What follows belongs to an exercise in optimizing a design on an open flow for small area and a short achievable clock period; a production flow would make more cautious choices.
Where RTL was checked, it was by simulation tests only, not by an equivalence proof against the original.
Some runs may be left out. An edit can pass the tests and still lose a function that they never use.
Function not checked in runs 1 to 5 and 14: the RTL went through the layout flow alone.

**Run 1: the worst timing path**

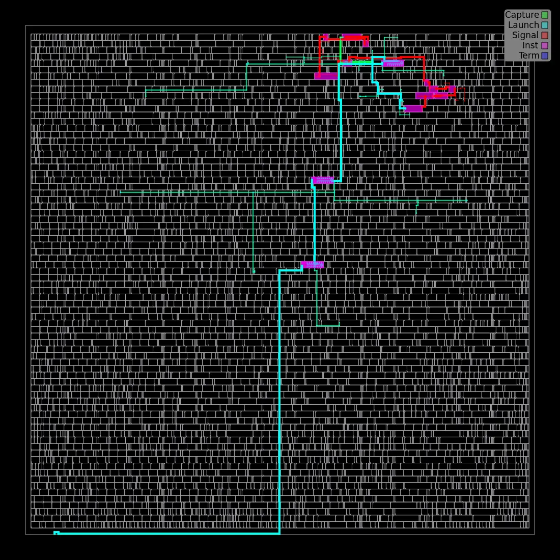
**Run 1: met2 routing**

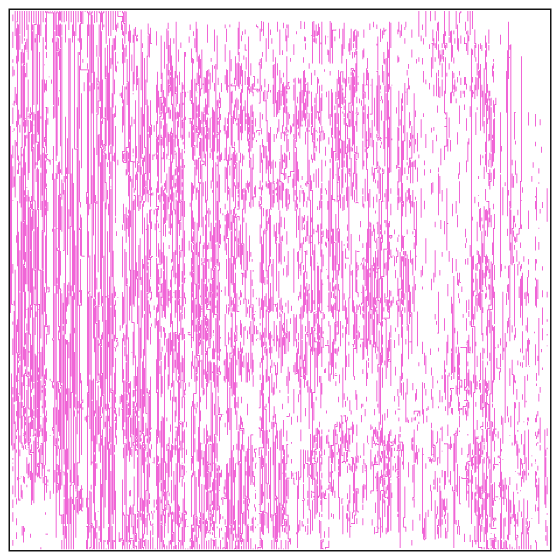
**Run 1: wiring by layer**

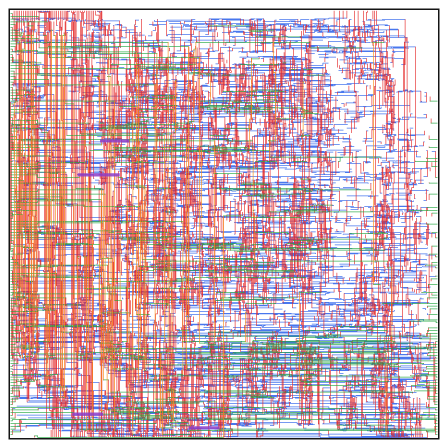
**Run 1: where the registers sit**

Other sequential cells in the stronger gray, the rest of the logic in the fainter gray.
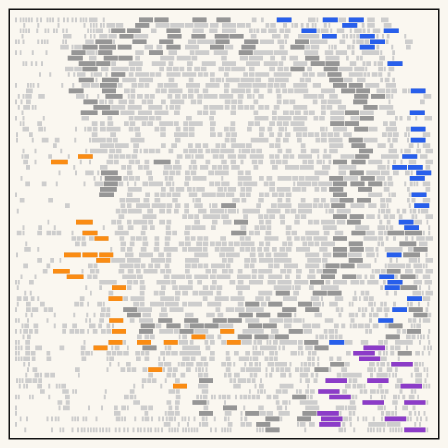
==> flow/design.v <==
`timescale 1ns / 1ps
module eq_streaming #(
	parameter integer C_S_AXI_DATA_WIDTH = 32
)
(
    input aclk,
    input aresetn,
    input [C_S_AXI_DATA_WIDTH-1:0] D_READY,
    input [C_S_AXI_DATA_WIDTH-1:0] FFT_PTNS,
    input [C_S_AXI_DATA_WIDTH-1:0] FFT_BKTS,
    input [C_S_AXI_DATA_WIDTH-1:0] my_reg0,
    input [C_S_AXI_DATA_WIDTH-1:0] my_reg1,
    input [C_S_AXI_DATA_WIDTH-1:0] my_reg2,
    input [C_S_AXI_DATA_WIDTH-1:0] my_reg3,
    input [C_S_AXI_DATA_WIDTH-1:0] my_reg4,
    input [C_S_AXI_DATA_WIDTH-1:0] my_reg5,
    input [C_S_AXI_DATA_WIDTH-1:0] my_reg6,
    input [C_S_AXI_DATA_WIDTH-1:0] my_reg7,
    input [C_S_AXI_DATA_WIDTH-1:0] my_reg8,
    input [C_S_AXI_DATA_WIDTH-1:0] my_reg9,
    input [C_S_AXI_DATA_WIDTH-1:0] my_reg10,
    input [C_S_AXI_DATA_WIDTH-1:0] my_reg11,
    input [C_S_AXI_DATA_WIDTH-1:0] my_reg12,
    input [C_S_AXI_DATA_WIDTH-1:0] s_axis_data,
    output reg s_axis_ready,
    input s_axis_valid,
    output reg [C_S_AXI_DATA_WIDTH-1:0] m_axis_data,
    input m_axis_ready,
    output reg m_axis_valid
);
wire acc = s_axis_valid & m_axis_ready;
reg v0, v1, r0, r1;
always @(posedge aclk) begin
    if (!aresetn) begin
        v0 <= 1'b0; v1 <= 1'b0; m_axis_valid <= 1'b0;
        r0 <= 1'b0; r1 <= 1'b0; s_axis_ready <= 1'b0;
    end else begin
        v0 <= s_axis_valid; v1 <= v0; m_axis_valid <= v1;
        r0 <= m_axis_ready; r1 <= r0; s_axis_ready <= r1;
    end
end
reg [3:0] nb;
always @(posedge aclk) nb <= FFT_BKTS[3:0];
reg [15:0] rem;
reg z;
reg [11:0] n;
wire [12:0] n1 = {1'b0, n} + 13'd1;
wire wrap = n1[nb];
always @(posedge aclk) begin
    if (!aresetn) begin
        rem <= FFT_PTNS[15:0];
        z <= 1'b1;
        n <= 12'd1;
    end else if (acc) begin
        if (rem == 16'd1) begin
            rem <= FFT_PTNS[15:0];
            z <= 1'b1;
        end else begin
            rem <= rem - 16'd1;
            z <= 1'b0;
        end
        if (!z)
            n <= wrap ? 12'd1 : n1[11:0];
    end
end
wire [11:0] lead;
genvar k;
generate for (k = 0; k < 12; k = k + 1) begin : g_lead
    if (k == 11) begin : g_top
        assign lead[k] = n[k];
    end else begin : g_low
        assign lead[k] = n[k] & ~|n[11:k+1];
    end
end endgenerate
wire [12:0] sel = z ? 13'd1 : {lead, 1'b0};
wire [23:0] gsel;
eq_gmux13 u_gmux (
    .sel(sel),
    .d0(my_reg0[23:0]), .d1(my_reg1[23:0]), .d2(my_reg2[23:0]), .d3(my_reg3[23:0]),
    .d4(my_reg4[23:0]), .d5(my_reg5[23:0]), .d6(my_reg6[23:0]), .d7(my_reg7[23:0]),
    .d8(my_reg8[23:0]), .d9(my_reg9[23:0]), .d10(my_reg10[23:0]), .d11(my_reg11[23:0]),
    .d12(my_reg12[23:0]),
    .y(gsel));
reg [23:0] g;
always @(posedge aclk) g <= gsel;
reg [7:0] re_one, re_two, re_neg;
always @(posedge aclk) begin
    re_one[0] <= (s_axis_data[0] ^ 1'b0);
    re_two[0] <= ((s_axis_data[0] & 1'b0 & ~s_axis_data[1]) | (~s_axis_data[0] & ~1'b0 & s_axis_data[1]));
    re_neg[0] <= s_axis_data[1];
    re_one[1] <= (s_axis_data[2] ^ s_axis_data[1]);
    re_two[1] <= ((s_axis_data[2] & s_axis_data[1] & ~s_axis_data[3]) | (~s_axis_data[2] & ~s_axis_data[1] & s_axis_data[3]));
    re_neg[1] <= s_axis_data[3];
    re_one[2] <= (s_axis_data[4] ^ s_axis_data[3]);
    re_two[2] <= ((s_axis_data[4] & s_axis_data[3] & ~s_axis_data[5]) | (~s_axis_data[4] & ~s_axis_data[3] & s_axis_data[5]));
    re_neg[2] <= s_axis_data[5];
    re_one[3] <= (s_axis_data[6] ^ s_axis_data[5]);
    re_two[3] <= ((s_axis_data[6] & s_axis_data[5] & ~s_axis_data[7]) | (~s_axis_data[6] & ~s_axis_data[5] & s_axis_data[7]));
    re_neg[3] <= s_axis_data[7];
    re_one[4] <= (s_axis_data[8] ^ s_axis_data[7]);
    re_two[4] <= ((s_axis_data[8] & s_axis_data[7] & ~s_axis_data[9]) | (~s_axis_data[8] & ~s_axis_data[7] & s_axis_data[9]));
    re_neg[4] <= s_axis_data[9];
    re_one[5] <= (s_axis_data[10] ^ s_axis_data[9]);
    re_two[5] <= ((s_axis_data[10] & s_axis_data[9] & ~s_axis_data[11]) | (~s_axis_data[10] & ~s_axis_data[9] & s_axis_data[11]));
    re_neg[5] <= s_axis_data[11];
    re_one[6] <= (s_axis_data[12] ^ s_axis_data[11]);
    re_two[6] <= ((s_axis_data[12] & s_axis_data[11] & ~s_axis_data[13]) | (~s_axis_data[12] & ~s_axis_data[11] & s_axis_data[13]));
    re_neg[6] <= s_axis_data[13];
    re_one[7] <= (s_axis_data[14] ^ s_axis_data[13]);
    re_two[7] <= ((s_axis_data[14] & s_axis_data[13] & ~s_axis_data[15]) | (~s_axis_data[14] & ~s_axis_data[13] & s_axis_data[15]));
    re_neg[7] <= s_axis_data[15];
end
wire re_w0 = ((re_one[0] & g[0]) ^ re_neg[0]);
wire re_w1 = (((re_one[0] & g[1]) | (re_two[0] & g[0])) ^ re_neg[0]);
wire re_w2 = (((re_one[0] & g[2]) | (re_two[0] & g[1])) ^ re_neg[0]);
wire re_w3 = (((re_one[0] & g[3]) | (re_two[0] & g[2])) ^ re_neg[0]);
wire re_w4 = (((re_one[0] & g[4]) | (re_two[0] & g[3])) ^ re_neg[0]);
wire re_w5 = (((re_one[0] & g[5]) | (re_two[0] & g[4])) ^ re_neg[0]);
wire re_w6 = (((re_one[0] & g[6]) | (re_two[0] & g[5])) ^ re_neg[0]);
wire re_w7 = (((re_one[0] & g[7]) | (re_two[0] & g[6])) ^ re_neg[0]);
wire re_w8 = (((re_one[0] & g[8]) | (re_two[0] & g[7])) ^ re_neg[0]);
wire re_w9 = (((re_one[0] & g[9]) | (re_two[0] & g[8])) ^ re_neg[0]);
wire re_w10 = (((re_one[0] & g[10]) | (re_two[0] & g[9])) ^ re_neg[0]);
wire re_w11 = (((re_one[0] & g[11]) | (re_two[0] & g[10])) ^ re_neg[0]);
wire re_w12 = (((re_one[0] & g[12]) | (re_two[0] & g[11])) ^ re_neg[0]);
wire re_w13 = (((re_one[0] & g[13]) | (re_two[0] & g[12])) ^ re_neg[0]);
wire re_w14 = (((re_one[0] & g[14]) | (re_two[0] & g[13])) ^ re_neg[0]);
wire re_w15 = (((re_one[0] & g[15]) | (re_two[0] & g[14])) ^ re_neg[0]);
wire re_w16 = (((re_one[0] & g[16]) | (re_two[0] & g[15])) ^ re_neg[0]);
wire re_w17 = (((re_one[0] & g[17]) | (re_two[0] & g[16])) ^ re_neg[0]);
wire re_w18 = (((re_one[0] & g[18]) | (re_two[0] & g[17])) ^ re_neg[0]);
wire re_w19 = (((re_one[0] & g[19]) | (re_two[0] & g[18])) ^ re_neg[0]);
wire re_w20 = (((re_one[0] & g[20]) | (re_two[0] & g[19])) ^ re_neg[0]);
wire re_w21 = (((re_one[0] & g[21]) | (re_two[0] & g[20])) ^ re_neg[0]);
wire re_w22 = (((re_one[0] & g[22]) | (re_two[0] & g[21])) ^ re_neg[0]);
wire re_w23 = (((re_one[0] & g[23]) | (re_two[0] & g[22])) ^ re_neg[0]);
wire re_w24 = ((re_one[1] & g[0]) ^ re_neg[1]);
wire re_w25 = (((re_one[1] & g[1]) | (re_two[1] & g[0])) ^ re_neg[1]);
wire re_w26 = (((re_one[1] & g[2]) | (re_two[1] & g[1])) ^ re_neg[1]);
wire re_w27 = (((re_one[1] & g[3]) | (re_two[1] & g[2])) ^ re_neg[1]);
wire re_w28 = (((re_one[1] & g[4]) | (re_two[1] & g[3])) ^ re_neg[1]);
wire re_w29 = (((re_one[1] & g[5]) | (re_two[1] & g[4])) ^ re_neg[1]);
wire re_w30 = (((re_one[1] & g[6]) | (re_two[1] & g[5])) ^ re_neg[1]);
wire re_w31 = (((re_one[1] & g[7]) | (re_two[1] & g[6])) ^ re_neg[1]);
wire re_w32 = (((re_one[1] & g[8]) | (re_two[1] & g[7])) ^ re_neg[1]);
wire re_w33 = (((re_one[1] & g[9]) | (re_two[1] & g[8])) ^ re_neg[1]);
wire re_w34 = (((re_one[1] & g[10]) | (re_two[1] & g[9])) ^ re_neg[1]);
wire re_w35 = (((re_one[1] & g[11]) | (re_two[1] & g[10])) ^ re_neg[1]);
wire re_w36 = (((re_one[1] & g[12]) | (re_two[1] & g[11])) ^ re_neg[1]);
wire re_w37 = (((re_one[1] & g[13]) | (re_two[1] & g[12])) ^ re_neg[1]);
wire re_w38 = (((re_one[1] & g[14]) | (re_two[1] & g[13])) ^ re_neg[1]);
wire re_w39 = (((re_one[1] & g[15]) | (re_two[1] & g[14])) ^ re_neg[1]);
wire re_w40 = (((re_one[1] & g[16]) | (re_two[1] & g[15])) ^ re_neg[1]);
wire re_w41 = (((re_one[1] & g[17]) | (re_two[1] & g[16])) ^ re_neg[1]);
wire re_w42 = (((re_one[1] & g[18]) | (re_two[1] & g[17])) ^ re_neg[1]);
wire re_w43 = (((re_one[1] & g[19]) | (re_two[1] & g[18])) ^ re_neg[1]);
wire re_w44 = (((re_one[1] & g[20]) | (re_two[1] & g[19])) ^ re_neg[1]);
wire re_w45 = (((re_one[1] & g[21]) | (re_two[1] & g[20])) ^ re_neg[1]);
wire re_w46 = ((re_one[2] & g[0]) ^ re_neg[2]);
wire re_w47 = (((re_one[2] & g[1]) | (re_two[2] & g[0])) ^ re_neg[2]);
wire re_w48 = (((re_one[2] & g[2]) | (re_two[2] & g[1])) ^ re_neg[2]);
wire re_w49 = (((re_one[2] & g[3]) | (re_two[2] & g[2])) ^ re_neg[2]);
wire re_w50 = (((re_one[2] & g[4]) | (re_two[2] & g[3])) ^ re_neg[2]);
wire re_w51 = (((re_one[2] & g[5]) | (re_two[2] & g[4])) ^ re_neg[2]);
wire re_w52 = (((re_one[2] & g[6]) | (re_two[2] & g[5])) ^ re_neg[2]);
wire re_w53 = (((re_one[2] & g[7]) | (re_two[2] & g[6])) ^ re_neg[2]);
wire re_w54 = (((re_one[2] & g[8]) | (re_two[2] & g[7])) ^ re_neg[2]);
wire re_w55 = (((re_one[2] & g[9]) | (re_two[2] & g[8])) ^ re_neg[2]);
wire re_w56 = (((re_one[2] & g[10]) | (re_two[2] & g[9])) ^ re_neg[2]);
wire re_w57 = (((re_one[2] & g[11]) | (re_two[2] & g[10])) ^ re_neg[2]);
wire re_w58 = (((re_one[2] & g[12]) | (re_two[2] & g[11])) ^ re_neg[2]);
wire re_w59 = (((re_one[2] & g[13]) | (re_two[2] & g[12])) ^ re_neg[2]);
wire re_w60 = (((re_one[2] & g[14]) | (re_two[2] & g[13])) ^ re_neg[2]);
wire re_w61 = (((re_one[2] & g[15]) | (re_two[2] & g[14])) ^ re_neg[2]);
wire re_w62 = (((re_one[2] & g[16]) | (re_two[2] & g[15])) ^ re_neg[2]);
wire re_w63 = (((re_one[2] & g[17]) | (re_two[2] & g[16])) ^ re_neg[2]);
wire re_w64 = (((re_one[2] & g[18]) | (re_two[2] & g[17])) ^ re_neg[2]);
wire re_w65 = (((re_one[2] & g[19]) | (re_two[2] & g[18])) ^ re_neg[2]);
wire re_w66 = ((re_one[3] & g[0]) ^ re_neg[3]);
wire re_w67 = (((re_one[3] & g[1]) | (re_two[3] & g[0])) ^ re_neg[3]);
wire re_w68 = (((re_one[3] & g[2]) | (re_two[3] & g[1])) ^ re_neg[3]);
wire re_w69 = (((re_one[3] & g[3]) | (re_two[3] & g[2])) ^ re_neg[3]);
wire re_w70 = (((re_one[3] & g[4]) | (re_two[3] & g[3])) ^ re_neg[3]);
wire re_w71 = (((re_one[3] & g[5]) | (re_two[3] & g[4])) ^ re_neg[3]);
wire re_w72 = (((re_one[3] & g[6]) | (re_two[3] & g[5])) ^ re_neg[3]);
wire re_w73 = (((re_one[3] & g[7]) | (re_two[3] & g[6])) ^ re_neg[3]);
wire re_w74 = (((re_one[3] & g[8]) | (re_two[3] & g[7])) ^ re_neg[3]);
wire re_w75 = (((re_one[3] & g[9]) | (re_two[3] & g[8])) ^ re_neg[3]);
wire re_w76 = (((re_one[3] & g[10]) | (re_two[3] & g[9])) ^ re_neg[3]);
wire re_w77 = (((re_one[3] & g[11]) | (re_two[3] & g[10])) ^ re_neg[3]);
wire re_w78 = (((re_one[3] & g[12]) | (re_two[3] & g[11])) ^ re_neg[3]);
wire re_w79 = (((re_one[3] & g[13]) | (re_two[3] & g[12])) ^ re_neg[3]);
wire re_w80 = (((re_one[3] & g[14]) | (re_two[3] & g[13])) ^ re_neg[3]);
wire re_w81 = (((re_one[3] & g[15]) | (re_two[3] & g[14])) ^ re_neg[3]);
wire re_w82 = (((re_one[3] & g[16]) | (re_two[3] & g[15])) ^ re_neg[3]);
wire re_w83 = (((re_one[3] & g[17]) | (re_two[3] & g[16])) ^ re_neg[3]);
wire re_w84 = ((re_one[4] & g[0]) ^ re_neg[4]);
wire re_w85 = (((re_one[4] & g[1]) | (re_two[4] & g[0])) ^ re_neg[4]);
wire re_w86 = (((re_one[4] & g[2]) | (re_two[4] & g[1])) ^ re_neg[4]);
wire re_w87 = (((re_one[4] & g[3]) | (re_two[4] & g[2])) ^ re_neg[4]);
wire re_w88 = (((re_one[4] & g[4]) | (re_two[4] & g[3])) ^ re_neg[4]);
wire re_w89 = (((re_one[4] & g[5]) | (re_two[4] & g[4])) ^ re_neg[4]);
wire re_w90 = (((re_one[4] & g[6]) | (re_two[4] & g[5])) ^ re_neg[4]);
wire re_w91 = (((re_one[4] & g[7]) | (re_two[4] & g[6])) ^ re_neg[4]);
wire re_w92 = (((re_one[4] & g[8]) | (re_two[4] & g[7])) ^ re_neg[4]);
wire re_w93 = (((re_one[4] & g[9]) | (re_two[4] & g[8])) ^ re_neg[4]);
wire re_w94 = (((re_one[4] & g[10]) | (re_two[4] & g[9])) ^ re_neg[4]);
wire re_w95 = (((re_one[4] & g[11]) | (re_two[4] & g[10])) ^ re_neg[4]);
wire re_w96 = (((re_one[4] & g[12]) | (re_two[4] & g[11])) ^ re_neg[4]);
wire re_w97 = (((re_one[4] & g[13]) | (re_two[4] & g[12])) ^ re_neg[4]);
wire re_w98 = (((re_one[4] & g[14]) | (re_two[4] & g[13])) ^ re_neg[4]);
wire re_w99 = (((re_one[4] & g[15]) | (re_two[4] & g[14])) ^ re_neg[4]);
wire re_w100 = ((re_one[5] & g[0]) ^ re_neg[5]);
wire re_w101 = (((re_one[5] & g[1]) | (re_two[5] & g[0])) ^ re_neg[5]);
wire re_w102 = (((re_one[5] & g[2]) | (re_two[5] & g[1])) ^ re_neg[5]);
wire re_w103 = (((re_one[5] & g[3]) | (re_two[5] & g[2])) ^ re_neg[5]);
wire re_w104 = (((re_one[5] & g[4]) | (re_two[5] & g[3])) ^ re_neg[5]);
wire re_w105 = (((re_one[5] & g[5]) | (re_two[5] & g[4])) ^ re_neg[5]);
wire re_w106 = (((re_one[5] & g[6]) | (re_two[5] & g[5])) ^ re_neg[5]);
wire re_w107 = (((re_one[5] & g[7]) | (re_two[5] & g[6])) ^ re_neg[5]);
wire re_w108 = (((re_one[5] & g[8]) | (re_two[5] & g[7])) ^ re_neg[5]);
wire re_w109 = (((re_one[5] & g[9]) | (re_two[5] & g[8])) ^ re_neg[5]);
wire re_w110 = (((re_one[5] & g[10]) | (re_two[5] & g[9])) ^ re_neg[5]);
wire re_w111 = (((re_one[5] & g[11]) | (re_two[5] & g[10])) ^ re_neg[5]);
wire re_w112 = (((re_one[5] & g[12]) | (re_two[5] & g[11])) ^ re_neg[5]);
wire re_w113 = (((re_one[5] & g[13]) | (re_two[5] & g[12])) ^ re_neg[5]);
wire re_w114 = ((re_one[6] & g[0]) ^ re_neg[6]);
wire re_w115 = (((re_one[6] & g[1]) | (re_two[6] & g[0])) ^ re_neg[6]);
wire re_w116 = (((re_one[6] & g[2]) | (re_two[6] & g[1])) ^ re_neg[6]);
wire re_w117 = (((re_one[6] & g[3]) | (re_two[6] & g[2])) ^ re_neg[6]);
wire re_w118 = (((re_one[6] & g[4]) | (re_two[6] & g[3])) ^ re_neg[6]);
wire re_w119 = (((re_one[6] & g[5]) | (re_two[6] & g[4])) ^ re_neg[6]);
wire re_w120 = (((re_one[6] & g[6]) | (re_two[6] & g[5])) ^ re_neg[6]);
wire re_w121 = (((re_one[6] & g[7]) | (re_two[6] & g[6])) ^ re_neg[6]);
wire re_w122 = (((re_one[6] & g[8]) | (re_two[6] & g[7])) ^ re_neg[6]);
wire re_w123 = (((re_one[6] & g[9]) | (re_two[6] & g[8])) ^ re_neg[6]);
wire re_w124 = (((re_one[6] & g[10]) | (re_two[6] & g[9])) ^ re_neg[6]);
wire re_w125 = (((re_one[6] & g[11]) | (re_two[6] & g[10])) ^ re_neg[6]);
wire re_w126 = ((re_one[7] & g[0]) ^ re_neg[7]);
wire re_w127 = (((re_one[7] & g[1]) | (re_two[7] & g[0])) ^ re_neg[7]);
wire re_w128 = (((re_one[7] & g[2]) | (re_two[7] & g[1])) ^ re_neg[7]);
wire re_w129 = (((re_one[7] & g[3]) | (re_two[7] & g[2])) ^ re_neg[7]);
wire re_w130 = (((re_one[7] & g[4]) | (re_two[7] & g[3])) ^ re_neg[7]);
wire re_w131 = (((re_one[7] & g[5]) | (re_two[7] & g[4])) ^ re_neg[7]);
wire re_w132 = (((re_one[7] & g[6]) | (re_two[7] & g[5])) ^ re_neg[7]);
wire re_w133 = (((re_one[7] & g[7]) | (re_two[7] & g[6])) ^ re_neg[7]);
wire re_w134 = (((re_one[7] & g[8]) | (re_two[7] & g[7])) ^ re_neg[7]);
wire re_w135 = (((re_one[7] & g[9]) | (re_two[7] & g[8])) ^ re_neg[7]);
wire re_w136, re_w137;
eq_ha re_ha138 (.a(re_neg[1]), .b(re_w2), .s(re_w136), .co(re_w137));
wire re_w138, re_w139;
eq_ha re_ha140 (.a(re_w3), .b(re_w25), .s(re_w138), .co(re_w139));
wire re_w140, re_w141;
eq_fa re_fa142 (.a(re_neg[2]), .b(re_w4), .c(re_w26), .s(re_w140), .co(re_w141));
wire re_w142, re_w143;
eq_ha re_ha144 (.a(re_w46), .b(re_w139), .s(re_w142), .co(re_w143));
wire re_w144, re_w145;
eq_fa re_fa146 (.a(re_w5), .b(re_w27), .c(re_w47), .s(re_w144), .co(re_w145));
wire re_w146, re_w147;
eq_ha re_ha148 (.a(re_w141), .b(re_w143), .s(re_w146), .co(re_w147));
wire re_w148, re_w149;
eq_fa re_fa150 (.a(re_neg[3]), .b(re_w6), .c(re_w28), .s(re_w148), .co(re_w149));
wire re_w150, re_w151;
eq_fa re_fa152 (.a(re_w48), .b(re_w66), .c(re_w145), .s(re_w150), .co(re_w151));
wire re_w152, re_w153;
eq_ha re_ha154 (.a(re_w148), .b(re_w147), .s(re_w152), .co(re_w153));
wire re_w154, re_w155;
eq_fa re_fa156 (.a(re_w7), .b(re_w29), .c(re_w49), .s(re_w154), .co(re_w155));
wire re_w156, re_w157;
eq_fa re_fa158 (.a(re_w67), .b(re_w149), .c(re_w154), .s(re_w156), .co(re_w157));
wire re_w158, re_w159;
eq_ha re_ha160 (.a(re_w151), .b(re_w153), .s(re_w158), .co(re_w159));
wire re_w160, re_w161;
eq_fa re_fa162 (.a(re_neg[4]), .b(re_w8), .c(re_w30), .s(re_w160), .co(re_w161));
wire re_w162, re_w163;
eq_fa re_fa164 (.a(re_w50), .b(re_w68), .c(re_w84), .s(re_w162), .co(re_w163));
wire re_w164, re_w165;
eq_fa re_fa166 (.a(re_w155), .b(re_w160), .c(re_w162), .s(re_w164), .co(re_w165));
wire re_w166, re_w167;
eq_fa re_fa168 (.a(re_w9), .b(re_w31), .c(re_w51), .s(re_w166), .co(re_w167));
wire re_w168, re_w169;
eq_fa re_fa170 (.a(re_w69), .b(re_w85), .c(re_w161), .s(re_w168), .co(re_w169));
wire re_w170, re_w171;
eq_ha re_ha172 (.a(re_w163), .b(re_w166), .s(re_w170), .co(re_w171));
wire re_w172, re_w173;
eq_fa re_fa174 (.a(re_neg[5]), .b(re_w10), .c(re_w32), .s(re_w172), .co(re_w173));
wire re_w174, re_w175;
eq_fa re_fa176 (.a(re_w52), .b(re_w70), .c(re_w86), .s(re_w174), .co(re_w175));
wire re_w176, re_w177;
eq_fa re_fa178 (.a(re_w100), .b(re_w167), .c(re_w172), .s(re_w176), .co(re_w177));
wire re_w178, re_w179;
eq_ha re_ha180 (.a(re_w174), .b(re_w171), .s(re_w178), .co(re_w179));
wire re_w180, re_w181;
eq_fa re_fa182 (.a(re_w11), .b(re_w33), .c(re_w53), .s(re_w180), .co(re_w181));
wire re_w182, re_w183;
eq_fa re_fa184 (.a(re_w71), .b(re_w87), .c(re_w101), .s(re_w182), .co(re_w183));
wire re_w184, re_w185;
eq_fa re_fa186 (.a(re_w173), .b(re_w175), .c(re_w180), .s(re_w184), .co(re_w185));
wire re_w186, re_w187;
eq_ha re_ha188 (.a(re_w182), .b(re_w177), .s(re_w186), .co(re_w187));
wire re_w188, re_w189;
eq_fa re_fa190 (.a(re_neg[6]), .b(re_w12), .c(re_w34), .s(re_w188), .co(re_w189));
wire re_w190, re_w191;
eq_fa re_fa192 (.a(re_w54), .b(re_w72), .c(re_w88), .s(re_w190), .co(re_w191));
wire re_w192, re_w193;
eq_fa re_fa194 (.a(re_w102), .b(re_w114), .c(re_w181), .s(re_w192), .co(re_w193));
wire re_w194, re_w195;
eq_fa re_fa196 (.a(re_w183), .b(re_w188), .c(re_w190), .s(re_w194), .co(re_w195));
wire re_w196, re_w197;
eq_ha re_ha198 (.a(re_w185), .b(re_w192), .s(re_w196), .co(re_w197));
wire re_w198, re_w199;
eq_fa re_fa200 (.a(re_w13), .b(re_w35), .c(re_w55), .s(re_w198), .co(re_w199));
wire re_w200, re_w201;
eq_fa re_fa202 (.a(re_w73), .b(re_w89), .c(re_w103), .s(re_w200), .co(re_w201));
wire re_w202, re_w203;
eq_fa re_fa204 (.a(re_w115), .b(re_w189), .c(re_w191), .s(re_w202), .co(re_w203));
wire re_w204, re_w205;
eq_fa re_fa206 (.a(re_w198), .b(re_w200), .c(re_w193), .s(re_w204), .co(re_w205));
wire re_w206, re_w207;
eq_ha re_ha208 (.a(re_w195), .b(re_w202), .s(re_w206), .co(re_w207));
wire re_w208, re_w209;
eq_fa re_fa210 (.a(re_neg[7]), .b(re_w14), .c(re_w36), .s(re_w208), .co(re_w209));
wire re_w210, re_w211;
eq_fa re_fa212 (.a(re_w56), .b(re_w74), .c(re_w90), .s(re_w210), .co(re_w211));
wire re_w212, re_w213;
eq_fa re_fa214 (.a(re_w104), .b(re_w116), .c(re_w126), .s(re_w212), .co(re_w213));
wire re_w214, re_w215;
eq_fa re_fa216 (.a(re_w199), .b(re_w201), .c(re_w208), .s(re_w214), .co(re_w215));
wire re_w216, re_w217;
eq_fa re_fa218 (.a(re_w210), .b(re_w212), .c(re_w203), .s(re_w216), .co(re_w217));
wire re_w218, re_w219;
eq_ha re_ha220 (.a(re_w214), .b(re_w207), .s(re_w218), .co(re_w219));
wire re_w220, re_w221;
eq_fa re_fa222 (.a(re_w15), .b(re_w37), .c(re_w57), .s(re_w220), .co(re_w221));
wire re_w222, re_w223;
eq_fa re_fa224 (.a(re_w75), .b(re_w91), .c(re_w105), .s(re_w222), .co(re_w223));
wire re_w224, re_w225;
eq_fa re_fa226 (.a(re_w117), .b(re_w127), .c(re_w209), .s(re_w224), .co(re_w225));
wire re_w226, re_w227;
eq_fa re_fa228 (.a(re_w211), .b(re_w213), .c(re_w220), .s(re_w226), .co(re_w227));
wire re_w228, re_w229;
eq_fa re_fa230 (.a(re_w222), .b(re_w215), .c(re_w224), .s(re_w228), .co(re_w229));
wire re_w230, re_w231;
eq_ha re_ha232 (.a(re_w226), .b(re_w217), .s(re_w230), .co(re_w231));
wire re_w232, re_w233;
eq_fa re_fa234 (.a(re_w16), .b(re_w38), .c(re_w58), .s(re_w232), .co(re_w233));
wire re_w234, re_w235;
eq_fa re_fa236 (.a(re_w76), .b(re_w92), .c(re_w106), .s(re_w234), .co(re_w235));
wire re_w236, re_w237;
eq_fa re_fa238 (.a(re_w118), .b(re_w128), .c(re_w221), .s(re_w236), .co(re_w237));
wire re_w238, re_w239;
eq_fa re_fa240 (.a(re_w223), .b(re_w232), .c(re_w234), .s(re_w238), .co(re_w239));
wire re_w240, re_w241;
eq_fa re_fa242 (.a(re_w225), .b(re_w227), .c(re_w236), .s(re_w240), .co(re_w241));
wire re_w242, re_w243;
eq_ha re_ha244 (.a(re_w238), .b(re_w229), .s(re_w242), .co(re_w243));
wire re_w244, re_w245;
eq_fa re_fa246 (.a(re_w17), .b(re_w39), .c(re_w59), .s(re_w244), .co(re_w245));
wire re_w246, re_w247;
eq_fa re_fa248 (.a(re_w77), .b(re_w93), .c(re_w107), .s(re_w246), .co(re_w247));
wire re_w248, re_w249;
eq_fa re_fa250 (.a(re_w119), .b(re_w129), .c(re_w233), .s(re_w248), .co(re_w249));
wire re_w250, re_w251;
eq_fa re_fa252 (.a(re_w235), .b(re_w244), .c(re_w246), .s(re_w250), .co(re_w251));
wire re_w252, re_w253;
eq_fa re_fa254 (.a(re_w237), .b(re_w239), .c(re_w248), .s(re_w252), .co(re_w253));
wire re_w254, re_w255;
eq_ha re_ha256 (.a(re_w250), .b(re_w241), .s(re_w254), .co(re_w255));
wire re_w256, re_w257;
eq_fa re_fa258 (.a(re_w18), .b(re_w40), .c(re_w60), .s(re_w256), .co(re_w257));
wire re_w258, re_w259;
eq_fa re_fa260 (.a(re_w78), .b(re_w94), .c(re_w108), .s(re_w258), .co(re_w259));
wire re_w260, re_w261;
eq_fa re_fa262 (.a(re_w120), .b(re_w130), .c(re_w245), .s(re_w260), .co(re_w261));
wire re_w262, re_w263;
eq_fa re_fa264 (.a(re_w247), .b(re_w256), .c(re_w258), .s(re_w262), .co(re_w263));
wire re_w264, re_w265;
eq_fa re_fa266 (.a(re_w249), .b(re_w251), .c(re_w260), .s(re_w264), .co(re_w265));
wire re_w266, re_w267;
eq_ha re_ha268 (.a(re_w262), .b(re_w253), .s(re_w266), .co(re_w267));
wire re_w268, re_w269;
eq_fa re_fa270 (.a(re_w19), .b(re_w41), .c(re_w61), .s(re_w268), .co(re_w269));
wire re_w270, re_w271;
eq_fa re_fa272 (.a(re_w79), .b(re_w95), .c(re_w109), .s(re_w270), .co(re_w271));
wire re_w272, re_w273;
eq_fa re_fa274 (.a(re_w121), .b(re_w131), .c(re_w257), .s(re_w272), .co(re_w273));
wire re_w274, re_w275;
eq_fa re_fa276 (.a(re_w259), .b(re_w268), .c(re_w270), .s(re_w274), .co(re_w275));
wire re_w276, re_w277;
eq_fa re_fa278 (.a(re_w261), .b(re_w263), .c(re_w272), .s(re_w276), .co(re_w277));
wire re_w278, re_w279;
eq_ha re_ha280 (.a(re_w274), .b(re_w265), .s(re_w278), .co(re_w279));
wire re_w280, re_w281;
eq_fa re_fa282 (.a(re_w20), .b(re_w42), .c(re_w62), .s(re_w280), .co(re_w281));
wire re_w282, re_w283;
eq_fa re_fa284 (.a(re_w80), .b(re_w96), .c(re_w110), .s(re_w282), .co(re_w283));
wire re_w284, re_w285;
eq_fa re_fa286 (.a(re_w122), .b(re_w132), .c(re_w269), .s(re_w284), .co(re_w285));
wire re_w286, re_w287;
eq_fa re_fa288 (.a(re_w271), .b(re_w280), .c(re_w282), .s(re_w286), .co(re_w287));
wire re_w288, re_w289;
eq_fa re_fa290 (.a(re_w273), .b(re_w275), .c(re_w284), .s(re_w288), .co(re_w289));
wire re_w290, re_w291;
eq_ha re_ha292 (.a(re_w286), .b(re_w277), .s(re_w290), .co(re_w291));
wire re_w292, re_w293;
eq_fa re_fa294 (.a(re_w21), .b(re_w43), .c(re_w63), .s(re_w292), .co(re_w293));
wire re_w294, re_w295;
eq_fa re_fa296 (.a(re_w81), .b(re_w97), .c(re_w111), .s(re_w294), .co(re_w295));
wire re_w296, re_w297;
eq_fa re_fa298 (.a(re_w123), .b(re_w133), .c(re_w281), .s(re_w296), .co(re_w297));
wire re_w298, re_w299;
eq_fa re_fa300 (.a(re_w283), .b(re_w292), .c(re_w294), .s(re_w298), .co(re_w299));
wire re_w300, re_w301;
eq_fa re_fa302 (.a(re_w285), .b(re_w287), .c(re_w296), .s(re_w300), .co(re_w301));
wire re_w302, re_w303;
eq_ha re_ha304 (.a(re_w298), .b(re_w289), .s(re_w302), .co(re_w303));
wire re_w304, re_w305;
eq_fa re_fa306 (.a(re_w22), .b(re_w44), .c(re_w64), .s(re_w304), .co(re_w305));
wire re_w306, re_w307;
eq_fa re_fa308 (.a(re_w82), .b(re_w98), .c(re_w112), .s(re_w306), .co(re_w307));
wire re_w308, re_w309;
eq_fa re_fa310 (.a(re_w124), .b(re_w134), .c(re_w293), .s(re_w308), .co(re_w309));
wire re_w310, re_w311;
eq_fa re_fa312 (.a(re_w295), .b(re_w304), .c(re_w306), .s(re_w310), .co(re_w311));
wire re_w312, re_w313;
eq_fa re_fa314 (.a(re_w297), .b(re_w299), .c(re_w308), .s(re_w312), .co(re_w313));
wire re_w314, re_w315;
eq_ha re_ha316 (.a(re_w310), .b(re_w301), .s(re_w314), .co(re_w315));
wire re_w316, re_w317;
eq_fa re_fa318 (.a(re_w23), .b(re_w45), .c(re_w65), .s(re_w316), .co(re_w317));
wire re_w318, re_w319;
eq_fa re_fa320 (.a(re_w83), .b(re_w99), .c(re_w113), .s(re_w318), .co(re_w319));
wire re_w320, re_w321;
eq_fa re_fa322 (.a(re_w125), .b(re_w135), .c(re_w316), .s(re_w320), .co(re_w321));
wire re_w322, re_w323;
eq_fa re_fa324 (.a(re_w318), .b(re_w305), .c(re_w307), .s(re_w322), .co(re_w323));
wire re_w324, re_w325;
eq_fa re_fa326 (.a(re_w320), .b(re_w322), .c(re_w309), .s(re_w324), .co(re_w325));
wire re_w326, re_w327;
eq_ha re_ha328 (.a(re_w311), .b(re_w324), .s(re_w326), .co(re_w327));
wire [8:0] re_lo = {1'b0, re_w156, re_w150, re_w144, re_w140, re_w137, re_w24, re_w1, re_w0} + {1'b0, re_w158, re_w152, re_w146, re_w142, re_w138, re_w136, 1'b0, re_neg[0]};
reg re_c8;
reg re_q8_0;
reg re_q8_1;
reg re_q8_2;
reg re_q9_0;
reg re_q9_1;
reg re_q9_2;
reg re_q10_0;
reg re_q10_1;
reg re_q10_2;
reg re_q11_0;
reg re_q11_1;
reg re_q11_2;
reg re_q12_0;
reg re_q12_1;
reg re_q12_2;
reg re_q13_0;
reg re_q13_1;
reg re_q13_2;
reg re_q14_0;
reg re_q14_1;
reg re_q14_2;
reg re_q15_0;
reg re_q15_1;
reg re_q15_2;
reg re_q16_0;
reg re_q16_1;
reg re_q16_2;
reg re_q17_0;
reg re_q17_1;
reg re_q17_2;
reg re_q18_0;
reg re_q18_1;
reg re_q18_2;
reg re_q19_0;
reg re_q19_1;
reg re_q19_2;
reg re_q20_0;
reg re_q20_1;
reg re_q20_2;
reg re_q21_0;
reg re_q21_1;
reg re_q21_2;
reg re_q22_0;
reg re_q22_1;
reg re_q22_2;
reg re_q23_0;
reg re_q23_1;
reg re_q23_2;
always @(posedge aclk) begin
    re_c8 <= re_lo[8];
    re_q8_0 <= re_w157;
    re_q8_1 <= re_w159;
    re_q8_2 <= re_w164;
    re_q9_0 <= re_w165;
    re_q9_1 <= re_w168;
    re_q9_2 <= re_w170;
    re_q10_0 <= re_w169;
    re_q10_1 <= re_w176;
    re_q10_2 <= re_w178;
    re_q11_0 <= re_w179;
    re_q11_1 <= re_w184;
    re_q11_2 <= re_w186;
    re_q12_0 <= re_w194;
    re_q12_1 <= re_w187;
    re_q12_2 <= re_w196;
    re_q13_0 <= re_w197;
    re_q13_1 <= re_w204;
    re_q13_2 <= re_w206;
    re_q14_0 <= re_w205;
    re_q14_1 <= re_w216;
    re_q14_2 <= re_w218;
    re_q15_0 <= re_w219;
    re_q15_1 <= re_w228;
    re_q15_2 <= re_w230;
    re_q16_0 <= re_w240;
    re_q16_1 <= re_w231;
    re_q16_2 <= re_w242;
    re_q17_0 <= re_w252;
    re_q17_1 <= re_w243;
    re_q17_2 <= re_w254;
    re_q18_0 <= re_w264;
    re_q18_1 <= re_w255;
    re_q18_2 <= re_w266;
    re_q19_0 <= re_w276;
    re_q19_1 <= re_w267;
    re_q19_2 <= re_w278;
    re_q20_0 <= re_w288;
    re_q20_1 <= re_w279;
    re_q20_2 <= re_w290;
    re_q21_0 <= re_w300;
    re_q21_1 <= re_w291;
    re_q21_2 <= re_w302;
    re_q22_0 <= re_w312;
    re_q22_1 <= re_w303;
    re_q22_2 <= re_w314;
    re_q23_0 <= re_w313;
    re_q23_1 <= re_w315;
    re_q23_2 <= re_w326;
end
wire re_w328, re_w329;
eq_fa re_fa330 (.a(re_q8_0), .b(re_q8_1), .c(re_q8_2), .s(re_w328), .co(re_w329));
wire re_w330, re_w331;
eq_fa re_fa332 (.a(re_q9_0), .b(re_q9_1), .c(re_q9_2), .s(re_w330), .co(re_w331));
wire re_w332, re_w333;
eq_fa re_fa334 (.a(re_q10_0), .b(re_q10_1), .c(re_q10_2), .s(re_w332), .co(re_w333));
wire re_w334, re_w335;
eq_fa re_fa336 (.a(re_q11_0), .b(re_q11_1), .c(re_q11_2), .s(re_w334), .co(re_w335));
wire re_w336, re_w337;
eq_fa re_fa338 (.a(re_q12_0), .b(re_q12_1), .c(re_q12_2), .s(re_w336), .co(re_w337));
wire re_w338, re_w339;
eq_fa re_fa340 (.a(re_q13_0), .b(re_q13_1), .c(re_q13_2), .s(re_w338), .co(re_w339));
wire re_w340, re_w341;
eq_fa re_fa342 (.a(re_q14_0), .b(re_q14_1), .c(re_q14_2), .s(re_w340), .co(re_w341));
wire re_w342, re_w343;
eq_fa re_fa344 (.a(re_q15_0), .b(re_q15_1), .c(re_q15_2), .s(re_w342), .co(re_w343));
wire re_w344, re_w345;
eq_fa re_fa346 (.a(re_q16_0), .b(re_q16_1), .c(re_q16_2), .s(re_w344), .co(re_w345));
wire re_w346, re_w347;
eq_fa re_fa348 (.a(re_q17_0), .b(re_q17_1), .c(re_q17_2), .s(re_w346), .co(re_w347));
wire re_w348, re_w349;
eq_fa re_fa350 (.a(re_q18_0), .b(re_q18_1), .c(re_q18_2), .s(re_w348), .co(re_w349));
wire re_w350, re_w351;
eq_fa re_fa352 (.a(re_q19_0), .b(re_q19_1), .c(re_q19_2), .s(re_w350), .co(re_w351));
wire re_w352, re_w353;
eq_fa re_fa354 (.a(re_q20_0), .b(re_q20_1), .c(re_q20_2), .s(re_w352), .co(re_w353));
wire re_w354, re_w355;
eq_fa re_fa356 (.a(re_q21_0), .b(re_q21_1), .c(re_q21_2), .s(re_w354), .co(re_w355));
wire re_w356, re_w357;
eq_fa re_fa358 (.a(re_q22_0), .b(re_q22_1), .c(re_q22_2), .s(re_w356), .co(re_w357));
wire re_w358, re_w359;
eq_fa re_fa360 (.a(re_q23_0), .b(re_q23_1), .c(re_q23_2), .s(re_w358), .co(re_w359));
wire [16:0] re_sum_x = {re_w357, re_w355, re_w353, re_w351, re_w349, re_w347, re_w345, re_w343, re_w341, re_w339, re_w337, re_w335, re_w333, re_w331, re_w329, re_w328, re_c8} + {re_w358, re_w356, re_w354, re_w352, re_w350, re_w348, re_w346, re_w344, re_w342, re_w340, re_w338, re_w336, re_w334, re_w332, re_w330, 1'b0, re_c8};
wire [15:0] re_sum = re_sum_x[16:1];
reg [7:0] im_one, im_two, im_neg;
always @(posedge aclk) begin
    im_one[0] <= (s_axis_data[16] ^ 1'b0);
    im_two[0] <= ((s_axis_data[16] & 1'b0 & ~s_axis_data[17]) | (~s_axis_data[16] & ~1'b0 & s_axis_data[17]));
    im_neg[0] <= s_axis_data[17];
    im_one[1] <= (s_axis_data[18] ^ s_axis_data[17]);
    im_two[1] <= ((s_axis_data[18] & s_axis_data[17] & ~s_axis_data[19]) | (~s_axis_data[18] & ~s_axis_data[17] & s_axis_data[19]));
    im_neg[1] <= s_axis_data[19];
    im_one[2] <= (s_axis_data[20] ^ s_axis_data[19]);
    im_two[2] <= ((s_axis_data[20] & s_axis_data[19] & ~s_axis_data[21]) | (~s_axis_data[20] & ~s_axis_data[19] & s_axis_data[21]));
    im_neg[2] <= s_axis_data[21];
    im_one[3] <= (s_axis_data[22] ^ s_axis_data[21]);
    im_two[3] <= ((s_axis_data[22] & s_axis_data[21] & ~s_axis_data[23]) | (~s_axis_data[22] & ~s_axis_data[21] & s_axis_data[23]));
    im_neg[3] <= s_axis_data[23];
    im_one[4] <= (s_axis_data[24] ^ s_axis_data[23]);
    im_two[4] <= ((s_axis_data[24] & s_axis_data[23] & ~s_axis_data[25]) | (~s_axis_data[24] & ~s_axis_data[23] & s_axis_data[25]));
    im_neg[4] <= s_axis_data[25];
    im_one[5] <= (s_axis_data[26] ^ s_axis_data[25]);
    im_two[5] <= ((s_axis_data[26] & s_axis_data[25] & ~s_axis_data[27]) | (~s_axis_data[26] & ~s_axis_data[25] & s_axis_data[27]));
    im_neg[5] <= s_axis_data[27];
    im_one[6] <= (s_axis_data[28] ^ s_axis_data[27]);
    im_two[6] <= ((s_axis_data[28] & s_axis_data[27] & ~s_axis_data[29]) | (~s_axis_data[28] & ~s_axis_data[27] & s_axis_data[29]));
    im_neg[6] <= s_axis_data[29];
    im_one[7] <= (s_axis_data[30] ^ s_axis_data[29]);
    im_two[7] <= ((s_axis_data[30] & s_axis_data[29] & ~s_axis_data[31]) | (~s_axis_data[30] & ~s_axis_data[29] & s_axis_data[31]));
    im_neg[7] <= s_axis_data[31];
end
wire im_w0 = ((im_one[0] & g[0]) ^ im_neg[0]);
wire im_w1 = (((im_one[0] & g[1]) | (im_two[0] & g[0])) ^ im_neg[0]);
wire im_w2 = (((im_one[0] & g[2]) | (im_two[0] & g[1])) ^ im_neg[0]);
wire im_w3 = (((im_one[0] & g[3]) | (im_two[0] & g[2])) ^ im_neg[0]);
wire im_w4 = (((im_one[0] & g[4]) | (im_two[0] & g[3])) ^ im_neg[0]);
wire im_w5 = (((im_one[0] & g[5]) | (im_two[0] & g[4])) ^ im_neg[0]);
wire im_w6 = (((im_one[0] & g[6]) | (im_two[0] & g[5])) ^ im_neg[0]);
wire im_w7 = (((im_one[0] & g[7]) | (im_two[0] & g[6])) ^ im_neg[0]);
wire im_w8 = (((im_one[0] & g[8]) | (im_two[0] & g[7])) ^ im_neg[0]);
wire im_w9 = (((im_one[0] & g[9]) | (im_two[0] & g[8])) ^ im_neg[0]);
wire im_w10 = (((im_one[0] & g[10]) | (im_two[0] & g[9])) ^ im_neg[0]);
wire im_w11 = (((im_one[0] & g[11]) | (im_two[0] & g[10])) ^ im_neg[0]);
wire im_w12 = (((im_one[0] & g[12]) | (im_two[0] & g[11])) ^ im_neg[0]);
wire im_w13 = (((im_one[0] & g[13]) | (im_two[0] & g[12])) ^ im_neg[0]);
wire im_w14 = (((im_one[0] & g[14]) | (im_two[0] & g[13])) ^ im_neg[0]);
wire im_w15 = (((im_one[0] & g[15]) | (im_two[0] & g[14])) ^ im_neg[0]);
wire im_w16 = (((im_one[0] & g[16]) | (im_two[0] & g[15])) ^ im_neg[0]);
wire im_w17 = (((im_one[0] & g[17]) | (im_two[0] & g[16])) ^ im_neg[0]);
wire im_w18 = (((im_one[0] & g[18]) | (im_two[0] & g[17])) ^ im_neg[0]);
wire im_w19 = (((im_one[0] & g[19]) | (im_two[0] & g[18])) ^ im_neg[0]);
wire im_w20 = (((im_one[0] & g[20]) | (im_two[0] & g[19])) ^ im_neg[0]);
wire im_w21 = (((im_one[0] & g[21]) | (im_two[0] & g[20])) ^ im_neg[0]);
wire im_w22 = (((im_one[0] & g[22]) | (im_two[0] & g[21])) ^ im_neg[0]);
wire im_w23 = (((im_one[0] & g[23]) | (im_two[0] & g[22])) ^ im_neg[0]);
wire im_w24 = ((im_one[1] & g[0]) ^ im_neg[1]);
wire im_w25 = (((im_one[1] & g[1]) | (im_two[1] & g[0])) ^ im_neg[1]);
wire im_w26 = (((im_one[1] & g[2]) | (im_two[1] & g[1])) ^ im_neg[1]);
wire im_w27 = (((im_one[1] & g[3]) | (im_two[1] & g[2])) ^ im_neg[1]);
wire im_w28 = (((im_one[1] & g[4]) | (im_two[1] & g[3])) ^ im_neg[1]);
wire im_w29 = (((im_one[1] & g[5]) | (im_two[1] & g[4])) ^ im_neg[1]);
wire im_w30 = (((im_one[1] & g[6]) | (im_two[1] & g[5])) ^ im_neg[1]);
wire im_w31 = (((im_one[1] & g[7]) | (im_two[1] & g[6])) ^ im_neg[1]);
wire im_w32 = (((im_one[1] & g[8]) | (im_two[1] & g[7])) ^ im_neg[1]);
wire im_w33 = (((im_one[1] & g[9]) | (im_two[1] & g[8])) ^ im_neg[1]);
wire im_w34 = (((im_one[1] & g[10]) | (im_two[1] & g[9])) ^ im_neg[1]);
wire im_w35 = (((im_one[1] & g[11]) | (im_two[1] & g[10])) ^ im_neg[1]);
wire im_w36 = (((im_one[1] & g[12]) | (im_two[1] & g[11])) ^ im_neg[1]);
wire im_w37 = (((im_one[1] & g[13]) | (im_two[1] & g[12])) ^ im_neg[1]);
wire im_w38 = (((im_one[1] & g[14]) | (im_two[1] & g[13])) ^ im_neg[1]);
wire im_w39 = (((im_one[1] & g[15]) | (im_two[1] & g[14])) ^ im_neg[1]);
wire im_w40 = (((im_one[1] & g[16]) | (im_two[1] & g[15])) ^ im_neg[1]);
wire im_w41 = (((im_one[1] & g[17]) | (im_two[1] & g[16])) ^ im_neg[1]);
wire im_w42 = (((im_one[1] & g[18]) | (im_two[1] & g[17])) ^ im_neg[1]);
wire im_w43 = (((im_one[1] & g[19]) | (im_two[1] & g[18])) ^ im_neg[1]);
wire im_w44 = (((im_one[1] & g[20]) | (im_two[1] & g[19])) ^ im_neg[1]);
wire im_w45 = (((im_one[1] & g[21]) | (im_two[1] & g[20])) ^ im_neg[1]);
wire im_w46 = ((im_one[2] & g[0]) ^ im_neg[2]);
wire im_w47 = (((im_one[2] & g[1]) | (im_two[2] & g[0])) ^ im_neg[2]);
wire im_w48 = (((im_one[2] & g[2]) | (im_two[2] & g[1])) ^ im_neg[2]);
wire im_w49 = (((im_one[2] & g[3]) | (im_two[2] & g[2])) ^ im_neg[2]);
wire im_w50 = (((im_one[2] & g[4]) | (im_two[2] & g[3])) ^ im_neg[2]);
wire im_w51 = (((im_one[2] & g[5]) | (im_two[2] & g[4])) ^ im_neg[2]);
wire im_w52 = (((im_one[2] & g[6]) | (im_two[2] & g[5])) ^ im_neg[2]);
wire im_w53 = (((im_one[2] & g[7]) | (im_two[2] & g[6])) ^ im_neg[2]);
wire im_w54 = (((im_one[2] & g[8]) | (im_two[2] & g[7])) ^ im_neg[2]);
wire im_w55 = (((im_one[2] & g[9]) | (im_two[2] & g[8])) ^ im_neg[2]);
wire im_w56 = (((im_one[2] & g[10]) | (im_two[2] & g[9])) ^ im_neg[2]);
wire im_w57 = (((im_one[2] & g[11]) | (im_two[2] & g[10])) ^ im_neg[2]);
wire im_w58 = (((im_one[2] & g[12]) | (im_two[2] & g[11])) ^ im_neg[2]);
wire im_w59 = (((im_one[2] & g[13]) | (im_two[2] & g[12])) ^ im_neg[2]);
wire im_w60 = (((im_one[2] & g[14]) | (im_two[2] & g[13])) ^ im_neg[2]);
wire im_w61 = (((im_one[2] & g[15]) | (im_two[2] & g[14])) ^ im_neg[2]);
wire im_w62 = (((im_one[2] & g[16]) | (im_two[2] & g[15])) ^ im_neg[2]);
wire im_w63 = (((im_one[2] & g[17]) | (im_two[2] & g[16])) ^ im_neg[2]);
wire im_w64 = (((im_one[2] & g[18]) | (im_two[2] & g[17])) ^ im_neg[2]);
wire im_w65 = (((im_one[2] & g[19]) | (im_two[2] & g[18])) ^ im_neg[2]);
wire im_w66 = ((im_one[3] & g[0]) ^ im_neg[3]);
wire im_w67 = (((im_one[3] & g[1]) | (im_two[3] & g[0])) ^ im_neg[3]);
wire im_w68 = (((im_one[3] & g[2]) | (im_two[3] & g[1])) ^ im_neg[3]);
wire im_w69 = (((im_one[3] & g[3]) | (im_two[3] & g[2])) ^ im_neg[3]);
wire im_w70 = (((im_one[3] & g[4]) | (im_two[3] & g[3])) ^ im_neg[3]);
wire im_w71 = (((im_one[3] & g[5]) | (im_two[3] & g[4])) ^ im_neg[3]);
wire im_w72 = (((im_one[3] & g[6]) | (im_two[3] & g[5])) ^ im_neg[3]);
wire im_w73 = (((im_one[3] & g[7]) | (im_two[3] & g[6])) ^ im_neg[3]);
wire im_w74 = (((im_one[3] & g[8]) | (im_two[3] & g[7])) ^ im_neg[3]);
wire im_w75 = (((im_one[3] & g[9]) | (im_two[3] & g[8])) ^ im_neg[3]);
wire im_w76 = (((im_one[3] & g[10]) | (im_two[3] & g[9])) ^ im_neg[3]);
wire im_w77 = (((im_one[3] & g[11]) | (im_two[3] & g[10])) ^ im_neg[3]);
wire im_w78 = (((im_one[3] & g[12]) | (im_two[3] & g[11])) ^ im_neg[3]);
wire im_w79 = (((im_one[3] & g[13]) | (im_two[3] & g[12])) ^ im_neg[3]);
wire im_w80 = (((im_one[3] & g[14]) | (im_two[3] & g[13])) ^ im_neg[3]);
wire im_w81 = (((im_one[3] & g[15]) | (im_two[3] & g[14])) ^ im_neg[3]);
wire im_w82 = (((im_one[3] & g[16]) | (im_two[3] & g[15])) ^ im_neg[3]);
wire im_w83 = (((im_one[3] & g[17]) | (im_two[3] & g[16])) ^ im_neg[3]);
wire im_w84 = ((im_one[4] & g[0]) ^ im_neg[4]);
wire im_w85 = (((im_one[4] & g[1]) | (im_two[4] & g[0])) ^ im_neg[4]);
wire im_w86 = (((im_one[4] & g[2]) | (im_two[4] & g[1])) ^ im_neg[4]);
wire im_w87 = (((im_one[4] & g[3]) | (im_two[4] & g[2])) ^ im_neg[4]);
wire im_w88 = (((im_one[4] & g[4]) | (im_two[4] & g[3])) ^ im_neg[4]);
wire im_w89 = (((im_one[4] & g[5]) | (im_two[4] & g[4])) ^ im_neg[4]);
wire im_w90 = (((im_one[4] & g[6]) | (im_two[4] & g[5])) ^ im_neg[4]);
wire im_w91 = (((im_one[4] & g[7]) | (im_two[4] & g[6])) ^ im_neg[4]);
wire im_w92 = (((im_one[4] & g[8]) | (im_two[4] & g[7])) ^ im_neg[4]);
wire im_w93 = (((im_one[4] & g[9]) | (im_two[4] & g[8])) ^ im_neg[4]);
wire im_w94 = (((im_one[4] & g[10]) | (im_two[4] & g[9])) ^ im_neg[4]);
wire im_w95 = (((im_one[4] & g[11]) | (im_two[4] & g[10])) ^ im_neg[4]);
wire im_w96 = (((im_one[4] & g[12]) | (im_two[4] & g[11])) ^ im_neg[4]);
wire im_w97 = (((im_one[4] & g[13]) | (im_two[4] & g[12])) ^ im_neg[4]);
wire im_w98 = (((im_one[4] & g[14]) | (im_two[4] & g[13])) ^ im_neg[4]);
wire im_w99 = (((im_one[4] & g[15]) | (im_two[4] & g[14])) ^ im_neg[4]);
wire im_w100 = ((im_one[5] & g[0]) ^ im_neg[5]);
wire im_w101 = (((im_one[5] & g[1]) | (im_two[5] & g[0])) ^ im_neg[5]);
wire im_w102 = (((im_one[5] & g[2]) | (im_two[5] & g[1])) ^ im_neg[5]);
wire im_w103 = (((im_one[5] & g[3]) | (im_two[5] & g[2])) ^ im_neg[5]);
wire im_w104 = (((im_one[5] & g[4]) | (im_two[5] & g[3])) ^ im_neg[5]);
wire im_w105 = (((im_one[5] & g[5]) | (im_two[5] & g[4])) ^ im_neg[5]);
wire im_w106 = (((im_one[5] & g[6]) | (im_two[5] & g[5])) ^ im_neg[5]);
wire im_w107 = (((im_one[5] & g[7]) | (im_two[5] & g[6])) ^ im_neg[5]);
wire im_w108 = (((im_one[5] & g[8]) | (im_two[5] & g[7])) ^ im_neg[5]);
wire im_w109 = (((im_one[5] & g[9]) | (im_two[5] & g[8])) ^ im_neg[5]);
wire im_w110 = (((im_one[5] & g[10]) | (im_two[5] & g[9])) ^ im_neg[5]);
wire im_w111 = (((im_one[5] & g[11]) | (im_two[5] & g[10])) ^ im_neg[5]);
wire im_w112 = (((im_one[5] & g[12]) | (im_two[5] & g[11])) ^ im_neg[5]);
wire im_w113 = (((im_one[5] & g[13]) | (im_two[5] & g[12])) ^ im_neg[5]);
wire im_w114 = ((im_one[6] & g[0]) ^ im_neg[6]);
wire im_w115 = (((im_one[6] & g[1]) | (im_two[6] & g[0])) ^ im_neg[6]);
wire im_w116 = (((im_one[6] & g[2]) | (im_two[6] & g[1])) ^ im_neg[6]);
wire im_w117 = (((im_one[6] & g[3]) | (im_two[6] & g[2])) ^ im_neg[6]);
wire im_w118 = (((im_one[6] & g[4]) | (im_two[6] & g[3])) ^ im_neg[6]);
wire im_w119 = (((im_one[6] & g[5]) | (im_two[6] & g[4])) ^ im_neg[6]);
wire im_w120 = (((im_one[6] & g[6]) | (im_two[6] & g[5])) ^ im_neg[6]);
wire im_w121 = (((im_one[6] & g[7]) | (im_two[6] & g[6])) ^ im_neg[6]);
wire im_w122 = (((im_one[6] & g[8]) | (im_two[6] & g[7])) ^ im_neg[6]);
wire im_w123 = (((im_one[6] & g[9]) | (im_two[6] & g[8])) ^ im_neg[6]);
wire im_w124 = (((im_one[6] & g[10]) | (im_two[6] & g[9])) ^ im_neg[6]);
wire im_w125 = (((im_one[6] & g[11]) | (im_two[6] & g[10])) ^ im_neg[6]);
wire im_w126 = ((im_one[7] & g[0]) ^ im_neg[7]);
wire im_w127 = (((im_one[7] & g[1]) | (im_two[7] & g[0])) ^ im_neg[7]);
wire im_w128 = (((im_one[7] & g[2]) | (im_two[7] & g[1])) ^ im_neg[7]);
wire im_w129 = (((im_one[7] & g[3]) | (im_two[7] & g[2])) ^ im_neg[7]);
wire im_w130 = (((im_one[7] & g[4]) | (im_two[7] & g[3])) ^ im_neg[7]);
wire im_w131 = (((im_one[7] & g[5]) | (im_two[7] & g[4])) ^ im_neg[7]);
wire im_w132 = (((im_one[7] & g[6]) | (im_two[7] & g[5])) ^ im_neg[7]);
wire im_w133 = (((im_one[7] & g[7]) | (im_two[7] & g[6])) ^ im_neg[7]);
wire im_w134 = (((im_one[7] & g[8]) | (im_two[7] & g[7])) ^ im_neg[7]);
wire im_w135 = (((im_one[7] & g[9]) | (im_two[7] & g[8])) ^ im_neg[7]);
wire im_w136, im_w137;
eq_ha im_ha138 (.a(im_neg[1]), .b(im_w2), .s(im_w136), .co(im_w137));
wire im_w138, im_w139;
eq_ha im_ha140 (.a(im_w3), .b(im_w25), .s(im_w138), .co(im_w139));
wire im_w140, im_w141;
eq_fa im_fa142 (.a(im_neg[2]), .b(im_w4), .c(im_w26), .s(im_w140), .co(im_w141));
wire im_w142, im_w143;
eq_ha im_ha144 (.a(im_w46), .b(im_w139), .s(im_w142), .co(im_w143));
wire im_w144, im_w145;
eq_fa im_fa146 (.a(im_w5), .b(im_w27), .c(im_w47), .s(im_w144), .co(im_w145));
wire im_w146, im_w147;
eq_ha im_ha148 (.a(im_w141), .b(im_w143), .s(im_w146), .co(im_w147));
wire im_w148, im_w149;
eq_fa im_fa150 (.a(im_neg[3]), .b(im_w6), .c(im_w28), .s(im_w148), .co(im_w149));
wire im_w150, im_w151;
eq_fa im_fa152 (.a(im_w48), .b(im_w66), .c(im_w145), .s(im_w150), .co(im_w151));
wire im_w152, im_w153;
eq_ha im_ha154 (.a(im_w148), .b(im_w147), .s(im_w152), .co(im_w153));
wire im_w154, im_w155;
eq_fa im_fa156 (.a(im_w7), .b(im_w29), .c(im_w49), .s(im_w154), .co(im_w155));
wire im_w156, im_w157;
eq_fa im_fa158 (.a(im_w67), .b(im_w149), .c(im_w154), .s(im_w156), .co(im_w157));
wire im_w158, im_w159;
eq_ha im_ha160 (.a(im_w151), .b(im_w153), .s(im_w158), .co(im_w159));
wire im_w160, im_w161;
eq_fa im_fa162 (.a(im_neg[4]), .b(im_w8), .c(im_w30), .s(im_w160), .co(im_w161));
wire im_w162, im_w163;
eq_fa im_fa164 (.a(im_w50), .b(im_w68), .c(im_w84), .s(im_w162), .co(im_w163));
wire im_w164, im_w165;
eq_fa im_fa166 (.a(im_w155), .b(im_w160), .c(im_w162), .s(im_w164), .co(im_w165));
wire im_w166, im_w167;
eq_fa im_fa168 (.a(im_w9), .b(im_w31), .c(im_w51), .s(im_w166), .co(im_w167));
wire im_w168, im_w169;
eq_fa im_fa170 (.a(im_w69), .b(im_w85), .c(im_w161), .s(im_w168), .co(im_w169));
wire im_w170, im_w171;
eq_ha im_ha172 (.a(im_w163), .b(im_w166), .s(im_w170), .co(im_w171));
wire im_w172, im_w173;
eq_fa im_fa174 (.a(im_neg[5]), .b(im_w10), .c(im_w32), .s(im_w172), .co(im_w173));
wire im_w174, im_w175;
eq_fa im_fa176 (.a(im_w52), .b(im_w70), .c(im_w86), .s(im_w174), .co(im_w175));
wire im_w176, im_w177;
eq_fa im_fa178 (.a(im_w100), .b(im_w167), .c(im_w172), .s(im_w176), .co(im_w177));
wire im_w178, im_w179;
eq_ha im_ha180 (.a(im_w174), .b(im_w171), .s(im_w178), .co(im_w179));
wire im_w180, im_w181;
eq_fa im_fa182 (.a(im_w11), .b(im_w33), .c(im_w53), .s(im_w180), .co(im_w181));
wire im_w182, im_w183;
eq_fa im_fa184 (.a(im_w71), .b(im_w87), .c(im_w101), .s(im_w182), .co(im_w183));
wire im_w184, im_w185;
eq_fa im_fa186 (.a(im_w173), .b(im_w175), .c(im_w180), .s(im_w184), .co(im_w185));
wire im_w186, im_w187;
eq_ha im_ha188 (.a(im_w182), .b(im_w177), .s(im_w186), .co(im_w187));
wire im_w188, im_w189;
eq_fa im_fa190 (.a(im_neg[6]), .b(im_w12), .c(im_w34), .s(im_w188), .co(im_w189));
wire im_w190, im_w191;
eq_fa im_fa192 (.a(im_w54), .b(im_w72), .c(im_w88), .s(im_w190), .co(im_w191));
wire im_w192, im_w193;
eq_fa im_fa194 (.a(im_w102), .b(im_w114), .c(im_w181), .s(im_w192), .co(im_w193));
wire im_w194, im_w195;
eq_fa im_fa196 (.a(im_w183), .b(im_w188), .c(im_w190), .s(im_w194), .co(im_w195));
wire im_w196, im_w197;
eq_ha im_ha198 (.a(im_w185), .b(im_w192), .s(im_w196), .co(im_w197));
wire im_w198, im_w199;
eq_fa im_fa200 (.a(im_w13), .b(im_w35), .c(im_w55), .s(im_w198), .co(im_w199));
wire im_w200, im_w201;
eq_fa im_fa202 (.a(im_w73), .b(im_w89), .c(im_w103), .s(im_w200), .co(im_w201));
wire im_w202, im_w203;
eq_fa im_fa204 (.a(im_w115), .b(im_w189), .c(im_w191), .s(im_w202), .co(im_w203));
wire im_w204, im_w205;
eq_fa im_fa206 (.a(im_w198), .b(im_w200), .c(im_w193), .s(im_w204), .co(im_w205));
wire im_w206, im_w207;
eq_ha im_ha208 (.a(im_w195), .b(im_w202), .s(im_w206), .co(im_w207));
wire im_w208, im_w209;
eq_fa im_fa210 (.a(im_neg[7]), .b(im_w14), .c(im_w36), .s(im_w208), .co(im_w209));
wire im_w210, im_w211;
eq_fa im_fa212 (.a(im_w56), .b(im_w74), .c(im_w90), .s(im_w210), .co(im_w211));
wire im_w212, im_w213;
eq_fa im_fa214 (.a(im_w104), .b(im_w116), .c(im_w126), .s(im_w212), .co(im_w213));
wire im_w214, im_w215;
eq_fa im_fa216 (.a(im_w199), .b(im_w201), .c(im_w208), .s(im_w214), .co(im_w215));
wire im_w216, im_w217;
eq_fa im_fa218 (.a(im_w210), .b(im_w212), .c(im_w203), .s(im_w216), .co(im_w217));
wire im_w218, im_w219;
eq_ha im_ha220 (.a(im_w214), .b(im_w207), .s(im_w218), .co(im_w219));
wire im_w220, im_w221;
eq_fa im_fa222 (.a(im_w15), .b(im_w37), .c(im_w57), .s(im_w220), .co(im_w221));
wire im_w222, im_w223;
eq_fa im_fa224 (.a(im_w75), .b(im_w91), .c(im_w105), .s(im_w222), .co(im_w223));
wire im_w224, im_w225;
eq_fa im_fa226 (.a(im_w117), .b(im_w127), .c(im_w209), .s(im_w224), .co(im_w225));
wire im_w226, im_w227;
eq_fa im_fa228 (.a(im_w211), .b(im_w213), .c(im_w220), .s(im_w226), .co(im_w227));
wire im_w228, im_w229;
eq_fa im_fa230 (.a(im_w222), .b(im_w215), .c(im_w224), .s(im_w228), .co(im_w229));
wire im_w230, im_w231;
eq_ha im_ha232 (.a(im_w226), .b(im_w217), .s(im_w230), .co(im_w231));
wire im_w232, im_w233;
eq_fa im_fa234 (.a(im_w16), .b(im_w38), .c(im_w58), .s(im_w232), .co(im_w233));
wire im_w234, im_w235;
eq_fa im_fa236 (.a(im_w76), .b(im_w92), .c(im_w106), .s(im_w234), .co(im_w235));
wire im_w236, im_w237;
eq_fa im_fa238 (.a(im_w118), .b(im_w128), .c(im_w221), .s(im_w236), .co(im_w237));
wire im_w238, im_w239;
eq_fa im_fa240 (.a(im_w223), .b(im_w232), .c(im_w234), .s(im_w238), .co(im_w239));
wire im_w240, im_w241;
eq_fa im_fa242 (.a(im_w225), .b(im_w227), .c(im_w236), .s(im_w240), .co(im_w241));
wire im_w242, im_w243;
eq_ha im_ha244 (.a(im_w238), .b(im_w229), .s(im_w242), .co(im_w243));
wire im_w244, im_w245;
eq_fa im_fa246 (.a(im_w17), .b(im_w39), .c(im_w59), .s(im_w244), .co(im_w245));
wire im_w246, im_w247;
eq_fa im_fa248 (.a(im_w77), .b(im_w93), .c(im_w107), .s(im_w246), .co(im_w247));
wire im_w248, im_w249;
eq_fa im_fa250 (.a(im_w119), .b(im_w129), .c(im_w233), .s(im_w248), .co(im_w249));
wire im_w250, im_w251;
eq_fa im_fa252 (.a(im_w235), .b(im_w244), .c(im_w246), .s(im_w250), .co(im_w251));
wire im_w252, im_w253;
eq_fa im_fa254 (.a(im_w237), .b(im_w239), .c(im_w248), .s(im_w252), .co(im_w253));
wire im_w254, im_w255;
eq_ha im_ha256 (.a(im_w250), .b(im_w241), .s(im_w254), .co(im_w255));
wire im_w256, im_w257;
eq_fa im_fa258 (.a(im_w18), .b(im_w40), .c(im_w60), .s(im_w256), .co(im_w257));
wire im_w258, im_w259;
eq_fa im_fa260 (.a(im_w78), .b(im_w94), .c(im_w108), .s(im_w258), .co(im_w259));
wire im_w260, im_w261;
eq_fa im_fa262 (.a(im_w120), .b(im_w130), .c(im_w245), .s(im_w260), .co(im_w261));
wire im_w262, im_w263;
eq_fa im_fa264 (.a(im_w247), .b(im_w256), .c(im_w258), .s(im_w262), .co(im_w263));
wire im_w264, im_w265;
eq_fa im_fa266 (.a(im_w249), .b(im_w251), .c(im_w260), .s(im_w264), .co(im_w265));
wire im_w266, im_w267;
eq_ha im_ha268 (.a(im_w262), .b(im_w253), .s(im_w266), .co(im_w267));
wire im_w268, im_w269;
eq_fa im_fa270 (.a(im_w19), .b(im_w41), .c(im_w61), .s(im_w268), .co(im_w269));
wire im_w270, im_w271;
eq_fa im_fa272 (.a(im_w79), .b(im_w95), .c(im_w109), .s(im_w270), .co(im_w271));
wire im_w272, im_w273;
eq_fa im_fa274 (.a(im_w121), .b(im_w131), .c(im_w257), .s(im_w272), .co(im_w273));
wire im_w274, im_w275;
eq_fa im_fa276 (.a(im_w259), .b(im_w268), .c(im_w270), .s(im_w274), .co(im_w275));
wire im_w276, im_w277;
eq_fa im_fa278 (.a(im_w261), .b(im_w263), .c(im_w272), .s(im_w276), .co(im_w277));
wire im_w278, im_w279;
eq_ha im_ha280 (.a(im_w274), .b(im_w265), .s(im_w278), .co(im_w279));
wire im_w280, im_w281;
eq_fa im_fa282 (.a(im_w20), .b(im_w42), .c(im_w62), .s(im_w280), .co(im_w281));
wire im_w282, im_w283;
eq_fa im_fa284 (.a(im_w80), .b(im_w96), .c(im_w110), .s(im_w282), .co(im_w283));
wire im_w284, im_w285;
eq_fa im_fa286 (.a(im_w122), .b(im_w132), .c(im_w269), .s(im_w284), .co(im_w285));
wire im_w286, im_w287;
eq_fa im_fa288 (.a(im_w271), .b(im_w280), .c(im_w282), .s(im_w286), .co(im_w287));
wire im_w288, im_w289;
eq_fa im_fa290 (.a(im_w273), .b(im_w275), .c(im_w284), .s(im_w288), .co(im_w289));
wire im_w290, im_w291;
eq_ha im_ha292 (.a(im_w286), .b(im_w277), .s(im_w290), .co(im_w291));
wire im_w292, im_w293;
eq_fa im_fa294 (.a(im_w21), .b(im_w43), .c(im_w63), .s(im_w292), .co(im_w293));
wire im_w294, im_w295;
eq_fa im_fa296 (.a(im_w81), .b(im_w97), .c(im_w111), .s(im_w294), .co(im_w295));
wire im_w296, im_w297;
eq_fa im_fa298 (.a(im_w123), .b(im_w133), .c(im_w281), .s(im_w296), .co(im_w297));
wire im_w298, im_w299;
eq_fa im_fa300 (.a(im_w283), .b(im_w292), .c(im_w294), .s(im_w298), .co(im_w299));
wire im_w300, im_w301;
eq_fa im_fa302 (.a(im_w285), .b(im_w287), .c(im_w296), .s(im_w300), .co(im_w301));
wire im_w302, im_w303;
eq_ha im_ha304 (.a(im_w298), .b(im_w289), .s(im_w302), .co(im_w303));
wire im_w304, im_w305;
eq_fa im_fa306 (.a(im_w22), .b(im_w44), .c(im_w64), .s(im_w304), .co(im_w305));
wire im_w306, im_w307;
eq_fa im_fa308 (.a(im_w82), .b(im_w98), .c(im_w112), .s(im_w306), .co(im_w307));
wire im_w308, im_w309;
eq_fa im_fa310 (.a(im_w124), .b(im_w134), .c(im_w293), .s(im_w308), .co(im_w309));
wire im_w310, im_w311;
eq_fa im_fa312 (.a(im_w295), .b(im_w304), .c(im_w306), .s(im_w310), .co(im_w311));
wire im_w312, im_w313;
eq_fa im_fa314 (.a(im_w297), .b(im_w299), .c(im_w308), .s(im_w312), .co(im_w313));
wire im_w314, im_w315;
eq_ha im_ha316 (.a(im_w310), .b(im_w301), .s(im_w314), .co(im_w315));
wire im_w316, im_w317;
eq_fa im_fa318 (.a(im_w23), .b(im_w45), .c(im_w65), .s(im_w316), .co(im_w317));
wire im_w318, im_w319;
eq_fa im_fa320 (.a(im_w83), .b(im_w99), .c(im_w113), .s(im_w318), .co(im_w319));
wire im_w320, im_w321;
eq_fa im_fa322 (.a(im_w125), .b(im_w135), .c(im_w316), .s(im_w320), .co(im_w321));
wire im_w322, im_w323;
eq_fa im_fa324 (.a(im_w318), .b(im_w305), .c(im_w307), .s(im_w322), .co(im_w323));
wire im_w324, im_w325;
eq_fa im_fa326 (.a(im_w320), .b(im_w322), .c(im_w309), .s(im_w324), .co(im_w325));
wire im_w326, im_w327;
eq_ha im_ha328 (.a(im_w311), .b(im_w324), .s(im_w326), .co(im_w327));
wire [8:0] im_lo = {1'b0, im_w156, im_w150, im_w144, im_w140, im_w137, im_w24, im_w1, im_w0} + {1'b0, im_w158, im_w152, im_w146, im_w142, im_w138, im_w136, 1'b0, im_neg[0]};
reg im_c8;
reg im_q8_0;
reg im_q8_1;
reg im_q8_2;
reg im_q9_0;
reg im_q9_1;
reg im_q9_2;
reg im_q10_0;
reg im_q10_1;
reg im_q10_2;
reg im_q11_0;
reg im_q11_1;
reg im_q11_2;
reg im_q12_0;
reg im_q12_1;
reg im_q12_2;
reg im_q13_0;
reg im_q13_1;
reg im_q13_2;
reg im_q14_0;
reg im_q14_1;
reg im_q14_2;
reg im_q15_0;
reg im_q15_1;
reg im_q15_2;
reg im_q16_0;
reg im_q16_1;
reg im_q16_2;
reg im_q17_0;
reg im_q17_1;
reg im_q17_2;
reg im_q18_0;
reg im_q18_1;
reg im_q18_2;
reg im_q19_0;
reg im_q19_1;
reg im_q19_2;
reg im_q20_0;
reg im_q20_1;
reg im_q20_2;
reg im_q21_0;
reg im_q21_1;
reg im_q21_2;
reg im_q22_0;
reg im_q22_1;
reg im_q22_2;
reg im_q23_0;
reg im_q23_1;
reg im_q23_2;
always @(posedge aclk) begin
    im_c8 <= im_lo[8];
    im_q8_0 <= im_w157;
    im_q8_1 <= im_w159;
    im_q8_2 <= im_w164;
    im_q9_0 <= im_w165;
    im_q9_1 <= im_w168;
    im_q9_2 <= im_w170;
    im_q10_0 <= im_w169;
    im_q10_1 <= im_w176;
    im_q10_2 <= im_w178;
    im_q11_0 <= im_w179;
    im_q11_1 <= im_w184;
    im_q11_2 <= im_w186;
    im_q12_0 <= im_w194;
    im_q12_1 <= im_w187;
    im_q12_2 <= im_w196;
    im_q13_0 <= im_w197;
    im_q13_1 <= im_w204;
    im_q13_2 <= im_w206;
    im_q14_0 <= im_w205;
    im_q14_1 <= im_w216;
    im_q14_2 <= im_w218;
    im_q15_0 <= im_w219;
    im_q15_1 <= im_w228;
    im_q15_2 <= im_w230;
    im_q16_0 <= im_w240;
    im_q16_1 <= im_w231;
    im_q16_2 <= im_w242;
    im_q17_0 <= im_w252;
    im_q17_1 <= im_w243;
    im_q17_2 <= im_w254;
    im_q18_0 <= im_w264;
    im_q18_1 <= im_w255;
    im_q18_2 <= im_w266;
    im_q19_0 <= im_w276;
    im_q19_1 <= im_w267;
    im_q19_2 <= im_w278;
    im_q20_0 <= im_w288;
    im_q20_1 <= im_w279;
    im_q20_2 <= im_w290;
    im_q21_0 <= im_w300;
    im_q21_1 <= im_w291;
    im_q21_2 <= im_w302;
    im_q22_0 <= im_w312;
    im_q22_1 <= im_w303;
    im_q22_2 <= im_w314;
    im_q23_0 <= im_w313;
    im_q23_1 <= im_w315;
    im_q23_2 <= im_w326;
end
wire im_w328, im_w329;
eq_fa im_fa330 (.a(im_q8_0), .b(im_q8_1), .c(im_q8_2), .s(im_w328), .co(im_w329));
wire im_w330, im_w331;
eq_fa im_fa332 (.a(im_q9_0), .b(im_q9_1), .c(im_q9_2), .s(im_w330), .co(im_w331));
wire im_w332, im_w333;
eq_fa im_fa334 (.a(im_q10_0), .b(im_q10_1), .c(im_q10_2), .s(im_w332), .co(im_w333));
wire im_w334, im_w335;
eq_fa im_fa336 (.a(im_q11_0), .b(im_q11_1), .c(im_q11_2), .s(im_w334), .co(im_w335));
wire im_w336, im_w337;
eq_fa im_fa338 (.a(im_q12_0), .b(im_q12_1), .c(im_q12_2), .s(im_w336), .co(im_w337));
wire im_w338, im_w339;
eq_fa im_fa340 (.a(im_q13_0), .b(im_q13_1), .c(im_q13_2), .s(im_w338), .co(im_w339));
wire im_w340, im_w341;
eq_fa im_fa342 (.a(im_q14_0), .b(im_q14_1), .c(im_q14_2), .s(im_w340), .co(im_w341));
wire im_w342, im_w343;
eq_fa im_fa344 (.a(im_q15_0), .b(im_q15_1), .c(im_q15_2), .s(im_w342), .co(im_w343));
wire im_w344, im_w345;
eq_fa im_fa346 (.a(im_q16_0), .b(im_q16_1), .c(im_q16_2), .s(im_w344), .co(im_w345));
wire im_w346, im_w347;
eq_fa im_fa348 (.a(im_q17_0), .b(im_q17_1), .c(im_q17_2), .s(im_w346), .co(im_w347));
wire im_w348, im_w349;
eq_fa im_fa350 (.a(im_q18_0), .b(im_q18_1), .c(im_q18_2), .s(im_w348), .co(im_w349));
wire im_w350, im_w351;
eq_fa im_fa352 (.a(im_q19_0), .b(im_q19_1), .c(im_q19_2), .s(im_w350), .co(im_w351));
wire im_w352, im_w353;
eq_fa im_fa354 (.a(im_q20_0), .b(im_q20_1), .c(im_q20_2), .s(im_w352), .co(im_w353));
wire im_w354, im_w355;
eq_fa im_fa356 (.a(im_q21_0), .b(im_q21_1), .c(im_q21_2), .s(im_w354), .co(im_w355));
wire im_w356, im_w357;
eq_fa im_fa358 (.a(im_q22_0), .b(im_q22_1), .c(im_q22_2), .s(im_w356), .co(im_w357));
wire im_w358, im_w359;
eq_fa im_fa360 (.a(im_q23_0), .b(im_q23_1), .c(im_q23_2), .s(im_w358), .co(im_w359));
wire [16:0] im_sum_x = {im_w357, im_w355, im_w353, im_w351, im_w349, im_w347, im_w345, im_w343, im_w341, im_w339, im_w337, im_w335, im_w333, im_w331, im_w329, im_w328, im_c8} + {im_w358, im_w356, im_w354, im_w352, im_w350, im_w348, im_w346, im_w344, im_w342, im_w340, im_w338, im_w336, im_w334, im_w332, im_w330, 1'b0, im_c8};
wire [15:0] im_sum = im_sum_x[16:1];
always @(posedge aclk) begin
    if (!aresetn)
        m_axis_data <= 32'd0;
    else if (v1 & r1)
        m_axis_data <= {im_sum, re_sum};
end
endmodule
module eq_gmux13 (
    input [12:0] sel,
    input [23:0] d0, d1, d2, d3, d4, d5, d6, d7, d8, d9, d10, d11, d12,
    output [23:0] y
);
assign y =
      ({24{sel[0]}}  & d0)  | ({24{sel[1]}}  & d1)  | ({24{sel[2]}}  & d2)
    | ({24{sel[3]}}  & d3)  | ({24{sel[4]}}  & d4)  | ({24{sel[5]}}  & d5)
    | ({24{sel[6]}}  & d6)  | ({24{sel[7]}}  & d7)  | ({24{sel[8]}}  & d8)
    | ({24{sel[9]}}  & d9)  | ({24{sel[10]}} & d10) | ({24{sel[11]}} & d11)
    | ({24{sel[12]}} & d12);
endmodule
module eq_fa (input a, input b, input c, output s, output co);
assign s = a ^ b ^ c;
assign co = (a & b) | (a & c) | (b & c);
endmodule
module eq_ha (input a, input b, output s, output co);
assign s = a ^ b;
assign co = a & b;
endmodule
==> flow/flow/run.sh <==
#!/bin/bash
set -euo pipefail
MARGIN=$(cat flow/margin.txt)
bash standard.sh SETUP_SLACK_MARGIN=$MARGIN \
  "BUFFER_PORTS_ARGS=-buffer_cell sky130_fd_sc_hd__buf_1" finish > make_finish.log 2>&1
==> flow/flow/margin.txt <==
7
==> flow/standard.sh <==
#!/bin/bash
# synth_recipe.tcl (not shown) runs the flow's synth.tcl, then flattens the netlist and writes it again
# the make line also repeats each setting of config.mk as NAME=value (left out here)
make -C /OpenROAD-flow-scripts/flow DESIGN_CONFIG=/design/flow/config.mk WORK_HOME=/design/flow/orfs CLKGATE_MAP_FILE= SYNTH_SCRIPT=/design/flow/synth_recipe.tcl "${@:-finish}"
==> flow/config.mk <==
export PLATFORM = sky130hd
export DESIGN_NAME = eq_streaming
export DESIGN_NICKNAME = eq_streaming
export VERILOG_FILES = /design/flow/design.v
export SDC_FILE = /design/flow/constraint.sdc
export NUM_CORES = 4
export LEC_CHECK = 0
export CAP_MARGIN = 20
export CORE_MARGIN = 2
export CORE_UTILIZATION = 45
export CTS_CLUSTER_DIAMETER = 80
export CTS_CLUSTER_SIZE = 20
export PLACE_DENSITY = 0.6
export SLEW_MARGIN = 20
export SYNTH_HIERARCHICAL = 1
==> flow/constraint.sdc <==
create_clock -name core_clock -period 10.0 [get_ports {aclk}]
set_input_delay 2.0000 -clock core_clock [delete_from_list [all_inputs] [get_ports {aclk}]]
set_output_delay 2.0000 -clock core_clock [all_outputs]
set_load 0.01 [all_outputs]
==> results.py, run 1 <==
metrics = {
    "status": {
        "outcome": "timing/DRC/antenna clean",
    },
    "worst_setup_path": {
        "end_kind": "flip-flop",
        "worstPathCellList": "fa_1, ha_2, a21o_1, a2111oi_1, o21ai_1, a41o_1, a2111oi_4, o21ai_0, a31oi_1",
        "crit_family": "compound AO/OA/AOI/OAI gates",
        "critPathRequiredTime_ns": 10.46,
        "cpMaxStageDelayCell": "fa_1",
        "reg2reg_depth": 9,
        "startpoint_type": "flip-flop",
        "arrival_ns": 3.47,
        "reg2reg_from": "re_q14_0$_DFF_P_",
        "crit_start": "re_q14_0$_DFF_P_",
        "r2r_setup_slack_ns": 6.99,
        "cp.buffers_inverters": 0,
        "cp.depth": 9,
        "cp-endpoint": "m_axis_data[15]$_SDFFE_PN0P_",
        "reg2reg_to": "m_axis_data[15]$_SDFFE_PN0P_",
        "critical_path.max_fanout": 6,
    },
    "floorplan": {
        "placementRows": 76,
        "dieArea_mm2": 0.04536,
        "dieHeight_um": 213.0,
        "core_mm2": 0.04308,
        "start_util_pct": 45.62,
        "chipWidth_um": 213.0,
        "taps": 585,
    },
    "cells_and_area": {
        "fin_area_mm2": 0.02291,
        "syn_to_final_growth_pct": 16.59,
        "final_common_cell": "a22oi_1",
        "nets": 3101,
        "largest_class": "multi-input combinational cells",
        "layout_common_cells": "a22oi_1, buf_1, xnor2_1",
        "reg_top3": "m_axis_data x32, g x24, rem x16",
        "n_all_buffers": 456,
        "drive_above_1_share_pct": 10.41,
        "n_all_inverters": 40,
        "seq_cells": 241,
        "antenna_cells": 10,
        "nClkBuffers": 22,
        "clk_share_pct": 3.167,
        "largest_reg_flops": 32,
        "buffer_area_share_pct": 9.933,
        "nMultiInputCombCells": 1497,
        "top_register": "m_axis_data",
        "multiInputGateArea_mm2": 0.01388,
    },
    "grt": {
        "first_global_vias": 17420,
        "grtUsageMet1_pct": 45.47,
        "antenna_found_initial": 13,
        "met3_usage_pct": 10.66,
        "overflow": 0,
        "grt_busiest_layer": "met2",
    },
    "synth": {
        "async_flop_share_pct": 0,
        "synth_enable_flop_cells": 16,
        "synth_largest_area_cell": "dfxtp_1",
        "synth-simple-area-share_pct": 7.946,
        "synthAdderAreaFrac_pct": 25.86,
        "synth_area_leaders": "dfxtp_1, fa_1, a22oi_1",
        "synth-main-ff-cell": "dfxtp_1",
        "synth_compound_area_share_pct": 21.46,
        "ys_ff_latch": 241,
        "ys_warn_count": 7,
        "synth_top_family_by_area": "adder cells",
        "synthXorXnorAreaFrac_pct": 13.64,
        "synth_area_mm2": 0.01965,
        "syn_nets": 2813,
        "yosys-mux-area-fraction_pct": 0.9041,
        "ys_seq_area_share_pct": 25.36,
        "ys_top_cells_by_count": "a22oi_1, xnor2_1, dfxtp_1, fa_1, clkbuf_1",
        "synth_area_per_cell_um2": 9.986,
        "yosysMostFrequentCell": "a22oi_1",
        "yosys.cell_types.count": 66,
        "netlist.area_leader.share_pct": 22.92,
    },
    "route": {
        "dr_wl_met2_um": 35990,
        "drt_iter0_drc": 1934,
        "postRouteAntennaNets": 0,
        "wl_met1_um": 30990,
        "top_layer_used": "met5",
        "met3_length_um": 9418,
    },
    "timing": {
        "fmax_ghz": 0.3327,
        "fin_crit_sh_pct": 30.06,
        "slew_viol_final": 0,
        "whs_ns": 0.4406,
        "rsz0062_at_grt": "yes",
        "fin_crit_ns": 3.006,
        "hold_viol": 0,
        "finalSetupViolations": 0,
        "max_slew_margin_pct": 38.29,
        "setup_tns_ns": 0,
        "worst_slack_ns": 6.994,
        "worst_pin_slew_ns": 0.9256,
    },
    "clocking": {
        "clockBufferDepth": 3,
        "cts_tree": "done",
        "numCtsBuffers": 20,
        "cts.hold.buffers_added": 0,
        "clk_pin_slew_ns": 0.08,
        "cts_setup_buffers": 7,
        "cts.repair.resized": 150,
        "clkSinkCount": 241,
        "insertion_delay_ns": 0.54,
        "clockRootBuffer": "clkbuf_16",
    },
    "hold_path": {
        "min-delay-start": "v0$_SDFF_PN0_",
        "whs_path_depth": 1,
        "hold_class": "reg -> reg",
        "hold_path_end": "v1$_SDFF_PN0_",
    },
    "placement": {
        "portBuffers": 401,
        "gp_congestion": 0.9946,
        "dp.cells": 2803,
        "place_ws_ns": 6.055,
        "placed_area_mm2": 0.02143,
        "dp_hpwl_um": 64630,
    },
    "run": {
        "drv_cap": 0,
    },
}
Back to the opening pictures, 'the worst timing path':
non-filler cells, final: 2862
Final Core Density: 53.19%

Back to the opening pictures, 'met2 routing':
The longest straight run is 118 µm. The layer carries 36.0 mm of wire. 2473 nets have wire on it. The wires run mostly vertical. The layer holds 43% of the routed length.
Routed WL: 83340 µm
routed via count: 17800
met2 GRT Util: 53.45%

Back to the opening pictures, 'wiring by layer':
Key: M3 = green [wire length 9420 µm]; M5 = purple [wire length 59.8 µm]; M1 = blue [wire length 31.0 mm]; M4 = orange [wire length 6880 µm]; M2 = red [wire length 36.0 mm]
routed len/inst: 29.12 µm
Total GRT Usage: 36.31%

Back to the opening pictures, 'where the registers sit':
Key: g = orange [placed flops 24]; rem = purple [placed flops 16, where bottom right]; m_axis_data = blue [placed flops 32, where a vertical strip on the right]
Seq/total area: 22.37%
Register Area: 0.005126 mm²

==> run 2: changes to the inputs <==
--- a/flow/config.mk
+++ b/flow/config.mk
@@ -8,8 +8,8 @@
 export CAP_MARGIN = 20
 export CORE_MARGIN = 2
 export CORE_UTILIZATION = 45
-export CTS_CLUSTER_DIAMETER = 80
-export CTS_CLUSTER_SIZE = 20
+export CTS_CLUSTER_DIAMETER = 90
+export CTS_CLUSTER_SIZE = 25
 export PLACE_DENSITY = 0.6
 export SLEW_MARGIN = 20
 export SYNTH_HIERARCHICAL = 1
==> run 2 against run 1 <==
Worst hold slack got worse by 0.018 ns. Count of clock-buffer cells in the layout down 3. Register-to-register slack lost 0.11 ns. Clock skew increased by 0.0068 ns. Synthesized area did not move. Global-route usage up 0.20 points.
==> results.py, run 2 <==
metrics = {
    "worst_setup_path": {
        "end_kind": "flip-flop",
        "reg2reg_to": "g[13]$_DFF_P_",
        "cp.depth": 8,
        "crit_family": "simple AND/OR/NAND/NOR gates",
        "worstPathCellList": "buf_4, or4_4, nor4_4, and2_1, buf_4, a222oi_1, and3_1, nand4_1",
        "cpMaxStageDelayCell": "a222oi_1",
        "startpoint_type": "flip-flop",
        "reg2reg_from": "z$_SDFFE_PN1P_",
        "cp.buffers_inverters": 2,
        "crit_start": "z$_SDFFE_PN1P_",
        "cp-endpoint": "g[13]$_DFF_P_",
        "r2r_setup_slack_ns": 6.88,
        "critical_path.max_fanout": 32,
        "critPathRequiredTime_ns": 10.37,
        "reg2reg_depth": 8,
        "path_class": "reg -> reg",
        "arrival_ns": 3.48,
        "critPathMostFrequentCell": "buf_4",
    },
    "synth": {
        "synth_enable_flop_cells": 16,
        "synth_area_leaders": "dfxtp_1, fa_1, a22oi_1",
        "synthAdderAreaFrac_pct": 25.86,
        "synth_top_family_by_area": "adder cells",
        "synth_area_mm2": 0.01965,
        "ys_seq_area_share_pct": 25.36,
        "syn_inst": 1968,
        "async_flop_share_pct": 0,
        "ys_warn_count": 7,
        "netlist.area_leader.share_pct": 22.92,
        "synth_largest_area_cell": "dfxtp_1",
        "yosys.cell_types.count": 66,
        "synth_compound_area_share_pct": 21.46,
        "syn_nets": 2813,
        "synthXorXnorAreaFrac_pct": 13.64,
        "yosys-mux-area-fraction_pct": 0.9041,
        "ys_top_cells_by_count": "a22oi_1, xnor2_1, dfxtp_1, fa_1, clkbuf_1",
        "synth-simple-area-share_pct": 7.946,
        "ys_ff_latch": 241,
        "yosysMostFrequentCell": "a22oi_1",
        "synth-main-ff-cell": "dfxtp_1",
        "synth_area_per_cell_um2": 9.986,
    },
    "clocking": {
        "cts_setup_buffers": 4,
        "clk_pin_slew_ns": 0.11,
        "numCtsBuffers": 16,
        "clockRootBuffer": "clkbuf_16",
        "insertion_delay_ns": 0.53,
        "h-tree-depth": 1,
        "cts_tree": "done",
        "clkSinkCount": 241,
        "clockBufferDepth": 3,
        "cts.hold.buffers_added": 0,
        "cts.repair.resized": 127,
    },
    "cells_and_area": {
        "n_all_inverters": 40,
        "reg_top3": "m_axis_data x32, g x24, rem x16",
        "top_register": "m_axis_data",
        "antenna_cells": 9,
        "nClkBuffers": 19,
        "fin_cells": 2851,
        "register_area_mm2": 0.005127,
        "clk_share_pct": 2.534,
        "syn_to_final_growth_pct": 15.57,
        "seq_cells": 241,
        "fill_cells": 3997,
        "seq-cell-share_pct": 22.58,
        "nets": 3093,
        "layout_common_cells": "a22oi_1, buf_1, xnor2_1",
        "multiInputGateArea_mm2": 0.01387,
        "drive_above_1_share_pct": 9.880,
        "buffer_area_share_pct": 9.839,
        "multi_input_area_share_pct": 61.07,
        "nMultiInputCombCells": 1497,
        "largest_class": "multi-input combinational cells",
        "final_util_pct": 52.72,
        "final_common_cell": "a22oi_1",
        "largest_reg_flops": 32,
    },
    "floorplan": {
        "core_mm2": 0.04308,
        "io_pins": 582,
        "start_util_pct": 45.62,
        "taps": 585,
        "placementRows": 76,
        "chipWidth_um": 213.0,
        "dieArea_mm2": 0.04536,
        "dieHeight_um": 213.0,
    },
    "run": {
        "drv_cap": 0,
    },
    "placement": {
        "portBuffers": 401,
        "place_ws_ns": 6.055,
        "dp.cells": 2803,
        "gp_congestion": 0.9946,
        "dp_hpwl_um": 64630,
        "placed_area_mm2": 0.02143,
    },
    "timing": {
        "max_slew_margin_pct": 38.07,
        "setup_tns_ns": 0,
        "slew_viol_final": 0,
        "fin_crit_sh_pct": 31.15,
        "finalSetupViolations": 0,
        "worst_slack_ns": 6.885,
        "whs_ns": 0.4229,
        "worst_pin_slew_ns": 0.9290,
        "fin_crit_ns": 3.115,
        "rsz0062_at_grt": "yes",
        "fin_skew_ns": 0.02271,
        "fmax_ghz": 0.3210,
        "hold_viol": 0,
    },
    "route": {
        "met3_length_um": 8813,
        "wl_met1_um": 31670,
        "drt_pass1_iterations": 6,
        "dr_wl_met2_um": 35830,
        "viasPerCell": 6.171,
        "postRouteAntennaNets": 0,
        "drt_iter0_drc": 1862,
        "top_layer_used": "met5",
    },
    "hold_path": {
        "hold_class": "reg -> reg",
        "min-delay-start": "v0$_SDFF_PN0_",
        "whs_path_depth": 1,
        "hold_path_end": "v1$_SDFF_PN0_",
    },
    "status": {
        "outcome": "timing/DRC/antenna clean",
    },
    "grt": {
        "overflow": 0,
        "grtUsageMet1_pct": 45.37,
        "met3_usage_pct": 10.47,
        "grt_busiest_layer": "met2",
        "grt_pass1_wl_um": 119100,
        "first_global_vias": 17470,
        "antenna_found_initial": 13,
    },
}
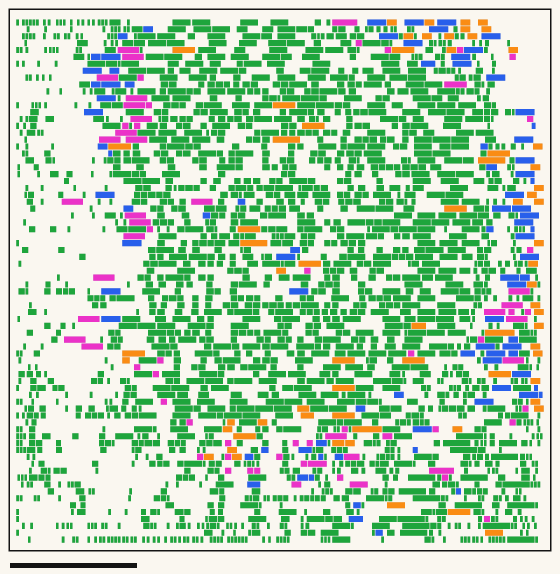
**Above:** run 2 (cell sizes after repair).
The bar under the picture is 50 µm long.
Key: x6 and larger = orange [cells 67, share 3.0%]; x3 and x4 = magenta [cells 70, share 3.1%]; x1 and smaller = green [cells 2034, share 90%]; x2 = blue [cells 86, share 3.8%]
Final Cell Area: 0.02271 mm²
Non-CTS buffers: 452

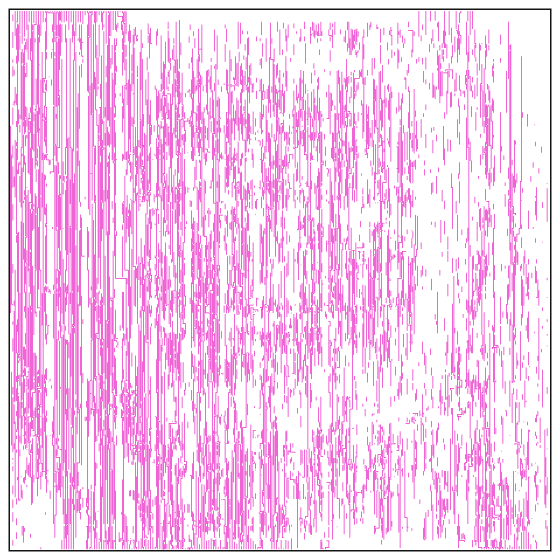
**Above:** run 2 (met2 routing).
2453 nets have wire on it. The longest straight run is 112 µm. The layer holds 43% of the routed length.
Routed WL: 83270 µm
routed via count: 17590
met2 GRT Util: 54.02%

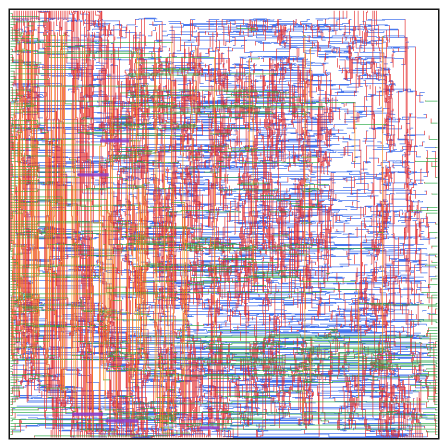
**Above:** run 2 (wiring by layer).
Key: M3 = green [wire length 8810 µm]; M4 = orange [wire length 6890 µm]; M5 = purple [wire length 63.5 µm]; M1 = blue [wire length 31.7 mm]; M2 = red [wire length 35.8 mm]
Total GRT Usage: 36.51%
routed len/inst: 29.21 µm

==> run 3: changes to the inputs <==
--- a/flow/design.v
+++ b/flow/design.v
@@ -1075,12 +1075,19 @@
     input [23:0] d0, d1, d2, d3, d4, d5, d6, d7, d8, d9, d10, d11, d12,
     output [23:0] y
 );
-assign y =
-      ({24{sel[0]}}  & d0)  | ({24{sel[1]}}  & d1)  | ({24{sel[2]}}  & d2)
-    | ({24{sel[3]}}  & d3)  | ({24{sel[4]}}  & d4)  | ({24{sel[5]}}  & d5)
-    | ({24{sel[6]}}  & d6)  | ({24{sel[7]}}  & d7)  | ({24{sel[8]}}  & d8)
-    | ({24{sel[9]}}  & d9)  | ({24{sel[10]}} & d10) | ({24{sel[11]}} & d11)
-    | ({24{sel[12]}} & d12);
+genvar i;
+generate for (i = 0; i < 24; i = i + 1) begin : g_bit
+    wire na, nb, nc, nd, ne;
+    eq_aoi222 u_a (.a1(sel[0]), .a2(d0[i]), .b1(sel[1]), .b2(d1[i]), .c1(sel[2]), .c2(d2[i]), .y(na));
+    eq_aoi222 u_b (.a1(sel[3]), .a2(d3[i]), .b1(sel[4]), .b2(d4[i]), .c1(sel[5]), .c2(d5[i]), .y(nb));
+    eq_aoi222 u_c (.a1(sel[6]), .a2(d6[i]), .b1(sel[7]), .b2(d7[i]), .c1(sel[8]), .c2(d8[i]), .y(nc));
+    eq_aoi222 u_d (.a1(sel[9]), .a2(d9[i]), .b1(sel[10]), .b2(d10[i]), .c1(sel[11]), .c2(d11[i]), .y(nd));
+    assign ne = ~(sel[12] & d12[i]);
+    assign y[i] = ~(na & nb & nc & nd & ne);
+end endgenerate
+endmodule
+module eq_aoi222 (input a1, input a2, input b1, input b2, input c1, input c2, output y);
+assign y = ~((a1 & a2) | (b1 & b2) | (c1 & c2));
 endmodule
 module eq_fa (input a, input b, input c, output s, output co);
 assign s = a ^ b ^ c;
--- a/flow/config.mk
+++ b/flow/config.mk
@@ -8,8 +8,8 @@
 export CAP_MARGIN = 20
 export CORE_MARGIN = 2
 export CORE_UTILIZATION = 45
-export CTS_CLUSTER_DIAMETER = 90
-export CTS_CLUSTER_SIZE = 25
+export CTS_CLUSTER_DIAMETER = 80
+export CTS_CLUSTER_SIZE = 20
 export PLACE_DENSITY = 0.6
 export SLEW_MARGIN = 20
 export SYNTH_HIERARCHICAL = 1
==> run 3 against run 2 <==
Still clean. Synthesized area down 1.4%. Synthesized cell count down 3.7%. Final area up 0.31%. Critical path depth down 3. Via count down 0.45%. First-iteration DRC count up 13%. Count of clock-buffer cells in the layout up 4. Routed wire length down 1.5%. Largest cell class unchanged.
==> results.py, run 3 <==
metrics = {
    "timing": {
        "fmax_ghz": 0.3184,
        "slew_viol_final": 0,
        "rsz0062_at_grt": "yes",
        "hold_viol": 0,
        "max_slew_margin_pct": 32.04,
        "fin_crit_ns": 3.141,
        "fin_skew_ns": 0.02181,
        "setup_tns_ns": 0,
        "fin_crit_sh_pct": 31.41,
    },
    "floorplan": {
        "io_pins": 582,
        "dieHeight_um": 211.5,
        "taps": 546,
    },
    "cells_and_area": {
        "nMultiInputCombCells": 1449,
        "antenna_cells": 14,
        "nClkBuffers": 23,
        "top_register": "m_axis_data",
        "seq_cells": 241,
        "n_all_inverters": 40,
        "drive_above_1_share_pct": 11.40,
        "final_common_cell": "buf_1",
        "fill_cells": 3893,
        "buffer_area_share_pct": 10.21,
        "clk_share_pct": 2.872,
        "largest_class": "multi-input combinational cells",
    },
    "synth": {
        "synth_largest_area_cell": "dfxtp_1",
        "yosys-mux-area-fraction_pct": 0.9173,
        "syn_inst": 1896,
        "ys_top_cells_by_count": "xnor2_1, a22oi_1, dfxtp_1, fa_1, clkbuf_1",
        "async_flop_share_pct": 0,
        "ys_warn_count": 7,
        "ys_seq_area_share_pct": 25.74,
        "synthAdderAreaFrac_pct": 26.24,
        "synth_area_mm2": 0.01937,
        "synth_top_family_by_area": "adder cells",
        "synthXorXnorAreaFrac_pct": 13.84,
    },
    "worst_setup_path": {
        "end_kind": "flip-flop",
        "reg2reg_from": "z$_SDFFE_PN1P_",
        "critical_path.max_fanout": 1,
        "cp.buffers_inverters": 2,
        "arrival_ns": 3.56,
        "critPathRequiredTime_ns": 10.42,
        "cp-endpoint": "g[3]$_DFF_P_",
        "crit_start": "my_reg9[3]",
        "startpoint_type": "primary input",
        "reg2reg_depth": 8,
        "worstPathCellList": "buf_8, a222oi_1, buf_4, nand4_1, a21o_1",
        "path_class": "in -> reg",
        "reg2reg_to": "g[17]$_DFF_P_",
    },
    "grt": {
        "overflow": 0,
        "grt.total_usage_pct": 36.38,
        "first_global_vias": 17240,
        "grtUsageMet1_pct": 47.22,
    },
    "clocking": {
        "h-tree-depth": 1,
        "clkSinkCount": 241,
        "cts_tree": "done",
        "insertion_delay_ns": 0.54,
        "clockBufferDepth": 3,
        "cts.hold.buffers_added": 0,
        "clk_pin_slew_ns": 0.07,
        "cts_setup_buffers": 11,
        "cts.repair.resized": 163,
    },
    "run": {
        "drv_cap": 0,
    },
    "placement": {
        "place_ws_ns": 5.937,
        "dp.cells": 2718,
        "dp_hpwl_um": 63660,
        "portBuffers": 401,
    },
    "route": {
        "viasPerCell": 6.300,
        "drt_pass1_iterations": 9,
        "drt_iter0_drc": 2096,
        "wirelength_um": 82000,
        "postRouteAntennaNets": 0,
        "top_layer_used": "met5",
        "wl_met1_um": 32100,
    },
    "status": {
        "outcome": "timing/DRC/antenna clean",
    },
}
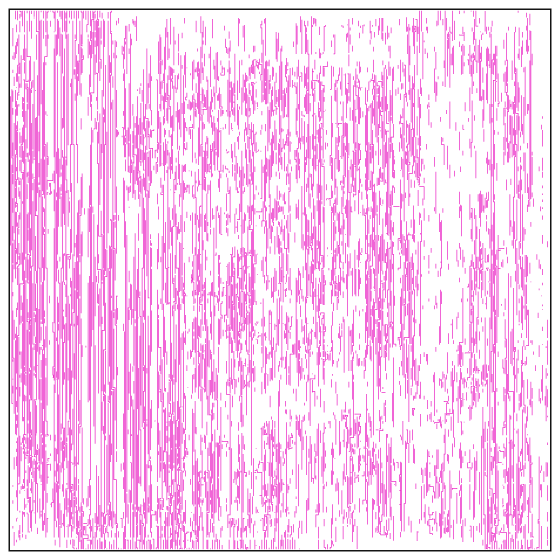
**Above:** run 3 (met2 routing).
The wires run mostly vertical. The longest straight run is 140 µm. The layer holds 43% of the routed length. The layer carries 35.5 mm of wire.
met2 GRT Util: 55.17%
routed via count: 17520

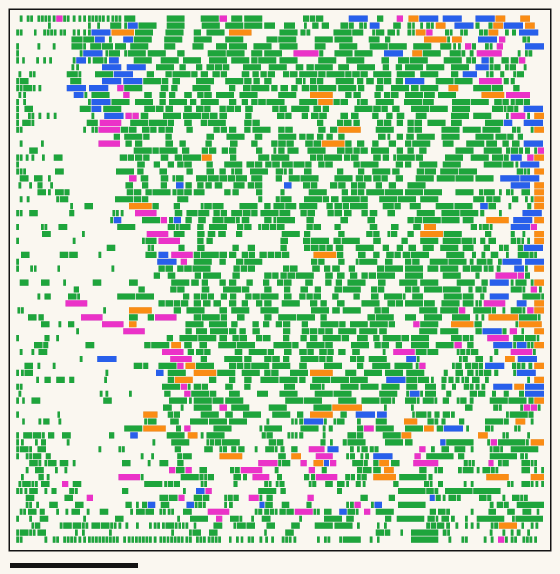
**Above:** run 3 (cell sizes after repair).
The bar under the picture is 50 µm long.
Key: x6 and larger = orange [cells 77, share 3.5%]; x2 = blue [cells 89, share 4.0%]; x1 and smaller = green [cells 1967, share 89%]; x3 and x4 = magenta [cells 87, share 3.9%]
Final Cell Area: 0.02278 mm²
Non-CTS buffers: 457
Final Worst Setup Slack: 6.859 ns
Layout area overhead: 17.63%

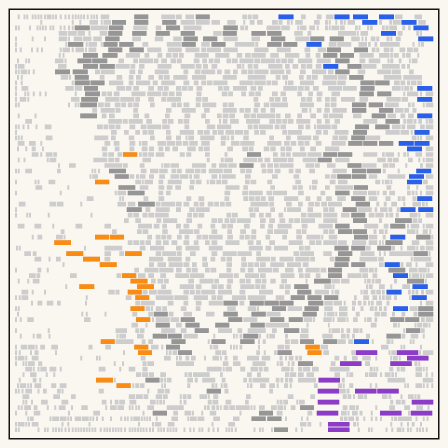
**Above:** run 3 (where the registers sit).
Other sequential cells in the stronger gray, the rest of the logic in the fainter gray.
Key: m_axis_data = blue [placed flops 32, where a vertical strip on the right]; g = orange [placed flops 24]; rem = purple [placed flops 16, where bottom right]
Another 169 sequential cells are not colored.
Final Core Density: 53.24%
Register Area: 0.005125 mm²
Seq/total area: 22.49%

==> run 4: changes to the inputs <==
--- a/flow/design.v
+++ b/flow/design.v
@@ -571,8 +571,153 @@
 eq_fa re_fa358 (.a(re_q22_0), .b(re_q22_1), .c(re_q22_2), .s(re_w356), .co(re_w357));
 wire re_w358, re_w359;
 eq_fa re_fa360 (.a(re_q23_0), .b(re_q23_1), .c(re_q23_2), .s(re_w358), .co(re_w359));
-wire [16:0] re_sum_x = {re_w357, re_w355, re_w353, re_w351, re_w349, re_w347, re_w345, re_w343, re_w341, re_w339, re_w337, re_w335, re_w333, re_w331, re_w329, re_w328, re_c8} + {re_w358, re_w356, re_w354, re_w352, re_w350, re_w348, re_w346, re_w344, re_w342, re_w340, re_w338, re_w336, re_w334, re_w332, re_w330, 1'b0, re_c8};
-wire [15:0] re_sum = re_sum_x[16:1];
+wire re_w360, re_w361;
+eq_ha re_ha362 (.a(re_w329), .b(re_w330), .s(re_w360), .co(re_w361));
+wire re_w362, re_w363;
+eq_ha re_ha364 (.a(re_w331), .b(re_w332), .s(re_w362), .co(re_w363));
+wire re_w364, re_w365;
+eq_ha re_ha366 (.a(re_w333), .b(re_w334), .s(re_w364), .co(re_w365));
+wire re_w366, re_w367;
+eq_ha re_ha368 (.a(re_w335), .b(re_w336), .s(re_w366), .co(re_w367));
+wire re_w368, re_w369;
+eq_ha re_ha370 (.a(re_w337), .b(re_w338), .s(re_w368), .co(re_w369));
+wire re_w370, re_w371;
+eq_ha re_ha372 (.a(re_w339), .b(re_w340), .s(re_w370), .co(re_w371));
+wire re_w372, re_w373;
+eq_ha re_ha374 (.a(re_w341), .b(re_w342), .s(re_w372), .co(re_w373));
+wire re_w374, re_w375;
+eq_ha re_ha376 (.a(re_w343), .b(re_w344), .s(re_w374), .co(re_w375));
+wire re_w376, re_w377;
+eq_ha re_ha378 (.a(re_w345), .b(re_w346), .s(re_w376), .co(re_w377));
+wire re_w378, re_w379;
+eq_ha re_ha380 (.a(re_w347), .b(re_w348), .s(re_w378), .co(re_w379));
+wire re_w380, re_w381;
+eq_ha re_ha382 (.a(re_w349), .b(re_w350), .s(re_w380), .co(re_w381));
+wire re_w382, re_w383;
+eq_ha re_ha384 (.a(re_w351), .b(re_w352), .s(re_w382), .co(re_w383));
+wire re_w384, re_w385;
+eq_ha re_ha386 (.a(re_w353), .b(re_w354), .s(re_w384), .co(re_w385));
+wire re_w386, re_w387;
+eq_ha re_ha388 (.a(re_w355), .b(re_w356), .s(re_w386), .co(re_w387));
+wire re_w388, re_w389;
+eq_ha re_ha390 (.a(re_w357), .b(re_w358), .s(re_w388), .co(re_w389));
+wire re_w390;
+eq_and re_c391 (.a(re_w328), .b(re_c8), .y(re_w390));
+wire re_w391;
+eq_gc re_gc392 (.gh(re_w363), .ph(re_w362), .gl(re_w361), .g(re_w391));
+wire re_w392;
+eq_and re_c393 (.a(re_w362), .b(re_w360), .y(re_w392));
+wire re_w393;
+eq_gc re_gc394 (.gh(re_w367), .ph(re_w366), .gl(re_w365), .g(re_w393));
+wire re_w394;
+eq_and re_c395 (.a(re_w366), .b(re_w364), .y(re_w394));
+wire re_w395;
+eq_gc re_gc396 (.gh(re_w371), .ph(re_w370), .gl(re_w369), .g(re_w395));
+wire re_w396;
+eq_and re_c397 (.a(re_w370), .b(re_w368), .y(re_w396));
+wire re_w397;
+eq_gc re_gc398 (.gh(re_w375), .ph(re_w374), .gl(re_w373), .g(re_w397));
+wire re_w398;
+eq_and re_c399 (.a(re_w374), .b(re_w372), .y(re_w398));
+wire re_w399;
+eq_gc re_gc400 (.gh(re_w379), .ph(re_w378), .gl(re_w377), .g(re_w399));
+wire re_w400;
+eq_and re_c401 (.a(re_w378), .b(re_w376), .y(re_w400));
+wire re_w401;
+eq_gc re_gc402 (.gh(re_w383), .ph(re_w382), .gl(re_w381), .g(re_w401));
+wire re_w402;
+eq_and re_c403 (.a(re_w382), .b(re_w380), .y(re_w402));
+wire re_w403;
+eq_gc re_gc404 (.gh(re_w387), .ph(re_w386), .gl(re_w385), .g(re_w403));
+wire re_w404;
+eq_and re_c405 (.a(re_w386), .b(re_w384), .y(re_w404));
+wire re_w405;
+eq_gc re_gc406 (.gh(re_w361), .ph(re_w360), .gl(re_w390), .g(re_w405));
+wire re_w406;
+eq_gc re_gc407 (.gh(re_w391), .ph(re_w392), .gl(re_w390), .g(re_w406));
+wire re_w407;
+eq_gc re_gc408 (.gh(re_w369), .ph(re_w368), .gl(re_w393), .g(re_w407));
+wire re_w408;
+eq_and re_c409 (.a(re_w368), .b(re_w394), .y(re_w408));
+wire re_w409;
+eq_gc re_gc410 (.gh(re_w395), .ph(re_w396), .gl(re_w393), .g(re_w409));
+wire re_w410;
+eq_and re_c411 (.a(re_w396), .b(re_w394), .y(re_w410));
+wire re_w411;
+eq_gc re_gc412 (.gh(re_w377), .ph(re_w376), .gl(re_w397), .g(re_w411));
+wire re_w412;
+eq_and re_c413 (.a(re_w376), .b(re_w398), .y(re_w412));
+wire re_w413;
+eq_gc re_gc414 (.gh(re_w399), .ph(re_w400), .gl(re_w397), .g(re_w413));
+wire re_w414;
+eq_and re_c415 (.a(re_w400), .b(re_w398), .y(re_w414));
+wire re_w415;
+eq_gc re_gc416 (.gh(re_w385), .ph(re_w384), .gl(re_w401), .g(re_w415));
+wire re_w416;
+eq_and re_c417 (.a(re_w384), .b(re_w402), .y(re_w416));
+wire re_w417;
+eq_gc re_gc418 (.gh(re_w403), .ph(re_w404), .gl(re_w401), .g(re_w417));
+wire re_w418;
+eq_and re_c419 (.a(re_w404), .b(re_w402), .y(re_w418));
+wire re_w419;
+eq_gc re_gc420 (.gh(re_w365), .ph(re_w364), .gl(re_w406), .g(re_w419));
+wire re_w420;
+eq_gc re_gc421 (.gh(re_w393), .ph(re_w394), .gl(re_w406), .g(re_w420));
+wire re_w421;
+eq_gc re_gc422 (.gh(re_w407), .ph(re_w408), .gl(re_w406), .g(re_w421));
+wire re_w422;
+eq_gc re_gc423 (.gh(re_w409), .ph(re_w410), .gl(re_w406), .g(re_w422));
+wire re_w423;
+eq_gc re_gc424 (.gh(re_w381), .ph(re_w380), .gl(re_w413), .g(re_w423));
+wire re_w424;
+eq_and re_c425 (.a(re_w380), .b(re_w414), .y(re_w424));
+wire re_w425;
+eq_gc re_gc426 (.gh(re_w401), .ph(re_w402), .gl(re_w413), .g(re_w425));
+wire re_w426;
+eq_and re_c427 (.a(re_w402), .b(re_w414), .y(re_w426));
+wire re_w427;
+eq_gc re_gc428 (.gh(re_w415), .ph(re_w416), .gl(re_w413), .g(re_w427));
+wire re_w428;
+eq_and re_c429 (.a(re_w416), .b(re_w414), .y(re_w428));
+wire re_w429;
+eq_gc re_gc430 (.gh(re_w417), .ph(re_w418), .gl(re_w413), .g(re_w429));
+wire re_w430;
+eq_and re_c431 (.a(re_w418), .b(re_w414), .y(re_w430));
+wire re_w431;
+eq_gc re_gc432 (.gh(re_w373), .ph(re_w372), .gl(re_w422), .g(re_w431));
+wire re_w432;
+eq_gc re_gc433 (.gh(re_w397), .ph(re_w398), .gl(re_w422), .g(re_w432));
+wire re_w433;
+eq_gc re_gc434 (.gh(re_w411), .ph(re_w412), .gl(re_w422), .g(re_w433));
+wire re_w434;
+eq_gc re_gc435 (.gh(re_w413), .ph(re_w414), .gl(re_w422), .g(re_w434));
+wire re_w435;
+eq_gc re_gc436 (.gh(re_w423), .ph(re_w424), .gl(re_w422), .g(re_w435));
+wire re_w436;
+eq_gc re_gc437 (.gh(re_w425), .ph(re_w426), .gl(re_w422), .g(re_w436));
+wire re_w437;
+eq_gc re_gc438 (.gh(re_w427), .ph(re_w428), .gl(re_w422), .g(re_w437));
+wire re_w438;
+eq_gc re_gc439 (.gh(re_w429), .ph(re_w430), .gl(re_w422), .g(re_w438));
+wire re_w439;
+eq_gc re_gc440 (.gh(re_w389), .ph(re_w388), .gl(re_w438), .g(re_w439));
+wire re_w440 = re_w328 ^ re_c8;
+wire re_w441 = re_w360 ^ re_w390;
+wire re_w442 = re_w362 ^ re_w405;
+wire re_w443 = re_w364 ^ re_w406;
+wire re_w444 = re_w366 ^ re_w419;
+wire re_w445 = re_w368 ^ re_w420;
+wire re_w446 = re_w370 ^ re_w421;
+wire re_w447 = re_w372 ^ re_w422;
+wire re_w448 = re_w374 ^ re_w431;
+wire re_w449 = re_w376 ^ re_w432;
+wire re_w450 = re_w378 ^ re_w433;
+wire re_w451 = re_w380 ^ re_w434;
+wire re_w452 = re_w382 ^ re_w435;
+wire re_w453 = re_w384 ^ re_w436;
+wire re_w454 = re_w386 ^ re_w437;
+wire re_w455 = re_w388 ^ re_w438;
+wire [15:0] re_sum = {re_w455, re_w454, re_w453, re_w452, re_w451, re_w450, re_w449, re_w448, re_w447, re_w446, re_w445, re_w444, re_w443, re_w442, re_w441, re_w440};
 reg [7:0] im_one, im_two, im_neg;
 always @(posedge aclk) begin
     im_one[0] <= (s_axis_data[16] ^ 1'b0);
@@ -1061,8 +1206,153 @@
 eq_fa im_fa358 (.a(im_q22_0), .b(im_q22_1), .c(im_q22_2), .s(im_w356), .co(im_w357));
 wire im_w358, im_w359;
 eq_fa im_fa360 (.a(im_q23_0), .b(im_q23_1), .c(im_q23_2), .s(im_w358), .co(im_w359));
-wire [16:0] im_sum_x = {im_w357, im_w355, im_w353, im_w351, im_w349, im_w347, im_w345, im_w343, im_w341, im_w339, im_w337, im_w335, im_w333, im_w331, im_w329, im_w328, im_c8} + {im_w358, im_w356, im_w354, im_w352, im_w350, im_w348, im_w346, im_w344, im_w342, im_w340, im_w338, im_w336, im_w334, im_w332, im_w330, 1'b0, im_c8};
-wire [15:0] im_sum = im_sum_x[16:1];
+wire im_w360, im_w361;
+eq_ha im_ha362 (.a(im_w329), .b(im_w330), .s(im_w360), .co(im_w361));
+wire im_w362, im_w363;
+eq_ha im_ha364 (.a(im_w331), .b(im_w332), .s(im_w362), .co(im_w363));
+wire im_w364, im_w365;
+eq_ha im_ha366 (.a(im_w333), .b(im_w334), .s(im_w364), .co(im_w365));
+wire im_w366, im_w367;
+eq_ha im_ha368 (.a(im_w335), .b(im_w336), .s(im_w366), .co(im_w367));
+wire im_w368, im_w369;
+eq_ha im_ha370 (.a(im_w337), .b(im_w338), .s(im_w368), .co(im_w369));
+wire im_w370, im_w371;
+eq_ha im_ha372 (.a(im_w339), .b(im_w340), .s(im_w370), .co(im_w371));
+wire im_w372, im_w373;
+eq_ha im_ha374 (.a(im_w341), .b(im_w342), .s(im_w372), .co(im_w373));
+wire im_w374, im_w375;
+eq_ha im_ha376 (.a(im_w343), .b(im_w344), .s(im_w374), .co(im_w375));
+wire im_w376, im_w377;
+eq_ha im_ha378 (.a(im_w345), .b(im_w346), .s(im_w376), .co(im_w377));
+wire im_w378, im_w379;
+eq_ha im_ha380 (.a(im_w347), .b(im_w348), .s(im_w378), .co(im_w379));
+wire im_w380, im_w381;
+eq_ha im_ha382 (.a(im_w349), .b(im_w350), .s(im_w380), .co(im_w381));
+wire im_w382, im_w383;
+eq_ha im_ha384 (.a(im_w351), .b(im_w352), .s(im_w382), .co(im_w383));
+wire im_w384, im_w385;
+eq_ha im_ha386 (.a(im_w353), .b(im_w354), .s(im_w384), .co(im_w385));
+wire im_w386, im_w387;
+eq_ha im_ha388 (.a(im_w355), .b(im_w356), .s(im_w386), .co(im_w387));
+wire im_w388, im_w389;
+eq_ha im_ha390 (.a(im_w357), .b(im_w358), .s(im_w388), .co(im_w389));
+wire im_w390;
+eq_and im_c391 (.a(im_w328), .b(im_c8), .y(im_w390));
+wire im_w391;
+eq_gc im_gc392 (.gh(im_w363), .ph(im_w362), .gl(im_w361), .g(im_w391));
+wire im_w392;
+eq_and im_c393 (.a(im_w362), .b(im_w360), .y(im_w392));
+wire im_w393;
+eq_gc im_gc394 (.gh(im_w367), .ph(im_w366), .gl(im_w365), .g(im_w393));
+wire im_w394;
+eq_and im_c395 (.a(im_w366), .b(im_w364), .y(im_w394));
+wire im_w395;
+eq_gc im_gc396 (.gh(im_w371), .ph(im_w370), .gl(im_w369), .g(im_w395));
+wire im_w396;
+eq_and im_c397 (.a(im_w370), .b(im_w368), .y(im_w396));
+wire im_w397;
+eq_gc im_gc398 (.gh(im_w375), .ph(im_w374), .gl(im_w373), .g(im_w397));
+wire im_w398;
+eq_and im_c399 (.a(im_w374), .b(im_w372), .y(im_w398));
+wire im_w399;
+eq_gc im_gc400 (.gh(im_w379), .ph(im_w378), .gl(im_w377), .g(im_w399));
+wire im_w400;
+eq_and im_c401 (.a(im_w378), .b(im_w376), .y(im_w400));
+wire im_w401;
+eq_gc im_gc402 (.gh(im_w383), .ph(im_w382), .gl(im_w381), .g(im_w401));
+wire im_w402;
+eq_and im_c403 (.a(im_w382), .b(im_w380), .y(im_w402));
+wire im_w403;
+eq_gc im_gc404 (.gh(im_w387), .ph(im_w386), .gl(im_w385), .g(im_w403));
+wire im_w404;
+eq_and im_c405 (.a(im_w386), .b(im_w384), .y(im_w404));
+wire im_w405;
+eq_gc im_gc406 (.gh(im_w361), .ph(im_w360), .gl(im_w390), .g(im_w405));
+wire im_w406;
+eq_gc im_gc407 (.gh(im_w391), .ph(im_w392), .gl(im_w390), .g(im_w406));
+wire im_w407;
+eq_gc im_gc408 (.gh(im_w369), .ph(im_w368), .gl(im_w393), .g(im_w407));
+wire im_w408;
+eq_and im_c409 (.a(im_w368), .b(im_w394), .y(im_w408));
+wire im_w409;
+eq_gc im_gc410 (.gh(im_w395), .ph(im_w396), .gl(im_w393), .g(im_w409));
+wire im_w410;
+eq_and im_c411 (.a(im_w396), .b(im_w394), .y(im_w410));
+wire im_w411;
+eq_gc im_gc412 (.gh(im_w377), .ph(im_w376), .gl(im_w397), .g(im_w411));
+wire im_w412;
+eq_and im_c413 (.a(im_w376), .b(im_w398), .y(im_w412));
+wire im_w413;
+eq_gc im_gc414 (.gh(im_w399), .ph(im_w400), .gl(im_w397), .g(im_w413));
+wire im_w414;
+eq_and im_c415 (.a(im_w400), .b(im_w398), .y(im_w414));
+wire im_w415;
+eq_gc im_gc416 (.gh(im_w385), .ph(im_w384), .gl(im_w401), .g(im_w415));
+wire im_w416;
+eq_and im_c417 (.a(im_w384), .b(im_w402), .y(im_w416));
+wire im_w417;
+eq_gc im_gc418 (.gh(im_w403), .ph(im_w404), .gl(im_w401), .g(im_w417));
+wire im_w418;
+eq_and im_c419 (.a(im_w404), .b(im_w402), .y(im_w418));
+wire im_w419;
+eq_gc im_gc420 (.gh(im_w365), .ph(im_w364), .gl(im_w406), .g(im_w419));
+wire im_w420;
+eq_gc im_gc421 (.gh(im_w393), .ph(im_w394), .gl(im_w406), .g(im_w420));
+wire im_w421;
+eq_gc im_gc422 (.gh(im_w407), .ph(im_w408), .gl(im_w406), .g(im_w421));
+wire im_w422;
+eq_gc im_gc423 (.gh(im_w409), .ph(im_w410), .gl(im_w406), .g(im_w422));
+wire im_w423;
+eq_gc im_gc424 (.gh(im_w381), .ph(im_w380), .gl(im_w413), .g(im_w423));
+wire im_w424;
+eq_and im_c425 (.a(im_w380), .b(im_w414), .y(im_w424));
+wire im_w425;
+eq_gc im_gc426 (.gh(im_w401), .ph(im_w402), .gl(im_w413), .g(im_w425));
+wire im_w426;
+eq_and im_c427 (.a(im_w402), .b(im_w414), .y(im_w426));
+wire im_w427;
+eq_gc im_gc428 (.gh(im_w415), .ph(im_w416), .gl(im_w413), .g(im_w427));
+wire im_w428;
+eq_and im_c429 (.a(im_w416), .b(im_w414), .y(im_w428));
+wire im_w429;
+eq_gc im_gc430 (.gh(im_w417), .ph(im_w418), .gl(im_w413), .g(im_w429));
+wire im_w430;
+eq_and im_c431 (.a(im_w418), .b(im_w414), .y(im_w430));
+wire im_w431;
+eq_gc im_gc432 (.gh(im_w373), .ph(im_w372), .gl(im_w422), .g(im_w431));
+wire im_w432;
+eq_gc im_gc433 (.gh(im_w397), .ph(im_w398), .gl(im_w422), .g(im_w432));
+wire im_w433;
+eq_gc im_gc434 (.gh(im_w411), .ph(im_w412), .gl(im_w422), .g(im_w433));
+wire im_w434;
+eq_gc im_gc435 (.gh(im_w413), .ph(im_w414), .gl(im_w422), .g(im_w434));
+wire im_w435;
+eq_gc im_gc436 (.gh(im_w423), .ph(im_w424), .gl(im_w422), .g(im_w435));
+wire im_w436;
+eq_gc im_gc437 (.gh(im_w425), .ph(im_w426), .gl(im_w422), .g(im_w436));
+wire im_w437;
+eq_gc im_gc438 (.gh(im_w427), .ph(im_w428), .gl(im_w422), .g(im_w437));
+wire im_w438;
+eq_gc im_gc439 (.gh(im_w429), .ph(im_w430), .gl(im_w422), .g(im_w438));
+wire im_w439;
+eq_gc im_gc440 (.gh(im_w389), .ph(im_w388), .gl(im_w438), .g(im_w439));
+wire im_w440 = im_w328 ^ im_c8;
+wire im_w441 = im_w360 ^ im_w390;
+wire im_w442 = im_w362 ^ im_w405;
+wire im_w443 = im_w364 ^ im_w406;
+wire im_w444 = im_w366 ^ im_w419;
+wire im_w445 = im_w368 ^ im_w420;
+wire im_w446 = im_w370 ^ im_w421;
+wire im_w447 = im_w372 ^ im_w422;
+wire im_w448 = im_w374 ^ im_w431;
+wire im_w449 = im_w376 ^ im_w432;
+wire im_w450 = im_w378 ^ im_w433;
+wire im_w451 = im_w380 ^ im_w434;
+wire im_w452 = im_w382 ^ im_w435;
+wire im_w453 = im_w384 ^ im_w436;
+wire im_w454 = im_w386 ^ im_w437;
+wire im_w455 = im_w388 ^ im_w438;
+wire [15:0] im_sum = {im_w455, im_w454, im_w453, im_w452, im_w451, im_w450, im_w449, im_w448, im_w447, im_w446, im_w445, im_w444, im_w443, im_w442, im_w441, im_w440};
 always @(posedge aclk) begin
     if (!aresetn)
         m_axis_data <= 32'd0;
@@ -1097,3 +1387,9 @@
 assign s = a ^ b;
 assign co = a & b;
 endmodule
+module eq_gc (input gh, input ph, input gl, output g);
+assign g = gh | (ph & gl);
+endmodule
+module eq_and (input a, input b, output y);
+assign y = a & b;
+endmodule
==> run 4 against run 3 <==
Sequential cell count unchanged. Via count down 2.9%. First-iteration DRC count up 9.7%. Register-to-register slack better by 0.08 ns. Worst setup slack better by 0.11 ns. Cell count down 2.3%. Maximum frequency up 3.7%. Count of clock-buffer cells in the layout down 1. Die area about the same.
==> results.py, run 4 <==
metrics = {
    "status": {
        "outcome": "timing/DRC/antenna clean",
    },
    "cells_and_area": {
        "n_all_inverters": 36,
        "largest_class": "multi-input combinational cells",
        "register_area_mm2": 0.005137,
        "largest_reg_flops": 32,
        "seq-cell-share_pct": 22.76,
        "fill_cells": 3924,
        "nets": 2999,
        "final_util_pct": 52.75,
        "top_register": "m_axis_data",
        "buffer_area_share_pct": 9.949,
        "clk_share_pct": 2.644,
        "reg_top3": "m_axis_data x32, g x24, rem x16",
        "n_all_buffers": 457,
        "antenna_cells": 5,
        "multi_input_area_share_pct": 60.97,
        "fin_cells": 2715,
        "nClkBuffers": 22,
        "seq_cells": 241,
        "final_common_cell": "buf_1",
        "layout_common_cells": "buf_1, xnor2_1, a22oi_1",
        "multiInputGateArea_mm2": 0.01376,
        "drive_above_1_share_pct": 11.69,
        "nMultiInputCombCells": 1399,
    },
    "synth": {
        "synth_top_family_by_area": "adder cells",
        "ys_top_cells_by_count": "xnor2_1, a22oi_1, dfxtp_1, fa_1, clkbuf_1",
        "synth-main-ff-cell": "dfxtp_1",
        "syn_inst": 1838,
        "ys_warn_count": 7,
        "synth_area_per_cell_um2": 10.54,
        "syn_nets": 2683,
        "synth_area_leaders": "dfxtp_1, fa_1, xnor2_1",
        "synth_area_mm2": 0.01938,
        "async_flop_share_pct": 0,
        "netlist.area_leader.share_pct": 23.24,
        "ys_seq_area_share_pct": 25.72,
        "ys_ff_latch": 241,
        "synthXorXnorAreaFrac_pct": 14.24,
        "yosys.cell_types.count": 55,
        "synth_compound_area_share_pct": 22.65,
        "synthAdderAreaFrac_pct": 26.23,
        "synth_enable_flop_cells": 16,
        "synth-simple-area-share_pct": 6.256,
        "synth_largest_area_cell": "dfxtp_1",
        "yosys-mux-area-fraction_pct": 0.8135,
        "yosysMostFrequentCell": "xnor2_1",
    },
    "worst_setup_path": {
        "critPathMaxStageDelay_ns": 1.02,
        "crit_start": "my_reg3[9]",
        "arrival_ns": 3.47,
        "reg2reg_depth": 8,
        "reg2reg_from": "z$_SDFFE_PN1P_",
        "path_class": "in -> reg",
        "crit_family": "compound AO/OA/AOI/OAI gates",
        "cp.depth": 4,
        "critical_path.max_fanout": 1,
        "cp.buffers_inverters": 1,
        "end_kind": "flip-flop",
        "worstPathCellList": "buf_1, a222oi_1, nand4_1, a21o_1",
        "r2r_setup_slack_ns": 7.02,
        "cp-endpoint": "g[9]$_DFF_P_",
        "startpoint_type": "primary input",
        "critPathRequiredTime_ns": 10.44,
        "reg2reg_to": "g[10]$_DFF_P_",
        "cpMaxStageDelayCell": "a222oi_1",
    },
    "floorplan": {
        "dieArea_mm2": 0.04474,
        "dieHeight_um": 211.5,
        "placementRows": 76,
        "chipWidth_um": 211.5,
        "io_pins": 582,
        "core_mm2": 0.04279,
        "start_util_pct": 45.29,
        "taps": 546,
    },
    "grt": {
        "first_global_vias": 17140,
        "grtUsageMet1_pct": 45.84,
        "antenna_found_initial": 10,
        "met3_usage_pct": 9.064,
        "grt_pass1_wl_um": 114300,
        "grt_start_max_net_pins": 65,
        "overflow": 0,
        "grt_busiest_layer": "met2",
    },
    "route": {
        "dr_wl_met2_um": 33900,
        "met3_length_um": 9650,
        "viasPerCell": 6.265,
        "top_layer_used": "met4",
        "drt_iter0_drc": 2299,
        "wl_met1_um": 30190,
        "drc_errors": 0,
        "postRouteAntennaNets": 0,
        "drt_pass1_iterations": 9,
    },
    "timing": {
        "setup_tns_ns": 0,
        "slew_viol_final": 0,
        "worst_pin_slew_ns": 1.202,
        "rsz0062_at_grt": "yes",
        "max_slew_margin_pct": 19.87,
        "fin_crit_ns": 3.028,
        "hold_viol": 0,
        "fin_crit_sh_pct": 30.28,
        "fin_skew_ns": 0.02128,
        "whs_ns": 0.4430,
        "fmax_ghz": 0.3303,
        "finalSetupViolations": 0,
    },
    "placement": {
        "placed_area_mm2": 0.02129,
        "dp_hpwl_um": 61380,
        "gp_congestion": 0.9863,
        "dp.cells": 2657,
        "portBuffers": 401,
        "place_ws_ns": 6.237,
    },
    "clocking": {
        "cts_setup_buffers": 14,
        "clockRootBuffer": "clkbuf_16",
        "numCtsBuffers": 19,
        "insertion_delay_ns": 0.55,
        "clk_pin_slew_ns": 0.08,
        "h-tree-depth": 1,
        "cts_tree": "done",
        "cts.repair.resized": 146,
        "clockBufferDepth": 3,
        "cts.hold.buffers_added": 0,
        "clkSinkCount": 241,
    },
    "hold_path": {
        "hold_path_end": "v1$_SDFF_PN0_",
        "min-delay-start": "v0$_SDFF_PN0_",
        "hold_class": "reg -> reg",
        "whs_path_depth": 1,
    },
    "run": {
        "drv_cap": 0,
    },
}
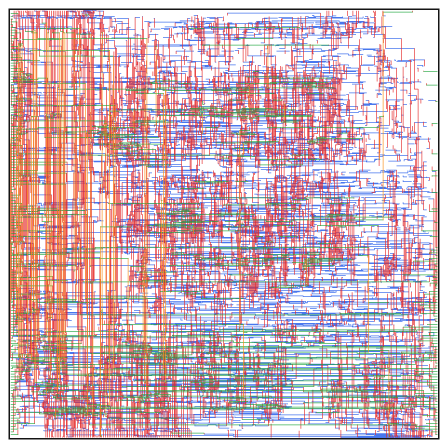
**Above:** run 4 (wiring by layer).
Key: M1 = blue [wire length 30.2 mm]; M3 = green [wire length 9650 µm]; M4 = orange [wire length 5480 µm]; M2 = red [wire length 33.9 mm]
Routed WL: 79210 µm
routed len/inst: 29.18 µm
Total GRT Usage: 35.26%
routed via count: 17010

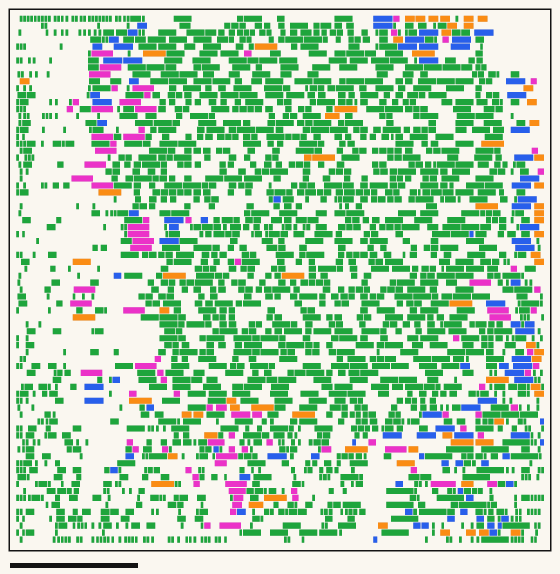
**Above:** run 4 (cell sizes after repair).
The bar under the picture is 50 µm long.
Key: x3 and x4 = magenta [cells 91, share 4.2%]; x2 = blue [cells 93, share 4.3%]; x1 and smaller = green [cells 1911, share 88%]; x6 and larger = orange [cells 69, share 3.2%]
Final Worst Setup Slack: 6.972 ns
Layout area overhead: 16.48%
Final Cell Area: 0.02257 mm²

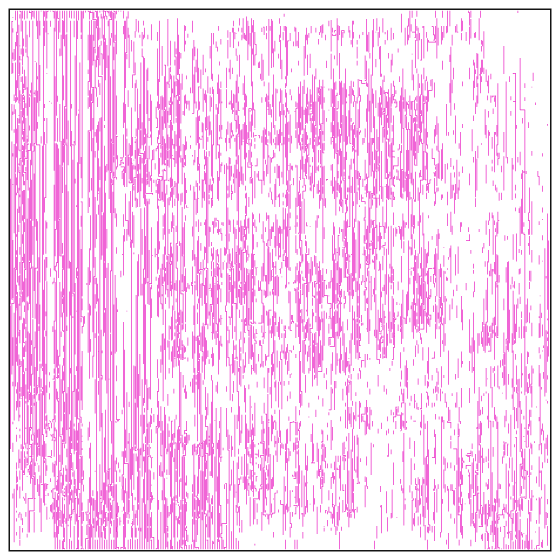
**Above:** run 4 (met2 routing).
The layer holds 43% of the routed length. 2425 nets have wire on it. The wires run mostly vertical. The layer carries 33.9 mm of wire. The longest straight run is 116 µm.
met2 GRT Util: 52.56%

==> run 5: changes to the inputs <==
--- a/flow/design.v
+++ b/flow/design.v
@@ -1365,19 +1365,12 @@
     input [23:0] d0, d1, d2, d3, d4, d5, d6, d7, d8, d9, d10, d11, d12,
     output [23:0] y
 );
-genvar i;
-generate for (i = 0; i < 24; i = i + 1) begin : g_bit
-    wire na, nb, nc, nd, ne;
-    eq_aoi222 u_a (.a1(sel[0]), .a2(d0[i]), .b1(sel[1]), .b2(d1[i]), .c1(sel[2]), .c2(d2[i]), .y(na));
-    eq_aoi222 u_b (.a1(sel[3]), .a2(d3[i]), .b1(sel[4]), .b2(d4[i]), .c1(sel[5]), .c2(d5[i]), .y(nb));
-    eq_aoi222 u_c (.a1(sel[6]), .a2(d6[i]), .b1(sel[7]), .b2(d7[i]), .c1(sel[8]), .c2(d8[i]), .y(nc));
-    eq_aoi222 u_d (.a1(sel[9]), .a2(d9[i]), .b1(sel[10]), .b2(d10[i]), .c1(sel[11]), .c2(d11[i]), .y(nd));
-    assign ne = ~(sel[12] & d12[i]);
-    assign y[i] = ~(na & nb & nc & nd & ne);
-end endgenerate
-endmodule
-module eq_aoi222 (input a1, input a2, input b1, input b2, input c1, input c2, output y);
-assign y = ~((a1 & a2) | (b1 & b2) | (c1 & c2));
+assign y =
+      ({24{sel[0]}}  & d0)  | ({24{sel[1]}}  & d1)  | ({24{sel[2]}}  & d2)
+    | ({24{sel[3]}}  & d3)  | ({24{sel[4]}}  & d4)  | ({24{sel[5]}}  & d5)
+    | ({24{sel[6]}}  & d6)  | ({24{sel[7]}}  & d7)  | ({24{sel[8]}}  & d8)
+    | ({24{sel[9]}}  & d9)  | ({24{sel[10]}} & d10) | ({24{sel[11]}} & d11)
+    | ({24{sel[12]}} & d12);
 endmodule
 module eq_fa (input a, input b, input c, output s, output co);
 assign s = a ^ b ^ c;
==> run 5 against run 4 <==
Still clean on timing, DRC and antenna. Maximum frequency up 0.76%. Clock skew shrank 0.0013 ns. Synthesized area rose by 1.5%. Global-route usage decreased by 3.9 points. Die area grew 1.4%. Critical endpoint is now re_q23_2$_DFF_P_.
==> results.py, run 5 <==
metrics = {
    "status": {
        "outcome": "timing/DRC/antenna clean",
    },
    "synth": {
        "ys_warn_count": 7,
        "ys_seq_area_share_pct": 25.35,
        "synthAdderAreaFrac_pct": 25.85,
        "synth_enable_flop_cells": 16,
        "yosys-mux-area-fraction_pct": 0.8017,
        "syn_inst": 1910,
        "synth-main-ff-cell": "dfxtp_1",
        "async_flop_share_pct": 0,
        "synthXorXnorAreaFrac_pct": 14.03,
        "synth_top_family_by_area": "adder cells",
        "synth-simple-area-share_pct": 6.923,
        "ys_ff_latch": 241,
        "synth_area_mm2": 0.01966,
        "synth_largest_area_cell": "dfxtp_1",
        "yosys.cell_types.count": 56,
        "synth_compound_area_share_pct": 22.31,
        "synth_area_leaders": "dfxtp_1, fa_1, a22oi_1",
        "synth_area_per_cell_um2": 10.30,
    },
    "timing": {
        "slew_viol_final": 0,
        "finalSetupViolations": 0,
        "fin_skew_ns": 0.01997,
        "rsz0062_at_grt": "yes",
        "hold_viol": 0,
        "setup_tns_ns": 0,
        "worst_pin_slew_ns": 0.9017,
    },
    "route": {
        "wl_met1_um": 29740,
        "postRouteAntennaNets": 0,
        "viasPerCell": 6.093,
        "drt_iter0_drc": 2046,
    },
    "cells_and_area": {
        "nClkBuffers": 20,
        "buffer_area_share_pct": 8.995,
        "seq_cells": 241,
        "nMultiInputCombCells": 1450,
        "n_all_inverters": 36,
        "fill_cells": 4057,
        "largest_reg_flops": 32,
        "drive_above_1_share_pct": 10.57,
        "nets": 3033,
        "multi_input_area_share_pct": 61.96,
        "fin_area_mm2": 0.02242,
        "layout_common_cells": "a22oi_1, buf_1, xnor2_1",
        "antenna_cells": 14,
    },
    "placement": {
        "placed_area_mm2": 0.02142,
        "gp_congestion": 0.9163,
        "place_ws_ns": 6.190,
    },
    "floorplan": {
        "io_pins": 582,
        "dieArea_mm2": 0.04539,
        "placementRows": 76,
        "chipWidth_um": 213.0,
        "start_util_pct": 45.65,
    },
    "grt": {
        "met3_usage_pct": 10.10,
        "grt_pass1_wl_um": 106200,
        "antenna_found_initial": 19,
        "grt.total_usage_pct": 31.41,
        "grtUsageMet1_pct": 43.82,
        "grt_busiest_layer": "met2",
    },
    "worst_setup_path": {
        "cpMaxStageDelayCell": "dfxtp_2",
        "cp-endpoint": "re_q23_2$_DFF_P_",
        "worstPathCellList": "a22oi_1, xnor2_1, fa_1, fa_1, fa_1, ha_1",
        "critPathRequiredTime_ns": 10.40,
        "startpoint_type": "flip-flop",
        "critical_path.max_fanout": 21,
        "critPathMostFrequentCell": "fa_1",
        "reg2reg_depth": 6,
        "arrival_ns": 3.41,
        "cp.buffers_inverters": 0,
        "cp.depth": 6,
        "crit_start": "re_two[1]$_DFF_P_",
        "critPathMaxStageDelay_ns": 0.65,
    },
    "clocking": {
        "h-tree-depth": 1,
        "cts.repair.resized": 110,
        "cts.hold.buffers_added": 0,
        "insertion_delay_ns": 0.52,
        "clkSinkCount": 241,
        "cts_tree": "done",
        "cts_setup_buffers": 3,
    },
    "hold_path": {
        "min-delay-start": "r0$_SDFF_PN0_",
        "hold_path_end": "r1$_SDFF_PN0_",
        "whs_path_depth": 1,
        "hold_class": "reg -> reg",
    },
    "run": {
        "drv_cap": 0,
    },
}
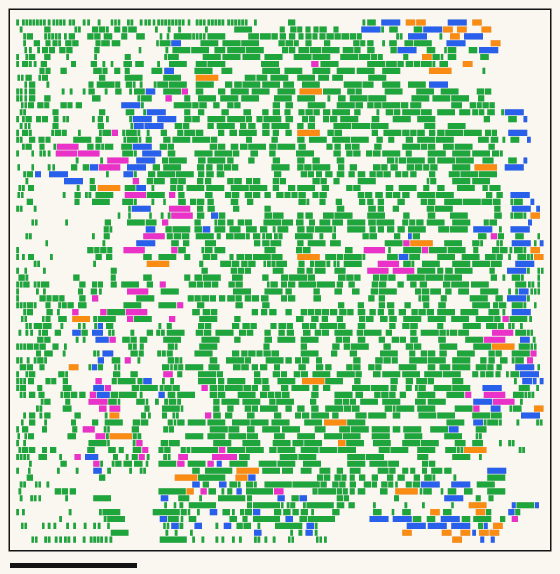
**Above:** run 5 (cell sizes after repair).
The bar under the picture is 50 µm long.
Key: x2 = blue [cells 116, share 5.3%]; x1 and smaller = green [cells 1962, share 89%]; x6 and larger = orange [cells 47, share 2.1%]; x3 and x4 = magenta [cells 69, share 3.1%]
Layout area overhead: 14.04%
Non-CTS buffers: 442

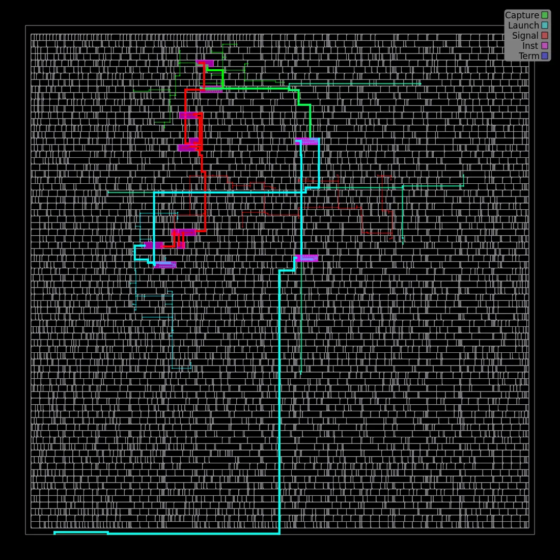
**Above:** run 5 (the worst timing path).
min Tclk post-route: 3.005 ns
Final Worst Setup Slack: 6.995 ns

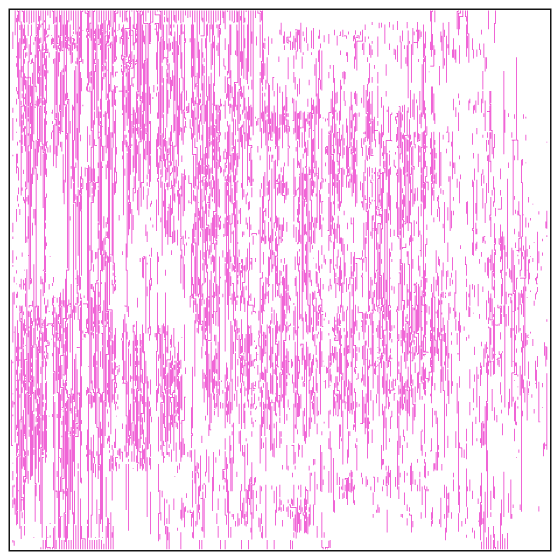
**Above:** run 5 (met2 routing).
The longest straight run is 80.9 µm. The layer holds 43% of the routed length. The wires run mostly vertical. The layer carries 31.0 mm of wire. 2465 nets have wire on it.
met2 GRT Util: 45.97%
Routed WL: 72190 µm
routed via count: 17020

--- run 6: outline of the changes from run 5 ---
flow/design.v: 1388 -> 1372 lines; modules unchanged: 5
  eq_streaming: edited, 1361 -> 1345 lines
==> flow/flow/margin.txt (replaced) <==
7.04
==> run 6 against run 5 <==
Via count rose by 0.84%. Cell count rose by 0.72%. Die area fell by 0.69%. Core utilization rose by 0.65 points. First-iteration DRC count rose by 4.8%. Sequential share of layout area fell by 0.19 points. Sequential cell count did not move. Synthesized cell count rose by 0.52%. Maximum frequency rose by 0.46%. Still clean.
==> results.py, run 6 <==
metrics = {
    "status": {
        "outcome": "timing/DRC/antenna clean",
    },
    "floorplan": {
        "start_util_pct": 45.43,
        "dieHeight_um": 212.3,
        "io_pins": 582,
        "dieArea_mm2": 0.04507,
        "core_mm2": 0.04298,
        "placementRows": 76,
        "taps": 585,
        "chipWidth_um": 212.3,
    },
    "route": {
        "drc_errors": 0,
        "wirelength_um": 74290,
        "dr_wl_met2_um": 33480,
        "viasPerCell": 6.100,
        "via_count": 17160,
        "top_layer_used": "met5",
        "postRouteAntennaNets": 0,
        "drt_iter0_drc": 2144,
        "drt_pass1_iterations": 7,
        "wl_per_cell_um": 26.41,
        "wl_met1_um": 30800,
        "met3_length_um": 7151,
    },
    "grt": {
        "grt_pass1_wl_um": 108300,
        "grt_util_met2_pct": 50.05,
        "grt.total_usage_pct": 32.30,
        "overflow": 0,
        "met3_usage_pct": 6.145,
        "grtUsageMet1_pct": 45.00,
        "first_global_vias": 16620,
        "antenna_found_initial": 24,
        "grt_busiest_layer": "met2",
        "grt_start_max_net_pins": 63,
    },
    "cells_and_area": {
        "final_common_cell": "a22oi_1",
        "drive_above_1_share_pct": 11.16,
        "buffer_area_share_pct": 9.841,
        "multi_input_area_share_pct": 60.69,
        "top_register": "m_axis_data",
        "nClkBuffers": 21,
        "largest_reg_flops": 32,
        "nets": 3032,
        "seq_cells": 241,
        "nMultiInputCombCells": 1456,
        "reg_top3": "m_axis_data x32, g x24, rem x16",
        "n_all_inverters": 34,
        "fill_cells": 4067,
        "clk_share_pct": 2.866,
        "layout_common_cells": "a22oi_1, buf_1, xnor2_1",
        "largest_class": "multi-input combinational cells",
        "antenna_cells": 14,
        "multiInputGateArea_mm2": 0.01375,
    },
    "worst_setup_path": {
        "critPathRequiredTime_ns": 8.00,
        "arrival_ns": 0.99,
        "cpMaxStageDelayCell": "dfxtp_2",
        "reg2reg_from": "re_q10_0$_DFF_P_",
        "crit_start": "m_axis_data[24]$_SDFFE_PN0P_",
        "end_kind": "output port",
        "worstPathCellList": "buf_6",
        "reg2reg_depth": 10,
        "critical_path.max_fanout": 2,
        "cp.depth": 1,
        "cp-endpoint": "m_axis_data[24]",
        "path_class": "reg -> out",
        "reg2reg_to": "m_axis_data[15]$_SDFFE_PN0P_",
        "cp.buffers_inverters": 1,
        "r2r_setup_slack_ns": 7.14,
        "startpoint_type": "flip-flop",
        "crit_family": "flip-flops",
        "critPathMaxStageDelay_ns": 0.33,
    },
    "synth": {
        "ys_warn_count": 7,
        "syn_inst": 1920,
        "netlist.area_leader.share_pct": 23.07,
        "synth-simple-area-share_pct": 7.087,
        "synth_top_family_by_area": "adder cells",
        "synth_enable_flop_cells": 16,
        "synth_largest_area_cell": "dfxtp_1",
        "yosys.cell_types.count": 66,
        "synth-main-ff-cell": "dfxtp_1",
        "ys_ff_latch": 241,
        "synth_area_mm2": 0.01953,
        "synth_area_leaders": "dfxtp_1, fa_1, xnor2_1",
        "synthXorXnorAreaFrac_pct": 15.47,
        "syn_nets": 2749,
        "yosys-mux-area-fraction_pct": 1.064,
        "async_flop_share_pct": 0,
        "synthAdderAreaFrac_pct": 24.54,
        "ys_top_cells_by_count": "a22oi_1, xnor2_1, dfxtp_1, fa_1, clkbuf_1",
        "synth_area_per_cell_um2": 10.17,
        "yosysMostFrequentCell": "a22oi_1",
        "synth_compound_area_share_pct": 21.57,
        "ys_seq_area_share_pct": 25.53,
    },
    "placement": {
        "dp.cells": 2749,
        "portBuffers": 401,
        "gp_congestion": 1.036,
        "placed_area_mm2": 0.02127,
        "dp_hpwl_um": 56530,
        "place_ws_ns": 5.966,
    },
    "timing": {
        "max_slew_margin_pct": 45.24,
        "slew_viol_final": 0,
        "whs_ns": 0.4354,
        "fin_skew_ns": 0.03162,
        "worst_pin_slew_ns": 0.8203,
        "hold_viol": 0,
        "fmax_ghz": 0.3343,
        "fin_crit_sh_pct": 29.92,
        "finalSetupViolations": 0,
        "rsz0062_at_grt": "yes",
    },
    "clocking": {
        "cts.hold.buffers_added": 0,
        "clkSinkCount": 241,
        "cts.repair.resized": 166,
        "clockBufferDepth": 3,
        "h-tree-depth": 1,
        "numCtsBuffers": 20,
        "clk_pin_slew_ns": 0.08,
        "cts_setup_buffers": 4,
        "insertion_delay_ns": 0.55,
        "clockRootBuffer": "clkbuf_16",
        "cts_tree": "done",
    },
    "run": {
        "drv_cap": 0,
    },
    "hold_path": {
        "whs_path_depth": 1,
        "hold_path_end": "r1$_SDFF_PN0_",
        "hold_class": "reg -> reg",
        "min-delay-start": "r0$_SDFF_PN0_",
    },
}
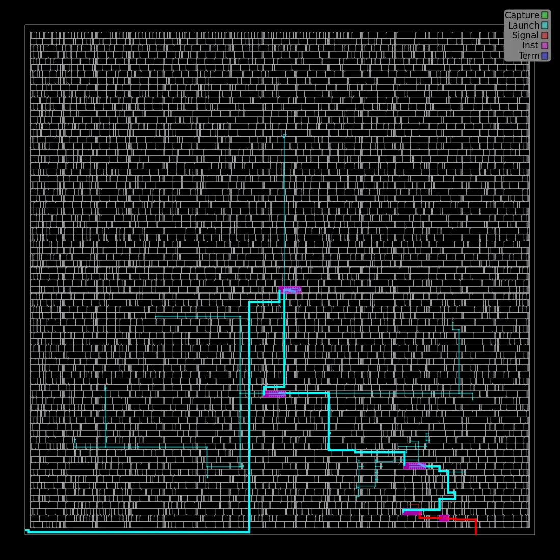
**Above:** run 6 (the worst timing path).
Final Core Density: 52.71%
non-filler cells, final: 2813
final setup TNS: 0 ns
min Tclk post-route: 2.992 ns

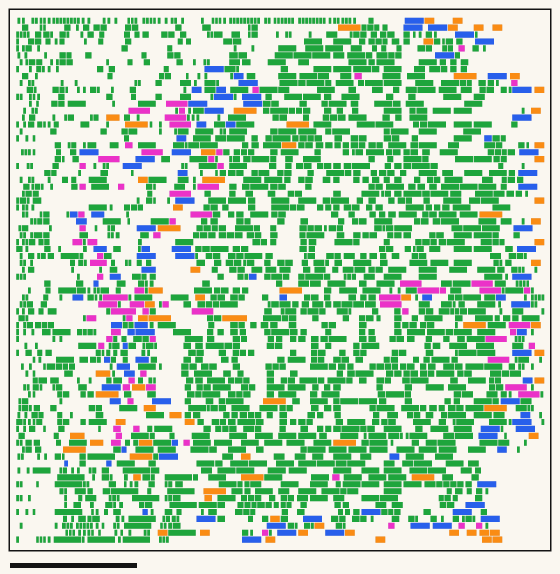
**Above:** run 6 (cell sizes after repair).
The bar under the picture is 50 µm long.
Key: x3 and x4 = magenta [cells 75, share 3.4%]; x1 and smaller = green [cells 1967, share 89%]; x6 and larger = orange [cells 77, share 3.5%]; x2 = blue [cells 95, share 4.3%]
Non-CTS buffers: 450
Final Cell Area: 0.02266 mm²
Final Worst Setup Slack: 7.008 ns
Layout area overhead: 16.03%

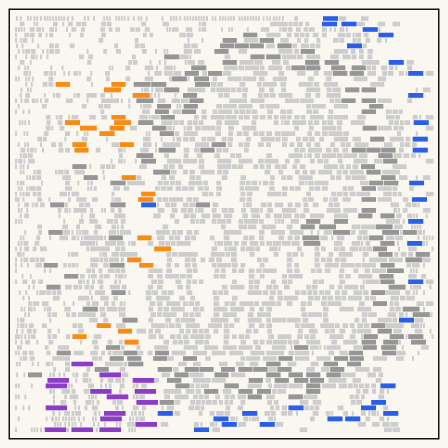
**Above:** run 6 (where the registers sit).
Other sequential cells in the stronger gray, the rest of the logic in the fainter gray.
Key: rem = purple [placed flops 16, where bottom left]; g = orange [placed flops 24]; m_axis_data = blue [placed flops 32]
Another 169 sequential cells are not colored.
Register Area: 0.005132 mm²
Seq/total area: 22.65%

==> run 7: changes to the inputs <==
==> flow/flow/margin.txt (replaced) <==
6.97
==> run 7 against run 6 <==
Sequential share of layout area is 0.10 points higher. Die area stayed put. Final area fell by 1.1%. Register-to-register slack worse by 0.12 ns. Via count fell by 0.69%.
==> results.py, run 7 <==
metrics = {
    "cells_and_area": {
        "n_all_inverters": 34,
        "buffer_area_share_pct": 8.988,
        "largest_reg_flops": 32,
        "top_register": "m_axis_data",
        "multiInputGateArea_mm2": 0.01375,
        "reg_top3": "m_axis_data x32, g x24, rem x16",
        "nMultiInputCombCells": 1456,
        "largest_class": "multi-input combinational cells",
        "nets": 3024,
        "final_common_cell": "a22oi_1",
        "drive_above_1_share_pct": 10.15,
        "multi_input_area_share_pct": 61.38,
        "fin_area_mm2": 0.02240,
        "clk_share_pct": 2.899,
    },
    "clocking": {
        "clockRootBuffer": "clkbuf_16",
        "h-tree-depth": 1,
        "clkSinkCount": 241,
        "clk_pin_slew_ns": 0.08,
        "cts.hold.buffers_added": 0,
        "insertion_delay_ns": 0.55,
        "clockBufferDepth": 3,
    },
    "hold_path": {
        "whs_path_depth": 1,
        "hold_class": "reg -> reg",
        "hold_path_end": "r1$_SDFF_PN0_",
        "min-delay-start": "r0$_SDFF_PN0_",
    },
    "timing": {
        "max_slew_margin_pct": 45.69,
        "fin_crit_sh_pct": 31.00,
        "hold_viol": 0,
        "slew_viol_final": 0,
        "rsz0062_at_grt": "yes",
        "finalSetupViolations": 0,
        "whs_ns": 0.4357,
        "worst_pin_slew_ns": 0.8136,
        "fin_skew_ns": 0.02922,
        "fmax_ghz": 0.3225,
    },
    "synth": {
        "synth_largest_area_cell": "dfxtp_1",
        "ys_seq_area_share_pct": 25.53,
        "synth_top_family_by_area": "adder cells",
        "ys_top_cells_by_count": "a22oi_1, xnor2_1, dfxtp_1, fa_1, clkbuf_1",
        "yosys.cell_types.count": 66,
        "synth_enable_flop_cells": 16,
        "syn_inst": 1920,
        "synth-simple-area-share_pct": 7.087,
        "synth_area_mm2": 0.01953,
        "synth_area_per_cell_um2": 10.17,
    },
    "worst_setup_path": {
        "crit_start": "m_axis_ready",
        "crit_family": "simple AND/OR/NAND/NOR gates",
        "reg2reg_depth": 8,
        "critical_path.max_fanout": 8,
        "cp.buffers_inverters": 2,
        "r2r_setup_slack_ns": 7.02,
        "reg2reg_to": "re_c8$_DFF_P_",
        "startpoint_type": "primary input",
        "worstPathCellList": "buf_8, nand2_4, or2_4, a2111oi_4, o32ai_4, nor3_4, buf_6, and3_4, a221o_1",
        "critPathMaxStageDelay_ns": 0.34,
        "cpMaxStageDelayCell": "a2111oi_4",
        "end_kind": "flip-flop",
        "cp.depth": 9,
    },
    "placement": {
        "place_ws_ns": 5.966,
        "dp.cells": 2749,
        "placed_area_mm2": 0.02127,
        "gp_congestion": 1.036,
        "dp_hpwl_um": 56530,
    },
    "grt": {
        "grtUsageMet1_pct": 45.30,
        "antenna_found_initial": 25,
        "met3_usage_pct": 5.820,
        "first_global_vias": 16600,
        "grt_start_max_net_pins": 63,
        "grt_pass1_wl_um": 108200,
    },
    "route": {
        "viasPerCell": 6.080,
        "drt_iter0_drc": 2125,
        "top_layer_used": "met5",
        "drt_pass1_iterations": 9,
    },
    "floorplan": {
        "start_util_pct": 45.43,
        "core_mm2": 0.04298,
        "placementRows": 76,
        "taps": 585,
        "chipWidth_um": 212.3,
        "dieHeight_um": 212.3,
        "io_pins": 582,
    },
    "status": {
        "outcome": "timing/DRC/antenna clean",
    },
    "run": {
        "drv_cap": 0,
    },
}
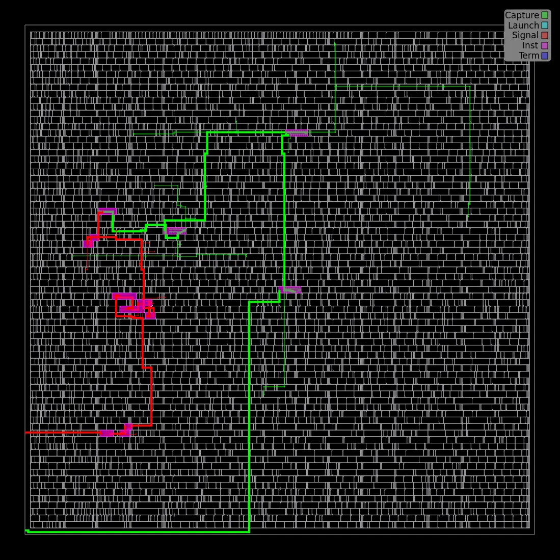
**Above:** run 7 (the worst timing path).
Final Worst Setup Slack: 6.900 ns
min Tclk post-route: 3.100 ns
non-filler cells, final: 2803
Final Core Density: 52.11%

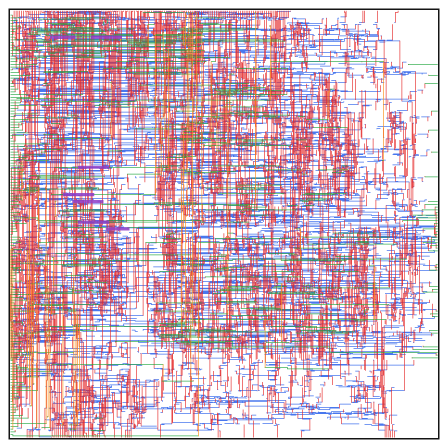
**Above:** run 7 (wiring by layer).
Key: M1 = blue [wire length 30.9 mm]; M4 = orange [wire length 2710 µm]; M2 = red [wire length 33.2 mm]; M5 = purple [wire length 90.2 µm]; M3 = green [wire length 6850 µm]
Routed WL: 73770 µm
Total GRT Usage: 32.28%
routed len/inst: 26.32 µm
routed via count: 17040

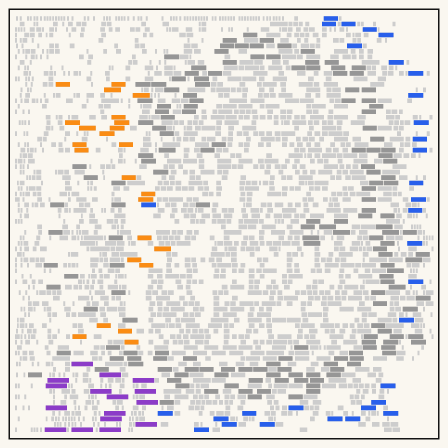
**Above:** run 7 (where the registers sit).
Other sequential cells in the stronger gray, the rest of the logic in the fainter gray.
Key: g = orange [placed flops 24]; m_axis_data = blue [placed flops 32]; rem = purple [placed flops 16, where bottom left]
Seq/total area: 22.76%
Register Area: 0.005097 mm²

==> run 8: changes to the inputs <==
==> flow/flow/margin.txt (replaced) <==
7
==> run 8 against run 7 <==
Still clean. Worst hold slack about the same. Worst setup slack improved by 0.11 ns. Via count fell by 0.16%. Synthesized area unchanged. Highest routed layer unchanged.
==> results.py, run 8 <==
metrics = {
    "status": {
        "outcome": "timing/DRC/antenna clean",
    },
    "cells_and_area": {
        "syn_to_final_growth_pct": 15.56,
        "multiInputGateArea_mm2": 0.01374,
        "nMultiInputCombCells": 1456,
        "clk_share_pct": 2.878,
        "fill_cells": 4073,
        "nClkBuffers": 21,
        "largest_reg_flops": 32,
        "final_common_cell": "a22oi_1",
        "multi_input_area_share_pct": 60.91,
        "nets": 3027,
        "layout_common_cells": "a22oi_1, buf_1, xnor2_1",
    },
    "clocking": {
        "cts.hold.buffers_added": 0,
        "h-tree-depth": 1,
        "clockRootBuffer": "clkbuf_16",
        "clkSinkCount": 241,
        "insertion_delay_ns": 0.55,
        "clockBufferDepth": 3,
        "clk_pin_slew_ns": 0.08,
        "numCtsBuffers": 20,
    },
    "synth": {
        "ys_ff_latch": 241,
        "synth_area_per_cell_um2": 10.17,
        "syn_nets": 2749,
        "synth_compound_area_share_pct": 21.57,
        "ys_warn_count": 7,
        "synthXorXnorAreaFrac_pct": 15.47,
        "synth_area_mm2": 0.01953,
        "synth-main-ff-cell": "dfxtp_1",
        "synthAdderAreaFrac_pct": 24.54,
        "async_flop_share_pct": 0,
        "synth_top_family_by_area": "adder cells",
        "netlist.area_leader.share_pct": 23.07,
        "synth_area_leaders": "dfxtp_1, fa_1, xnor2_1",
        "syn_inst": 1920,
        "synth_enable_flop_cells": 16,
        "synth_largest_area_cell": "dfxtp_1",
    },
    "worst_setup_path": {
        "reg2reg_from": "re_q10_0$_DFF_P_",
        "critPathMaxStageDelay_ns": 0.33,
        "arrival_ns": 0.99,
        "critPathRequiredTime_ns": 8.00,
        "r2r_setup_slack_ns": 7.10,
        "cp.depth": 1,
        "reg2reg_to": "m_axis_data[15]$_SDFFE_PN0P_",
        "reg2reg_depth": 10,
        "cpMaxStageDelayCell": "dfxtp_2",
        "cp.buffers_inverters": 1,
        "worstPathCellList": "buf_6",
        "crit_start": "m_axis_data[24]$_SDFFE_PN0P_",
        "critical_path.max_fanout": 2,
        "end_kind": "output port",
    },
    "grt": {
        "overflow": 0,
        "first_global_vias": 16590,
        "met3_usage_pct": 5.864,
        "grt_busiest_layer": "met2",
        "grt_util_met2_pct": 49.94,
        "grtUsageMet1_pct": 45.21,
        "grt_start_max_net_pins": 63,
        "antenna_found_initial": 26,
    },
    "timing": {
        "fin_crit_sh_pct": 29.92,
        "setup_tns_ns": 0,
        "whs_ns": 0.4352,
        "hold_viol": 0,
        "worst_pin_slew_ns": 0.8216,
        "slew_viol_final": 0,
        "fin_skew_ns": 0.03074,
    },
    "floorplan": {
        "chipWidth_um": 212.3,
        "core_mm2": 0.04298,
        "placementRows": 76,
        "taps": 585,
        "dieArea_mm2": 0.04507,
        "io_pins": 582,
    },
    "hold_path": {
        "hold_class": "reg -> reg",
        "whs_path_depth": 1,
        "min-delay-start": "r0$_SDFF_PN0_",
        "hold_path_end": "r1$_SDFF_PN0_",
    },
    "placement": {
        "place_ws_ns": 5.966,
        "gp_congestion": 1.036,
        "portBuffers": 401,
        "dp.cells": 2749,
        "dp_hpwl_um": 56530,
    },
    "run": {
        "drv_cap": 0,
    },
    "route": {
        "drt_iter0_drc": 2045,
        "wl_met1_um": 30940,
        "drt_pass1_iterations": 9,
        "met3_length_um": 6919,
        "postRouteAntennaNets": 0,
        "viasPerCell": 6.057,
    },
}
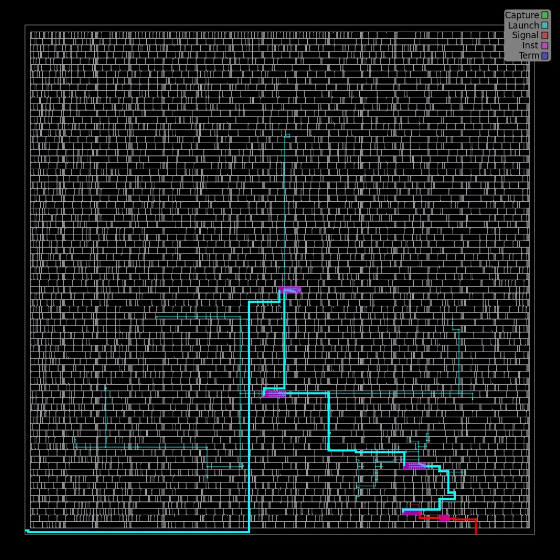
**Above:** run 8 (the worst timing path).
Final Core Density: 52.50%
non-filler cells, final: 2809
Final Worst Setup Slack: 7.008 ns
min Tclk post-route: 2.992 ns

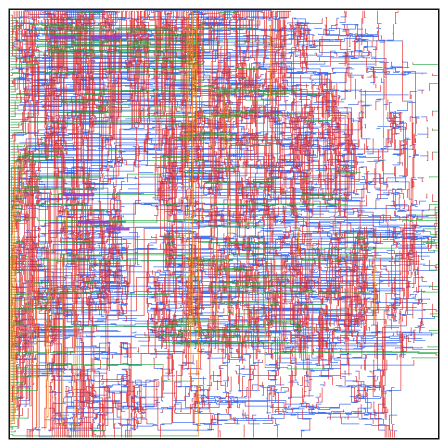
**Above:** run 8 (wiring by layer).
Key: M4 = orange [wire length 2760 µm]; M5 = purple [wire length 62.6 µm]; M2 = red [wire length 33.5 mm]; M1 = blue [wire length 30.9 mm]; M3 = green [wire length 6920 µm]
Total GRT Usage: 32.31%
routed via count: 17010
routed len/inst: 26.42 µm
Routed WL: 74220 µm

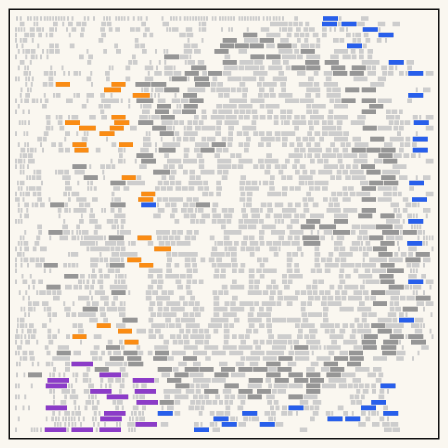
**Above:** run 8 (where the registers sit).
Other sequential cells in the stronger gray, the rest of the logic in the fainter gray.
Key: g = orange [placed flops 24]; m_axis_data = blue [placed flops 32]; rem = purple [placed flops 16, where bottom left]
Seq/total area: 22.68%
Register Area: 0.005117 mm²

==> run 9: changes to the inputs <==
--- a/flow/config.mk
+++ b/flow/config.mk
@@ -7,9 +7,9 @@
 export LEC_CHECK = 0
 export CAP_MARGIN = 20
 export CORE_MARGIN = 2
-export CORE_UTILIZATION = 45
+export CORE_UTILIZATION = 52
 export CTS_CLUSTER_DIAMETER = 80
 export CTS_CLUSTER_SIZE = 20
-export PLACE_DENSITY = 0.6
+export PLACE_DENSITY = 0.65
 export SLEW_MARGIN = 20
 export SYNTH_HIERARCHICAL = 1
==> run 9 against run 8 <==
Clock skew shrank 0.0089 ns. Via count grew 2.6%. Final area shrank 0.83%. Global-route usage grew 6.5 points. Worst setup slack lost 0.068 ns. Synthesized area is the same. Cell count shrank 4.3%. Maximum frequency shrank 2.2%. Critical endpoint is now g[12]$_DFF_P_.
==> results.py, run 9 <==
metrics = {
    "cells_and_area": {
        "largest_reg_flops": 32,
        "seq_cells": 241,
        "fin_area_mm2": 0.02238,
        "antenna_cells": 15,
        "multiInputGateArea_mm2": 0.01375,
        "largest_class": "multi-input combinational cells",
        "clk_share_pct": 2.745,
        "final_common_cell": "a22oi_1",
        "syn_to_final_growth_pct": 14.61,
        "multi_input_area_share_pct": 61.44,
        "layout_common_cells": "a22oi_1, buf_1, xnor2_1",
        "nClkBuffers": 26,
        "n_all_inverters": 34,
        "fill_cells": 3144,
        "buffer_area_share_pct": 9.667,
        "nMultiInputCombCells": 1456,
    },
    "clocking": {
        "clockBufferDepth": 3,
        "cts.repair.resized": 118,
        "cts.hold.buffers_added": 0,
        "cts_setup_buffers": 5,
        "cts_tree": "done",
        "clkSinkCount": 241,
        "clockRootBuffer": "clkbuf_16",
    },
    "run": {
        "drv_cap": 0,
    },
    "grt": {
        "grt_util_met2_pct": 58.72,
        "grt_pass1_wl_um": 111200,
        "grt_busiest_layer": "met2",
        "first_global_vias": 16940,
        "met3_usage_pct": 9.658,
        "antenna_found_initial": 22,
        "grt_start_max_net_pins": 63,
    },
    "worst_setup_path": {
        "critPathRequiredTime_ns": 10.37,
        "startpoint_type": "primary input",
        "reg2reg_from": "z$_SDFFE_PN1P_",
        "end_kind": "flip-flop",
        "crit_start": "my_reg3[12]",
        "arrival_ns": 3.43,
        "cp-endpoint": "g[12]$_DFF_P_",
        "critical_path.max_fanout": 1,
        "r2r_setup_slack_ns": 7.04,
        "cp.buffers_inverters": 1,
        "cpMaxStageDelayCell": "a222oi_1",
        "reg2reg_depth": 10,
        "crit_family": "compound AO/OA/AOI/OAI gates",
        "cp.depth": 4,
    },
    "floorplan": {
        "dieArea_mm2": 0.03912,
        "taps": 468,
        "dieHeight_um": 197.8,
        "io_pins": 582,
        "start_util_pct": 53.08,
        "core_mm2": 0.03679,
    },
    "timing": {
        "finalSetupViolations": 0,
        "rsz0062_at_grt": "yes",
        "slew_viol_final": 0,
        "whs_ns": 0.4584,
        "fin_skew_ns": 0.02189,
        "worst_pin_slew_ns": 0.9389,
        "hold_viol": 0,
        "max_slew_margin_pct": 37.41,
    },
    "route": {
        "drc_errors": 0,
        "drt_pass1_iterations": 8,
        "postRouteAntennaNets": 0,
        "wl_met1_um": 30710,
        "drt_iter0_drc": 2617,
        "dr_wl_met2_um": 34300,
    },
    "placement": {
        "gp_congestion": 1.090,
        "place_ws_ns": 6.002,
        "placed_area_mm2": 0.02113,
        "dp.cells": 2632,
        "portBuffers": 401,
    },
    "synth": {
        "synthXorXnorAreaFrac_pct": 15.47,
        "ys_top_cells_by_count": "a22oi_1, xnor2_1, dfxtp_1, fa_1, clkbuf_1",
        "synth_area_leaders": "dfxtp_1, fa_1, xnor2_1",
        "synth_top_family_by_area": "adder cells",
        "synth_enable_flop_cells": 16,
        "ys_warn_count": 7,
        "async_flop_share_pct": 0,
        "synth_area_per_cell_um2": 10.17,
        "syn_inst": 1920,
        "synth-main-ff-cell": "dfxtp_1",
        "syn_nets": 2749,
        "synth_area_mm2": 0.01953,
        "synth_largest_area_cell": "dfxtp_1",
        "yosys.cell_types.count": 66,
        "synth-simple-area-share_pct": 7.087,
    },
    "status": {
        "outcome": "timing/DRC/antenna clean",
    },
    "hold_path": {
        "hold_class": "reg -> reg",
        "hold_path_end": "v1$_SDFF_PN0_",
        "min-delay-start": "v0$_SDFF_PN0_",
        "whs_path_depth": 1,
    },
}
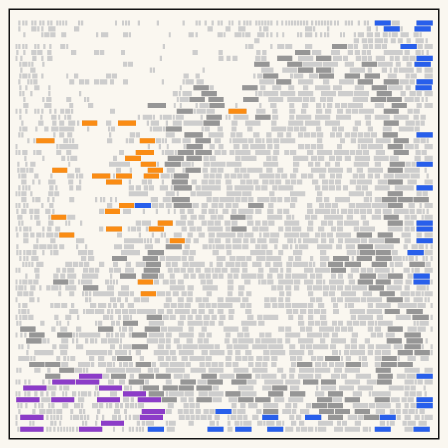
**Above:** run 9 (where the registers sit).
Other sequential cells in the stronger gray, the rest of the logic in the fainter gray.
Key: g = orange [placed flops 24]; m_axis_data = blue [placed flops 32]; rem = purple [placed flops 16, where bottom left]
Another 169 sequential cells are not colored.
Register Area: 0.005101 mm²
Final Core Density: 60.84%

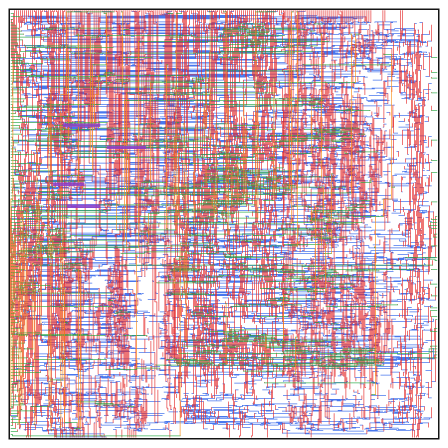
**Above:** run 9 (wiring by layer).
Key: M4 = orange [wire length 4250 µm]; M1 = blue [wire length 30.7 mm]; M2 = red [wire length 34.3 mm]; M5 = purple [wire length 58.9 µm]; M3 = green [wire length 8090 µm]
routed via count: 17450
Total GRT Usage: 38.83%

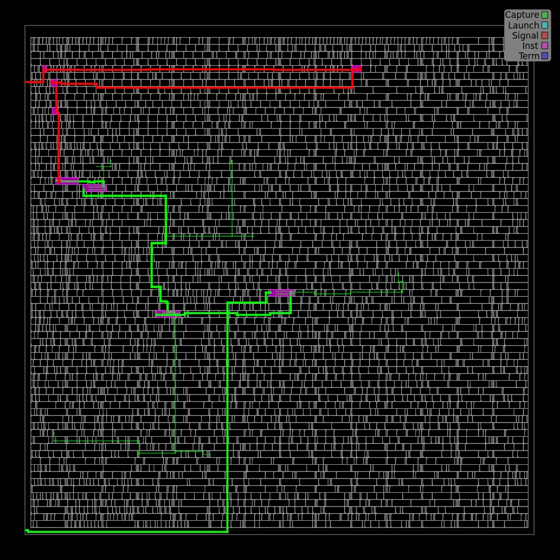
**Above:** run 9 (the worst timing path).
non-filler cells, final: 2687
min Tclk post-route: 3.060 ns
Final Worst Setup Slack: 6.940 ns

==> run 10: changes to the inputs <==
--- a/flow/config.mk
+++ b/flow/config.mk
@@ -7,9 +7,9 @@
 export LEC_CHECK = 0
 export CAP_MARGIN = 20
 export CORE_MARGIN = 2
-export CORE_UTILIZATION = 52
+export CORE_UTILIZATION = 40
 export CTS_CLUSTER_DIAMETER = 80
 export CTS_CLUSTER_SIZE = 20
-export PLACE_DENSITY = 0.65
+export PLACE_DENSITY = 0.55
 export SLEW_MARGIN = 20
 export SYNTH_HIERARCHICAL = 1
==> run 10 against run 9 <==
Sequential share of layout area decreased by 0.19 points. Die area is 29% higher. Clock skew is 0.0050 ns lower. Worst hold slack worse by 0.017 ns. Register-to-register slack got worse by 0.06 ns. Still clean. Non-clock buffer count increased by 6. Via count down 2.2%. Critical endpoint is now n[6]$_SDFFE_PN0P_. Maximum frequency is 0.56% higher. Cell count up 5.5%.
==> results.py, run 10 <==
metrics = {
    "synth": {
        "synth-main-ff-cell": "dfxtp_1",
        "ys_warn_count": 7,
        "synth_largest_area_cell": "dfxtp_1",
        "synth_area_mm2": 0.01953,
        "synth_enable_flop_cells": 16,
        "synth_area_leaders": "dfxtp_1, fa_1, xnor2_1",
        "ys_ff_latch": 241,
        "synth_top_family_by_area": "adder cells",
        "synth-simple-area-share_pct": 7.087,
        "yosys-mux-area-fraction_pct": 1.064,
        "netlist.area_leader.share_pct": 23.07,
        "ys_seq_area_share_pct": 25.53,
        "synthXorXnorAreaFrac_pct": 15.47,
        "syn_nets": 2749,
        "synthAdderAreaFrac_pct": 24.54,
        "ys_top_cells_by_count": "a22oi_1, xnor2_1, dfxtp_1, fa_1, clkbuf_1",
        "syn_inst": 1920,
    },
    "placement": {
        "place_ws_ns": 6.015,
        "placed_area_mm2": 0.02130,
        "portBuffers": 401,
        "gp_congestion": 1.013,
    },
    "worst_setup_path": {
        "reg2reg_from": "re_two[0]$_DFF_P_",
        "critical_path.max_fanout": 7,
        "crit_family": "simple AND/OR/NAND/NOR gates",
        "reg2reg_depth": 8,
        "cpMaxStageDelayCell": "or2_4",
        "r2r_setup_slack_ns": 6.98,
        "startpoint_type": "primary input",
        "critPathMaxStageDelay_ns": 0.27,
    },
    "timing": {
        "max_slew_margin_pct": 41.38,
        "worst_pin_slew_ns": 0.8780,
        "whs_ns": 0.4417,
        "setup_tns_ns": 0,
        "hold_viol": 0,
        "finalSetupViolations": 0,
        "slew_viol_final": 0,
    },
    "cells_and_area": {
        "fill_cells": 4554,
        "multi_input_area_share_pct": 61.11,
        "n_all_buffers": 447,
        "largest_reg_flops": 32,
        "drive_above_1_share_pct": 11.00,
        "final_common_cell": "a22oi_1",
        "n_all_inverters": 34,
        "seq_cells": 241,
        "fin_area_mm2": 0.02257,
        "multiInputGateArea_mm2": 0.01379,
        "clk_share_pct": 2.561,
        "antenna_cells": 11,
        "buffer_area_share_pct": 9.619,
        "reg_top3": "m_axis_data x32, g x24, rem x16",
        "layout_common_cells": "a22oi_1, buf_1, xnor2_1",
    },
    "grt": {
        "grtUsageMet1_pct": 40.15,
        "grt_pass1_wl_um": 111100,
        "first_global_vias": 16920,
        "grt_busiest_layer": "met2",
        "met3_usage_pct": 5.332,
        "overflow": 0,
        "grt.total_usage_pct": 29.44,
    },
    "floorplan": {
        "chipWidth_um": 224.9,
        "taps": 615,
        "start_util_pct": 40.73,
        "dieArea_mm2": 0.05060,
        "io_pins": 582,
        "dieHeight_um": 224.9,
    },
    "hold_path": {
        "hold_class": "reg -> reg",
        "whs_path_depth": 1,
        "min-delay-start": "r0$_SDFF_PN0_",
    },
    "route": {
        "drc_errors": 0,
        "wl_met1_um": 31160,
        "met3_length_um": 6554,
        "dr_wl_met2_um": 35540,
        "postRouteAntennaNets": 0,
    },
    "clocking": {
        "h-tree-depth": 1,
        "clk_pin_slew_ns": 0.08,
        "clockBufferDepth": 3,
        "clkSinkCount": 241,
        "cts_tree": "done",
        "cts.hold.buffers_added": 0,
        "cts_setup_buffers": 6,
        "clockRootBuffer": "clkbuf_16",
    },
    "status": {
        "outcome": "timing/DRC/antenna clean",
    },
}
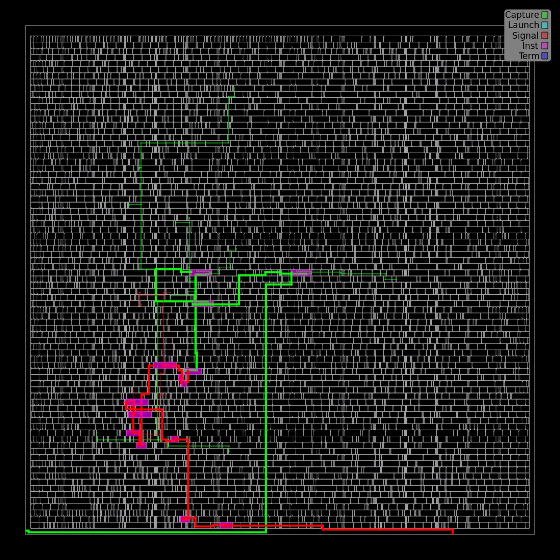
**Above:** run 10 (the worst timing path).
Final Core Density: 47.07%
min Tclk post-route: 3.044 ns
Final Worst Setup Slack: 6.956 ns
non-filler cells, final: 2836

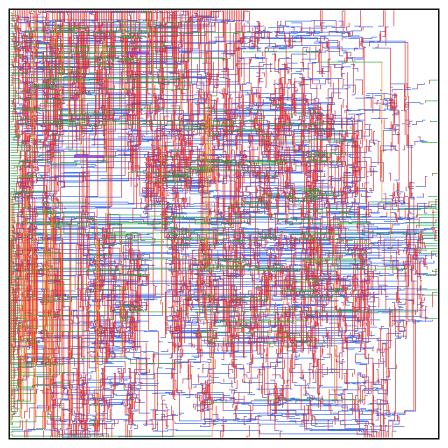
**Above:** run 10 (wiring by layer).
Key: M2 = red [wire length 35.5 mm]; M5 = purple [wire length 23.9 µm]; M3 = green [wire length 6550 µm]; M4 = orange [wire length 3040 µm]; M1 = blue [wire length 31.2 mm]
Routed WL: 76320 µm
routed len/inst: 26.91 µm
routed via count: 17070

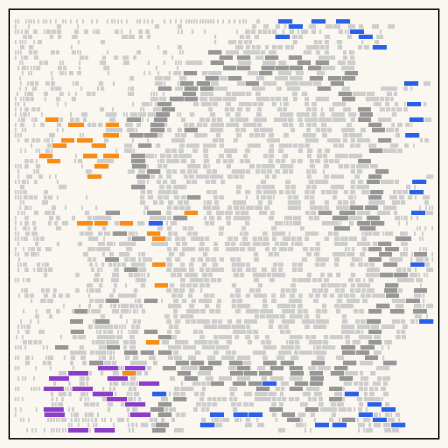
**Above:** run 10 (where the registers sit).
Other sequential cells in the stronger gray, the rest of the logic in the fainter gray.
Key: rem = purple [placed flops 16, where bottom left]; g = orange [placed flops 24]; m_axis_data = blue [placed flops 32]
Register Area: 0.005102 mm²
Seq/total area: 22.61%

==> run 11: changes to the inputs <==
--- a/flow/config.mk
+++ b/flow/config.mk
@@ -7,9 +7,9 @@
 export LEC_CHECK = 0
 export CAP_MARGIN = 20
 export CORE_MARGIN = 2
-export CORE_UTILIZATION = 40
-export CTS_CLUSTER_DIAMETER = 80
-export CTS_CLUSTER_SIZE = 20
-export PLACE_DENSITY = 0.55
+export CORE_UTILIZATION = 45
+export CTS_CLUSTER_DIAMETER = 60
+export CTS_CLUSTER_SIZE = 16
+export PLACE_DENSITY = 0.6
 export SLEW_MARGIN = 20
 export SYNTH_HIERARCHICAL = 1
==> run 11 against run 10 <==
Sequential cell count unchanged. Register-to-register slack better by 0.07 ns. Synthesized cell count is the same. Maximum frequency decreased by 1.1%. First-iteration DRC count is 1.3% lower. Non-clock buffer count up 1. Count of clock-buffer cells in the layout grew 13.
==> results.py, run 11 <==
metrics = {
    "cells_and_area": {
        "nets": 3037,
        "multi_input_area_share_pct": 59.88,
        "fin_area_mm2": 0.02296,
        "n_all_buffers": 448,
        "n_all_inverters": 34,
        "nClkBuffers": 33,
        "seq_cells": 241,
        "multiInputGateArea_mm2": 0.01375,
        "layout_common_cells": "a22oi_1, buf_1, xnor2_1",
        "fill_cells": 4036,
        "largest_class": "multi-input combinational cells",
        "nMultiInputCombCells": 1456,
        "buffer_area_share_pct": 9.641,
        "antenna_cells": 14,
        "reg_top3": "m_axis_data x32, g x24, rem x16",
        "drive_above_1_share_pct": 11.48,
        "final_common_cell": "a22oi_1",
    },
    "worst_setup_path": {
        "cp.depth": 9,
        "critical_path.max_fanout": 5,
        "reg2reg_to": "re_c8$_DFF_P_",
        "critPathMaxStageDelay_ns": 0.34,
        "arrival_ns": 3.51,
        "critPathRequiredTime_ns": 10.43,
        "crit_family": "compound AO/OA/AOI/OAI gates",
        "end_kind": "flip-flop",
        "critPathMostFrequentCell": "buf_4",
        "startpoint_type": "primary input",
        "worstPathCellList": "buf_8, nand2_4, or2_4, a2111oi_4, o32ai_4, buf_4, buf_4, o21ai_0, o211ai_1",
        "cp-endpoint": "n[0]$_SDFFE_PN1P_",
        "cp.buffers_inverters": 3,
        "reg2reg_from": "g[4]$_DFF_P_",
        "r2r_setup_slack_ns": 7.05,
    },
    "clocking": {
        "insertion_delay_ns": 0.58,
        "cts_tree": "done",
        "h-tree-depth": 1,
        "cts.repair.resized": 145,
        "clkSinkCount": 241,
        "numCtsBuffers": 27,
        "clockRootBuffer": "clkbuf_16",
    },
    "synth": {
        "yosys.cell_types.count": 66,
        "ys_top_cells_by_count": "a22oi_1, xnor2_1, dfxtp_1, fa_1, clkbuf_1",
        "synth-simple-area-share_pct": 7.087,
        "synthAdderAreaFrac_pct": 24.54,
        "synth_area_leaders": "dfxtp_1, fa_1, xnor2_1",
        "synth_compound_area_share_pct": 21.57,
        "synth-main-ff-cell": "dfxtp_1",
        "syn_nets": 2749,
        "synth_area_per_cell_um2": 10.17,
        "synth_enable_flop_cells": 16,
        "synthXorXnorAreaFrac_pct": 15.47,
        "yosysMostFrequentCell": "a22oi_1",
        "ys_seq_area_share_pct": 25.53,
        "yosys-mux-area-fraction_pct": 1.064,
        "async_flop_share_pct": 0,
    },
    "timing": {
        "worst_slack_ns": 6.924,
        "fmax_ghz": 0.3251,
        "worst_pin_slew_ns": 0.8134,
        "hold_viol": 0,
        "setup_tns_ns": 0,
        "max_slew_margin_pct": 45.70,
        "fin_skew_ns": 0.01674,
        "slew_viol_final": 0,
    },
    "grt": {
        "first_global_vias": 16780,
        "grt_util_met2_pct": 49.88,
        "grt_start_max_net_pins": 63,
        "overflow": 0,
        "grt_busiest_layer": "met2",
        "met3_usage_pct": 7.696,
    },
    "route": {
        "drc_errors": 0,
        "via_count": 17250,
        "postRouteAntennaNets": 0,
        "drt_iter0_drc": 2012,
        "met3_length_um": 7655,
    },
    "floorplan": {
        "core_mm2": 0.04298,
        "placementRows": 76,
        "start_util_pct": 45.43,
        "taps": 585,
        "dieArea_mm2": 0.04507,
        "dieHeight_um": 212.3,
        "io_pins": 582,
    },
    "placement": {
        "dp_hpwl_um": 56530,
        "portBuffers": 401,
        "place_ws_ns": 5.966,
        "gp_congestion": 1.036,
        "dp.cells": 2749,
    },
    "hold_path": {
        "whs_path_depth": 1,
        "hold_class": "reg -> reg",
    },
    "status": {
        "outcome": "timing/DRC/antenna clean",
    },
}
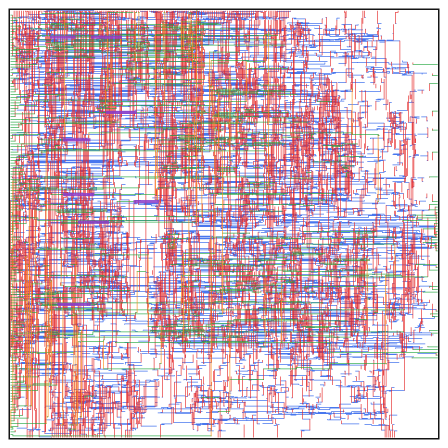
**Above:** run 11 (wiring by layer).
Key: M2 = red [wire length 33.5 mm]; M4 = orange [wire length 2790 µm]; M5 = purple [wire length 104 µm]; M1 = blue [wire length 30.4 mm]; M3 = green [wire length 7660 µm]
Total GRT Usage: 32.39%
Routed WL: 74460 µm
routed len/inst: 26.33 µm

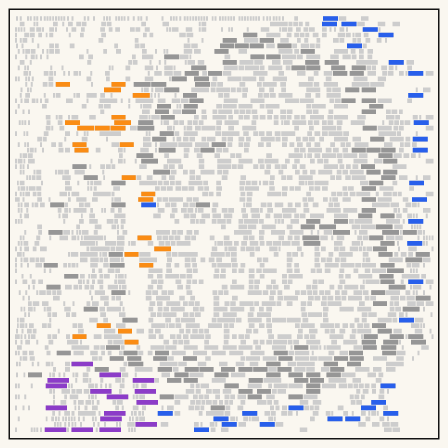
**Above:** run 11 (where the registers sit).
Other sequential cells in the stronger gray, the rest of the logic in the fainter gray.
Key: m_axis_data = blue [placed flops 32]; g = orange [placed flops 24]; rem = purple [placed flops 16, where bottom left]
Another 169 sequential cells are not colored.
Seq/total area: 22.34%
Final Core Density: 53.41%
Register Area: 0.005129 mm²

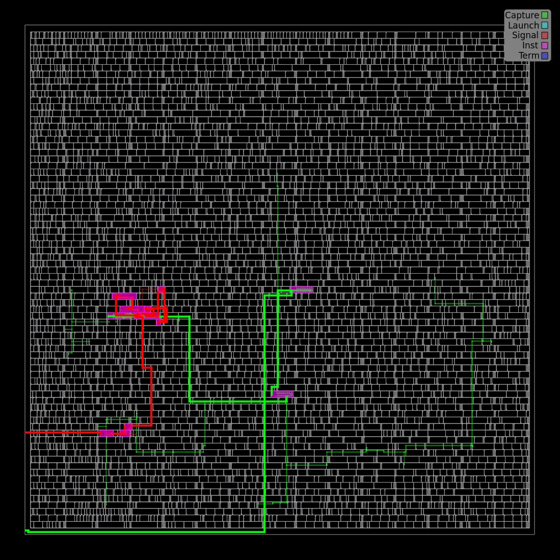
**Above:** run 11 (the worst timing path).
non-filler cells, final: 2828
min Tclk post-route: 3.076 ns

==> run 12: changes to the inputs <==
--- a/flow/config.mk
+++ b/flow/config.mk
@@ -8,8 +8,8 @@
 export CAP_MARGIN = 20
 export CORE_MARGIN = 2
 export CORE_UTILIZATION = 45
-export CTS_CLUSTER_DIAMETER = 60
-export CTS_CLUSTER_SIZE = 16
+export CTS_CLUSTER_DIAMETER = 150
+export CTS_CLUSTER_SIZE = 24
 export PLACE_DENSITY = 0.6
 export SLEW_MARGIN = 20
 export SYNTH_HIERARCHICAL = 1
==> run 12 against run 11 <==
Still clean. Routed wire length shrank 0.62%. Via count shrank 1.2%. Register-to-register slack gained 0.05 ns. Synthesized area is the same. Core utilization shrank 1.8 points. Cell count shrank 1.3%. Count of clock-buffer cells in the layout shrank 15. Critical endpoint is now n[10]$_SDFFE_PN0P_. Highest routed layer unchanged.
==> results.py, run 12 <==
metrics = {
    "status": {
        "outcome": "timing/DRC/antenna clean",
    },
    "worst_setup_path": {
        "end_kind": "flip-flop",
        "startpoint_type": "primary input",
        "cp-endpoint": "n[10]$_SDFFE_PN0P_",
        "critPathMaxStageDelay_ns": 0.27,
        "reg2reg_to": "m_axis_data[15]$_SDFFE_PN0P_",
        "critPathRequiredTime_ns": 10.47,
        "r2r_setup_slack_ns": 7.10,
        "critical_path.max_fanout": 8,
        "cp.buffers_inverters": 2,
        "cp.depth": 9,
        "crit_start": "m_axis_ready",
        "path_class": "in -> reg",
        "worstPathCellList": "buf_8, nand2_4, or2_4, a2111oi_4, o32ai_4, nor3_4, buf_6, and3_4, a221o_1",
        "cpMaxStageDelayCell": "or2_4",
        "reg2reg_depth": 10,
        "arrival_ns": 3.47,
        "reg2reg_from": "re_q10_0$_DFF_P_",
        "crit_family": "simple AND/OR/NAND/NOR gates",
    },
    "placement": {
        "portBuffers": 401,
        "placed_area_mm2": 0.02127,
        "dp.cells": 2749,
        "gp_congestion": 1.036,
        "dp_hpwl_um": 56530,
        "place_ws_ns": 5.966,
    },
    "clocking": {
        "h-tree-depth": 1,
        "cts.repair.resized": 95,
        "numCtsBuffers": 14,
        "clockRootBuffer": "clkbuf_16",
        "cts.hold.buffers_added": 0,
        "clk_pin_slew_ns": 0.11,
        "clkSinkCount": 241,
        "cts_tree": "done",
        "cts_setup_buffers": 3,
        "insertion_delay_ns": 0.52,
        "clockBufferDepth": 3,
    },
    "timing": {
        "rsz0062_at_grt": "yes",
        "worst_pin_slew_ns": 0.8156,
        "whs_ns": 0.4444,
        "finalSetupViolations": 0,
        "fin_crit_sh_pct": 30.01,
        "hold_viol": 0,
        "fmax_ghz": 0.3332,
        "max_slew_margin_pct": 45.55,
        "fin_skew_ns": 0.03258,
        "slew_viol_final": 0,
    },
    "hold_path": {
        "hold_class": "reg -> reg",
        "min-delay-start": "r0$_SDFF_PN0_",
        "whs_path_depth": 1,
        "hold_path_end": "r1$_SDFF_PN0_",
    },
    "route": {
        "met3_length_um": 6712,
        "dr_wl_met2_um": 33670,
        "drt_pass1_iterations": 7,
        "wl_per_cell_um": 26.50,
        "viasPerCell": 6.103,
        "drc_errors": 0,
        "drt_iter0_drc": 2046,
        "top_layer_used": "met5",
        "postRouteAntennaNets": 0,
        "wl_met1_um": 31060,
    },
    "synth": {
        "synth_area_mm2": 0.01953,
        "synth_largest_area_cell": "dfxtp_1",
        "async_flop_share_pct": 0,
        "yosysMostFrequentCell": "a22oi_1",
        "ys_seq_area_share_pct": 25.53,
        "ys_top_cells_by_count": "a22oi_1, xnor2_1, dfxtp_1, fa_1, clkbuf_1",
        "netlist.area_leader.share_pct": 23.07,
        "synthAdderAreaFrac_pct": 24.54,
        "synth_compound_area_share_pct": 21.57,
        "synth_area_leaders": "dfxtp_1, fa_1, xnor2_1",
        "ys_ff_latch": 241,
        "ys_warn_count": 7,
        "synthXorXnorAreaFrac_pct": 15.47,
        "synth_area_per_cell_um2": 10.17,
        "yosys-mux-area-fraction_pct": 1.064,
        "synth-main-ff-cell": "dfxtp_1",
        "synth_enable_flop_cells": 16,
        "yosys.cell_types.count": 66,
        "synth_top_family_by_area": "adder cells",
        "synth-simple-area-share_pct": 7.087,
        "syn_nets": 2749,
    },
    "cells_and_area": {
        "layout_common_cells": "a22oi_1, buf_1, xnor2_1",
        "syn_to_final_growth_pct": 13.62,
        "nMultiInputCombCells": 1456,
        "multi_input_area_share_pct": 61.95,
        "largest_class": "multi-input combinational cells",
        "antenna_cells": 13,
        "seq_cells": 241,
        "n_all_buffers": 444,
        "reg_top3": "m_axis_data x32, g x24, rem x16",
        "buffer_area_share_pct": 9.097,
        "fill_cells": 4110,
        "n_all_inverters": 34,
        "clk_share_pct": 1.878,
        "top_register": "m_axis_data",
        "fin_area_mm2": 0.02219,
        "largest_reg_flops": 32,
        "final_common_cell": "a22oi_1",
        "multiInputGateArea_mm2": 0.01374,
        "drive_above_1_share_pct": 9.891,
        "fin_cells": 2792,
        "nets": 3020,
    },
    "grt": {
        "first_global_vias": 16590,
        "antenna_found_initial": 25,
        "grt.total_usage_pct": 32.20,
        "grt_pass1_wl_um": 107800,
        "grt_busiest_layer": "met2",
        "grtUsageMet1_pct": 44.87,
        "overflow": 0,
        "grt_start_max_net_pins": 63,
        "met3_usage_pct": 6.514,
        "grt_util_met2_pct": 49.95,
    },
    "floorplan": {
        "start_util_pct": 45.43,
        "core_mm2": 0.04298,
        "dieArea_mm2": 0.04507,
        "dieHeight_um": 212.3,
        "chipWidth_um": 212.3,
        "io_pins": 582,
        "placementRows": 76,
        "taps": 585,
    },
    "run": {
        "drv_cap": 0,
    },
}
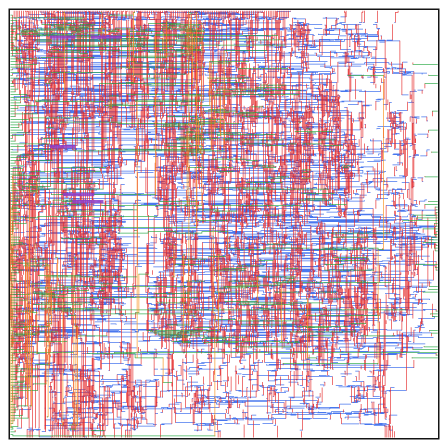
**Above:** run 12 (wiring by layer).
Key: M4 = orange [wire length 2490 µm]; M3 = green [wire length 6710 µm]; M1 = blue [wire length 31.1 mm]; M2 = red [wire length 33.7 mm]; M5 = purple [wire length 63.5 µm]
Routed WL: 74000 µm
routed via count: 17040

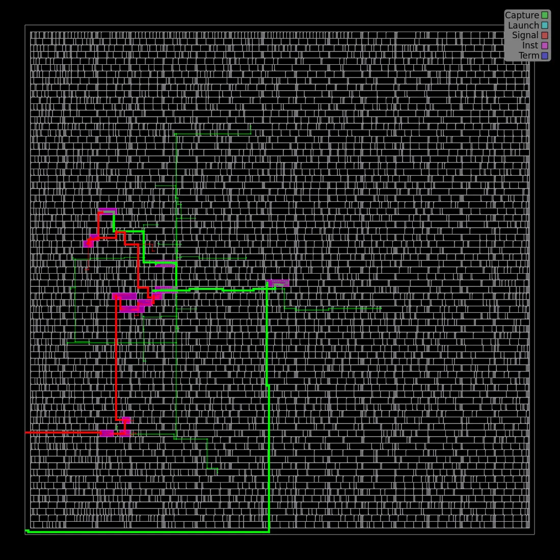
**Above:** run 12 (the worst timing path).
Final Worst Setup Slack: 6.999 ns
min Tclk post-route: 3.001 ns

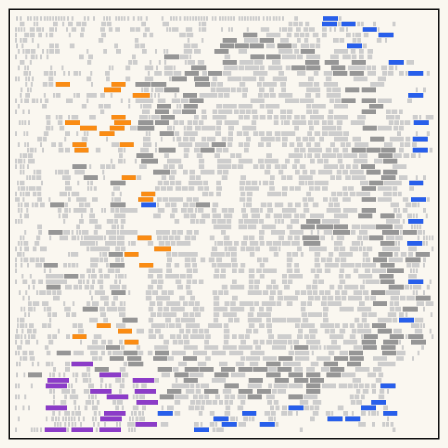
**Above:** run 12 (where the registers sit).
Other sequential cells in the stronger gray, the rest of the logic in the fainter gray.
Key: rem = purple [placed flops 16, where bottom left]; g = orange [placed flops 24]; m_axis_data = blue [placed flops 32]
Another 169 sequential cells are not colored.
Final Core Density: 51.62%
Seq/total area: 23.05%
Register Area: 0.005115 mm²

==> run 13: changes to the inputs <==
--- a/flow/config.mk
+++ b/flow/config.mk
@@ -8,8 +8,8 @@
 export CAP_MARGIN = 20
 export CORE_MARGIN = 2
 export CORE_UTILIZATION = 45
-export CTS_CLUSTER_DIAMETER = 150
-export CTS_CLUSTER_SIZE = 24
+export CTS_CLUSTER_DIAMETER = 100
+export CTS_CLUSTER_SIZE = 30
 export PLACE_DENSITY = 0.6
 export SLEW_MARGIN = 20
 export SYNTH_HIERARCHICAL = 1
==> run 13 against run 12 <==
Worst hold slack got worse by 0.0018 ns. Synthesized area unchanged. Sequential share of layout area decreased by 0.13 points. Cell count increased by 0.43%. Worst setup slack improved by 0.016 ns. Count of clock-buffer cells in the layout unchanged. Clock skew decreased by 0.0048 ns. Global-route usage decreased by 0.087 points. Register-to-register slack about the same. First-iteration DRC count about the same. Die area unchanged. Critical endpoint is now m_axis_valid. Sequential cell count unchanged. Critical path type is now reg -> out.
==> results.py, run 13 <==
metrics = {
    "status": {
        "outcome": "timing/DRC/antenna clean",
    },
    "route": {
        "drc_errors": 0,
        "drt_pass1_iterations": 8,
        "drt_iter0_drc": 2047,
        "wl_met1_um": 30520,
        "top_layer_used": "met5",
    },
    "placement": {
        "gp_congestion": 1.036,
        "place_ws_ns": 5.966,
        "dp.cells": 2749,
        "placed_area_mm2": 0.02127,
    },
    "cells_and_area": {
        "multi_input_area_share_pct": 61.41,
        "buffer_area_share_pct": 9.470,
        "nets": 3026,
        "seq-cell-share_pct": 22.92,
        "multiInputGateArea_mm2": 0.01374,
        "antenna_cells": 14,
    },
    "clocking": {
        "h-tree-depth": 1,
        "insertion_delay_ns": 0.52,
        "numCtsBuffers": 14,
        "cts.repair.resized": 120,
        "clockBufferDepth": 3,
        "clkSinkCount": 241,
    },
    "timing": {
        "rsz0062_at_grt": "yes",
        "fin_crit_ns": 2.985,
        "worst_pin_slew_ns": 0.8193,
        "finalSetupViolations": 0,
    },
    "grt": {
        "grt_pass1_wl_um": 107800,
        "antenna_found_initial": 26,
        "grt_busiest_layer": "met2",
        "met3_usage_pct": 7.548,
        "grt.total_usage_pct": 32.12,
        "grt_start_max_net_pins": 63,
    },
    "worst_setup_path": {
        "critical_path.max_fanout": 1,
        "arrival_ns": 0.98,
        "crit_family": "flip-flops",
        "cp.depth": 1,
        "r2r_setup_slack_ns": 7.10,
        "end_kind": "output port",
        "startpoint_type": "flip-flop",
        "reg2reg_depth": 10,
        "critPathMaxStageDelay_ns": 0.35,
        "worstPathCellList": "buf_6",
        "cp-endpoint": "m_axis_valid",
    },
    "synth": {
        "netlist.area_leader.share_pct": 23.07,
        "ys_warn_count": 7,
        "async_flop_share_pct": 0,
        "ys_top_cells_by_count": "a22oi_1, xnor2_1, dfxtp_1, fa_1, clkbuf_1",
        "synth_enable_flop_cells": 16,
        "yosys.cell_types.count": 66,
        "synthAdderAreaFrac_pct": 24.54,
        "ys_ff_latch": 241,
        "synth-simple-area-share_pct": 7.087,
        "synth_compound_area_share_pct": 21.57,
        "yosys-mux-area-fraction_pct": 1.064,
    },
    "hold_path": {
        "whs_path_depth": 1,
        "hold_class": "reg -> reg",
    },
    "run": {
        "drv_cap": 0,
    },
}
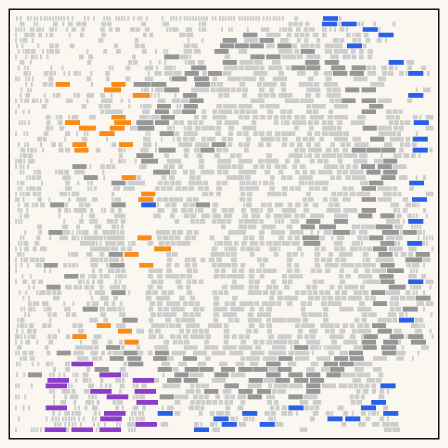
**Above:** run 13 (where the registers sit).
Other sequential cells in the stronger gray, the rest of the logic in the fainter gray.
Key: rem = purple [placed flops 16, where bottom left]; g = orange [placed flops 24]; m_axis_data = blue [placed flops 32]
Final Core Density: 52.07%
Register Area: 0.005130 mm²

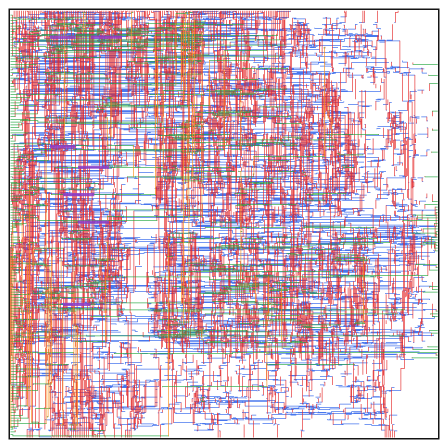
**Above:** run 13 (wiring by layer).
Key: M3 = green [wire length 7180 µm]; M2 = red [wire length 33.4 mm]; M5 = purple [wire length 89.2 µm]; M1 = blue [wire length 30.5 mm]; M4 = orange [wire length 2590 µm]
routed len/inst: 26.30 µm
Routed WL: 73740 µm

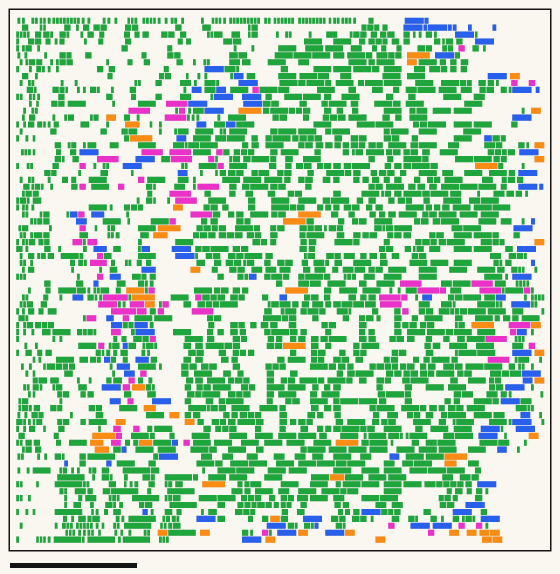
**Above:** run 13 (cell sizes after repair).
The bar under the picture is 50 µm long.
Key: x2 = blue [cells 104, share 4.7%]; x1 and smaller = green [cells 1971, share 89%]; x6 and larger = orange [cells 55, share 2.5%]; x3 and x4 = magenta [cells 75, share 3.4%]
Final Cell Area: 0.02238 mm²
Final Worst Setup Slack: 7.015 ns
Layout area overhead: 14.62%

--- run 14: outline of the changes from run 13 ---
flow/design.v: 1372 -> 1364 lines; modules unchanged: 5
  eq_streaming: edited, 1345 -> 1337 lines
--- a/flow/config.mk
+++ b/flow/config.mk
@@ -9,6 +9,6 @@
 export CORE_MARGIN = 2
 export CORE_UTILIZATION = 45
-export CTS_CLUSTER_DIAMETER = 100
-export CTS_CLUSTER_SIZE = 30
+export CTS_CLUSTER_DIAMETER = 80
+export CTS_CLUSTER_SIZE = 20
 export PLACE_DENSITY = 0.6
 export SLEW_MARGIN = 20
==> run 14 against run 13 <==
Critical endpoint is now n[10]$_SDFFE_PN0P_. Clock skew down 0.011 ns. Largest cell class unchanged. Count of clock-buffer cells in the layout up 2. Sequential share of layout area down 0.47 points.
==> results.py, run 14 <==
metrics = {
    "timing": {
        "max_slew_margin_pct": 46.08,
        "hold_viol": 0,
        "fin_skew_ns": 0.01645,
        "setup_tns_ns": 0,
        "worst_pin_slew_ns": 0.8077,
        "slew_viol_final": 0,
        "fmax_ghz": 0.3226,
        "whs_ns": 0.4386,
        "worst_slack_ns": 6.900,
        "fin_crit_sh_pct": 31.00,
    },
    "synth": {
        "netlist.area_leader.share_pct": 22.75,
        "synth_largest_area_cell": "dfxtp_1",
        "synth_compound_area_share_pct": 21.66,
        "yosys-mux-area-fraction_pct": 1.068,
        "syn_nets": 2745,
        "ys_top_cells_by_count": "a22oi_1, xnor2_1, dfxtp_1, fa_1, clkbuf_1",
        "synth_area_leaders": "dfxtp_1, fa_1, xnor2_1",
        "ys_ff_latch": 237,
        "async_flop_share_pct": 0,
        "synth-simple-area-share_pct": 7.116,
        "ys_seq_area_share_pct": 25.22,
        "synth-main-ff-cell": "dfxtp_1",
        "yosysMostFrequentCell": "a22oi_1",
        "synth_area_mm2": 0.01945,
        "yosys.cell_types.count": 66,
        "ys_warn_count": 7,
        "synth_enable_flop_cells": 16,
        "synthXorXnorAreaFrac_pct": 15.54,
    },
    "worst_setup_path": {
        "worstPathCellList": "buf_8, nand2_4, or2_4, a2111oi_4, o32ai_4, nor3_4, buf_4, buf_6, and3_4, a221o_1",
        "reg2reg_depth": 10,
        "startpoint_type": "primary input",
        "critical_path.max_fanout": 6,
        "cp-endpoint": "n[10]$_SDFFE_PN0P_",
        "end_kind": "flip-flop",
        "cp.buffers_inverters": 3,
        "critPathMaxStageDelay_ns": 0.26,
        "arrival_ns": 3.56,
        "reg2reg_from": "n[4]$_SDFFE_PN0P_",
        "cpMaxStageDelayCell": "or2_4",
        "crit_family": "simple AND/OR/NAND/NOR gates",
    },
    "cells_and_area": {
        "largest_reg_flops": 32,
        "layout_common_cells": "a22oi_1, buf_1, xnor2_1",
        "nClkBuffers": 20,
        "top_register": "m_axis_data",
        "multi_input_area_share_pct": 61.51,
        "fin_cells": 2792,
        "clk_share_pct": 2.631,
        "nets": 3021,
        "drive_above_1_share_pct": 10.60,
        "fill_cells": 4021,
        "final_common_cell": "a22oi_1",
        "n_all_buffers": 445,
        "syn_to_final_growth_pct": 14.95,
        "reg_top3": "m_axis_data x32, g x24, rem x16",
        "final_util_pct": 52.12,
        "n_all_inverters": 34,
        "nMultiInputCombCells": 1456,
        "buffer_area_share_pct": 9.477,
        "multiInputGateArea_mm2": 0.01375,
        "seq_cells": 237,
    },
    "grt": {
        "overflow": 0,
        "antenna_found_initial": 13,
        "grt_start_max_net_pins": 62,
        "grt_pass1_wl_um": 108100,
        "first_global_vias": 16520,
        "grt_util_met2_pct": 51.23,
        "met3_usage_pct": 5.340,
        "grt_busiest_layer": "met2",
    },
    "clocking": {
        "clk_pin_slew_ns": 0.08,
        "cts.repair.resized": 106,
        "cts_setup_buffers": 8,
        "numCtsBuffers": 18,
        "clkSinkCount": 237,
        "cts.hold.buffers_added": 0,
    },
    "hold_path": {
        "min-delay-start": "r0$_SDFF_PN0_",
        "whs_path_depth": 1,
        "hold_path_end": "r1$_SDFF_PN0_",
        "hold_class": "reg -> reg",
    },
    "floorplan": {
        "io_pins": 582,
        "dieHeight_um": 211.9,
        "dieArea_mm2": 0.04489,
        "core_mm2": 0.04289,
        "start_util_pct": 45.34,
        "taps": 585,
        "placementRows": 76,
        "chipWidth_um": 211.9,
    },
    "status": {
        "outcome": "timing/DRC/antenna clean",
    },
    "route": {
        "drc_errors": 0,
        "top_layer_used": "met5",
        "drt_iter0_drc": 2165,
        "wl_met1_um": 30950,
        "postRouteAntennaNets": 0,
        "dr_wl_met2_um": 33880,
        "drt_pass1_iterations": 9,
    },
    "placement": {
        "gp_congestion": 1.043,
        "placed_area_mm2": 0.02118,
    },
}
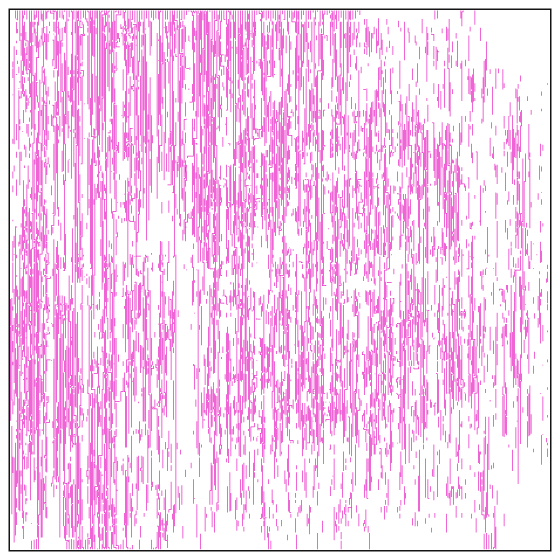
**Above:** run 14 (met2 routing).
The layer carries 33.9 mm of wire. 2447 nets have wire on it. The longest straight run is 101 µm.
Routed WL: 74080 µm
routed via count: 17010

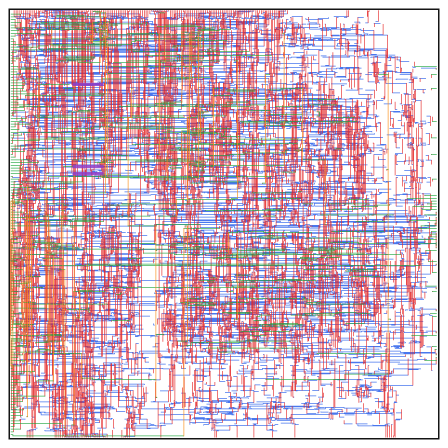
**Above:** run 14 (wiring by layer).
Key: M1 = blue [wire length 30.9 mm]; M3 = green [wire length 6660 µm]; M5 = purple [wire length 41.4 µm]; M2 = red [wire length 33.9 mm]; M4 = orange [wire length 2550 µm]
routed len/inst: 26.53 µm
Total GRT Usage: 32.36%

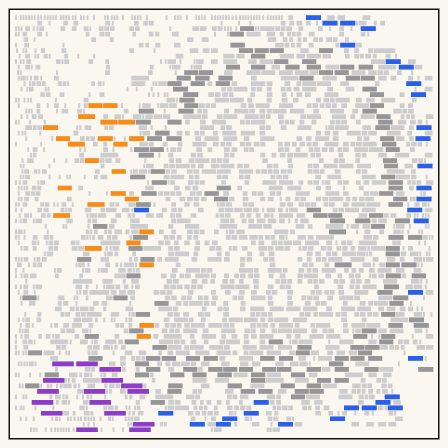
**Above:** run 14 (where the registers sit).
Other sequential cells in the stronger gray, the rest of the logic in the fainter gray.
Key: g = orange [placed flops 24]; m_axis_data = blue [placed flops 32]; rem = purple [placed flops 16, where bottom left]
Register Area: 0.005019 mm²
Seq/total area: 22.45%

-- static timing again, ports no longer ideal --
The flow's constraints put no driver on any port. The routed layouts listed below were extracted and timed again, unchanged, in two steps.
Step 1 (the two cells are an assumption about what drives the block):
set clk [get_ports {aclk}]
set_driving_cell -lib_cell sky130_fd_sc_hd__clkbuf_16 $clk
set_driving_cell -lib_cell sky130_fd_sc_hd__buf_2 [delete_from_list [all_inputs] $clk]
Step 2 moves the port delays by t, midway between the first and last clock arrival at a register: inputs arrive t later, outputs are due t later. That takes back most of the time a late clock gives input paths.
Three values: ideal, step 1, step 2; two values: the first two.
run | shift t [ns] | setup WS [ns] | worst setup path after step 2 | latest minus earliest clock arrival (ns)
run 1 | 0.586 | 6.994 / 6.951 / 6.508 | input to register | 0.017 / 0.018
run 2 | 0.579 | 6.885 / 6.885 / 6.451 | input to register | 0.028 / 0.027
run 3 | 0.584 | 6.859 / 6.870 / 6.286 | input to register | 0.022 / 0.022
run 4 | 0.590 | 6.972 / 6.929 / 6.347 | input to register | 0.024 / 0.024
run 5 | 0.566 | 6.995 / 6.971 / 6.588 | input to register | 0.022 / 0.022
run 6 | 0.585 | 7.008 / 6.919 / 6.334 | input to register | 0.032 / 0.033
run 7 | 0.583 | 6.900 / 6.773 / 6.190 | input to register | 0.030 / 0.030
run 8 | 0.586 | 7.008 / 6.954 / 6.382 | input to register | 0.031 / 0.032
run 9 | 0.567 | 6.940 / 6.829 / 6.262 | input to register | 0.022 / 0.022
run 10 | 0.572 | 6.956 / 6.895 / 6.324 | input to register | 0.022 / 0.021
run 11 | 0.624 | 6.924 / 6.803 / 6.179 | input to register | 0.018 / 0.018
run 12 | 0.554 | 6.999 / 6.886 / 6.332 | input to register | 0.034 / 0.034
run 13 | 0.567 | 7.015 / 6.924 / 6.357 | input to register | 0.028 / 0.028
run 14 | 0.568 | 6.900 / 6.814 / 6.246 | input to register | 0.019 / 0.020
After both steps every run listed still meets setup and hold. The setup slack of run 11, which loses most, moves by -0.121 ns with the drivers and by -0.745 ns with both steps.
